This design comes from an exercise in tuning for small area on the open sky130 flow, not from production work.
Where RTL was checked, it was by simulation tests only, not by an equivalence proof against the original.
Some runs may be left out. An edit can pass the tests and still lose a function that they never use.
The RTL of run 2 was laid out without a check of its function.

===== config.mk =====
export PLATFORM = sky130hd
export DESIGN_NAME = GraphicDriver
export DESIGN_NICKNAME = GraphicDriver
export VERILOG_FILES = /design/flow/design.v
export SDC_FILE = /design/flow/constraint.sdc
export NUM_CORES = 4
export LEC_CHECK = 0
export CAP_MARGIN = 20
export CORE_MARGIN = 2
export CORE_UTILIZATION = 25
export SLEW_MARGIN = 20

===== constraint.sdc =====
create_clock -name core_clock -period 8.0 [get_ports {clk}]
set_input_delay 1.6000 -clock core_clock [delete_from_list [all_inputs] [get_ports {clk}]]
set_output_delay 1.6000 -clock core_clock [all_outputs]
set_load 0.01 [all_outputs]

===== design.v =====
module altera_up_avalon_video_vga_timing (
	clk,
	reset,
	red_to_vga_display,
	green_to_vga_display,
	blue_to_vga_display,
	color_select,
	read_enable,
	end_of_active_frame,
	end_of_frame,
	vga_blank,					 
	vga_c_sync,					 
	vga_h_sync,					 
	vga_v_sync,					 
	vga_data_enable,			 
	vga_red,						 
	vga_green,	 				 
	vga_blue,	   			 
	vga_color_data	   		 
);
parameter CW								= 9;
parameter H_ACTIVE 						= 640;
parameter H_FRONT_PORCH					=  16;
parameter H_SYNC							=  96;
parameter H_BACK_PORCH 					=  48;
parameter H_TOTAL 						= 800;
parameter V_ACTIVE 						= 480;
parameter V_FRONT_PORCH					=  10;
parameter V_SYNC							=   2;
parameter V_BACK_PORCH 					=  33;
parameter V_TOTAL							= 525;
parameter PW								= 10;			 
parameter PIXEL_COUNTER_INCREMENT	= 10'h001;
parameter LW								= 10;			 
parameter LINE_COUNTER_INCREMENT		= 10'h001;
input						clk;
input						reset;
input			[CW: 0]	red_to_vga_display;
input			[CW: 0]	green_to_vga_display;
input			[CW: 0]	blue_to_vga_display;
input			[ 3: 0]	color_select;
output					read_enable;
output reg				end_of_active_frame;
output reg				end_of_frame;
output reg				vga_blank;			 
output reg				vga_c_sync;			 
output reg				vga_h_sync;			 
output reg				vga_v_sync;			 
output reg				vga_data_enable;	 
output reg	[CW: 0]	vga_red;				 
output reg	[CW: 0]	vga_green;			 
output reg	[CW: 0]	vga_blue;  	 		 
output reg	[CW: 0]	vga_color_data;	 
reg			[PW:1]	pixel_counter;
reg			[LW:1]	line_counter;
reg						early_hsync_pulse;
reg						early_vsync_pulse;
reg						hsync_pulse;
reg						vsync_pulse;
reg						csync_pulse;
reg						hblanking_pulse;
reg						vblanking_pulse;
reg						blanking_pulse;
always @ (posedge clk)
begin
	if (reset)
	begin
		vga_c_sync			<= 1'b1;
		vga_blank			<= 1'b1;
		vga_h_sync			<= 1'b1;
		vga_v_sync			<= 1'b1;
		vga_red				<= {(CW + 1){1'b0}};
		vga_green			<= {(CW + 1){1'b0}};
		vga_blue				<= {(CW + 1){1'b0}};
		vga_color_data		<= {(CW + 1){1'b0}};
	end
	else
	begin
		vga_blank			<= ~blanking_pulse;
		vga_c_sync			<= ~csync_pulse;
		vga_h_sync			<= ~hsync_pulse;
		vga_v_sync			<= ~vsync_pulse;
		vga_data_enable	<= ~blanking_pulse;
		if (blanking_pulse)
		begin
			vga_red			<= {(CW + 1){1'b0}};
			vga_green		<= {(CW + 1){1'b0}};
			vga_blue			<= {(CW + 1){1'b0}};
			vga_color_data	<= {(CW + 1){1'b0}};
		end
		else
		begin
			vga_red			<= red_to_vga_display;
			vga_green		<= green_to_vga_display;
			vga_blue			<= blue_to_vga_display;
			vga_color_data	<= ({(CW + 1){color_select[0]}} & red_to_vga_display) |
									({(CW + 1){color_select[1]}} & green_to_vga_display) |
									({(CW + 1){color_select[2]}} & blue_to_vga_display);
		end
	end
end
always @ (posedge clk)
begin
	if (reset)
	begin
		pixel_counter	<= H_TOTAL - 3;  
		line_counter	<= V_TOTAL - 1;  
	end
	else
	begin
		if (pixel_counter == (H_TOTAL - 1))
		begin
			pixel_counter <= {PW{1'b0}};
			if (line_counter == (V_TOTAL - 1))
				line_counter <= {LW{1'b0}};
			else
				line_counter <= line_counter + LINE_COUNTER_INCREMENT;
		end
		else 
			pixel_counter <= pixel_counter + PIXEL_COUNTER_INCREMENT;
	end
end
always @ (posedge clk) 
begin
	if (reset)
	begin
		end_of_active_frame <= 1'b0;
		end_of_frame		<= 1'b0;
	end
	else
	begin
		if ((line_counter == (V_ACTIVE - 1)) &&
			(pixel_counter == (H_ACTIVE - 2)))
			end_of_active_frame <= 1'b1;
		else
			end_of_active_frame <= 1'b0;
		if ((line_counter == (V_TOTAL - 1)) && 
			(pixel_counter == (H_TOTAL - 2)))
			end_of_frame <= 1'b1;
		else
			end_of_frame <= 1'b0;
	end
end
always @ (posedge clk) 
begin
	if (reset)
	begin
		early_hsync_pulse <= 1'b0;
		early_vsync_pulse <= 1'b0;
		hsync_pulse <= 1'b0;
		vsync_pulse <= 1'b0;
		csync_pulse	<= 1'b0;
	end
	else
	begin
		if (pixel_counter == (H_ACTIVE + H_FRONT_PORCH - 2))
			early_hsync_pulse <= 1'b1;	
		else if (pixel_counter == (H_TOTAL - H_BACK_PORCH - 2))
			early_hsync_pulse <= 1'b0;	
		if ((line_counter == (V_ACTIVE + V_FRONT_PORCH - 1)) && 
				(pixel_counter == (H_TOTAL - 2)))
			early_vsync_pulse <= 1'b1;
		else if ((line_counter == (V_TOTAL - V_BACK_PORCH - 1)) && 
				(pixel_counter == (H_TOTAL - 2)))
			early_vsync_pulse <= 1'b0;
		hsync_pulse <= early_hsync_pulse;
		vsync_pulse <= early_vsync_pulse;
		csync_pulse <= early_hsync_pulse ^ early_vsync_pulse;
	end
end
always @ (posedge clk) 
begin
	if (reset)
	begin
		hblanking_pulse	<= 1'b1;
		vblanking_pulse	<= 1'b1;
		blanking_pulse	<= 1'b1;
	end
	else
	begin
		if (pixel_counter == (H_ACTIVE - 2))
			hblanking_pulse	<= 1'b1;
		else if (pixel_counter == (H_TOTAL - 2))
			hblanking_pulse	<= 1'b0;
		if ((line_counter == (V_ACTIVE - 1)) &&
				(pixel_counter == (H_TOTAL - 2))) 
			vblanking_pulse	<= 1'b1;
		else if ((line_counter == (V_TOTAL - 1)) &&
				(pixel_counter == (H_TOTAL - 2))) 
			vblanking_pulse	<= 1'b0;
		blanking_pulse		<= hblanking_pulse | vblanking_pulse;
	end
end
assign read_enable = ~blanking_pulse;
endmodule
module video_driver
	#(parameter WIDTH = 640, parameter HEIGHT = 480)
	(CLOCK_50, reset, x, y, r, g, b, VGA_R, VGA_G, VGA_B, VGA_BLANK_N, VGA_CLK, VGA_HS, VGA_SYNC_N, VGA_VS); 
	input CLOCK_50;
	input reset;
	output reg [9:0] x;
	output reg [8:0] y;
	input [7:0] r, g, b;
	output [7:0] VGA_R;
	output [7:0] VGA_G;
	output [7:0] VGA_B;
	output VGA_BLANK_N;
	output VGA_CLK;
	output VGA_HS;
	output VGA_SYNC_N;
	output VGA_VS;
	localparam integer X_BLOCK = 640 / WIDTH;
	localparam integer Y_BLOCK = 480 / HEIGHT;
	localparam integer BLOCK = X_BLOCK < Y_BLOCK ? X_BLOCK : Y_BLOCK;
	localparam integer X_SPAN = WIDTH * BLOCK;
	localparam integer Y_SPAN = HEIGHT * BLOCK;
	localparam integer X_START = (640 - X_SPAN) / 2;
	localparam integer Y_START = (480 - Y_SPAN) / 2;
	localparam integer X_STOP = X_START + X_SPAN;
	localparam integer Y_STOP = Y_START + Y_SPAN;
	localparam integer BLOCK_STOP = BLOCK - 1;
	wire read_enable;
	wire end_of_active_frame;
	wire end_of_frame;
	wire vga_blank;
	wire vga_c_sync;
	wire vga_h_sync;
	wire vga_v_sync;
	wire vga_data_enable;
	reg read_enable_last;
	reg [9:0] xt;
	reg [8:0] yt;
	reg [9:0] xd;
	reg [8:0] yd;
	always @(posedge CLOCK_50) begin
		if(reset) begin
			xt <= 0;
			yt <= 0;
			xd <= 0;
			yd <= 0;
			x <= 0;
			y <= 0;
			read_enable_last <= 1'b0;
		end else begin
			read_enable_last <= read_enable;
			if(read_enable) begin
				xt <= xt + 1'b1;
				if(xt >= X_START && xt < X_STOP) begin
					if(xd == BLOCK_STOP) begin
						xd <= 10'b0;
						x <= x + 1'b1;
					end else begin
						xd <= xd + 1'b1;
					end
				end else begin
					xd <= 10'b0;
					x <= 10'b0;
				end
			end else begin
				xt <= 10'b0;
				xd <= 10'b0;
				x <= 10'b0;
			end
			if(end_of_active_frame) begin
				yt <= 9'b111111111;
				yd <= 9'b0;
				y <= 9'b0;
			end else begin
				if(read_enable_last & ~read_enable) begin
					yt <= yt + 1'b1;
					if(yt >= Y_START && yt < Y_STOP) begin
						if(yd == BLOCK_STOP) begin
							yd <= 9'b0;
							y <= y + 1'b1;
						end else begin
							yd <= yd + 1'b1;
						end
					end else begin
						yd <= 9'b0;
						y <= 9'b0;
					end
				end
			end
		end
	end
	assign VGA_BLANK_N = vga_blank;
	assign VGA_CLK = 1'b0;
	assign VGA_HS = vga_h_sync;
	assign VGA_SYNC_N = 1'b0;
	assign VGA_VS = vga_v_sync;
	reg [7:0] rout, gout, bout;
	always @(posedge CLOCK_50) begin
		if(xt >= X_START && xt < X_STOP && yt >= Y_START && yt < Y_STOP) begin
			rout <= r;
			gout <= g;
			bout <= b;
		end else begin
			rout <= 8'b0;
			gout <= 8'b0;
			bout <= 8'b0;
		end
	end
	altera_up_avalon_video_vga_timing video (
		.clk(CLOCK_50),
		.reset,
		.red_to_vga_display({rout,2'b00}),
		.green_to_vga_display({gout,2'b00}),
		.blue_to_vga_display({bout,2'b00}),
		.color_select(4'b1111),
		.read_enable,
		.end_of_active_frame,
		.end_of_frame,
		.vga_blank,					 
		.vga_c_sync,				 
		.vga_h_sync,				 
		.vga_v_sync,				 
		.vga_data_enable,			 
		.vga_red(VGA_R),			 
		.vga_green(VGA_G),	 	 
		.vga_blue(VGA_B),	   	 
		.vga_color_data()	   	 
	);
endmodule
module user_input(pressed, clk, button);
   output reg pressed;
	input clk, button;
   reg ps;
	reg ns;
	parameter off = 1'b0, on = 1'b1;
	always @(*)
	   case(ps)
		   off: if (button) ns = on;
			     else ns = off;
			on: if (button) ns = on;
			    else ns = off;
			default ns = off;
		endcase	
	always @(posedge clk) begin
	   pressed <= (~ps & button);
	   ps <= ns;
	end
endmodule
module pikachu(clk, rst, x, y, r, g, b, x0, y0, chosen);
	input clk, rst, chosen;
	input [9:0] x, x0;
	input [8:0] y, y0;
	output reg [7:0] r, g, b;
	parameter scale = 11;
	always @(posedge clk) begin
		if(chosen) begin
			if(x <= x0 + 10'b0011001000 & x > x0 & y <= y0 + 9'b011001000 & y > y0) begin
				if(y > y0 & y <= y0 + scale) begin
					if((x > x0 + scale*2 & x <= x0 + scale*4) | (x > x0 + 11*scale & x <= x0 + 13*scale)) begin
						r <= 8'b00001111;
						g <= 8'b00001111;
						b <= 8'b00001111;
					end else begin 
						r <= 8'b11111111;
						g <= 8'b11111111;
						b <= 8'b11111111;
					end
				end else if(y > y0 + scale & y <= y0 + scale*2) begin
					if((x > x0 + scale*2 & x <= x0 + 3*scale) | (x > x0 + scale*4 & x <= x0 + 5*scale) | 
							(x > x0 + 10*scale & x <= x0 + 11*scale) | (x > x0 + 12*scale & x <= x0 + 13*scale)) begin
						r <= 8'b00001111;  
						g <= 8'b00001111;
						b <= 8'b00001111;
					end else if((x > x0 + 3*scale & x <= x0 + scale*4) | (x > x0 + 11*scale & x <= x0 + 12*scale)) begin
						r <= 8'b11111111;  
						g <= 8'b11111111;
						b <= 8'b00000000;
					end else begin 
						r <= 8'b11111111;
						g <= 8'b11111111;
						b <= 8'b11111111;
					end 
				end else if(y > y0 + scale*2 & y <= y0 + 3*scale) begin
					if((x <= x0 + 3*scale) | (x > x0 + 5*scale & x <= x0 + 10*scale) | (x > x0 + 12*scale & x <= x0 + 13*scale)) begin
						r <= 8'b00001111;  
						g <= 8'b00001111;
						b <= 8'b00001111;
					end else if((x > x0 + 3*scale & x <= x0 + 5*scale) | (x > x0 + 10*scale & x <= x0 + 12*scale)) begin
						r <= 8'b11111111;  
						g <= 8'b11111111;
						b <= 8'b00000000;
					end else begin 
						r <= 8'b11111111;
						g <= 8'b11111111;
						b <= 8'b11111111;
					end
				end else if(y > y0 + 3*scale & y <= y0 + scale*4) begin
					if((x <= x0 + scale) | (x > x0 + scale*2 & x <= x0+ scale*4) | (x > x0 + 11*scale & x <= x0 + 12*scale)) begin
						r <= 8'b00001111;  
						g <= 8'b00001111;
						b <= 8'b00001111;
					end else if((x > x0 + scale & x <= x0 + scale*2) | (x > x0 + scale*4 & x <= x0 + 11*scale)) begin 
						r <= 8'b11111111;  
						g <= 8'b11111111;
						b <= 8'b00000000;
					end else begin 
						r <= 8'b11111111;
						g <= 8'b11111111;
						b <= 8'b11111111;
					end
				end else if(y > y0 + scale*4 & y <= y0 + 5*scale) begin
					if((x <= x0 + scale) | (x > x0 + 3*scale & x <= x0 + scale*4) | (x > x0 + 5*scale & x <= x0 + 6*scale) | 
							(x > x0 + 9*scale & x <= x0 + 10*scale) | (x > x0 + 11*scale & x <= x0 + 12*scale)) begin
						r <= 8'b00001111;  
						g <= 8'b00001111;
						b <= 8'b00001111;
					end else if((x > x0 + scale & x <= x0 + 3*scale) | (x > x0 + scale*4 & x <= x0 + 5*scale) | (x > x0 + 6*scale & x <= x0 + 9*scale) |
										(x > x0 + 10*scale & x <= x0 + 11*scale)) begin
						r <= 8'b11111111;  
						g <= 8'b11111111;
						b <= 8'b00000000;		
					end else begin 
						r <= 8'b11111111;
						g <= 8'b11111111;
						b <= 8'b11111111;
					end 
				end else if(y > y0 + 5*scale & y <= y0 + 6*scale) begin
					if((x > x0 + scale & x <= x0 + scale*4) | (x > x0 + 7*scale & x <= x0 + 8*scale) | (x > x0 + 11*scale & x <= x0 + 13*scale)) begin
						r <= 8'b00001111;
						g <= 8'b00001111;
						b <= 8'b00001111;
					end else if ((x > x0 + scale*4 & x <= x0 + 7*scale) | (x > x0 + 8*scale & x <= x0 + 11*scale)) begin
						r <= 8'b11111111;
						g <= 8'b11111111;
						b <= 8'b00000000;
					end else begin 
						r <= 8'b11111111;
						g <= 8'b11111111;
						b <= 8'b11111111;
					end
				end else if(y > y0 + 6*scale & y <= y0 + 7*scale) begin
					if((x > x0 + scale*2 & x <= x0 + 3*scale) | (x > x0 + 6*scale & x <= x0 + 9*scale) | (x > x0 + 12*scale & x <= x0 + 13*scale)) begin
						r <= 8'b00001111;
						g <= 8'b00001111;
						b <= 8'b00001111;
					end else if ((x > x0 + 3*scale & x <= x0 + scale*4) | (x > x0 + 5*scale & x <= x0 + 6*scale) | (x > x0 + 9*scale & x <= x0 + 10*scale) | (x > x0 + 11*scale & x <= x0 + 12*scale)) begin
						r <= 8'b11111111;
						g <= 8'b11111111;
						b <= 8'b00000000;
					end else if ((x > x0 + scale*4 & x <= x0 + 5*scale) | (x > x0 + 10*scale & x <= x0 + 11*scale)) begin
						r <= 8'b11111111;  
						g <= 8'b00000000;
						b <= 8'b00000000;
					end else begin 
						r <= 8'b11111111;
						g <= 8'b11111111;
						b <= 8'b11111111;
					end
				end else if(y > y0 + 7*scale & y <= y0 + 8*scale) begin
					if((x > x0 + scale*2 & x <= x0 + 3*scale) | (x > x0 + 12*scale & x <= x0 + 13*scale)) begin
						r <= 8'b00001111;
						g <= 8'b00001111;
						b <= 8'b00001111;
					end else if (x > x0 + 3*scale & x <= x0 + 12*scale) begin
						r <= 8'b11111111;
						g <= 8'b11111111;
						b <= 8'b00000000;
					end else begin 
						r <= 8'b11111111;
						g <= 8'b11111111;
						b <= 8'b11111111;
					end
				end else if(y > y0 + 8*scale & y <= y0 + 9*scale) begin
					if((x > x0 + scale*2 & x <= x0 + 3*scale) | (x > x0 + 5*scale & x <= x0 + 6*scale) | (x > x0 + 9*scale & x <= x0 + 10*scale) | (x > x0 + 12*scale & x <= x0 + 13*scale)) begin
						r <= 8'b00001111;
						g <= 8'b00001111;
						b <= 8'b00001111;
					end else if ((x > x0 + 3*scale & x <= x0 + 5*scale) | (x > x0 + 6*scale & x <= x0 + 9*scale) | (x > x0 + 10*scale & x <= x0 + 12*scale)) begin
						r <= 8'b11111111;
						g <= 8'b11111111;
						b <= 8'b00000000;
					end else begin 
						r <= 8'b11111111;
						g <= 8'b11111111;
						b <= 8'b11111111;
					end
				end else if(y > y0 + 9*scale & y <= y0 + 10*scale) begin
					if((x > x0 + scale*2 & x <= x0 + 3*scale) | (x > x0 + scale*4 & x <= x0 + 6*scale) | (x > x0 + 9*scale & x <= x0 + 11*scale) | (x > x0 + 12*scale & x <= x0 + 13*scale)) begin
						r <= 8'b00001111;
						g <= 8'b00001111;
						b <= 8'b00001111;
					end else if ((x > x0 + 3*scale & x <= x0 + scale*4) | (x > x0 + 6*scale & x <= x0 + 9*scale) | (x > x0 + 11*scale & x <= x0 + 12*scale)) begin
						r <= 8'b11111111;
						g <= 8'b11111111;
						b <= 8'b00000000;
					end else begin 
						r <= 8'b11111111;
						g <= 8'b11111111;
						b <= 8'b11111111;
					end
				end else if(y > y0 + 10*scale & y <= y0 + 11*scale) begin
					if((x > x0 + scale*2 & x <= x0 + 3*scale) | (x > x0 + 12*scale & x <= x0 + 13*scale)) begin
						r <= 8'b00001111;
						g <= 8'b00001111;
						b <= 8'b00001111;
					end else if (x > x0 + 3*scale & x <= x0 + 12*scale) begin
						r <= 8'b11111111;
						g <= 8'b11111111;
						b <= 8'b00000000;
					end else begin 
						r <= 8'b11111111;
						g <= 8'b11111111;
						b <= 8'b11111111;
					end
				end else if(y > y0 + 11*scale & y <= y0 + 12*scale) begin
					if((x > x0 + 3*scale & x <= x0 +scale*4) | (x > x0 + 6*scale & x <= x0 + 9*scale) | (x > x0 + 11*scale & x <= x0 + 12*scale)) begin
						r <= 8'b00001111;
						g <= 8'b00001111;
						b <= 8'b00001111;
					end else if ((x > x0 + scale*4 & x <= x0 + 6*scale) | (x > x0 + 9*scale & x <= x0 + 11*scale)) begin
						r <= 8'b11111111;
						g <= 8'b11111111;
						b <= 8'b00000000;
					end else begin 
						r <= 8'b11111111;
						g <= 8'b11111111;
						b <= 8'b11111111;
					end
				end else if(y > y0 + 12*scale & y <= y0 + 13*scale) begin
					if((x > x0 + scale*4 & x <= x0 + 6*scale) | (x > x0 + 9*scale & x <= x0 + 11*scale)) begin
						r <= 8'b00001111;
						g <= 8'b00001111;
						b <= 8'b00001111;
					end else begin 
						r <= 8'b11111111;
						g <= 8'b11111111;
						b <= 8'b11111111;
					end 
				end 
			end 
		end else begin 
			r <= 8'b11111111;
			g <= 8'b11111111;
			b <= 8'b11111111;
		end
	end 
endmodule 
module mushroom(clk, rst, x, y, r, g, b, x0, y0, chosen);
	input clk, rst, chosen;
	input [9:0] x, x0;
	input [8:0] y, y0;
	output reg [7:0] r, g, b;
	parameter scale = 8;
	always @(posedge clk) begin
		if(chosen) begin
			if(x <= x0 + 10'b0011001000 & x > x0 & y <= y0 + 9'b011001000 & y > y0) begin
				if(y > y0 & y <= y0 + scale) begin
					if(x > x0 + 5*scale & x <= x0 + 11*scale) begin
						r <= 8'b00001111;
						g <= 8'b00001111;
						b <= 8'b00001111;
					end else begin
						r <= 8'b11111111;
						g <= 8'b11111111;
						b <= 8'b11111111;
					end
				end else if (y > y0 + scale & y <= y0 + 2*scale) begin
					if((x > x0 + 3*scale & x <= x0 + 6*scale) | (x > x0 + 10*scale & x <= x0 + 13*scale)) begin
						r <= 8'b00001111;
						g <= 8'b00001111;
						b <= 8'b00001111;
					end else if (x > x0 + 7*scale & x <= x0 + 9*scale) begin
						r <= 8'b00001111;
						g <= 8'b10011001;
						b <= 8'b00001111;
					end else begin
						r <= 8'b11111111;
						g <= 8'b11111111;
						b <= 8'b11111111;
					end
				end else if (y > y0 + 2*scale & y <= y0 + 3*scale) begin
					if((x > x0 + 2*scale & x <= x0 + 4*scale) | (x > x0 + 12*scale & x <= x0 + 14*scale)) begin
						r <= 8'b00001111;
						g <= 8'b00001111;
						b <= 8'b00001111;
					end else if (x > x0 + 7*scale & x <= x0 + 9*scale) begin
						r <= 8'b00001111;
						g <= 8'b10011001;
						b <= 8'b00001111;
					end else begin
						r <= 8'b11111111;
						g <= 8'b11111111;
						b <= 8'b11111111;
					end
				end else if (y > y0 + 3*scale & y <= y0 + 4*scale) begin
					if((x > x0 + scale & x <= x0 + 3*scale) | (x > x0 + 13*scale & x <= x0 + 15*scale)) begin
						r <= 8'b00001111;
						g <= 8'b00001111;
						b <= 8'b00001111;
					end else if ((x > x0 + 3*scale & x <= x0 + 4*scale) | (x > x0 + 6*scale & x <= x0 + 10*scale) | (x > x0 + 12*scale & x <= x0 + 13*scale)) begin
						r <= 8'b00001111;
						g <= 8'b10011001;
						b <= 8'b00001111;
					end else begin
						r <= 8'b11111111;
						g <= 8'b11111111;
						b <= 8'b11111111;
					end
				end else if (y > y0 + 4*scale & y <= y0 + 5*scale) begin
					if((x > x0 + scale & x <= x0 + 2*scale) | (x > x0 + 14*scale & x <= x0 + 15*scale)) begin
						r <= 8'b00001111;
						g <= 8'b00001111;
						b <= 8'b00001111;
					end else if (x > x0 + 3*scale & x <= x0 + 13*scale) begin
						r <= 8'b00001111;
						g <= 8'b10011001;
						b <= 8'b00001111;
					end else begin
						r <= 8'b11111111;
						g <= 8'b11111111;
						b <= 8'b11111111;
					end
				end else if (y > y0 + 5*scale & y <= y0 + 6*scale) begin
					if((x > x0 & x <= x0 + 2*scale) | (x > x0 + 14*scale & x <= x0 + 16*scale)) begin
						r <= 8'b00001111;
						g <= 8'b00001111;
						b <= 8'b00001111;
					end else if ((x > x0 + 4*scale & x <= x0 + 6*scale) | (x > x0 + 10*scale & x <= x0 + 12*scale)) begin
						r <= 8'b00001111;
						g <= 8'b10011001;
						b <= 8'b00001111;
					end else begin
						r <= 8'b11111111;
						g <= 8'b11111111;
						b <= 8'b11111111;
					end
				end else if (y > y0 + 6*scale & y <= y0 + 9*scale) begin
					if((x > x0 & x <= x0 + 1*scale) | (x > x0 + 15*scale & x <= x0 + 16*scale)) begin
						r <= 8'b00001111;
						g <= 8'b00001111;
						b <= 8'b00001111;
					end else if ((x > x0 + 4*scale & x <= x0 + 5*scale) | (x > x0 + 11*scale & x <= x0 + 12*scale)) begin
						r <= 8'b00001111;
						g <= 8'b10011001;
						b <= 8'b00001111;
					end else begin
						r <= 8'b11111111;
						g <= 8'b11111111;
						b <= 8'b11111111;
					end
				end else if (y > y0 + 9*scale & y <= y0 + 10*scale) begin
					if((x > x0 & x <= x0 + 1*scale) | (x > x0 + 15*scale & x <= x0 + 16*scale)) begin
						r <= 8'b00001111;
						g <= 8'b00001111;
						b <= 8'b00001111;
					end else if ((x > x0 + scale & x <= x0 + 6*scale) | (x > x0 + 10*scale & x <= x0 + 15*scale)) begin
						r <= 8'b00001111;
						g <= 8'b10011001;
						b <= 8'b00001111;
					end else begin
						r <= 8'b11111111;
						g <= 8'b11111111;
						b <= 8'b11111111;
					end
				end else if (y > y0 + 10*scale & y <= y0 + 11*scale) begin
					if((x > x0 & x <= x0 + 1*scale) | (x > x0 + 3*scale & x <= x0 + 13*scale) | (x > x0 + 15*scale & x <= x0 + 16*scale)) begin
						r <= 8'b00001111;
						g <= 8'b00001111;
						b <= 8'b00001111;
					end else if ((x > x0 + scale & x <= x0 + 3*scale) | (x > x0 + 13*scale & x <= x0 + 15*scale)) begin
						r <= 8'b00001111;
						g <= 8'b10011001;
						b <= 8'b00001111;
					end else begin
						r <= 8'b11111111;
						g <= 8'b11111111;
						b <= 8'b11111111;
					end
				end else if (y > y0 + 11*scale & y <= y0 + 12*scale) begin
					if((x > x0 & x <= x0 + 4*scale) | (x > x0 + 6*scale & x <= x0 + 7*scale) | (x > x0 + 9*scale & x <= x0 + 10*scale) | (x > x0 + 12*scale & x <= x0 + 16*scale)) begin
						r <= 8'b00001111;
						g <= 8'b00001111;
						b <= 8'b00001111;
					end else if ((x > x0 + 4*scale & x <= x0 + 6*scale) | (x > x0 + 7*scale & x <= x0 + 9*scale) | (x > x0 + 10*scale & x <= x0 + 12*scale)) begin
						r <= 8'b11111111;  
						g <= 8'b11101101;
						b <= 8'b11001100;
					end else begin
						r <= 8'b11111111;
						g <= 8'b11111111;
						b <= 8'b11111111;
					end
				end else if (y > y0 + 12*scale & y <= y0 + 13*scale) begin
					if((x > x0 + scale & x <= x0 + 3*scale) | (x > x0 + 6*scale & x <= x0 + 7*scale) | (x > x0 + 9*scale & x <= x0 + 10*scale) | (x > x0 + 13*scale & x <= x0 + 15*scale)) begin
						r <= 8'b00001111;
						g <= 8'b00001111;
						b <= 8'b00001111;
					end else if ((x > x0 + 3*scale & x <= x0 + 6*scale) | (x > x0 + 7*scale & x <= x0 + 9*scale) | (x > x0 + 10*scale & x <= x0 + 13*scale)) begin
						r <= 8'b11111111;  
						g <= 8'b11101101;
						b <= 8'b11001100;
					end else begin
						r <= 8'b11111111;
						g <= 8'b11111111;
						b <= 8'b11111111;
					end
				end else if (y > y0 + 13*scale & y <= y0 + 14*scale) begin
					if((x > x0 + 2*scale & x <= x0 + 3*scale) | (x > x0 + 13*scale & x <= x0 + 14*scale)) begin
						r <= 8'b00001111;
						g <= 8'b00001111;
						b <= 8'b00001111;
					end else if (x > x0 + 3*scale & x <= x0 + 13*scale) begin
						r <= 8'b11111111;  
						g <= 8'b11101101;
						b <= 8'b11001100;
					end else begin
						r <= 8'b11111111;
						g <= 8'b11111111;
						b <= 8'b11111111;
					end
				end else if (y > y0 + 14*scale & y <= y0 + 15*scale) begin
					if((x > x0 + 2*scale & x <= x0 + 4*scale) | (x > x0 + 12*scale & x <= x0 + 14*scale)) begin
						r <= 8'b00001111;
						g <= 8'b00001111;
						b <= 8'b00001111;
					end else if (x > x0 + 4*scale & x <= x0 + 12*scale) begin
						r <= 8'b11111111;  
						g <= 8'b11101101;
						b <= 8'b11001100;
					end else begin
						r <= 8'b11111111;
						g <= 8'b11111111;
						b <= 8'b11111111;
					end
				end else if (y > y0 + 15*scale & y <= y0 + 16*scale) begin
					if(x > x0 + 3*scale & x <= x0 + 13*scale) begin
						r <= 8'b00001111;
						g <= 8'b00001111;
						b <= 8'b00001111;
					end else begin
						r <= 8'b11111111;
						g <= 8'b11111111;
						b <= 8'b11111111;
					end
				end
			end 
		end else begin
			r <= 8'b11111111;
			g <= 8'b11111111;
			b <= 8'b11111111;
		end
	end 
endmodule 
module kirby(clk, rst, x, y, r, g, b, x0, y0, chosen);
	input clk, rst, chosen;
	input [9:0] x, x0;
	input [8:0] y, y0;
	output reg [7:0] r, g, b;
	parameter scale = 8;
always @(posedge clk) begin
		if(chosen) begin
			if(x <= x0 + 10'b0011001000 & x > x0 & y <= y0 + 9'b011001000 & y > y0) begin
				if(y > y0 & y <= y0 + scale) begin
					if((x > x0 + 2*scale & x <= x0 + 4*scale) | (x > x0 + 5*scale & x <= x0 + 10*scale)) begin
						r <= 8'b00001111;
						g <= 8'b00001111;
						b <= 8'b00001111;
					end else begin
						r <= 8'b11111111;
						g <= 8'b11111111;
						b <= 8'b11111111;
					end
				end else if (y > y0 + scale & y <= y0 + 2*scale) begin
					if((x > x0 + 1*scale & x <= x0 + 2*scale) | (x > x0 + 4*scale & x <= x0 + 5*scale) | (x > x0 + 10*scale & x <= x0 + 12*scale)) begin
						r <= 8'b00001111;
						g <= 8'b00001111;
						b <= 8'b00001111;
					end else if ((x > x0 + 2*scale & x <= x0 + 4*scale) | (x > x0 + 5*scale & x <= x0 + 10*scale)) begin
						r <= 8'b11111111;
						g <= 8'b00110011;
						b <= 8'b00110011;
					end else begin
						r <= 8'b11111111;
						g <= 8'b11111111;
						b <= 8'b11111111;
					end
				end else if (y > y0 + 2*scale & y <= y0 + 3*scale) begin
					if((x > x0 & x <= x0 + scale) | (x > x0 + 3*scale & x <= x0 + 4*scale) | (x > x0 + 12*scale & x <= x0 + 13*scale)) begin
						r <= 8'b00001111;
						g <= 8'b00001111;
						b <= 8'b00001111;
					end else if ((x > x0 + scale & x <= x0 + 3*scale) | (x > x0 + 4*scale & x <= x0 + 12*scale)) begin
						r <= 8'b11111111;
						g <= 8'b00110011;
						b <= 8'b00110011;
					end else begin
						r <= 8'b11111111;
						g <= 8'b11111111;
						b <= 8'b11111111;
					end
				end else if (y > y0 + 3*scale & y <= y0 + 5*scale) begin
					if((x > x0 & x <= x0 + scale) | (x > x0 + 6*scale & x <= x0 + 7*scale) | (x > x0 + 8*scale & x <= x0 + 9*scale) | (x > x0 + 13*scale & x <= x0 + 14*scale)) begin
						r <= 8'b00001111;
						g <= 8'b00001111;
						b <= 8'b00001111;
					end else if ((x > x0 + scale & x <= x0 + 6*scale) | (x > x0 + 7*scale & x <= x0 + 8*scale) | (x > x0 + 9*scale & x <= x0 + 13*scale)) begin
						r <= 8'b11111111;
						g <= 8'b00110011;
						b <= 8'b00110011;
					end else begin
						r <= 8'b11111111;
						g <= 8'b11111111;
						b <= 8'b11111111;
					end
				end else if (y > y0 + 5*scale & y <= y0 + 6*scale) begin
					if((x > x0 & x <= x0 + scale) | (x > x0 + 6*scale & x <= x0 + 7*scale) | (x > x0 + 8*scale & x <= x0 + 9*scale) | (x > x0 + 14*scale & x <= x0 + 15*scale)) begin
						r <= 8'b00001111;
						g <= 8'b00001111;
						b <= 8'b00001111;
					end else if ((x > x0 + scale & x <= x0 + 6*scale) | (x > x0 + 7*scale & x <= x0 + 8*scale) | (x > x0 + 9*scale & x <= x0 + 14*scale)) begin
						r <= 8'b11111111;
						g <= 8'b00110011;
						b <= 8'b00110011;
					end else begin
						r <= 8'b11111111;
						g <= 8'b11111111;
						b <= 8'b11111111;
					end
				end else if (y > y0 + 6*scale & y <= y0 + 7*scale) begin
					if((x > x0 & x <= x0 + scale) | (x > x0 + 15*scale & x <= x0 + 16*scale)) begin
						r <= 8'b00001111;
						g <= 8'b00001111;
						b <= 8'b00001111;
					end else if ((x > x0 + scale & x <= x0 + 4*scale) | (x > x0 + 6*scale & x <= x0 + 9*scale) | (x > x0 + 11*scale & x <= x0 + 15*scale)) begin
						r <= 8'b11111111;
						g <= 8'b00110011;
						b <= 8'b00110011;
					end else if ((x > x0 + 4*scale & x <= x0 + 6*scale) | (x > x0 + 9*scale & x <= x0 + 11*scale)) begin
						r <= 8'b11111111;
						g <= 8'b00001111;
						b <= 8'b00001111;
					end else begin
						r <= 8'b11111111;
						g <= 8'b11111111;
						b <= 8'b11111111;
					end
				end else if (y > y0 + 7*scale & y <= y0 + 8*scale) begin
					if((x > x0 & x <= x0 + scale) | (x > x0 + 7*scale & x <= x0 + 8*scale) | (x > x0 + 15*scale & x <= x0 + 16*scale)) begin
						r <= 8'b00001111;
						g <= 8'b00001111;
						b <= 8'b00001111;
					end else if ((x > x0 + scale & x <= x0 + 7*scale) | (x > x0 + 8*scale & x <= x0 + 15*scale)) begin
						r <= 8'b11111111;
						g <= 8'b00110011;
						b <= 8'b00110011;
					end else begin
						r <= 8'b11111111;
						g <= 8'b11111111;
						b <= 8'b11111111;
					end
				end else if (y > y0 + 8*scale & y <= y0 + 9*scale) begin
					if((x > x0 + scale & x <= x0 + 2*scale) | (x > x0 + 7*scale & x <= x0 + 8*scale) | (x > x0 + 15*scale & x <= x0 + 16*scale)) begin
						r <= 8'b00001111;
						g <= 8'b00001111;
						b <= 8'b00001111;
					end else if ((x > x0 + 2*scale & x <= x0 + 7*scale) | (x > x0 + 8*scale & x <= x0 + 15*scale)) begin
						r <= 8'b11111111;
						g <= 8'b00110011;
						b <= 8'b00110011;
					end else begin
						r <= 8'b11111111;
						g <= 8'b11111111;
						b <= 8'b11111111;
					end
				end else if (y > y0 + 9*scale & y <= y0 + 10*scale) begin
					if((x > x0 + scale & x <= x0 + 2*scale) | (x > x0 + 12*scale & x <= x0 + 15*scale)) begin
						r <= 8'b00001111;
						g <= 8'b00001111;
						b <= 8'b00001111;
					end else if (x > x0 + 2*scale & x <= x0 + 12*scale) begin
						r <= 8'b11111111;
						g <= 8'b00110011;
						b <= 8'b00110011;
					end else begin
						r <= 8'b11111111;
						g <= 8'b11111111;
						b <= 8'b11111111;
					end	
				end else if (y > y0 + 10*scale & y <= y0 + 11*scale) begin
					if((x > x0 + scale & x <= x0 + 2*scale) | (x > x0 + 11*scale & x <= x0 + 12*scale) | (x > x0 + 15*scale & x <= x0 + 16*scale)) begin
						r <= 8'b00001111;
						g <= 8'b00001111;
						b <= 8'b00001111;
					end else if (x > x0 + 2*scale & x <= x0 + 11*scale) begin
						r <= 8'b11111111;
						g <= 8'b00110011;
						b <= 8'b00110011;
					end else if (x > x0 + 12*scale & x <= x0 + 15*scale) begin
						r <= 8'b11111111;
						g <= 8'b00001111;
						b <= 8'b00001111;
					end else begin
						r <= 8'b11111111;
						g <= 8'b11111111;
						b <= 8'b11111111;
					end	
				end else if (y > y0 + 11*scale & y <= y0 + 12*scale) begin
					if((x > x0 + 2*scale & x <= x0 + 3*scale) | (x > x0 + 10*scale & x <= x0 + 11*scale) | (x > x0 + 15*scale & x <= x0 + 16*scale)) begin
						r <= 8'b00001111;
						g <= 8'b00001111;
						b <= 8'b00001111;
					end else if (x > x0 + 3*scale & x <= x0 + 10*scale) begin
						r <= 8'b11111111;
						g <= 8'b00110011;
						b <= 8'b00110011;
					end else if (x > x0 + 11*scale & x <= x0 + 15*scale) begin
						r <= 8'b11111111;
						g <= 8'b00001111;
						b <= 8'b00001111;
					end else begin
						r <= 8'b11111111;
						g <= 8'b11111111;
						b <= 8'b11111111;
					end				
				end else if (y > y0 + 12*scale & y <= y0 + 13*scale) begin
					if((x > x0 + 2*scale & x <= x0 + 4*scale) | (x > x0 + 10*scale & x <= x0 + 11*scale) | (x > x0 + 15*scale & x <= x0 + 16*scale)) begin
						r <= 8'b00001111;
						g <= 8'b00001111;
						b <= 8'b00001111;
					end else if (x > x0 + 4*scale & x <= x0 + 10*scale) begin
						r <= 8'b11111111;
						g <= 8'b00110011;
						b <= 8'b00110011;
					end else if (x > x0 + 11*scale & x <= x0 + 15*scale) begin
						r <= 8'b11111111;
						g <= 8'b00001111;
						b <= 8'b00001111;
					end else begin
						r <= 8'b11111111;
						g <= 8'b11111111;
						b <= 8'b11111111;
					end		
				end else if (y > y0 + 13*scale & y <= y0 + 14*scale) begin
					if((x > x0 + scale & x <= x0 + 2*scale) | (x > x0 + 4*scale & x <= x0 + 6*scale) | (x > x0 + 9*scale & x <= x0 + 10*scale) | (x > x0 + 14*scale & x <= x0 + 15*scale)) begin
						r <= 8'b00001111;
						g <= 8'b00001111;
						b <= 8'b00001111;
					end else if (x > x0 + 6*scale & x <= x0 + 9*scale) begin
						r <= 8'b11111111;
						g <= 8'b00110011;
						b <= 8'b00110011;
					end else if ((x > x0 + 2*scale & x <= x0 + 4*scale) | (x > x0 + 10*scale & x <= x0 + 14*scale)) begin
						r <= 8'b11111111;
						g <= 8'b00001111;
						b <= 8'b00001111;
					end else begin
						r <= 8'b11111111;
						g <= 8'b11111111;
						b <= 8'b11111111;
					end	
				end else if (y > y0 + 14*scale & y <= y0 + 15*scale) begin
					if((x > x0 & x <= x0 + scale) | (x > x0 + 6*scale & x <= x0 + 11*scale) | (x > x0 + 13*scale & x <= x0 + 14*scale)) begin
						r <= 8'b00001111;
						g <= 8'b00001111;
						b <= 8'b00001111;
					end else if ((x > x0 + scale & x <= x0 + 6*scale) | (x > x0 + 11*scale & x <= x0 + 13*scale)) begin
						r <= 8'b11111111;
						g <= 8'b00001111;
						b <= 8'b00001111;
					end else begin
						r <= 8'b11111111;
						g <= 8'b11111111;
						b <= 8'b11111111;
					end	
				end else if (y > y0 + 15*scale & y <= y0 + 16*scale) begin
					if((x > x0 + scale & x <= x0 + 7*scale) | (x > x0 + 10*scale & x <= x0 + 13*scale)) begin
						r <= 8'b00001111;
						g <= 8'b00001111;
						b <= 8'b00001111;
					end else begin
						r <= 8'b11111111;
						g <= 8'b11111111;
						b <= 8'b11111111;
					end	
				end
			end 
		end else begin
			r <= 8'b11111111;
			g <= 8'b11111111;
			b <= 8'b11111111;
		end
	end 
endmodule 
module squirtle(clk, rst, x, y, r, g, b, x0, y0, chosen);
	input clk, rst, chosen;
	input [9:0] x, x0;
	input [8:0] y, y0;
	output reg [7:0] r, g, b;
	parameter scale = 6;
always @(posedge clk) begin
		if(chosen) begin
			if(x <= x0 + 10'b0011001000 & x > x0 & y <= y0 + 9'b011001000 & y > y0) begin
				if(y > y0 & y <= y0 + scale) begin
					if((x > x0 + 2*scale & x <= x0 + 5*scale) | (x > x0 + 14*scale & x <= x0 + 18*scale)) begin
						r <= 8'b00001111;
						g <= 8'b00001111;
						b <= 8'b00001111;
					end else begin
						r <= 8'b11111111;
						g <= 8'b11111111;
						b <= 8'b11111111;
					end
				end else if (y > y0 + scale & y <= y0 + 2*scale) begin
					if((x > x0 + 1*scale & x <= x0 + 2*scale) | (x > x0 + 5*scale & x <= x0 + 6*scale) | (x > x0 + 12*scale & x <= x0 + 14*scale) | (x > x0 + 18*scale & x <= x0 + 19*scale)) begin
						r <= 8'b00001111;
						g <= 8'b00001111;
						b <= 8'b00001111;
					end else if ((x > x0 + 2*scale & x <= x0 + 5*scale) | (x > x0 + 14*scale & x <= x0 + 18*scale)) begin
						r <= 8'b00000000;
						g <= 8'b11111111;
						b <= 8'b11111111;
					end else begin
						r <= 8'b11111111;
						g <= 8'b11111111;
						b <= 8'b11111111;
					end
				end else if (y > y0 + 2*scale & y <= y0 + 3*scale) begin
					if((x > x0 & x <= x0 + scale) | (x > x0 + 6*scale & x <= x0 + 7*scale) | (x > x0 + 10*scale & x <= x0 + 12*scale) | (x > x0 + 19*scale & x <= x0 + 20*scale)) begin
						r <= 8'b00001111;
						g <= 8'b00001111;
						b <= 8'b00001111;
					end else if ((x > x0 + scale & x <= x0 + 6*scale) | (x > x0 + 12*scale & x <= x0 + 19*scale)) begin
						r <= 8'b00000000;
						g <= 8'b11111111;
						b <= 8'b11111111;
					end else begin
						r <= 8'b11111111;
						g <= 8'b11111111;
						b <= 8'b11111111;
					end
				end else if (y > y0 + 3*scale & y <= y0 + 4*scale) begin
					if((x > x0 & x <= x0 + scale) | (x > x0 + 2*scale & x <= x0 + 3*scale) | (x > x0 + 6*scale & x <= x0 + 7*scale) | (x > x0 + 8*scale & x <= x0 + 10*scale) | (x > x0 + 11*scale & x <= x0 + 12*scale) | (x > x0 + 19*scale & x <= x0 + 20*scale)) begin
						r <= 8'b00001111;
						g <= 8'b00001111;
						b <= 8'b00001111;
					end else if ((x > x0 + scale & x <= x0 + 2*scale) | (x > x0 + 3*scale & x <= x0 + 6*scale) | (x > x0 + 12*scale & x <= x0 + 19*scale)) begin
						r <= 8'b00000000;
						g <= 8'b11111111;
						b <= 8'b11111111;
					end else if (x > x0 + 10*scale & x <= x0 + 11*scale) begin
						r <= 8'b11111111;  
						g <= 8'b11001100;
						b <= 8'b00000000;
					end else begin
						r <= 8'b11111111;
						g <= 8'b11111111;
						b <= 8'b11111111;
					end
				end else if (y > y0 + 4*scale & y <= y0 + 5*scale) begin
					if((x > x0 & x <= x0 + scale) | (x > x0 + 3*scale & x <= x0 + 4*scale) | (x > x0 + 7*scale & x <= x0 + 8*scale) | (x > x0 + 20*scale & x <= x0 + 21*scale)) begin
						r <= 8'b00001111;
						g <= 8'b00001111;
						b <= 8'b00001111;
					end else if ((x > x0 + scale & x <= x0 + 3*scale) | (x > x0 + 4*scale & x <= x0 + 7*scale) | (x > x0 + 11*scale & x <= x0 + 19*scale)) begin
						r <= 8'b00000000;
						g <= 8'b11111111;
						b <= 8'b11111111;
					end else if ((x > x0 + 8*scale & x <= x0 + 11*scale) | (x > x0 + 19*scale & x <= x0 + 20*scale)) begin
						r <= 8'b11111111;  
						g <= 8'b11001100;
						b <= 8'b00000000;
					end else begin
						r <= 8'b11111111;
						g <= 8'b11111111;
						b <= 8'b11111111;
					end
				end else if (y > y0 + 5*scale & y <= y0 + 6*scale) begin
					if((x > x0 + scale & x <= x0 + 2*scale) | (x > x0 + 3*scale & x <= x0 + 4*scale) | (x > x0 + 6*scale & x <= x0 + 7*scale) | (x > x0 + 20*scale & x <= x0 + 21*scale)) begin
						r <= 8'b00001111;
						g <= 8'b00001111;
						b <= 8'b00001111;
					end else if ((x > x0 + 2*scale & x <= x0 + 3*scale) | (x > x0 + 4*scale & x <= x0 + 6*scale) | (x > x0 + 10*scale & x <= x0 + 14*scale) | (x > x0 + 16*scale & x <= x0 + 20*scale)) begin
						r <= 8'b00000000;
						g <= 8'b11111111;
						b <= 8'b11111111;
					end else if ((x > x0 + 7*scale & x <= x0 + 10*scale) | (x > x0 + 14*scale & x <= x0 + 15*scale)) begin
						r <= 8'b11111111;  
						g <= 8'b11001100;
						b <= 8'b00000000;
					end else begin
						r <= 8'b11111111;
						g <= 8'b11111111;
						b <= 8'b11111111;
					end
				end else if (y > y0 + 6*scale & y <= y0 + 7*scale) begin
					if((x > x0 + 2*scale & x <= x0 + 5*scale) | (x > x0 + 6*scale & x <= x0 + 7*scale) | (x > x0 + 15*scale & x <= x0 + 16*scale) | (x > x0 + 20*scale & x <= x0 + 21*scale)) begin
						r <= 8'b00001111;
						g <= 8'b00001111;
						b <= 8'b00001111;
					end else if ((x > x0 + 5*scale & x <= x0 + 6*scale) | (x > x0 + 10*scale & x <= x0 + 14*scale) | (x > x0 + 16*scale & x <= x0 + 20*scale)) begin
						r <= 8'b00000000;
						g <= 8'b11111111;
						b <= 8'b11111111;
					end else if ((x > x0 + 7*scale & x <= x0 + 10*scale) | (x > x0 + 14*scale & x <= x0 + 15*scale)) begin
						r <= 8'b11111111;  
						g <= 8'b11001100;
						b <= 8'b00000000;
					end else begin
						r <= 8'b11111111;
						g <= 8'b11111111;
						b <= 8'b11111111;
					end
				end else if (y > y0 + 7*scale & y <= y0 + 8*scale) begin
					if((x > x0 + 4*scale & x <= x0 +6*scale) | (x > x0 + 10*scale & x <= x0 + 11*scale) | (x > x0 + 15*scale & x <= x0 + 16*scale) | (x > x0 + 19*scale & x <= x0 + 20*scale)) begin
						r <= 8'b00001111;
						g <= 8'b00001111;
						b <= 8'b00001111;
					end else if ((x > x0 + 9*scale & x <= x0 + 10*scale) | (x > x0 + 11*scale & x <= x0 + 14*scale) | (x > x0 + 16*scale & x <= x0 + 19*scale)) begin
						r <= 8'b00000000;
						g <= 8'b11111111;
						b <= 8'b11111111;
					end else if ((x > x0 + 6*scale & x <= x0 + 9*scale) | (x > x0 + 14*scale & x <= x0 + 15*scale)) begin
						r <= 8'b11111111;  
						g <= 8'b11001100;
						b <= 8'b00000000;
					end else begin
						r <= 8'b11111111;
						g <= 8'b11111111;
						b <= 8'b11111111;
					end
				end else if (y > y0 + 8*scale & y <= y0 + 9*scale) begin
					if((x > x0 + 5*scale & x <= x0 + 6*scale) | (x > x0 + 11*scale & x <= x0 + 13*scale) | (x > x0 + 17*scale & x <= x0 + 19*scale)) begin
						r <= 8'b00001111;
						g <= 8'b00001111;
						b <= 8'b00001111;
					end else if ((x > x0 + 8*scale & x <= x0 + 11*scale) | (x > x0 + 13*scale & x <= x0 +17*scale)) begin
						r <= 8'b00000000;
						g <= 8'b11111111;
						b <= 8'b11111111;
					end else if (x > x0 + 6*scale & x <= x0 + 8*scale) begin
						r <= 8'b11111111;  
						g <= 8'b11001100;
						b <= 8'b00000000;
					end else begin
						r <= 8'b11111111;
						g <= 8'b11111111;
						b <= 8'b11111111;
					end
				end else if (y > y0 + 9*scale & y <= y0 + 10*scale) begin
					if((x > x0 + 5*scale & x <= x0 + 6*scale) | (x > x0 + 13*scale & x <= x0 + 17*scale) | (x > x0 + 18*scale & x <= x0 + 19*scale)) begin
						r <= 8'b00001111;
						g <= 8'b00001111;
						b <= 8'b00001111;
					end else if ((x > x0 + 8*scale & x <= x0 + 13*scale) | (x > x0 + 17*scale & x <= x0 +18*scale)) begin
						r <= 8'b00000000;
						g <= 8'b11111111;
						b <= 8'b11111111;
					end else if (x > x0 + 6*scale & x <= x0 + 8*scale) begin
						r <= 8'b11111111;  
						g <= 8'b11001100;
						b <= 8'b00000000;
					end else begin
						r <= 8'b11111111;
						g <= 8'b11111111;
						b <= 8'b11111111;
					end
				end else if (y > y0 + 10*scale & y <= y0 + 11*scale) begin
					if((x > x0 + 5*scale & x <= x0 + 6*scale) | (x > x0 + 9*scale & x <= x0 + 10*scale) | (x > x0 + 13*scale & x <= x0 + 15*scale) | (x > x0 + 17*scale & x <= x0 + 18*scale)) begin
						r <= 8'b00001111;
						g <= 8'b00001111;
						b <= 8'b00001111;
					end else if ((x > x0 + 8*scale & x <= x0 + 9*scale) | (x > x0 + 10*scale & x <= x0 +13*scale)) begin
						r <= 8'b00000000;
						g <= 8'b11111111;
						b <= 8'b11111111;
					end else if (x > x0 + 6*scale & x <= x0 + 8*scale) begin
						r <= 8'b11111111;  
						g <= 8'b11001100;
						b <= 8'b00000000;
					end else if (x > x0 + 15*scale & x <= x0 + 17*scale) begin
						r <= 8'b11111111;
						g <= 8'b11111111;
						b <= 8'b00000000;
					end else begin
						r <= 8'b11111111;
						g <= 8'b11111111;
						b <= 8'b11111111;
					end
				end else if (y > y0 + 11*scale & y <= y0 + 12*scale) begin
					if((x > x0 + 5*scale & x <= x0 + 6*scale) | (x > x0 + 9*scale & x <= x0 + 13*scale) | (x > x0 + 16*scale & x <= x0 + 17*scale)) begin
						r <= 8'b00001111;
						g <= 8'b00001111;
						b <= 8'b00001111;
					end else if ((x > x0 + 8*scale & x <= x0 + 9*scale)) begin
						r <= 8'b00000000;
						g <= 8'b11111111;
						b <= 8'b11111111;
					end else if (x > x0 + 6*scale & x <= x0 + 8*scale) begin
						r <= 8'b11111111;  
						g <= 8'b11001100;
						b <= 8'b00000000;
					end else if (x > x0 + 13*scale & x <= x0 + 16*scale) begin
						r <= 8'b11111111;
						g <= 8'b11111111;
						b <= 8'b00000000;
					end else begin
						r <= 8'b11111111;
						g <= 8'b11111111;
						b <= 8'b11111111;
					end
				end else if (y > y0 + 12*scale & y <= y0 + 13*scale) begin
					if((x > x0 + 6*scale & x <= x0 + 7*scale) | (x > x0 + 8*scale & x <= x0 + 9*scale) | (x > x0 + 14*scale & x <= x0 + 16*scale) | (x > x0 + 17*scale & x <= x0 + 18*scale)) begin
						r <= 8'b00001111;
						g <= 8'b00001111;
						b <= 8'b00001111;
					end else if ((x > x0 + 7*scale & x <= x0 + 8*scale) | (x > x0 + 16*scale & x <= x0 + 17*scale)) begin
						r <= 8'b00000000;
						g <= 8'b11111111;
						b <= 8'b11111111;
					end else if (x > x0 + 9*scale & x <= x0 + 14*scale) begin
						r <= 8'b11111111;
						g <= 8'b11111111;
						b <= 8'b00000000;
					end else begin
						r <= 8'b11111111;
						g <= 8'b11111111;
						b <= 8'b11111111;
					end
				end else if (y > y0 + 13*scale & y <= y0 + 14*scale) begin
					if((x > x0 + 6*scale & x <= x0 + 7*scale) | (x > x0 + 8*scale & x <= x0 + 9*scale) | (x > x0 + 12*scale & x <= x0 + 17*scale)) begin
						r <= 8'b00001111;
						g <= 8'b00001111;
						b <= 8'b00001111;
					end else if ((x > x0 + 7*scale & x <= x0 + 8*scale) | (x > x0 + 9*scale & x <= x0 + 10*scale)) begin
						r <= 8'b00000000;
						g <= 8'b11111111;
						b <= 8'b11111111;
					end else if (x > x0 + 10*scale & x <= x0 + 12*scale) begin
						r <= 8'b11111111;
						g <= 8'b11111111;
						b <= 8'b00000000;
					end else begin
						r <= 8'b11111111;
						g <= 8'b11111111;
						b <= 8'b11111111;
					end
				end else if (y > y0 + 14*scale & y <= y0 + 15*scale) begin
					if((x > x0 + 7*scale & x <= x0 + 9*scale) | (x > x0 + 10*scale & x <= x0 + 13*scale)) begin
						r <= 8'b00001111;
						g <= 8'b00001111;
						b <= 8'b00001111;
					end else if (x > x0 + 9*scale & x <= x0 + 10*scale) begin
						r <= 8'b00000000;
						g <= 8'b11111111;
						b <= 8'b11111111;
					end else begin
						r <= 8'b11111111;
						g <= 8'b11111111;
						b <= 8'b11111111;
					end
				end else if (y > y0 + 15*scale & y <= y0 + 16*scale) begin
					if((x > x0 + 7*scale & x <= x0 + 8*scale) | (x > x0 + 11*scale & x <= x0 + 12*scale)) begin
						r <= 8'b00001111;
						g <= 8'b00001111;
						b <= 8'b00001111;
					end else if (x > x0 + 8*scale & x <= x0 + 11*scale) begin
						r <= 8'b00000000;
						g <= 8'b11111111;
						b <= 8'b11111111;
					end else begin
						r <= 8'b11111111;
						g <= 8'b11111111;
						b <= 8'b11111111;
					end
				end else if (y > y0 + 16*scale & y <= y0 + 17*scale) begin
					if(x > x0 + 7*scale & x <= x0 + 12*scale) begin
						r <= 8'b00001111;
						g <= 8'b00001111;
						b <= 8'b00001111;
					end else begin
						r <= 8'b11111111;
						g <= 8'b11111111;
						b <= 8'b11111111;
					end	
				end
			end 
		end else begin
			r <= 8'b11111111;
			g <= 8'b11111111;
			b <= 8'b11111111;
		end
	end 
endmodule 
module hulk(clk, rst, x, y, r, g, b, x0, y0, chosen);
	input clk, rst, chosen;
	input [9:0] x, x0;
	input [8:0] y, y0;
	output reg [7:0] r, g, b;
	parameter scale = 6;
always @(posedge clk) begin
		if(chosen) begin
			if(x <= x0 + 10'b0011001000 & x > x0 & y <= y0 + 9'b011001000 & y > y0) begin
				if(y > y0 & y <= y0 + scale) begin
					if((x > x0 + 4*scale & x <= x0 + 12*scale)) begin
						r <= 8'b00001111;
						g <= 8'b00001111;
						b <= 8'b00001111;
					end else begin
						r <= 8'b11111111;
						g <= 8'b11111111;
						b <= 8'b11111111;
					end
				end else if (y > y0 + scale & y <= y0 + 2*scale) begin
					if((x > x0 + 3*scale & x <= x0 + 4*scale) | (x > x0 + 12*scale & x <= x0 + 13*scale)) begin
						r <= 8'b00001111;
						g <= 8'b00001111;
						b <= 8'b00001111;
					end else if ((x > x0 + 4*scale & x <= x0 + 12*scale)) begin
						r <= 8'b01000000;
						g <= 8'b01000000;
						b <= 8'b01000000;
					end else begin
						r <= 8'b11111111;
						g <= 8'b11111111;
						b <= 8'b11111111;
					end
				end else if (y > y0 + 2*scale & y <= y0 + 4*scale) begin
					if((x > x0 + 2*scale & x <= x0 + 3*scale) | (x > x0 + 13*scale & x <= x0 + 14*scale)) begin
						r <= 8'b00001111;
						g <= 8'b00001111;
						b <= 8'b00001111;
					end else if ((x > x0 + 3*scale & x <= x0 + 13*scale)) begin
						r <= 8'b01000000;
						g <= 8'b01000000;
						b <= 8'b01000000;
					end else begin
						r <= 8'b11111111;
						g <= 8'b11111111;
						b <= 8'b11111111;
					end
				end else if (y > y0 + 4*scale & y <= y0 + 5*scale) begin
					if((x > x0 + 2*scale & x <= x0 + 3*scale) | (x > x0 + 13*scale & x <= x0 + 14*scale)) begin
						r <= 8'b00001111;
						g <= 8'b00001111;
						b <= 8'b00001111;
					end else if ((x > x0 + 3*scale & x <= x0 + 4*scale) | (x > x0 + 10*scale & x <= x0 + 13*scale)) begin
						r <= 8'b01000000;
						g <= 8'b01000000;
						b <= 8'b01000000;
					end else if ((x > x0 + 4*scale & x <= x0 + 10*scale)) begin
						r <= 8'b00000000;
						g <= 8'b01100110;
						b <= 8'b00000000;
					end else begin
						r <= 8'b11111111;
						g <= 8'b11111111;
						b <= 8'b11111111;
					end
				end else if (y > y0 + 5*scale & y <= y0 + 6*scale) begin
					if((x > x0 + 2*scale & x <= x0 + 3*scale) | (x > x0 + 13*scale & x <= x0 + 14*scale)) begin
						r <= 8'b00001111;
						g <= 8'b00001111;
						b <= 8'b00001111;
					end else if ((x > x0 + 3*scale & x <= x0 + 4*scale) | (x > x0 + 11*scale & x <= x0 + 13*scale)) begin
						r <= 8'b01000000;
						g <= 8'b01000000;
						b <= 8'b01000000;
					end else if ((x > x0 + 4*scale & x <= x0 + 11*scale)) begin
						r <= 8'b00000000;
						g <= 8'b01100110;
						b <= 8'b00000000;
					end else begin
						r <= 8'b11111111;
						g <= 8'b11111111;
						b <= 8'b11111111;
					end
				end else if (y > y0 + 6*scale & y <= y0 + 7*scale) begin
					if((x > x0 + 2*scale & x <= x0 + 3*scale) | (x > x0 + 5*scale & x <= x0 + 6*scale) | (x > x0 + 9*scale & x <= x0 + 10*scale) | (x > x0 + 13*scale & x <= x0 + 14*scale)) begin
						r <= 8'b00001111;
						g <= 8'b00001111;
						b <= 8'b00001111;
					end else if ((x > x0 + 3*scale & x <= x0 + 4*scale) | (x > x0 + 11*scale & x <= x0 + 12*scale)) begin
						r <= 8'b01000000;
						g <= 8'b01000000;
						b <= 8'b01000000;
					end else if ((x > x0 + 4*scale & x <= x0 + 5*scale) | (x > x0 + 6*scale & x <= x0 + 9*scale) | (x > x0 + 10*scale & x <= x0 + 11*scale) | (x > x0 + 12*scale & x <= x0 + 13*scale)) begin
						r <= 8'b00000000;
						g <= 8'b01100110;
						b <= 8'b00000000;
					end else begin
						r <= 8'b11111111;
						g <= 8'b11111111;
						b <= 8'b11111111;
					end
				end else if (y > y0 + 7*scale & y <= y0 + 8*scale) begin
					if((x > x0 + 2*scale & x <= x0 + 3*scale) | (x > x0 + 13*scale & x <= x0 + 14*scale)) begin
						r <= 8'b00001111;
						g <= 8'b00001111;
						b <= 8'b00001111;
					end else if ((x > x0 + 3*scale & x <= x0 + 13*scale)) begin
						r <= 8'b00000000;
						g <= 8'b01100110;
						b <= 8'b00000000;
					end else begin
						r <= 8'b11111111;
						g <= 8'b11111111;
						b <= 8'b11111111;
					end
				end else if (y > y0 + 8*scale & y <= y0 + 9*scale) begin
					if((x > x0 + 2*scale & x <= x0 + 3*scale) | (x > x0 + 5*scale & x <= x0 + 10*scale) | (x > x0 + 13*scale & x <= x0 + 14*scale)) begin
						r <= 8'b00001111;
						g <= 8'b00001111;
						b <= 8'b00001111;
					end else if ((x > x0 + 3*scale & x <= x0 + 5*scale) | (x > x0 + 10*scale & x <= x0 + 13*scale)) begin
						r <= 8'b00000000;
						g <= 8'b01100110;
						b <= 8'b00000000;
					end else begin
						r <= 8'b11111111;
						g <= 8'b11111111;
						b <= 8'b11111111;
					end
				end else if (y > y0 + 9*scale & y <= y0 + 10*scale) begin
					if((x > x0 + 2*scale & x <= x0 + 3*scale) | (x > x0 + 13*scale & x <= x0 + 14*scale)) begin
						r <= 8'b00001111;
						g <= 8'b00001111;
						b <= 8'b00001111;
					end else if ((x > x0 + 3*scale & x <= x0 + 13*scale)) begin
						r <= 8'b00000000;
						g <= 8'b01100110;
						b <= 8'b00000000;
					end else begin
						r <= 8'b11111111;
						g <= 8'b11111111;
						b <= 8'b11111111;
					end	
				end else if (y > y0 + 10*scale & y <= y0 + 11*scale) begin
					if((x > x0 + 2*scale & x <= x0 + 4*scale) | (x > x0 + 12*scale & x <= x0 + 14*scale)) begin
						r <= 8'b00001111;
						g <= 8'b00001111;
						b <= 8'b00001111;
					end else if ((x > x0 + 4*scale & x <= x0 + 12*scale)) begin
						r <= 8'b00000000;
						g <= 8'b01100110;
						b <= 8'b00000000;
					end else begin
						r <= 8'b11111111;
						g <= 8'b11111111;
						b <= 8'b11111111;
					end	
				end else if (y > y0 + 11*scale & y <= y0 + 12*scale) begin
					if((x > x0 + 2*scale & x <= x0 + 3*scale) | (x > x0 + 4*scale & x <= x0 + 12*scale) | (x > x0 + 13*scale & x <= x0 + 14*scale)) begin
						r <= 8'b00001111;
						g <= 8'b00001111;
						b <= 8'b00001111;
					end else if ((x > x0 + 3*scale & x <= x0 + 4*scale) | (x > x0 + 12*scale & x <= x0 + 13*scale)) begin
						r <= 8'b00000000;
						g <= 8'b01100110;
						b <= 8'b00000000;
					end else begin
						r <= 8'b11111111;
						g <= 8'b11111111;
						b <= 8'b11111111;
					end
				end else if (y > y0 + 12*scale & y <= y0 + 13*scale) begin
					if((x > x0 + 1*scale & x <= x0 + 2*scale) | (x > x0 + 14*scale & x <= x0 + 15*scale)) begin
						r <= 8'b00001111;
						g <= 8'b00001111;
						b <= 8'b00001111;
					end else if ((x > x0 + 2*scale & x <= x0 + 14*scale)) begin
						r <= 8'b00000000;
						g <= 8'b01100110;
						b <= 8'b00000000;
					end else begin
						r <= 8'b11111111;
						g <= 8'b11111111;
						b <= 8'b11111111;
					end
				end else if (y > y0 + 13*scale & y <= y0 + 14*scale) begin
					if((x > x0 & x <= x0 + scale) | (x > x0 + 11*scale & x <= x0 + 12*scale) | (x > x0 + 15*scale & x <= x0 + 16*scale)) begin
						r <= 8'b00001111;
						g <= 8'b00001111;
						b <= 8'b00001111;
					end else if ((x > x0 + scale & x <= x0 + 11*scale) | (x > x0 + 12*scale & x <= x0 + 15*scale)) begin
						r <= 8'b00000000;
						g <= 8'b01100110;
						b <= 8'b00000000;
					end else begin
						r <= 8'b11111111;
						g <= 8'b11111111;
						b <= 8'b11111111;
					end
				end else if (y > y0 + 14*scale & y <= y0 + 15*scale) begin
					if((x > x0 & x <= x0 + scale) | (x > x0 + 3*scale & x <= x0 + 5*scale) | (x > x0 + 11*scale & x <= x0 + 13*scale) | (x > x0 + 15*scale & x <= x0 + 16*scale)) begin
						r <= 8'b00001111;
						g <= 8'b00001111;
						b <= 8'b00001111;
					end else if ((x > x0 + scale & x <= x0 + 3*scale) | (x > x0 + 5*scale & x <= x0 + 11*scale) | (x > x0 + 13*scale & x <= x0 + 15*scale)) begin
						r <= 8'b00000000;
						g <= 8'b01100110;
						b <= 8'b00000000;
					end else begin
						r <= 8'b11111111;
						g <= 8'b11111111;
						b <= 8'b11111111;
					end
				end else if (y > y0 + 15*scale & y <= y0 + 16*scale) begin
					if((x > x0 & x <= x0 + scale) | (x > x0 + 4*scale & x <= x0 + 5*scale) | (x > x0 + 11*scale & x <= x0 + 12*scale) | (x > x0 + 15*scale & x <= x0 + 16*scale)) begin
						r <= 8'b00001111;
						g <= 8'b00001111;
						b <= 8'b00001111;
					end else if ((x > x0 + scale & x <= x0 + 4*scale) | (x > x0 + 5*scale & x <= x0 + 11*scale) | (x > x0 + 12*scale & x <= x0 + 15*scale)) begin
						r <= 8'b00000000;
						g <= 8'b01100110;
						b <= 8'b00000000;
					end else begin
						r <= 8'b11111111;
						g <= 8'b11111111;
						b <= 8'b11111111;
					end
				end else if (y > y0 + 16*scale & y <= y0 + 17*scale) begin
					if((x > x0 & x <= x0 + scale) | (x > x0 + 4*scale & x <= x0 + 5*scale) | (x > x0 + 11*scale & x <= x0 + 12*scale) | (x > x0 + 15*scale & x <= x0 + 16*scale)) begin
						r <= 8'b00001111;
						g <= 8'b00001111;
						b <= 8'b00001111;
					end else if ((x > x0 + scale & x <= x0 + 4*scale) | (x > x0 + 12*scale & x <= x0 + 15*scale)) begin
						r <= 8'b00000000;
						g <= 8'b01100110;
						b <= 8'b00000000;
					end else if ((x > x0 + 5*scale & x <= x0 + 11*scale)) begin
						r <= 8'b00110011;
						g <= 8'b00110011;
						b <= 8'b11111111;
					end else begin
						r <= 8'b11111111;
						g <= 8'b11111111;
						b <= 8'b11111111;
					end	
				end else if (y > y0 + 17*scale & y <= y0 + 18*scale) begin
					if((x > x0 + scale & x <= x0 + 5*scale) | (x > x0 + 11*scale & x <= x0 + 15*scale)) begin
						r <= 8'b00001111;
						g <= 8'b00001111;
						b <= 8'b00001111;
					end else if ((x > x0 + 5*scale & x <= x0 + 11*scale)) begin
						r <= 8'b00110011;
						g <= 8'b00110011;
						b <= 8'b11111111;
					end else begin
						r <= 8'b11111111;
						g <= 8'b11111111;
						b <= 8'b11111111;
					end	
				end else if (y > y0 + 18*scale & y <= y0 + 19*scale) begin
					if((x > x0 + 4*scale & x <= x0 + 5*scale) | (x > x0 + 7*scale & x <= x0 + 9*scale) | (x > x0 + 11*scale & x <= x0 + 12*scale)) begin
						r <= 8'b00001111;
						g <= 8'b00001111;
						b <= 8'b00001111;
					end else if ((x > x0 + 5*scale & x <= x0 + 7*scale) | (x > x0 + 9*scale & x <= x0 + 11*scale)) begin
						r <= 8'b00110011;
						g <= 8'b00110011;
						b <= 8'b11111111;
					end else begin
						r <= 8'b11111111;
						g <= 8'b11111111;
						b <= 8'b11111111;
					end		
				end else if (y > y0 + 19*scale & y <= y0 + 20*scale) begin
					if((x > x0 + 4*scale & x <= x0 + 7*scale) | (x > x0 + 9*scale & x <= x0 + 12*scale)) begin
						r <= 8'b00001111;
						g <= 8'b00001111;
						b <= 8'b00001111;
					end else begin
						r <= 8'b11111111;
						g <= 8'b11111111;
						b <= 8'b11111111;
					end	
				end
			end 
		end else begin
			r <= 8'b11111111;
			g <= 8'b11111111;
			b <= 8'b11111111;
		end
	end 
endmodule 
module ironman(clk, rst, x, y, r, g, b, x0, y0, chosen);
	input clk, rst, chosen;
	input [9:0] x, x0;
	input [8:0] y, y0;
	output reg [7:0] r, g, b;
	parameter scale = 6;
always @(posedge clk) begin
		if(chosen) begin
			if(x <= x0 + 10'b0011001000 & x > x0 & y <= y0 + 9'b011001000 & y > y0) begin
				if(y > y0 & y <= y0 + scale) begin
					if((x > x0 + 11*scale & x <= x0 + 17*scale)) begin
						r <= 8'b00001111;
						g <= 8'b00001111;
						b <= 8'b00001111;
					end else begin
						r <= 8'b11111111;
						g <= 8'b11111111;
						b <= 8'b11111111;
					end
				end else if (y > y0 + scale & y <= y0 + 2*scale) begin
					if((x > x0 + 10*scale & x <= x0 + 11*scale) | (x > x0 + 17*scale & x <= x0 + 18*scale)) begin
						r <= 8'b00001111;
						g <= 8'b00001111;
						b <= 8'b00001111;
					end else if ((x > x0 + 11*scale & x <= x0 + 17*scale)) begin
						r <= 8'b11111111;
						g <= 8'b00000000;
						b <= 8'b00000000;
					end else begin
						r <= 8'b11111111;
						g <= 8'b11111111;
						b <= 8'b11111111;
					end
				end else if (y > y0 + 2*scale & y <= y0 + 3*scale) begin
					if((x > x0 + 9*scale & x <= x0 + 10*scale) | (x > x0 + 18*scale & x <= x0 + 19*scale)) begin
						r <= 8'b00001111;
						g <= 8'b00001111;
						b <= 8'b00001111;
					end else if ((x > x0 + 10*scale & x <= x0 + 13*scale) | (x > x0 + 16*scale & x <= x0 + 18*scale)) begin
						r <= 8'b11111111;
						g <= 8'b00000000;
						b <= 8'b00000000;
					end else if ((x > x0 + 13*scale & x <= x0 + 16*scale)) begin
						r <= 8'b11111111;
						g <= 8'b11111111;
						b <= 8'b00000000;
					end else begin
						r <= 8'b11111111;
						g <= 8'b11111111;
						b <= 8'b11111111;
					end
				end else if (y > y0 + 3*scale & y <= y0 + 4*scale) begin
					if((x > x0 + 9*scale & x <= x0 + 10*scale) | (x > x0 + 19*scale & x <= x0 + 20*scale)) begin
						r <= 8'b00001111;
						g <= 8'b00001111;
						b <= 8'b00001111;
					end else if ((x > x0 + 10*scale & x <= x0 + 13*scale) | (x > x0 + 16*scale & x <= x0 + 18*scale)) begin
						r <= 8'b11111111;
						g <= 8'b00000000;
						b <= 8'b00000000;
					end else if ((x > x0 + 13*scale & x <= x0 + 16*scale) | (x > x0 + 18*scale & x <= x0 + 19*scale)) begin
						r <= 8'b11111111;
						g <= 8'b11111111;
						b <= 8'b00000000;
					end else begin
						r <= 8'b11111111;
						g <= 8'b11111111;
						b <= 8'b11111111;
					end
				end else if (y > y0 + 4*scale & y <= y0 + 5*scale) begin
					if((x > x0 + 8*scale & x <= x0 + 9*scale) | (x > x0 + 19*scale & x <= x0 + 20*scale)) begin
						r <= 8'b00001111;
						g <= 8'b00001111;
						b <= 8'b00001111;
					end else if ((x > x0 + 9*scale & x <= x0 + 13*scale) | (x > x0 + 16*scale & x <= x0 + 18*scale)) begin
						r <= 8'b11111111;
						g <= 8'b00000000;
						b <= 8'b00000000;
					end else if ((x > x0 + 13*scale & x <= x0 + 16*scale) | (x > x0 + 18*scale & x <= x0 + 19*scale)) begin
						r <= 8'b11111111;
						g <= 8'b11111111;
						b <= 8'b00000000;
					end else begin
						r <= 8'b11111111;
						g <= 8'b11111111;
						b <= 8'b11111111;
					end
				end else if (y > y0 + 5*scale & y <= y0 + 6*scale) begin
					if((x > x0 + 6*scale & x <= x0 + 9*scale) | (x > x0 + 19*scale & x <= x0 + 20*scale)) begin
						r <= 8'b00001111;
						g <= 8'b00001111;
						b <= 8'b00001111;
					end else if ((x > x0 + 9*scale & x <= x0 + 12*scale)) begin
						r <= 8'b11111111;
						g <= 8'b00000000;
						b <= 8'b00000000;
					end else if ((x > x0 + 12*scale & x <= x0 + 19*scale)) begin
						r <= 8'b11111111;
						g <= 8'b11111111;
						b <= 8'b00000000;
					end else begin
						r <= 8'b11111111;
						g <= 8'b11111111;
						b <= 8'b11111111;
					end
				end else if (y > y0 + 6*scale & y <= y0 + 7*scale) begin
					if((x > x0 + 4*scale & x <= x0 + 6*scale) | (x > x0 + 8*scale & x <= x0 + 9*scale) | (x > x0 + 14*scale & x <= x0 + 16*scale) | (x > x0 + 17*scale & x <= x0 + 18*scale) | (x > x0 + 19*scale & x <= x0 + 20*scale) | (x > x0 + 26*scale & x <= x0 + 28*scale)) begin
						r <= 8'b00001111;
						g <= 8'b00001111;
						b <= 8'b00001111;
					end else if ((x > x0 + 7*scale & x <= x0 + 8*scale) | (x > x0 + 9*scale & x <= x0 + 12*scale)) begin
						r <= 8'b11111111;
						g <= 8'b00000000;
						b <= 8'b00000000;
					end else if ((x > x0 + 6*scale & x <= x0 + 7*scale) | (x > x0 + 12*scale & x <= x0 + 14*scale) | (x > x0 + 16*scale & x <= x0 + 17*scale) | (x > x0 + 18*scale & x <= x0 + 19*scale)) begin
						r <= 8'b11111111;
						g <= 8'b11111111;
						b <= 8'b00000000;
					end else begin
						r <= 8'b11111111;
						g <= 8'b11111111;
						b <= 8'b11111111;
					end
				end else if (y > y0 + 7*scale & y <= y0 + 8*scale) begin
					if((x > x0 + 3*scale & x <= x0 + 4*scale) | (x > x0 + 9*scale & x <= x0 + 10*scale) | (x > x0 + 19*scale & x <= x0 + 20*scale) | (x > x0 + 25*scale & x <= x0 + 26*scale) | (x > x0 + 28*scale & x <= x0 + 29*scale)) begin
						r <= 8'b00001111;
						g <= 8'b00001111;
						b <= 8'b00001111;
					end else if ((x > x0 + 7*scale & x <= x0 + 9*scale) | (x > x0 + 10*scale & x <= x0 + 12*scale) | (x > x0 + 26*scale & x <= x0 + 28*scale)) begin
						r <= 8'b11111111;
						g <= 8'b00000000;
						b <= 8'b00000000;
					end else if ((x > x0 + 4*scale & x <= x0 + 7*scale) | (x > x0 + 12*scale & x <= x0 + 19*scale)) begin
						r <= 8'b11111111;
						g <= 8'b11111111;
						b <= 8'b00000000;
					end else begin
						r <= 8'b11111111;
						g <= 8'b11111111;
						b <= 8'b11111111;
					end
				end else if (y > y0 + 8*scale & y <= y0 + 9*scale) begin
					if((x > x0 + 2*scale & x <= x0 + 3*scale) | (x > x0 + 9*scale & x <= x0 + 10*scale) | (x > x0 + 19*scale & x <= x0 + 25*scale) | (x > x0 + 28*scale & x <= x0 + 29*scale)) begin
						r <= 8'b00001111;
						g <= 8'b00001111;
						b <= 8'b00001111;
					end else if ((x > x0 + 3*scale & x <= x0 + 4*scale) | (x > x0 + 6*scale & x <= x0 + 9*scale) | (x > x0 + 10*scale & x <= x0 + 13*scale) | (x > x0 + 18*scale & x <= x0 + 19*scale) | (x > x0 + 25*scale & x <= x0 + 26*scale)) begin
						r <= 8'b11111111;
						g <= 8'b00000000;
						b <= 8'b00000000;
					end else if ((x > x0 + 4*scale & x <= x0 + 6*scale) | (x > x0 + 13*scale & x <= x0 + 18*scale)) begin
						r <= 8'b11111111;
						g <= 8'b11111111;
						b <= 8'b00000000;
					end else begin
						r <= 8'b11111111;
						g <= 8'b11111111;
						b <= 8'b11111111;
					end
				end else if (y > y0 + 9*scale & y <= y0 + 10*scale) begin
					if((x > x0 + 2*scale & x <= x0 + 3*scale) | (x > x0 + 7*scale & x <= x0 + 8*scale) | (x > x0 + 10*scale & x <= x0 + 11*scale) | (x > x0 + 14*scale & x <= x0 + 17*scale) | (x > x0 + 18*scale & x <= x0 + 20*scale) | (x > x0 + 22*scale & x <= x0 + 23*scale) | (x > x0 + 28*scale & x <= x0 + 29*scale)) begin
						r <= 8'b00001111;
						g <= 8'b00001111;
						b <= 8'b00001111;
					end else if ((x > x0 + 3*scale & x <= x0 + 7*scale) | (x > x0 + 8*scale & x <= x0 + 10*scale) | (x > x0 + 11*scale & x <= x0 + 13*scale) | (x > x0 + 23*scale & x <= x0 + 26*scale)) begin
						r <= 8'b11111111;
						g <= 8'b00000000;
						b <= 8'b00000000;
					end else if ((x > x0 + 13*scale & x <= x0 + 14*scale) | (x > x0 + 17*scale & x <= x0 + 18*scale) | (x > x0 + 20*scale & x <= x0 + 22*scale)) begin
						r <= 8'b11111111;
						g <= 8'b11111111;
						b <= 8'b00000000;
					end else begin
						r <= 8'b11111111;
						g <= 8'b11111111;
						b <= 8'b11111111;
					end
				end else if (y > y0 + 10*scale & y <= y0 + 11*scale) begin
					if((x > x0 + 2*scale & x <= x0 + 3*scale) | (x > x0 + 6*scale & x <= x0 + 7*scale) | (x > x0 + 8*scale & x <= x0 + 9*scale) | (x > x0 + 11*scale & x <= x0 + 12*scale) | (x > x0 + 17*scale & x <= x0 + 18*scale) | (x > x0 + 22*scale & x <= x0 + 23*scale) | (x > x0 + 28*scale & x <= x0 + 29*scale)) begin
						r <= 8'b00001111;
						g <= 8'b00001111;
						b <= 8'b00001111;
					end else if ((x > x0 + 3*scale & x <= x0 + 6*scale) | (x > x0 + 7*scale & x <= x0 + 8*scale) | (x > x0 + 9*scale & x <= x0 + 11*scale) | (x > x0 + 12*scale & x <= x0 + 13*scale) | (x > x0 + 18*scale & x <= x0 + 20*scale) | (x > x0 + 23*scale & x <= x0 + 26*scale)) begin
						r <= 8'b11111111;
						g <= 8'b00000000;
						b <= 8'b00000000;
					end else if ((x > x0 + 13*scale & x <= x0 + 17*scale) | (x > x0 + 20*scale & x <= x0 + 22*scale)) begin
						r <= 8'b11111111;
						g <= 8'b11111111;
						b <= 8'b00000000;
					end else begin
						r <= 8'b11111111;
						g <= 8'b11111111;
						b <= 8'b11111111;
					end
				end else if (y > y0 + 11*scale & y <= y0 + 12*scale) begin
					if((x > x0 + 3*scale & x <= x0 + 4*scale) | (x > x0 + 6*scale & x <= x0 + 7*scale) | (x > x0 + 9*scale & x <= x0 + 10*scale) | (x > x0 + 12*scale & x <= x0 + 17*scale) | (x > x0 + 22*scale & x <= x0 + 23*scale) | (x > x0 + 28*scale & x <= x0 + 29*scale)) begin
						r <= 8'b00001111;
						g <= 8'b00001111;
						b <= 8'b00001111;
					end else if ((x > x0 + 4*scale & x <= x0 + 6*scale) | (x > x0 + 7*scale & x <= x0 + 9*scale) | (x > x0 + 10*scale & x <= x0 + 12*scale) | (x > x0 + 17*scale & x <= x0 + 22*scale) | (x > x0 + 23*scale & x <= x0 + 28*scale)) begin
						r <= 8'b11111111;
						g <= 8'b00000000;
						b <= 8'b00000000;
					end else begin
						r <= 8'b11111111;
						g <= 8'b11111111;
						b <= 8'b11111111;
					end
				end else if (y > y0 + 12*scale & y <= y0 + 13*scale) begin
					if((x > x0 + 4*scale & x <= x0 + 5*scale) | (x > x0 + 9*scale & x <= x0 + 10*scale) | (x > x0 + 17*scale & x <= x0 + 28*scale)) begin
						r <= 8'b00001111;
						g <= 8'b00001111;
						b <= 8'b00001111;
					end else if ((x > x0 + 5*scale & x <= x0 + 9*scale) | (x > x0 + 10*scale & x <= x0 + 13*scale) | (x > x0 + 16*scale & x <= x0 + 17*scale)) begin
						r <= 8'b11111111;
						g <= 8'b00000000;
						b <= 8'b00000000;
					end else begin
						r <= 8'b11111111;
						g <= 8'b11111111;
						b <= 8'b11111111;
					end
				end else if (y > y0 + 13*scale & y <= y0 + 14*scale) begin
					if((x > x0 + 5*scale & x <= x0 + 6*scale) | (x > x0 + 8*scale & x <= x0 + 9*scale) | (x > x0 + 17*scale & x <= x0 + 18*scale)) begin
						r <= 8'b00001111;
						g <= 8'b00001111;
						b <= 8'b00001111;
					end else if ((x > x0 + 6*scale & x <= x0 + 8*scale) | (x > x0 + 9*scale & x <= x0 + 14*scale) | (x > x0 + 15*scale & x <= x0 + 17*scale)) begin
						r <= 8'b11111111;
						g <= 8'b00000000;
						b <= 8'b00000000;
					end else begin
						r <= 8'b11111111;
						g <= 8'b11111111;
						b <= 8'b11111111;
					end
				end else if (y > y0 + 14*scale & y <= y0 + 15*scale) begin
					if((x > x0 + 6*scale & x <= x0 + 8*scale) | (x > x0 + 16*scale & x <= x0 + 17*scale)) begin
						r <= 8'b00001111;
						g <= 8'b00001111;
						b <= 8'b00001111;
					end else if ((x > x0 + 8*scale & x <= x0 + 16*scale)) begin
						r <= 8'b11111111;
						g <= 8'b00000000;
						b <= 8'b00000000;
					end else begin
						r <= 8'b11111111;
						g <= 8'b11111111;
						b <= 8'b11111111;
					end
				end else if (y > y0 + 15*scale & y <= y0 + 16*scale) begin
					if((x > x0 + 8*scale & x <= x0 + 9*scale) | (x > x0 + 16*scale & x <= x0 + 17*scale)) begin
						r <= 8'b00001111;
						g <= 8'b00001111;
						b <= 8'b00001111;
					end else if ((x > x0 + 9*scale & x <= x0 + 16*scale)) begin
						r <= 8'b11111111;
						g <= 8'b00000000;
						b <= 8'b00000000;
					end else begin
						r <= 8'b11111111;
						g <= 8'b11111111;
						b <= 8'b11111111;
					end
				end else if (y > y0 + 16*scale & y <= y0 + 17*scale) begin
					if((x > x0 + 7*scale & x <= x0 + 8*scale) | (x > x0 + 16*scale & x <= x0 + 17*scale)) begin
						r <= 8'b00001111;
						g <= 8'b00001111;
						b <= 8'b00001111;
					end else if ((x > x0 + 9*scale & x <= x0 + 15*scale)) begin
						r <= 8'b11111111;
						g <= 8'b00000000;
						b <= 8'b00000000;
					end else if ((x > x0 + 8*scale & x <= x0 + 9*scale) | (x > x0 + 15*scale & x <= x0 + 16*scale)) begin
						r <= 8'b11111111;
						g <= 8'b11111111;
						b <= 8'b00000000;
					end else begin
						r <= 8'b11111111;
						g <= 8'b11111111;
						b <= 8'b11111111;
					end
				end else if (y > y0 + 17*scale & y <= y0 + 18*scale) begin
					if((x > x0 + 6*scale & x <= x0 + 7*scale) | (x > x0 + 17*scale & x <= x0 + 18*scale)) begin
						r <= 8'b00001111;
						g <= 8'b00001111;
						b <= 8'b00001111;
					end else if ((x > x0 + 10*scale & x <= x0 + 14*scale)) begin
						r <= 8'b11111111;
						g <= 8'b00000000;
						b <= 8'b00000000;
					end else if ((x > x0 + 7*scale & x <= x0 + 10*scale) | (x > x0 + 14*scale & x <= x0 + 17*scale)) begin
						r <= 8'b11111111;
						g <= 8'b11111111;
						b <= 8'b00000000;
					end else begin
						r <= 8'b11111111;
						g <= 8'b11111111;
						b <= 8'b11111111;
					end
				end else if (y > y0 + 18*scale & y <= y0 + 19*scale) begin
					if((x > x0 + 5*scale & x <= x0 + 6*scale) | (x > x0 + 11*scale & x <= x0 + 13*scale) | (x > x0 + 18*scale & x <= x0 + 19*scale)) begin
						r <= 8'b00001111;
						g <= 8'b00001111;
						b <= 8'b00001111;
					end else if ((x > x0 + 6*scale & x <= x0 + 7*scale) | (x > x0 + 16*scale & x <= x0 + 18*scale)) begin
						r <= 8'b11111111;
						g <= 8'b00000000;
						b <= 8'b00000000;
					end else if ((x > x0 + 7*scale & x <= x0 + 11*scale) | (x > x0 + 13*scale & x <= x0 + 16*scale)) begin
						r <= 8'b11111111;
						g <= 8'b11111111;
						b <= 8'b00000000;
					end else begin
						r <= 8'b11111111;
						g <= 8'b11111111;
						b <= 8'b11111111;
					end
				end else if (y > y0 + 19*scale & y <= y0 + 20*scale) begin
					if((x > x0 + 3*scale & x <= x0 + 5*scale) | (x > x0 + 10*scale & x <= x0 + 11*scale) | (x > x0 + 13*scale & x <= x0 + 14*scale) | (x > x0 + 18*scale & x <= x0 + 19*scale)) begin
						r <= 8'b00001111;
						g <= 8'b00001111;
						b <= 8'b00001111;
					end else if ((x > x0 + 5*scale & x <= x0 + 8*scale) | (x > x0 + 14*scale & x <= x0 + 18*scale)) begin
						r <= 8'b11111111;
						g <= 8'b00000000;
						b <= 8'b00000000;
					end else if ((x > x0 + 8*scale & x <= x0 + 10*scale)) begin
						r <= 8'b11111111;
						g <= 8'b11111111;
						b <= 8'b00000000;
					end else begin
						r <= 8'b11111111;
						g <= 8'b11111111;
						b <= 8'b11111111;
					end
				end else if (y > y0 + 20*scale & y <= y0 + 21*scale) begin
					if((x > x0 + 1*scale & x <= x0 + 3*scale) | (x > x0 + 9*scale & x <= x0 + 10*scale) | (x > x0 + 13*scale & x <= x0 + 14*scale) | (x > x0 + 17*scale & x <= x0 + 20*scale)) begin
						r <= 8'b00001111;
						g <= 8'b00001111;
						b <= 8'b00001111;
					end else if ((x > x0 + 3*scale & x <= x0 + 9*scale) | (x > x0 + 14*scale & x <= x0 + 17*scale)) begin
						r <= 8'b11111111;
						g <= 8'b00000000;
						b <= 8'b00000000;
					end else begin
						r <= 8'b11111111;
						g <= 8'b11111111;
						b <= 8'b11111111;
					end
				end else if (y > y0 + 21*scale & y <= y0 + 22*scale) begin
					if((x > x0 & x <= x0 + scale) | (x > x0 + 8*scale & x <= x0 + 9*scale) | (x > x0 + 12*scale & x <= x0 + 13*scale) | (x > x0 + 20*scale & x <= x0 + 21*scale)) begin
						r <= 8'b00001111;
						g <= 8'b00001111;
						b <= 8'b00001111;
					end else if ((x > x0 + scale & x <= x0 + 8*scale) | (x > x0 + 13*scale & x <= x0 + 20*scale)) begin
						r <= 8'b11111111;
						g <= 8'b00000000;
						b <= 8'b00000000;
					end else begin
						r <= 8'b11111111;
						g <= 8'b11111111;
						b <= 8'b11111111;
					end
				end else if (y > y0 + 22*scale & y <= y0 + 23*scale) begin
					if((x > x0 & x <= x0 + 9*scale) | (x > x0 + 12*scale & x <= x0 + 21*scale)) begin
						r <= 8'b00001111;
						g <= 8'b00001111;
						b <= 8'b00001111;
					end else begin
						r <= 8'b11111111;
						g <= 8'b11111111;
						b <= 8'b11111111;
					end
				end
			end 
		end else begin
			r <= 8'b11111111;
			g <= 8'b11111111;
			b <= 8'b11111111;
		end
	end 
endmodule 
module mp(clk, rst, x, y, r, g, b, x0, y0, magic);
	input clk, rst;
	input [9:0] x, x0;
	input [8:0] y, y0;
	input [9:0] magic;
	output reg [7:0] r, g, b;
	always @(posedge clk) begin
		if(x <= x0 + 10'b0011001000 & x > x0 & y <= y0 + 9'b011001000 & y > y0) begin
			if(y > y0 & y <= y0 + 2) begin
				if((x > x0 & x <= x0 + 124)) begin
					r <= 8'b00001111;
					g <= 8'b00001111;
					b <= 8'b00001111;
				end else begin 
					r <= 8'b11111111;
					g <= 8'b11111111;
					b <= 8'b11111111;
				end
			end else if(y > y0 + 2 & y <= y0 + 12) begin
				if((x > x0 & x <= x0 + 2) | (x > x0 + 122 & x <= x0 + 124)) begin
					r <= 8'b00001111;
					g <= 8'b00001111;
					b <= 8'b00001111;
				end else if (x > x0 + 2 & x <= x0 + magic) begin
					r <= 8'b00000000;
					g <= 8'b00000000;
					b <= 8'b11111111;
				end else begin			
					r <= 8'b11111111;
					g <= 8'b11111111;
					b <= 8'b11111111;
				end
			end else if(y > y0 + 12 & y <= y0 + 14) begin
				if((x > x0 & x <= x0 + 124)) begin
					r <= 8'b00001111;
					g <= 8'b00001111;
					b <= 8'b00001111;
				end else begin 
					r <= 8'b11111111;
					g <= 8'b11111111;
					b <= 8'b11111111;
				end
			end	
		end else begin 
			r <= 8'b11111111;
			g <= 8'b11111111;
			b <= 8'b11111111;
		end
	end 
endmodule 
module blood_bar(clk, rst, x, y, r, g, b, x0, y0, blood);
	input clk, rst;
	input [9:0] x, x0;
	input [8:0] y, y0;
	input [9:0] blood;
	output reg [7:0] r, g, b;
	always @(posedge clk) begin
		if(x <= x0 + 10'b0011001000 & x > x0 & y <= y0 + 9'b011001000 & y > y0) begin
			if(y > y0 & y <= y0 + 2) begin
				if((x > x0 & x <= x0 + 124)) begin
					r <= 8'b00001111;
					g <= 8'b00001111;
					b <= 8'b00001111;
				end else begin 
					r <= 8'b11111111;
					g <= 8'b11111111;
					b <= 8'b11111111;
				end
			end else if(y > y0 + 2 & y <= y0 + 12) begin
				if((x > x0 & x <= x0 + 2) | (x > x0 + 122 & x <= x0 + 124)) begin
					r <= 8'b00001111;
					g <= 8'b00001111;
					b <= 8'b00001111;
				end else if (x > x0 + 2 & x <= x0 + blood) begin
					r <= 8'b11111111;
					g <= 8'b00000000;
					b <= 8'b00000000;
				end else begin			
					r <= 8'b11111111;
					g <= 8'b11111111;
					b <= 8'b11111111;
				end
			end else if(y > y0 + 12 & y <= y0 + 14) begin
				if((x > x0 & x <= x0 + 124)) begin
					r <= 8'b00001111;
					g <= 8'b00001111;
					b <= 8'b00001111;
				end else begin 
					r <= 8'b11111111;
					g <= 8'b11111111;
					b <= 8'b11111111;
				end
			end	
		end else begin 
			r <= 8'b11111111;
			g <= 8'b11111111;
			b <= 8'b11111111;
		end
	end 
endmodule 
module Menu(clk, rst, x, y, r, g, b, x0, y0);
	input clk, rst;
	input [9:0] x, x0;
	input [8:0] y, y0;
	output reg [7:0] r, g, b;
	always @(posedge clk) begin
		if(x <= x0 + 10'b0011001000 & x > x0 & y <= y0 + 9'b011001000 & y > y0) begin
			if(y > y0 & y <= y0 + 2) begin
				if((x > x0 & x <= x0 + 179)) begin
					r <= 8'b00000000;
					g <= 8'b00000000;
					b <= 8'b00000000;
				end else begin 
					r <= 8'b11111111;
					g <= 8'b11111111;
					b <= 8'b11111111;
				end
			end else if(y > y0 + 2 & y <= y0 + 17) begin
				if((x > x0 & x <= x0 + 2) | (x > x0 + 177 & x <= x0 + 179)) begin
					r <= 8'b00000000;
					g <= 8'b00000000;
					b <= 8'b00000000;
				end else begin			
					r <= 8'b11111111;
					g <= 8'b11111111;
					b <= 8'b11111111;
				end
			end else if(y > y0 + 17 & y <= y0 + 42) begin
				if((x > x0 & x <= x0 + 2) | (x > x0 + 177 & x <= x0 + 179)) begin
					r <= 8'b00000000;
					g <= 8'b00000000;
					b <= 8'b00000000;
				end else if((x > x0 + 97 & x <= x0 + 122)) begin
					r <= 8'b11111111;
					g <= 8'b00000000;
					b <= 8'b00000000;
				end else if (x > x0 + 137 & x <= x0 + 162) begin
					r <= 8'b00000000;
					g <= 8'b00000000;
					b <= 8'b11111111;
				end else begin			
					r <= 8'b11111111;
					g <= 8'b11111111;
					b <= 8'b11111111;
				end
			end else if(y > y0 + 42 & y <= y0 + 57) begin
				if((x > x0 & x <= x0 + 2) | (x > x0 + 177 & x <= x0 + 179)) begin
					r <= 8'b00000000;
					g <= 8'b00000000;
					b <= 8'b00000000;
				end else begin			
					r <= 8'b11111111;
					g <= 8'b11111111;
					b <= 8'b11111111;
				end
			end else if(y > y0 + 57 & y <= y0 + 82) begin
				if((x > x0 & x <= x0 + 2) | (x > x0 + 177 & x <= x0 + 179)) begin
					r <= 8'b00000000;
					g <= 8'b00000000;
					b <= 8'b00000000;
				end else if((x > x0 + 17 & x <= x0 + 42)) begin
					r <= 8'b00101111;
					g <= 8'b00101111;
					b <= 8'b00101111;
				end else if((x > x0 + 57 & x <= x0 + 82)) begin
					r <= 8'b00011111;
					g <= 8'b00011111;
					b <= 8'b00011111;
				end else if((x > x0 + 97 & x <= x0 + 122)) begin
					r <= 8'b00010011;
					g <= 8'b00010011;
					b <= 8'b00010011;
				end else if((x > x0 + 137 & x <= x0 + 162)) begin
					r <= 8'b00001100;
					g <= 8'b00001100;
					b <= 8'b00001100;
				end else begin 
					r <= 8'b11111111;
					g <= 8'b11111111;
					b <= 8'b11111111;
				end
			end else if(y > y0 + 82 & y <= y0 + 97) begin
				if((x > x0 & x <= x0 + 2) | (x > x0 + 177 & x <= x0 + 179)) begin
					r <= 8'b00000000;
					g <= 8'b00000000;
					b <= 8'b00000000;
				end else begin 
					r <= 8'b11111111;
					g <= 8'b11111111;
					b <= 8'b11111111;
				end
			end else if(y > y0 + 97 & y <= y0 + 99) begin
				if((x > x0 & x <= x0 + 179)) begin
					r <= 8'b00000000;
					g <= 8'b00000000;
					b <= 8'b00000000;
				end else begin 
					r <= 8'b11111111;
					g <= 8'b11111111;
					b <= 8'b11111111;
				end
			end
		end else begin 
			r <= 8'b11111111;
			g <= 8'b11111111;
			b <= 8'b11111111;
		end
	end 
endmodule 
module pointer_locat(clk, rst, toLeft, toRight, x, y, enter, command);
	input clk, rst;
	input toLeft, toRight;
	output reg [9:0] x;
	output reg [8:0] y;
	input enter;
	output reg [5:0] command;
	parameter case_blood = 3'b000, case_magic = 3'b001, case_1 = 3'b010, case_2 = 3'b011,
					case_3 = 3'b100, case_4 = 3'b101;
	reg [3:0] ps, ns;
	always @ (*)
		case (ps)
			case_blood: if(toLeft & ~toRight & ~enter) begin
								ns = case_4;
								command = 6'b000000;
							end else if (toRight & ~toLeft & ~enter) begin 
								ns = case_magic;
								command = 6'b000000;
							end else if (~toRight & ~toLeft & enter) begin
								ns = case_blood;
								command = 6'b010000;
							end else begin
								ns = ps;
								command = 6'b000000;
							end
			case_magic: if(toLeft & ~toRight & ~enter) begin
								ns = case_blood;
								command = 6'b000000;
							end else if (toRight & ~toLeft & ~enter) begin 
								ns = case_1;
								command = 6'b000000;
							end else if (~toRight & ~toLeft & enter) begin
								ns = case_magic;
								command = 6'b100000;
							end else begin
								ns = ps;
								command = 6'b000000;
							end
			case_1: if(toLeft & ~toRight & ~enter) begin
							ns = case_magic;
							command = 6'b000000;
						end else if (toRight & ~toLeft & ~enter) begin 
							ns = case_2;
							command = 6'b000000;
						end else if (~toRight & ~toLeft & enter) begin
							ns = case_1;
							command = 6'b000001;
						end else begin
								ns = ps;
								command = 6'b000000;
						end
			case_2: if(toLeft & ~toRight & ~enter) begin
							ns = case_1;
							command = 6'b000000;
						end else if (toRight & ~toLeft & ~enter) begin 
							ns = case_3;
							command = 6'b000000;
						end else if (~toRight & ~toLeft & enter) begin
							ns = case_2;
							command = 6'b000010;
						end else begin
								ns = ps;
								command = 6'b000000;
						end
			case_3: if(toLeft & ~toRight & ~enter) begin
							ns = case_2;
							command = 6'b000000;
						end else if (toRight & ~toLeft & ~enter) begin 
							ns = case_4;
							command = 6'b000000;
						end else if (~toRight & ~toLeft & enter) begin
							ns = case_3;
							command = 6'b000100;
						end else begin
								ns = ps;
								command = 6'b000000;
						end
			case_4: if(toLeft & ~toRight & ~enter) begin
							ns = case_3;
							command = 6'b000000;
						end else if (toRight & ~toLeft & ~enter) begin 
							ns = case_blood;
							command = 6'b000000;
						end else if (~toRight & ~toLeft & enter) begin
							ns = case_4;
							command = 6'b001000;
						end else begin
								ns = ps;
								command = 6'b000000;
						end
			default begin
						ns = case_blood;
						command = 6'b000000;
					end
		endcase
	always @ (*)
		case (ps)
			case_blood: begin 
							x = 88;
							y = 22;
							end
			case_magic: begin 
							x = 128;
							y = 22;
							end
			case_1: begin 
							x = 8;
							y = 62;
							end				
			case_2: begin 
							x = 48;
							y = 62;
							end	
			case_3: begin 
							x = 88;
							y = 62;
							end
			case_4: begin 
							x = 128;
							y = 62;
							end
			default begin 
							x = 88;
							y = 22;
					end
		endcase
		always @(posedge clk)
			if (rst)
				ps <= case_blood;
			else 
				ps <= ns;
endmodule
module pointer(clk, rst, x, y, r, g, b, x0, y0);
	input clk, rst;
	input [9:0] x, x0;
	input [8:0] y, y0;
	output reg [7:0] r, g, b;
	parameter scale = 2;
	always @(posedge clk) begin
		if(x <= x0 + 10'b0000001000 & x > x0 & y <= y0 + 9'b000001110 & y > y0) begin
			if(y > y0 & y <= y0 + scale) begin
				if((x > x0 & x <= x0 + scale)) begin
					r <= 8'b11111111;
					g <= 8'b10011001;
					b <= 8'b11001100;
				end else begin 
					r <= 8'b11111111;
					g <= 8'b11111111;
					b <= 8'b11111111;
				end
			end else if(y > y0 + scale & y <= y0 + 2*scale) begin
				if((x > x0 & x <= x0 + 2*scale)) begin
					r <= 8'b11111111;
					g <= 8'b10011001;
					b <= 8'b11001100;
				end else begin 
					r <= 8'b11111111;
					g <= 8'b11111111;
					b <= 8'b11111111;
				end
			end else if(y > y0 + 2*scale & y <= y0 + 3*scale) begin
				if((x > x0 & x <= x0 + 3*scale)) begin
					r <= 8'b11111111;
					g <= 8'b10011001;
					b <= 8'b11001100;
				end else begin 
					r <= 8'b11111111;
					g <= 8'b11111111;
					b <= 8'b11111111;
				end
			end else if(y > y0 + 3*scale & y <= y0 + 4*scale) begin
				if((x > x0 & x <= x0 + 4*scale)) begin
					r <= 8'b11111111;
					g <= 8'b10011001;
					b <= 8'b11001100;
				end else begin 
					r <= 8'b11111111;
					g <= 8'b11111111;
					b <= 8'b11111111;
				end
			end else if(y > y0 + 4*scale & y <= y0 + 5*scale) begin
				if((x > x0 & x <= x0 + 3*scale)) begin
					r <= 8'b11111111;
					g <= 8'b10011001;
					b <= 8'b11001100;
				end else begin 
					r <= 8'b11111111;
					g <= 8'b11111111;
					b <= 8'b11111111;
				end
			end else if(y > y0 + 5*scale & y <= y0 + 6*scale) begin
				if((x > x0 & x <= x0 + 2*scale)) begin
					r <= 8'b11111111;
					g <= 8'b10011001;
					b <= 8'b11001100;
				end else begin 
					r <= 8'b11111111;
					g <= 8'b11111111;
					b <= 8'b11111111;
				end	
			end else if(y > y0 + 6*scale & y <= y0 + 7*scale) begin
				if((x > x0 & x <= x0 + scale)) begin
					r <= 8'b11111111;
					g <= 8'b10011001;
					b <= 8'b11001100;
				end else begin 
					r <= 8'b11111111;
					g <= 8'b11111111;
					b <= 8'b11111111;
				end
			end
		end else begin 
			r <= 8'b11111111;
			g <= 8'b11111111;
			b <= 8'b11111111;
		end
	end 
endmodule 
module pokeball(clk, rst, x, y, r, g, b, x0, y0, enable);
	input clk, rst, enable;
	input [9:0] x, x0;
	input [8:0] y, y0;
	output reg [7:0] r, g, b;
	always @(posedge clk) begin
		if(enable) begin
			if(x <= x0 + 10'b0000001110 & x > x0 & y <= y0 + 9'b000001110 & y > y0) begin
				if(y > y0 & y <= y0 + 1) begin
					if(x > x0 + 5 & x <= x0 + 9) begin
						r <= 8'b00001111;
						g <= 8'b00001111;
						b <= 8'b00001111;
					end else begin
						r <= 8'b11111111;
						g <= 8'b11111111;
						b <= 8'b11111111;
					end
				end else if (y > y0 + 1 & y <= y0 + 2) begin
					if((x > x0 + 3 & x <= x0 + 5) | (x > x0 + 10 & x <= x0 + 11)) begin
						r <= 8'b00001111;
						g <= 8'b00001111;
						b <= 8'b00001111;
					end else if (x > x0 + 5 & x <= x0 + 10) begin
						r <= 8'b11111111;
						g <= 8'b00000000;
						b <= 8'b00000000;
					end else begin
						r <= 8'b11111111;
						g <= 8'b11111111;
						b <= 8'b11111111;
					end
				end else if (y > y0 + 2 & y <= y0 + 3) begin
					if((x > x0 + 2 & x <= x0 + 3) | (x > x0 + 11 & x <= x0 + 12)) begin
						r <= 8'b00001111;
						g <= 8'b00001111;
						b <= 8'b00001111;
					end else if (x > x0 + 3 & x <= x0 + 11) begin
						r <= 8'b11111111;
						g <= 8'b00000000;
						b <= 8'b00000000;
					end else begin
						r <= 8'b11111111;
						g <= 8'b11111111;
						b <= 8'b11111111;
					end
				end else if (y > y0 + 3 & y <= y0 + 5) begin
					if((x > x0 + 1 & x <= x0 + 2) | (x > x0 + 12 & x <= x0 + 13)) begin
						r <= 8'b00001111;
						g <= 8'b00001111;
						b <= 8'b00001111;
					end else if (x > x0 + 2 & x <= x0 + 12) begin
						r <= 8'b11111111;
						g <= 8'b00000000;
						b <= 8'b00000000;
					end else begin
						r <= 8'b11111111;
						g <= 8'b11111111;
						b <= 8'b11111111;
					end
				end else if (y > y0 + 5 & y <= y0 + 6) begin
					if((x > x0 & x <= x0 + 1) | (x > x0 + 6 & x <= x0 + 8) | (x > x0 + 13 & x <= x0 + 14)) begin
						r <= 8'b00001111;
						g <= 8'b00001111;
						b <= 8'b00001111;
					end else if ((x > x0 + 1 & x <= x0 + 6) |  (x > x0 + 8 & x <= x0 + 13))begin
						r <= 8'b11111111;
						g <= 8'b00000000;
						b <= 8'b00000000;
					end else begin
						r <= 8'b11111111;
						g <= 8'b11111111;
						b <= 8'b11111111;
					end
				end else if (y > y0 + 6 & y <= y0 + 7) begin
					if((x > x0 & x <= x0 + 1) | (x > x0 + 5 & x <= x0 + 6) | (x > x0 + 8 & x <= x0 + 9) | (x > x0 + 13 & x <= x0 + 14)) begin
						r <= 8'b00001111;
						g <= 8'b00001111;
						b <= 8'b00001111;
					end else if ((x > x0 + 1 & x <= x0 + 5) |  (x > x0 + 9 & x <= x0 + 13))begin
						r <= 8'b11111111;
						g <= 8'b00000000;
						b <= 8'b00000000;
					end else begin
						r <= 8'b11111111;
						g <= 8'b11111111;
						b <= 8'b11111111;
					end
				end else if (y > y0 + 7 & y <= y0 + 8) begin
					if((x > x0 & x <= x0 + 6) | (x > x0 + 9 & x <= x0 + 14)) begin
						r <= 8'b00001111;
						g <= 8'b00001111;
						b <= 8'b00001111;
					end else begin
						r <= 8'b11111111;
						g <= 8'b11111111;
						b <= 8'b11111111;
					end
				end else if (y > y0 + 8 & y <= y0 + 9) begin
					if((x > x0 & x <= x0 + 1) | (x > x0 + 6 & x <= x0 + 8) | (x > x0 + 13 & x <= x0 + 14)) begin
						r <= 8'b00001111;
						g <= 8'b00001111;
						b <= 8'b00001111;
					end else begin
						r <= 8'b11111111;
						g <= 8'b11111111;
						b <= 8'b11111111;
					end
				end else if (y > y0 + 9 & y <= y0 + 11) begin
					if((x > x0 + 1 & x <= x0 + 2) | (x > x0 + 12 & x <= x0 + 13)) begin
						r <= 8'b00001111;
						g <= 8'b00001111;
						b <= 8'b00001111;
					end else begin
						r <= 8'b11111111;
						g <= 8'b11111111;
						b <= 8'b11111111;
					end
				end else if (y > y0 + 11 & y <= y0 + 12) begin
					if((x > x0 + 2 & x <= x0 + 3) | (x > x0 + 11 & x <= x0 + 12)) begin
						r <= 8'b00001111;
						g <= 8'b00001111;
						b <= 8'b00001111;
					end else begin
						r <= 8'b11111111;
						g <= 8'b11111111;
						b <= 8'b11111111;
					end
				end else if (y > y0 + 12 & y <= y0 + 13) begin
					if((x > x0 + 3 & x <= x0 + 5) | (x > x0 + 9 & x <= x0 + 11)) begin
						r <= 8'b00001111;
						g <= 8'b00001111;
						b <= 8'b00001111;
					end else begin
						r <= 8'b11111111;
						g <= 8'b11111111;
						b <= 8'b11111111;
					end
				end else if(y > y0 + 13& y <= y0 + 14) begin
					if(x > x0 + 5 & x <= x0 + 9) begin
						r <= 8'b00001111;
						g <= 8'b00001111;
						b <= 8'b00001111;
					end else begin
						r <= 8'b11111111;
						g <= 8'b11111111;
						b <= 8'b11111111;
					end
				end
			end else begin
				r <= 8'b11111111;
				g <= 8'b11111111;
				b <= 8'b11111111;
			end
		end else begin
			r <= 8'b11111111;
			g <= 8'b11111111;
			b <= 8'b11111111;
		end
	end 
endmodule 
module GraphicDriver(clk, reset, VGA_HS, VGA_VS, VGA_R, VGA_G, VGA_B, VGA_SYNC_N, VGA_BLANK_N, KEY, enable, getAttack, blood1, blood2, magic, life, command);
	input clk, reset, getAttack;
	input [3:0] KEY;
	input [11:0] enable;
	input [9:0] blood1, blood2, magic;
	input [2:0] life;
	output VGA_HS, VGA_VS;
	output VGA_BLANK_N;
	output VGA_SYNC_N;
	output [7:0] VGA_R, VGA_G, VGA_B;
	output [5:0] command;
	wire VGA_CLK;
	wire [9:0] x;
	wire [8:0] y;
	wire [7:0] r1, g1, b1, r2, g2, b2, r3, g3, b3, r4, g4, b4, r5, g5, b5, r6, g6, b6, r7, g7, b7, r8, g8, b8, 
					r9, g9, b9, r10, g10, b10, r11, g11, b11, r12, g12, b12, r13, g13, b13, r14, g14, b14, r15, g15, b15,
					r16, g16, b16, r17, g17, b17, r18, g18, b18, r19, g19, b19, r20, g20, b20;
	reg [7:0] r, g, b;
	wire pressed1, pressed2, pressed3;
	wire [9:0] point_x;
	wire [8:0] point_y;
	wire [7:0] offset = 8'd0;
	video_driver vd(clk, reset, x, y, r, g, b, VGA_R, VGA_G, VGA_B, VGA_BLANK_N, VGA_CLK, VGA_HS, VGA_SYNC_N, VGA_VS);
	user_input u1 (pressed1, clk, KEY[2]);
	user_input u2 (pressed2, clk, KEY[3]);
	user_input u3 (pressed3, clk, KEY[0]);
	pikachu p1(clk, reset, x, y, r1, g1, b1, 60 + offset, 275 - offset, enable[0]);
	mushroom m1(clk, reset, x, y, r3, g3, b3, 60 + offset, 275 - offset, enable[1]);
	kirby k1(clk, reset, x, y, r5, g5, b5, 60 + offset, 275 - offset, enable[2]);
	squirtle s1(clk, reset, x, y, r7, g7, b7, 60 + offset, 275 - offset, enable[3]);
	hulk h1(clk, reset, x, y, r9, g9, b9, 60 + offset, 275 - offset, enable[4]);
	ironman i1(clk, reset, x, y, r11, g11, b11, 60 + offset, 275 - offset, enable[5]);
	pikachu p2(clk, reset, x, y, r2, g2, b2, 380, 75, enable[6]);
	mushroom m2(clk, reset, x, y, r4, g4, b4, 380, 75, enable[7]);
	kirby k2(clk, reset, x, y, r6, g6, b6, 380, 75, enable[8]);
	squirtle s2(clk, reset, x, y, r8, g8, b8, 380, 75, enable[9]);
	hulk h2(clk, reset, x, y, r10, g10, b10, 380, 75, enable[10]);
	ironman i2(clk, reset, x, y, r12, g12, b12, 380, 75, enable[11]);
	mp mp(clk, reset, x, y, r13, g13, b13, 60, 244, magic);
	blood_bar bb1(clk, reset, x, y, r14, g14, b14, 380, 30, blood1);
	blood_bar bb2(clk, reset, x, y, r15, g15, b15, 60, 230, blood2);
	Menu m(clk, reset, x, y, r16, g16, b16, 350, 300);
	pointer_locat pl(clk, reset, pressed2, pressed1, point_x, point_y, ~KEY[0], command);
	pointer p(clk, reset, x, y, r17, g17, b17, 350 + point_x, 300 + point_y);
	pokeball pb1(clk, reset, x, y, r18, g18, b18, 362, 317, life[0]);
	pokeball pb2(clk, reset, x, y, r19, g19, b19, 386, 317, life[1]);
	pokeball pb3(clk, reset, x, y, r20, g20, b20, 410, 317, life[2]);
	always @(*) 
		if(getAttack) 
			r = 8'b11111111;
		else begin
			if(r1 > r2 & r3 > r2 & r4 > r2 & r5 > r2 & r6 > r2 & r7 > r2 & r8 > r2 & r9 > r2 & r10 > r2 & r11 > r2 & r12 > r2 & r13 > r2 & r14 > r2 & r15 > r2 & r16 > r2 & r17 > r2 & r18 > r2 & r19 > r2 & r20 > r2) 
				r = r2;
			else if(r2 > r1 & r3 > r1 & r4 > r1 & r5 > r1 & r6 > r1 & r7 > r1 & r8 > r1 & r9 > r1 & r10 > r1 & r11 > r1 & r12 > r1 & r13 > r1 & r14 > r1 & r15 > r1 & r16 > r1 & r17 > r1 & r18 > r1 & r19 > r1 & r20 > r1)
				r = r1;
			else if(r1 > r3 & r2 > r3 & r4 > r3 & r5 > r3 & r6 > r3 & r7 > r3 & r8 > r3 & r9 > r3 & r10 > r3 & r11 > r3 & r12 > r3 & r13 > r3 & r14 > r3 & r15 > r3 & r16 > r3 & r17 > r3 & r18 > r3 & r19 > r3 & r20 > r3)
				r = r3;
			else if(r1 > r4 & r2 > r4 & r3 > r4 & r5 > r4 & r6 > r4 & r7 > r4 & r8 > r4 & r9 > r4 & r10 > r4 & r11 > r4 & r12 > r4 & r13 > r4 & r14 > r4 & r15 > r4 & r16 > r4 & r17 > r4 & r18 > r4 & r19 > r4 & r20 > r4)
				r = r4;
			else if(r1 > r5 & r2 > r5 & r3 > r5 & r4 > r5 & r6 > r5 & r7 > r5 & r8 > r5 & r9 > r5 & r10 > r5 & r11 > r5 & r12 > r5 & r13 > r5 & r14 > r5 & r15 > r5 & r16 > r5 & r17 > r5 & r18 > r5 & r19 > r5 & r20 > r5)
				r = r5;
			else if(r1 > r6 & r2 > r6 & r3 > r6 & r4 > r6 & r5 > r6 & r7 > r6 & r8 > r6 & r9 > r6 & r10 > r6 & r11 > r6 & r12 > r6 & r13 > r6 & r14 > r6 & r15 > r6 & r16 > r6 & r17 > r6 & r18 > r6 & r19 > r6 & r20 > r6)
				r = r6;
			else if(r1 > r7 & r2 > r7 & r3 > r7 & r4 > r7 & r5 > r7 & r6 > r7 & r8 > r7 & r9 > r7 & r10 > r7 & r11 > r7 & r12 > r7 & r13 > r7 & r14 > r7 & r15 > r7 & r16 > r7 & r17 > r7 & r18 > r7 & r19 > r7 & r20 > r7)
				r = r7;
			else if(r1 > r8 & r2 > r8 & r3 > r8 & r4 > r8 & r5 > r8 & r6 > r8 & r7 > r8 & r9 > r8 & r10 > r8 & r11 > r8 & r12 > r8 & r13 > r8 & r14 > r8 & r15 > r8 & r16 > r8 & r17 > r8 & r18 > r8 & r19 > r8 & r20 > r8)
				r = r8;
			else if(r1 > r9 & r2 > r9 & r3 > r9 & r4 > r9 & r5 > r9 & r6 > r9 & r7 > r9 & r8 > r9 & r10 > r9 & r11 > r9 & r12 > r9 & r13 > r9 & r14 > r9 & r15 > r9 & r16 > r9 & r17 > r9 & r18 > r9 & r19 > r9 & r20 > r9)
				r = r9;
			else if(r1 > r10 & r2 > r10 & r3 > r10 & r4 > r10 & r5 > r10 & r6 > r10 & r7 > r10 & r8 > r10 & r9 > r10 & r11 > r10 & r12 > r10 & r13 > r10 & r14 > r10 & r15 > r10 & r16 > r10 & r17 > r10 & r18 > r10 & r19 > r10 & r20 > r10)
				r = r10;
			else if(r1 > r11 & r2 > r11 & r3 > r11 & r4 > r11 & r5 > r11 & r6 > r11 & r7 > r11 & r8 > r11 & r9 > r11 & r10 > r11 & r12 > r11 & r13 > r11 & r14 > r11 & r15 > r11 & r16 > r11 & r17 > r11 & r18 > r11 & r19 > r11 & r20 > r11)
				r = r11;
			else if(r1 > r12 & r2 > r12 & r3 > r12 & r4 > r12 & r5 > r12 & r6 > r12 & r7 > r12 & r8 > r12 & r9 > r12 & r10 > r12 & r11 > r12 & r13 > r12 & r14 > r12 & r15 > r12 & r16 > r12 & r17 > r12 & r18 > r12 & r19 > r12 & r20 > r12)
				r = r12;
			else if(r1 > r13 & r2 > r13 & r3 > r13 & r4 > r13 & r5 > r13 & r6 > r13 & r7 > r13 & r8 > r13 & r9 > r13 & r10 > r13 & r11 > r13 & r12 > r13 & r14 > r13 & r15 > r13 & r16 > r13 & r17 > r13 & r18 > r13 & r19 > r13 & r20 > r13)
				r = r13;
			else if(r1 > r14 & r2 > r14 & r3 > r14 & r4 > r14 & r5 > r14 & r6 > r14 & r7 > r14 & r8 > r14 & r9 > r14 & r10 > r14 & r11 > r14 & r12 > r14 & r13 > r14 & r15 > r14 & r16 > r14 & r17 > r14 & r18 > r14 & r19 > r14 & r20 > r14)
				r = r14;
			else if(r1 > r15 & r2 > r15 & r3 > r15 & r4 > r15 & r5 > r15 & r6 > r15 & r7 > r15 & r8 > r15 & r9 > r15 & r10 > r15 & r11 > r15 & r12 > r15 & r13 > r15 & r14 > r15 & r16 > r15 & r17 > r15 & r18 > r15 & r19 > r15 & r20 > r15)
				r = r15;
			else if(r1 > r16 & r2 > r16 & r3 > r16 & r4 > r16 & r5 > r16 & r6 > r16 & r7 > r16 & r8 > r16 & r9 > r16 & r10 > r16 & r11 > r16 & r12 > r16 & r13 > r16 & r14 > r16 & r15 > r16 & r17 > r16 & r18 > r16 & r19 > r16 & r20 > r16)
				r = r16;
			else if(r1 > r17 & r2 > r17 & r3 > r17 & r4 > r17 & r5 > r17 & r6 > r17 & r7 > r17 & r8 > r17 & r9 > r17 & r10 > r17 & r11 > r17 & r12 > r17 & r13 > r17 & r14 > r17 & r15 > r17 & r16 > r17 & r18 > r17 & r19 > r17 & r20 > r17)
				r = r17;
			else if(r1 > r18 & r2 > r18 & r3 > r18 & r4 > r18 & r5 > r18 & r6 > r18 & r7 > r18 & r8 > r18 & r9 > r18 & r10 > r18 & r11 > r18 & r12 > r18 & r13 > r18 & r14 > r18 & r15 > r18 & r16 > r18 & r17 > r18 & r19 > r18 & r20 > r18)
				r = r18;
			else if(r1 > r19 & r2 > r19 & r3 > r19 & r4 > r19 & r5 > r19 & r6 > r19 & r7 > r19 & r8 > r19 & r9 > r19 & r10 > r19 & r11 > r19 & r12 > r19 & r13 > r19 & r14 > r19 & r15 > r19 & r16 > r19 & r17 > r19 & r18 > r19 & r20 > r19)
				r = r19;
			else 
				r = r20;
		end
	always @(*) 
		if(getAttack) 
			g = 8'b00001111;
		else begin
			if(g1 > g2 & g3 > g2 & g4 > g2 & g5 > g2 & g6 > g2 & g7 > g2 & g8 > g2 & g9 > g2 & g10 > g2 & g11 > g2 & g12 > g2 & g13 > g2 & g14 > g2 & g15 > g2 & g16 > g2 & g17 > g2 & g18 > g2 & g19 > g2 & g20 > g2) 
				g = g2;
			else if(g2 > g1 & g3 > g1 & g4 > g1 & g5 > g1 & g6 > g1 & g7 > g1 & g8 > g1 & g9 > g1 & g10 > g1 & g11 > g1 & g12 > g1 & g13 > g1 & g14 > g1 & g15 > g1 & g16 > g1 & g17 > g1 & g18 > g1 & g19 > g1 & g20 > g1)
				g = g1;
			else if(g1 > g3 & g2 > g3 & g4 > g3 & g5 > g3 & g6 > g3 & g7 > g3 & g8 > g3 & g9 > g3 & g10 > g3 & g11 > g3 & g12 > g3 & g13 > g3 & g14 > g3 & g15 > g3 & g16 > g3 & g17 > g3 & g18 > g3 & g19 > g3 & g20 > g3)
				g = g3;
			else if(g1 > g4 & g2 > g4 & g3 > g4 & g5 > g4 & g6 > g4 & g7 > g4 & g8 > g4 & g9 > g4 & g10 > g4 & g11 > g4 & g12 > g4 & g13 > g4 & g14 > g4 & g15 > g4 & g16 > g4 & g17 > g4 & g18 > g4 & g19 > g4 & g20 > g4)
				g = g4;
			else if(g1 > g5 & g2 > g5 & g3 > g5 & g4 > g5 & g6 > g5 & g7 > g5 & g8 > g5 & g9 > g5 & g10 > g5 & g11 > g5 & g12 > g5 & g13 > g5 & g14 > g5 & g15 > g5 & g16 > g5 & g17 > g5 & g18 > g5 & g19 > g5 & g20 > g5)
				g = g5;
			else if(g1 > g6 & g2 > g6 & g3 > g6 & g4 > g6 & g5 > g6 & g7 > g6 & g8 > g6 & g9 > g6 & g10 > g6 & g11 > g6 & g12 > g6 & g13 > g6 & g14 > g6 & g15 > g6 & g16 > g6 & g17 > g6 & g18 > g6 & g19 > g6 & g20 > g6)
				g = g6;
			else if(g1 > g7 & g2 > g7 & g3 > g7 & g4 > g7 & g5 > g7 & g6 > g7 & g8 > g7 & g9 > g7 & g10 > g7 & g11 > g7 & g12 > g7 & g13 > g7 & g14 > g7 & g15 > g7 & g16 > g7 & g17 > g7 & g18 > g7 & g19 > g7 & g20 > g7)
				g = g7;
			else if(g1 > g8 & g2 > g8 & g3 > g8 & g4 > g8 & g5 > g8 & g6 > g8 & g7 > g8 & g9 > g8 & g10 > g8 & g11 > g8 & g12 > g8 & g13 > g8 & g14 > g8 & g15 > g8 & g16 > g8 & g17 > g8 & g18 > g8 & g19 > g8 & g20 > g8)
				g = g8;
			else if(g1 > g9 & g2 > g9 & g3 > g9 & g4 > g9 & g5 > g9 & g6 > g9 & g7 > g9 & g8 > g9 & g10 > g9 & g11 > g9 & g12 > g9 & g13 > g9 & g14 > g9 & g15 > g9 & g16 > g9 & g17 > g9 & g18 > g9 & g19 > g9 & g20 > g9)
				g = g9;
			else if(g1 > g10 & g2 > g10 & g3 > g10 & g4 > g10 & g5 > g10 & g6 > g10 & g7 > g10 & g8 > g10 & g9 > g10 & g11 > g10 & g12 > g10 & g13 > g10 & g14 > g10 & g15 > g10 & g16 > g10 & g17 > g10 & g18 > g10 & g19 > g10 & g20 > g10)
				g = g10;
			else if(g1 > g11 & g2 > g11 & g3 > g11 & g4 > g11 & g5 > g11 & g6 > g11 & g7 > g11 & g8 > g11 & g9 > g11 & g10 > g11 & g12 > g11 & g13 > g11 & g14 > g11 & g15 > g11 & g16 > g11 & g17 > g11 & g18 > g11 & g19 > g11 & g20 > g11)
				g = g11;
			else if(g1 > g12 & g2 > g12 & g3 > g12 & g4 > g12 & g5 > g12 & g6 > g12 & g7 > g12 & g8 > g12 & g9 > g12 & g10 > g12 & g11 > g12 & g13 > g12 & g14 > g12 & g15 > g12 & g16 > g12 & g17 > g12 & g18 > g12 & g19 > g12 & g20 > g12)
				g = g12;
			else if(g1 > g13 & g2 > g13 & g3 > g13 & g4 > g13 & g5 > g13 & g6 > g13 & g7 > g13 & g8 > g13 & g9 > g13 & g10 > g13 & g11 > g13 & g12 > g13 & g14 > g13 & g15 > g13 & g16 > g13 & g17 > g13 & g18 > g13 & g19 > g13 & g20 > g13)
				g = g13;
			else if(g1 > g14 & g2 > g14 & g3 > g14 & g4 > g14 & g5 > g14 & g6 > g14 & g7 > g14 & g8 > g14 & g9 > g14 & g10 > g14 & g11 > g14 & g12 > g14 & g13 > g14 & g15 > g14 & g16 > g14 & g17 > g14 & g18 > g14 & g19 > g14 & g20 > g14)
				g = g14;
			else if(g1 > g15 & g2 > g15 & g3 > g15 & g4 > g15 & g5 > g15 & g6 > g15 & g7 > g15 & g8 > g15 & g9 > g15 & g10 > g15 & g11 > g15 & g12 > g15 & g13 > g15 & g14 > g15 & g16 > g15 & g17 > g15 & g18 > g15 & g19 > g15 & g20 > g15)
				g = g15;
			else if(g1 > g16 & g2 > g16 & g3 > g16 & g4 > g16 & g5 > g16 & g6 > g16 & g7 > g16 & g8 > g16 & g9 > g16 & g10 > g16 & g11 > g16 & g12 > g16 & g13 > g16 & g14 > g16 & g15 > g16 & g17 > g16 & g18 > g16 & g19 > g16 & g20 > g16)
				g = g16;
			else if(g1 > g17 & g2 > g17 & g3 > g17 & g4 > g17 & g5 > g17 & g6 > g17 & g7 > g17 & g8 > g17 & g9 > g17 & g10 > g17 & g11 > g17 & g12 > g17 & g13 > g17 & g14 > g17 & g15 > g17 & g16 > g17 & g18 > g17 & g19 > g17 & g20 > g17)
				g = g17;
			else if(g1 > g18 & g2 > g18 & g3 > g18 & g4 > g18 & g5 > g18 & g6 > g18 & g7 > g18 & g8 > g18 & g9 > g18 & g10 > g18 & g11 > g18 & g12 > g18 & g13 > g18 & g14 > g18 & g15 > g18 & g16 > g18 & g17 > g18 & g19 > g18 & g20 > g18)
				g = g18;
			else if(g1 > g19 & g2 > g19 & g3 > g19 & g4 > g19 & g5 > g19 & g6 > g19 & g7 > g19 & g8 > g19 & g9 > g19 & g10 > g19 & g11 > g19 & g12 > g19 & g13 > g19 & g14 > g19 & g15 > g19 & g16 > g19 & g17 > g19 & g18 > g19 & g20 > g19)
				g = g19;
			else 
				g = g20;
		end
	always @(*) 
		if(getAttack) 
			b = 8'b00001111;
		else begin
			if(b1 > b2 & b3 > b2 & b4 > b2 & b5 > b2 & b6 > b2 & b7 > b2 & b8 > b2 & b9 > b2 & b10 > b2 & b11 > b2 & b12 > b2 & b13 > b2 & b14 > b2 & b15 > b2 & b16 > b2 & b17 > b2 & b18 > b2 & b19 > b2 & b20 > b2) 
				b = b2;
			else if(b2 > b1 & b3 > b1 & b4 > b1 & b5 > b1 & b6 > b1 & b7 > b1 & b8 > b1 & b9 > b1 & b10 > b1 & b11 > b1 & b12 > b1 & b13 > b1 & b14 > b1 & b15 > b1 & b16 > b1 & b17 > b1 & b18 > b1 & b19 > b1 & b20 > b1)
				b = b1;
			else if(b1 > b3 & b2 > b3 & b4 > b3 & b5 > b3 & b6 > b3 & b7 > b3 & b8 > b3 & b9 > b3 & b10 > b3 & b11 > b3 & b12 > b3 & b13 > b3 & b14 > b3 & b15 > b3 & b16 > b3 & b17 > b3 & b18 > b3 & b19 > b3 & b20 > b3)
				b = b3;
			else if(b1 > b4 & b2 > b4 & b3 > b4 & b5 > b4 & b6 > b4 & b7 > b4 & b8 > b4 & b9 > b4 & b10 > b4 & b11 > b4 & b12 > b4 & b13 > b4 & b14 > b4 & b15 > b4 & b16 > b4 & b17 > b4 & b18 > b4 & b19 > b4 & b20 > b4)
				b = b4;
			else if(b1 > b5 & b2 > b5 & b3 > b5 & b4 > b5 & b6 > b5 & b7 > b5 & b8 > b5 & b9 > b5 & b10 > b5 & b11 > b5 & b12 > b5 & b13 > b5 & b14 > b5 & b15 > b5 & b16 > b5 & b17 > b5 & b18 > b5 & b19 > b5 & b20 > b5)
				b = b5;
			else if(b1 > b6 & b2 > b6 & b3 > b6 & b4 > b6 & b5 > b6 & b7 > b6 & b8 > b6 & b9 > b6 & b10 > b6 & b11 > b6 & b12 > b6 & b13 > b6 & b14 > b6 & b15 > b6 & b16 > b6 & b17 > b6 & b18 > b6 & b19 > b6 & b20 > b6)
				b = b6;
			else if(b1 > b7 & b2 > b7 & b3 > b7 & b4 > b7 & b5 > b7 & b6 > b7 & b8 > b7 & b9 > b7 & b10 > b7 & b11 > b7 & b12 > b7 & b13 > b7 & b14 > b7 & b15 > b7 & b16 > b7 & b17 > b7 & b18 > b7 & b19 > b7 & b20 > b7)
				b = b7;
			else if(b1 > b8 & b2 > b8 & b3 > b8 & b4 > b8 & b5 > b8 & b6 > b8 & b7 > b8 & b9 > b8 & b10 > b8 & b11 > b8 & b12 > b8 & b13 > b8 & b14 > b8 & b15 > b8 & b16 > b8 & b17 > b8 & b18 > b8 & b19 > b8 & b20 > b8)
				b = b8;
			else if(b1 > b9 & b2 > b9 & b3 > b9 & b4 > b9 & b5 > b9 & b6 > b9 & b7 > b9 & b8 > b9 & b10 > b9 & b11 > b9 & b12 > b9 & b13 > b9 & b14 > b9 & b15 > b9 & b16 > b9 & b17 > b9 & b18 > b9 & b19 > b9 & b20 > b9)
				b = b9;
			else if(b1 > b10 & b2 > b10 & b3 > b10 & b4 > b10 & b5 > b10 & b6 > b10 & b7 > b10 & b8 > b10 & b9 > b10 & b11 > b10 & b12 > b10 & b13 > b10 & b14 > b10 & b15 > b10 & b16 > b10 & b17 > b10 & b18 > b10 & b19 > b10 & b20 > b10)
				b = b10;
			else if(b1 > b11 & b2 > b11 & b3 > b11 & b4 > b11 & b5 > b11 & b6 > b11 & b7 > b11 & b8 > b11 & b9 > b11 & b10 > b11 & b12 > b11 & b13 > b11 & b14 > b11 & b15 > b11 & b16 > b11 & b17 > b11 & b18 > b11 & b19 > b11 & b20 > b11)
				b = b11;
			else if(b1 > b12 & b2 > b12 & b3 > b12 & b4 > b12 & b5 > b12 & b6 > b12 & b7 > b12 & b8 > b12 & b9 > b12 & b10 > b12 & b11 > b12 & b13 > b12 & b14 > b12 & b15 > b12 & b16 > b12 & b17 > b12 & b18 > b12 & b19 > b12 & b20 > b12)
				b = b12;
			else if(b1 > b13 & b2 > b13 & b3 > b13 & b4 > b13 & b5 > b13 & b6 > b13 & b7 > b13 & b8 > b13 & b9 > b13 & b10 > b13 & b11 > b13 & b12 > b13 & b14 > b13 & b15 > b13 & b16 > b13 & b17 > b13 & b18 > b13 & b19 > b13 & b20 > b13)
				b = b13;
			else if(b1 > b14 & b2 > b14 & b3 > b14 & b4 > b14 & b5 > b14 & b6 > b14 & b7 > b14 & b8 > b14 & b9 > b14 & b10 > b14 & b11 > b14 & b12 > b14 & b13 > b14 & b15 > b14 & b16 > b14 & b17 > b14 & b18 > b14 & b19 > b14 & b20 > b14)
				b = b14;
			else if(b1 > b15 & b2 > b15 & b3 > b15 & b4 > b15 & b5 > b15 & b6 > b15 & b7 > b15 & b8 > b15 & b9 > b15 & b10 > b15 & b11 > b15 & b12 > b15 & b13 > b15 & b14 > b15 & b16 > b15 & b17 > b15 & b18 > b15 & b19 > b15 & b20 > b15)
				b = b15;
			else if(b1 > b16 & b2 > b16 & b3 > b16 & b4 > b16 & b5 > b16 & b6 > b16 & b7 > b16 & b8 > b16 & b9 > b16 & b10 > b16 & b11 > b16 & b12 > b16 & b13 > b16 & b14 > b16 & b15 > b16 & b17 > b16 & b18 > b16 & b19 > b16 & b20 > b16)
				b = b16;
			else if(b1 > b17 & b2 > b17 & b3 > b17 & b4 > b17 & b5 > b17 & b6 > b17 & b7 > b17 & b8 > b17 & b9 > b17 & b10 > b17 & b11 > b17 & b12 > b17 & b13 > b17 & b14 > b17 & b15 > b17 & b16 > b17 & b18 > b17 & b19 > b17 & b20 > b17)
				b = b17;
			else if(b1 > b18 & b2 > b18 & b3 > b18 & b4 > b18 & b5 > b18 & b6 > b18 & b7 > b18 & b8 > b18 & b9 > b18 & b10 > b18 & b11 > b18 & b12 > b18 & b13 > b18 & b14 > b18 & b15 > b18 & b16 > b18 & b17 > b18 & b19 > b18 & b20 > b18)
				b = b18;
			else if(b1 > b19 & b2 > b19 & b3 > b19 & b4 > b19 & b5 > b19 & b6 > b19 & b7 > b19 & b8 > b19 & b9 > b19 & b10 > b19 & b11 > b19 & b12 > b19 & b13 > b19 & b14 > b19 & b15 > b19 & b16 > b19 & b17 > b19 & b18 > b19 & b20 > b19)
				b = b19;
			else 
				b = b20;
		end
endmodule

===== run.sh =====
#!/bin/bash
# synth_recipe.tcl (not shown) runs the flow's synth.tcl, then flattens the netlist and writes it again
# the make line also repeats each setting of config.mk as NAME=value (left out here)
make -C /OpenROAD-flow-scripts/flow DESIGN_CONFIG=/design/flow/config.mk WORK_HOME=/design/flow/orfs CLKGATE_MAP_FILE= SYNTH_SCRIPT=/design/flow/synth_recipe.tcl finish

### Hierarchy map of the flops, run 1

Other sequential cells in the stronger gray, the rest of the logic in the fainter gray.
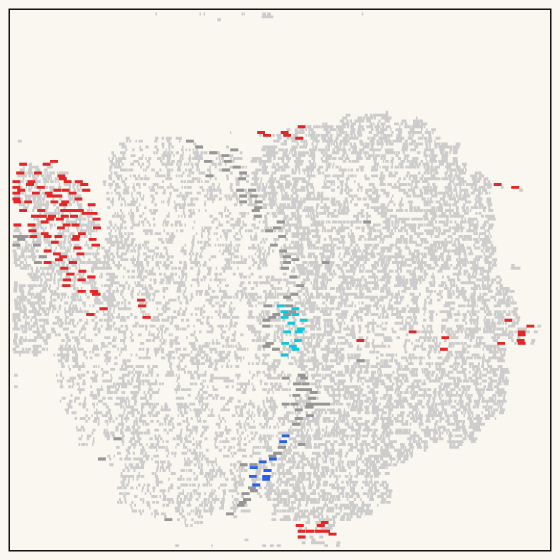
Key: blue = h2 [flops 10, where south]; red = vd [flops 117]; cyan = m [flops 15, where center]

### Cells colored by class, run 1

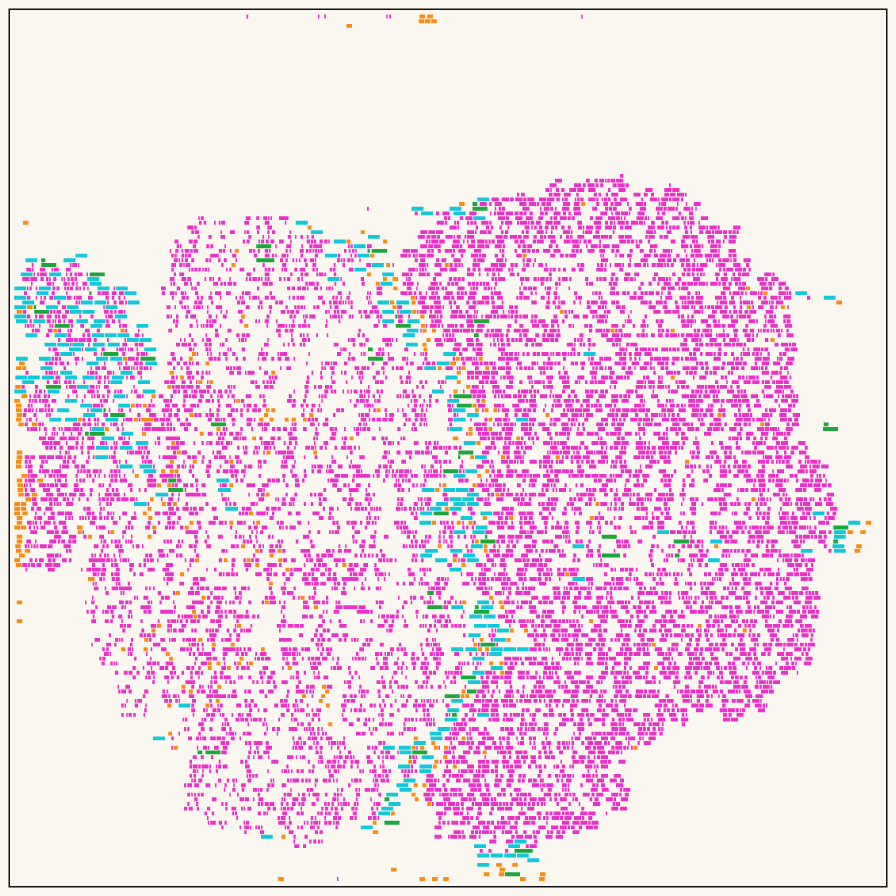
Key: magenta = all other logic [cells 8090, share of their area 87%]; green = clock drivers and dummy loads [cells 62, share of their area 1.8%]; orange = other buffers and delay cells [cells 333, share of their area 4.1%]; cyan = flip-flops [cells 234, share of their area 7.2%]

==> impl_results.md, run 1 <==
- Avg Cell Area, Syn: around 7.4 um2
- Hold_buf cts: 0
- Yosys top cell by area: ha_1
- Worst path slowest cell: o21ai_1
- Top cells by area, synth: ha_1, dfxtp_1, a21oi_1
- # DRC: 0
- Ratio of cells with drive above 1 in the final layout: ~6.8%
- WL per Instance: 29.98 um
- Largest net degree at the start of global routing: between 50 and 60
- Number of I/O port buffers: 77
- Core area: 253500 um2
- Clock Latency Late Sink: 0.65 ns
- CP most frequent cell: o21ai_1
- CP endpoint: s2.r[6]$_SDFFE_PN1P_
- R2R Setup Slk: roughly 2.2 ns
- Fillers: around 28000
- Most used DFF post-synth: dfxtp_1
- Initial Utilization: roughly 25%
- Worst-path fanout max: 32
- Count leader, synth: ha_1
- Post-CTS Resized: 0
- Max-slew headroom: between 10% and 20%
- Multi-input logic area: between 50000 and 60000 um2
- Chip Width: ~510 um
- Clock transition at the registers of the reported paths: roughly 0.06 ns
- RSZ-0062 raised after global routing: false
- Crit path time final: roughly 5.8 ns
- Status: complete, no violations
- Root Buffer: clkbuf_16
- CP Class: reg -> reg
- DRT Wirelength: about 360 mm
- DRT Pass-1 Iters: 10
- Final GP Congestion: roughly 1.1
- Worst hold margin: roughly 0.38 ns
- R2r worst-path depth: 11
- Die area: 258400 um2
- Commonest non-fill, non-tap cells in the layout: ha_1, a21oi_1, nand2_1
- Worst Slack Setup Final: 2.155 ns
- Post-route antenna net violation count: 0
- Seq/Total Area, Yosys: around 7.4%
- Fin Setup TNS: 0 ns
- Dpl hpwl: ~280 mm
- Slew @ Worst Pin: around 1.3 ns
- Slowest stage delay, CP: between 1 and 1.5 ns
- CP Data Required Time: ~8.4 ns
- Final core occ: approximately 28%
- Levels on crit path: 11
### Met1 routing, run 1

The bar under the picture is 200 um long.
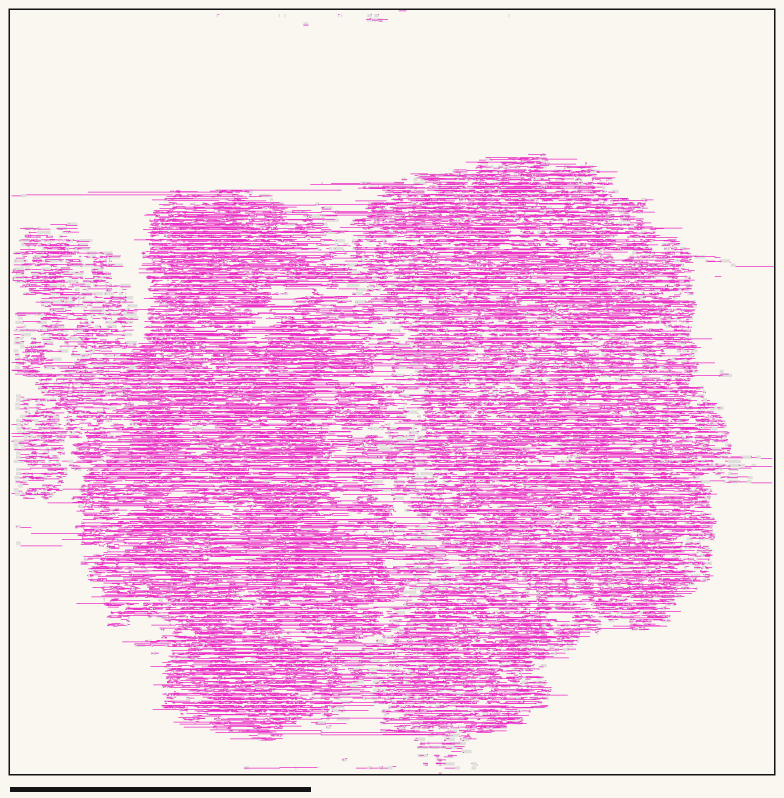
The wires run mostly horizontal. The longest straight run is 187 um. The layer holds 40% of the routed length. 9671 nets have wire on it.

-- run 1: metal layers --
layer	share of wire, %	track usage (%)	up-vias
met1	40	34.12	36200
met4	7.7	16.38	12
met2	40	39.36	5266
li1	-	-	33860
met5	0.026	0	-
met3	12	7.529	1335
-- run 1: area by class of cell --
class | instances | area share (%)
multi-input cells | 7754 | 79.93
flip-flops and latches | 234 | 6.726
well taps | 3366 | 5.996
repair buffers | 333 | 3.856
inverters | 336 | 1.795
clock buffers | 43 | 1.304
clock inverters | 19 | 0.3616
diodes | 8 | 0.02850
-- run 1: logic make-up (layout without fill, tap and decap cells) --
group,count (synthesis),after routing,synth area share (%)
simple gates,3545,3545,30.42
compound gates,2698,2698,28.68
fa+ha+maj,1407,1407,27.68
buf+inv,627,731,4.517
flops,234,234,7.366
xor+xnor,77,77,1.060
mux,16,16,0.2558
other cells,2,19,0.01181
### Worst path highlighted, run 1

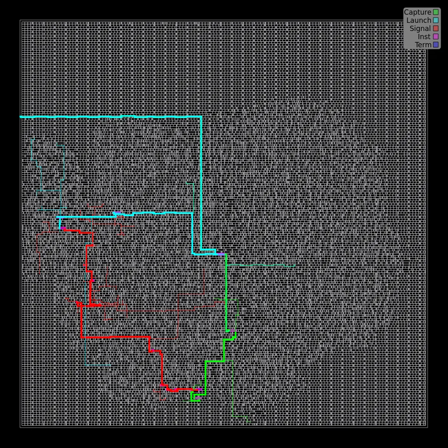

==> run 2: too many edits to list; what changed since run 1 <==
design.v: 2734 -> 4695 lines; modules unchanged: 0
  GraphicDriver: edited, 183 -> 4695 lines
  removed: altera_up_avalon_video_vga_timing, video_driver, user_input, pikachu, mushroom, kirby, squirtle, hulk, ironman, mp, blood_bar, Menu, pointer_locat, pointer, pokeball
--- a/config.mk
+++ b/config.mk
@@ -6,6 +6,7 @@
 export NUM_CORES = 4
 export LEC_CHECK = 0
+export ABC_AREA = 1
 export CAP_MARGIN = 20
 export CORE_MARGIN = 2
-export CORE_UTILIZATION = 25
+export CORE_UTILIZATION = 50
 export SLEW_MARGIN = 20
### Worst path highlighted, run 2

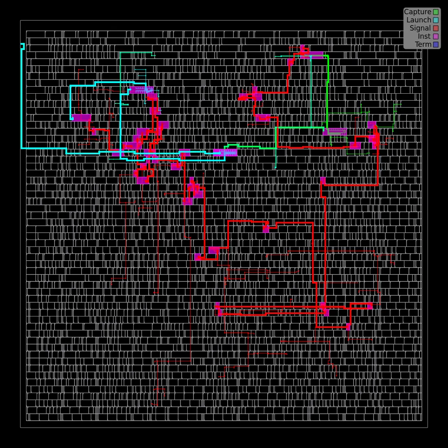
final core occ: 57.77%
Finished Layout Cells: 2513
Fin Setup TNS: 0 ns

==> impl_results.md, run 2 <==
- Status: complete, no violations (unchanged)
- DRT Pass-1 Iters: 6 (was 10)
- Synth Area in Compound Gates: 16.88% (was 28.68%)
- Avg Cell Area, Syn: 5.743 um2 (was 7.389 um2)
- CP Class: reg -> reg (unchanged)
- Slew @ Worst Pin: 0.9529 ns (was 1.289 ns)
- R2r worst-path depth: 48 (was 11)
- Count leader, synth: nand2_1 (was ha_1)
- CP Data Required Time: 8.25 ns (was 8.44 ns)
- R2R Setup Slk: 0.41 ns (was 2.16 ns)
- Top cells by area, synth: nand2_1, dfxtp_1, nor2_1 (was ha_1, dfxtp_1, a21oi_1)
- Worst path slowest cell: dfxtp_1 (was o21ai_1)
- Worst-path fanout max: 15 (was 32)
- Post-route antenna net violation count: 0 (unchanged)
- Crit path time final: 7.588 ns (was 5.845 ns)
- RSZ-0062 raised after global routing: false (unchanged)
- Worst hold margin: 0.3929 ns (was 0.3788 ns)
- Hold_buf cts: 0 (unchanged)
- Post-synthesis mux area share: 0% (was 0.2558%)
- Clock transition at the registers of the reported paths: 0.07 ns (was 0.06 ns)
- Root Buffer: clkbuf_16 (unchanged)
- Post-CTS Resized: 0 (unchanged)
- WL per Instance: 21.09 um (was 29.98 um)
- Number of I/O port buffers: 77 (unchanged)
- Slowest stage delay, CP: 0.38 ns (was 1.14 ns)
- CP most frequent cell: ha_1 (was o21ai_1)
- Ratio of cells with drive above 1 in the final layout: 11.08% (was 6.767%)
- Max-slew headroom: 34.83% (was 12.96%)
- Worst Slack Setup Final: 0.4123 ns (was 2.155 ns)
- Synth Area in XOR/XNOR: 0.7072% (was 1.060%)
- Largest family of logic cells by synthesized area: simple AND/OR/NAND/NOR gates (unchanged)
### Cells colored by class, run 2

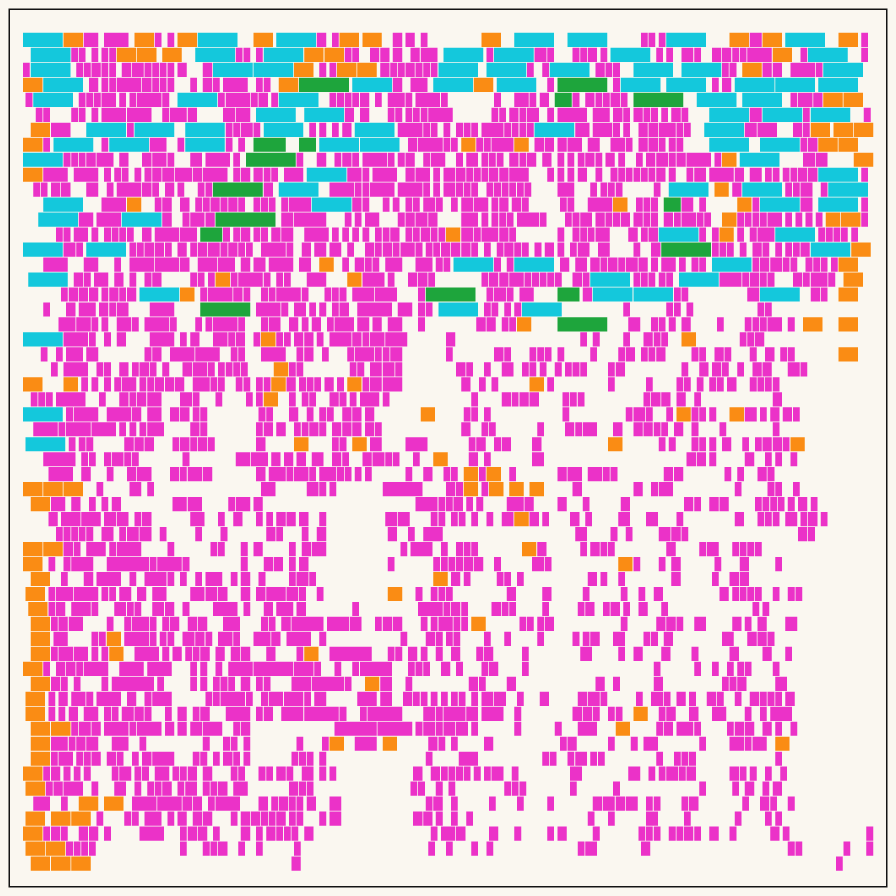
Key: orange = other buffers and delay cells [cells 130, share of their area 8.9%]; magenta = all other logic [cells 1958, share of their area 75%]; green = clock drivers and dummy loads [cells 16, share of their area 2.4%]; cyan = flip-flops [cells 90, share of their area 14%]

## run 2: cell types whose count changed after synthesis, sizes merged, moves of 226 or more
cell	previous run	this run
nor2b	226	0
o21ai	499	132
a21oi	684	94
nand4	319	35
nor2	666	305
ha	1407	77
## run 2: per-layer routing
layer  track usage [%]  vias to the layer above  wire, um
met5                 0                        -         0
met4             27.73                        0      4371
met3             8.544                      279      5802
met2             63.16                     1078     22620
met1             49.16                     6933     20210
li1                  -                     7067         -
## run 2: cells by family after synthesis
family	after synthesis
simple gates	1227
buf+inv	354
compound gates	337
flops	90
fa+ha+maj	78
xor+xnor	8
other cells	1
## run 2: worst max-delay path, delay by kind of cell (launching register included)
kind	cells	cell delay, ns
DFF	1	0.38
adders and majority gates	6	1.32
buffers and inverters	7	0.69
AOI/OAI and AO/OA	5	1.04
and+or+nand+nor	30	4.05
## run 2: cell type report
cell class	count	area (um2)
Fill cell	2323	9942
Multi-Input combinational cell	1658	8781
Sequential cell	90	1802
Timing Repair Buffer	130	1169
Inverter	300	1130
Tap cell	319	399.1
Clock buffer	9	225.2
Clock inverter	7	95.09

==> re-timing with driven ports <==
The flow's constraints put no driver on any port. The routed layouts listed below were extracted and timed again, unchanged, in two steps. Step 1, drivers: a clkbuf_16 drives clk and a buf_2 each remaining input, both assumed. Step 2 also shifts input and output timing later by t, the mid clock arrival at the registers, as if the neighbouring blocks saw the same clock. a / b / c = no drivers / after step 1 / after step 2; a / b = the first two.
run | t, ns | setup WS [ns] | worst setup path after step 2 | latest minus earliest clock arrival (ns) | cell pins on the clock port's net
run 1 | 0.708 | 2.155 / 2.155 / 2.155 | register to register | 0.064 / 0.064 | 1
run 2 | 0.397 | 0.412 / 0.412 / 0.412 | register to register | 0.010 / 0.011 | 1
After both steps setup and hold are still met in every run listed.
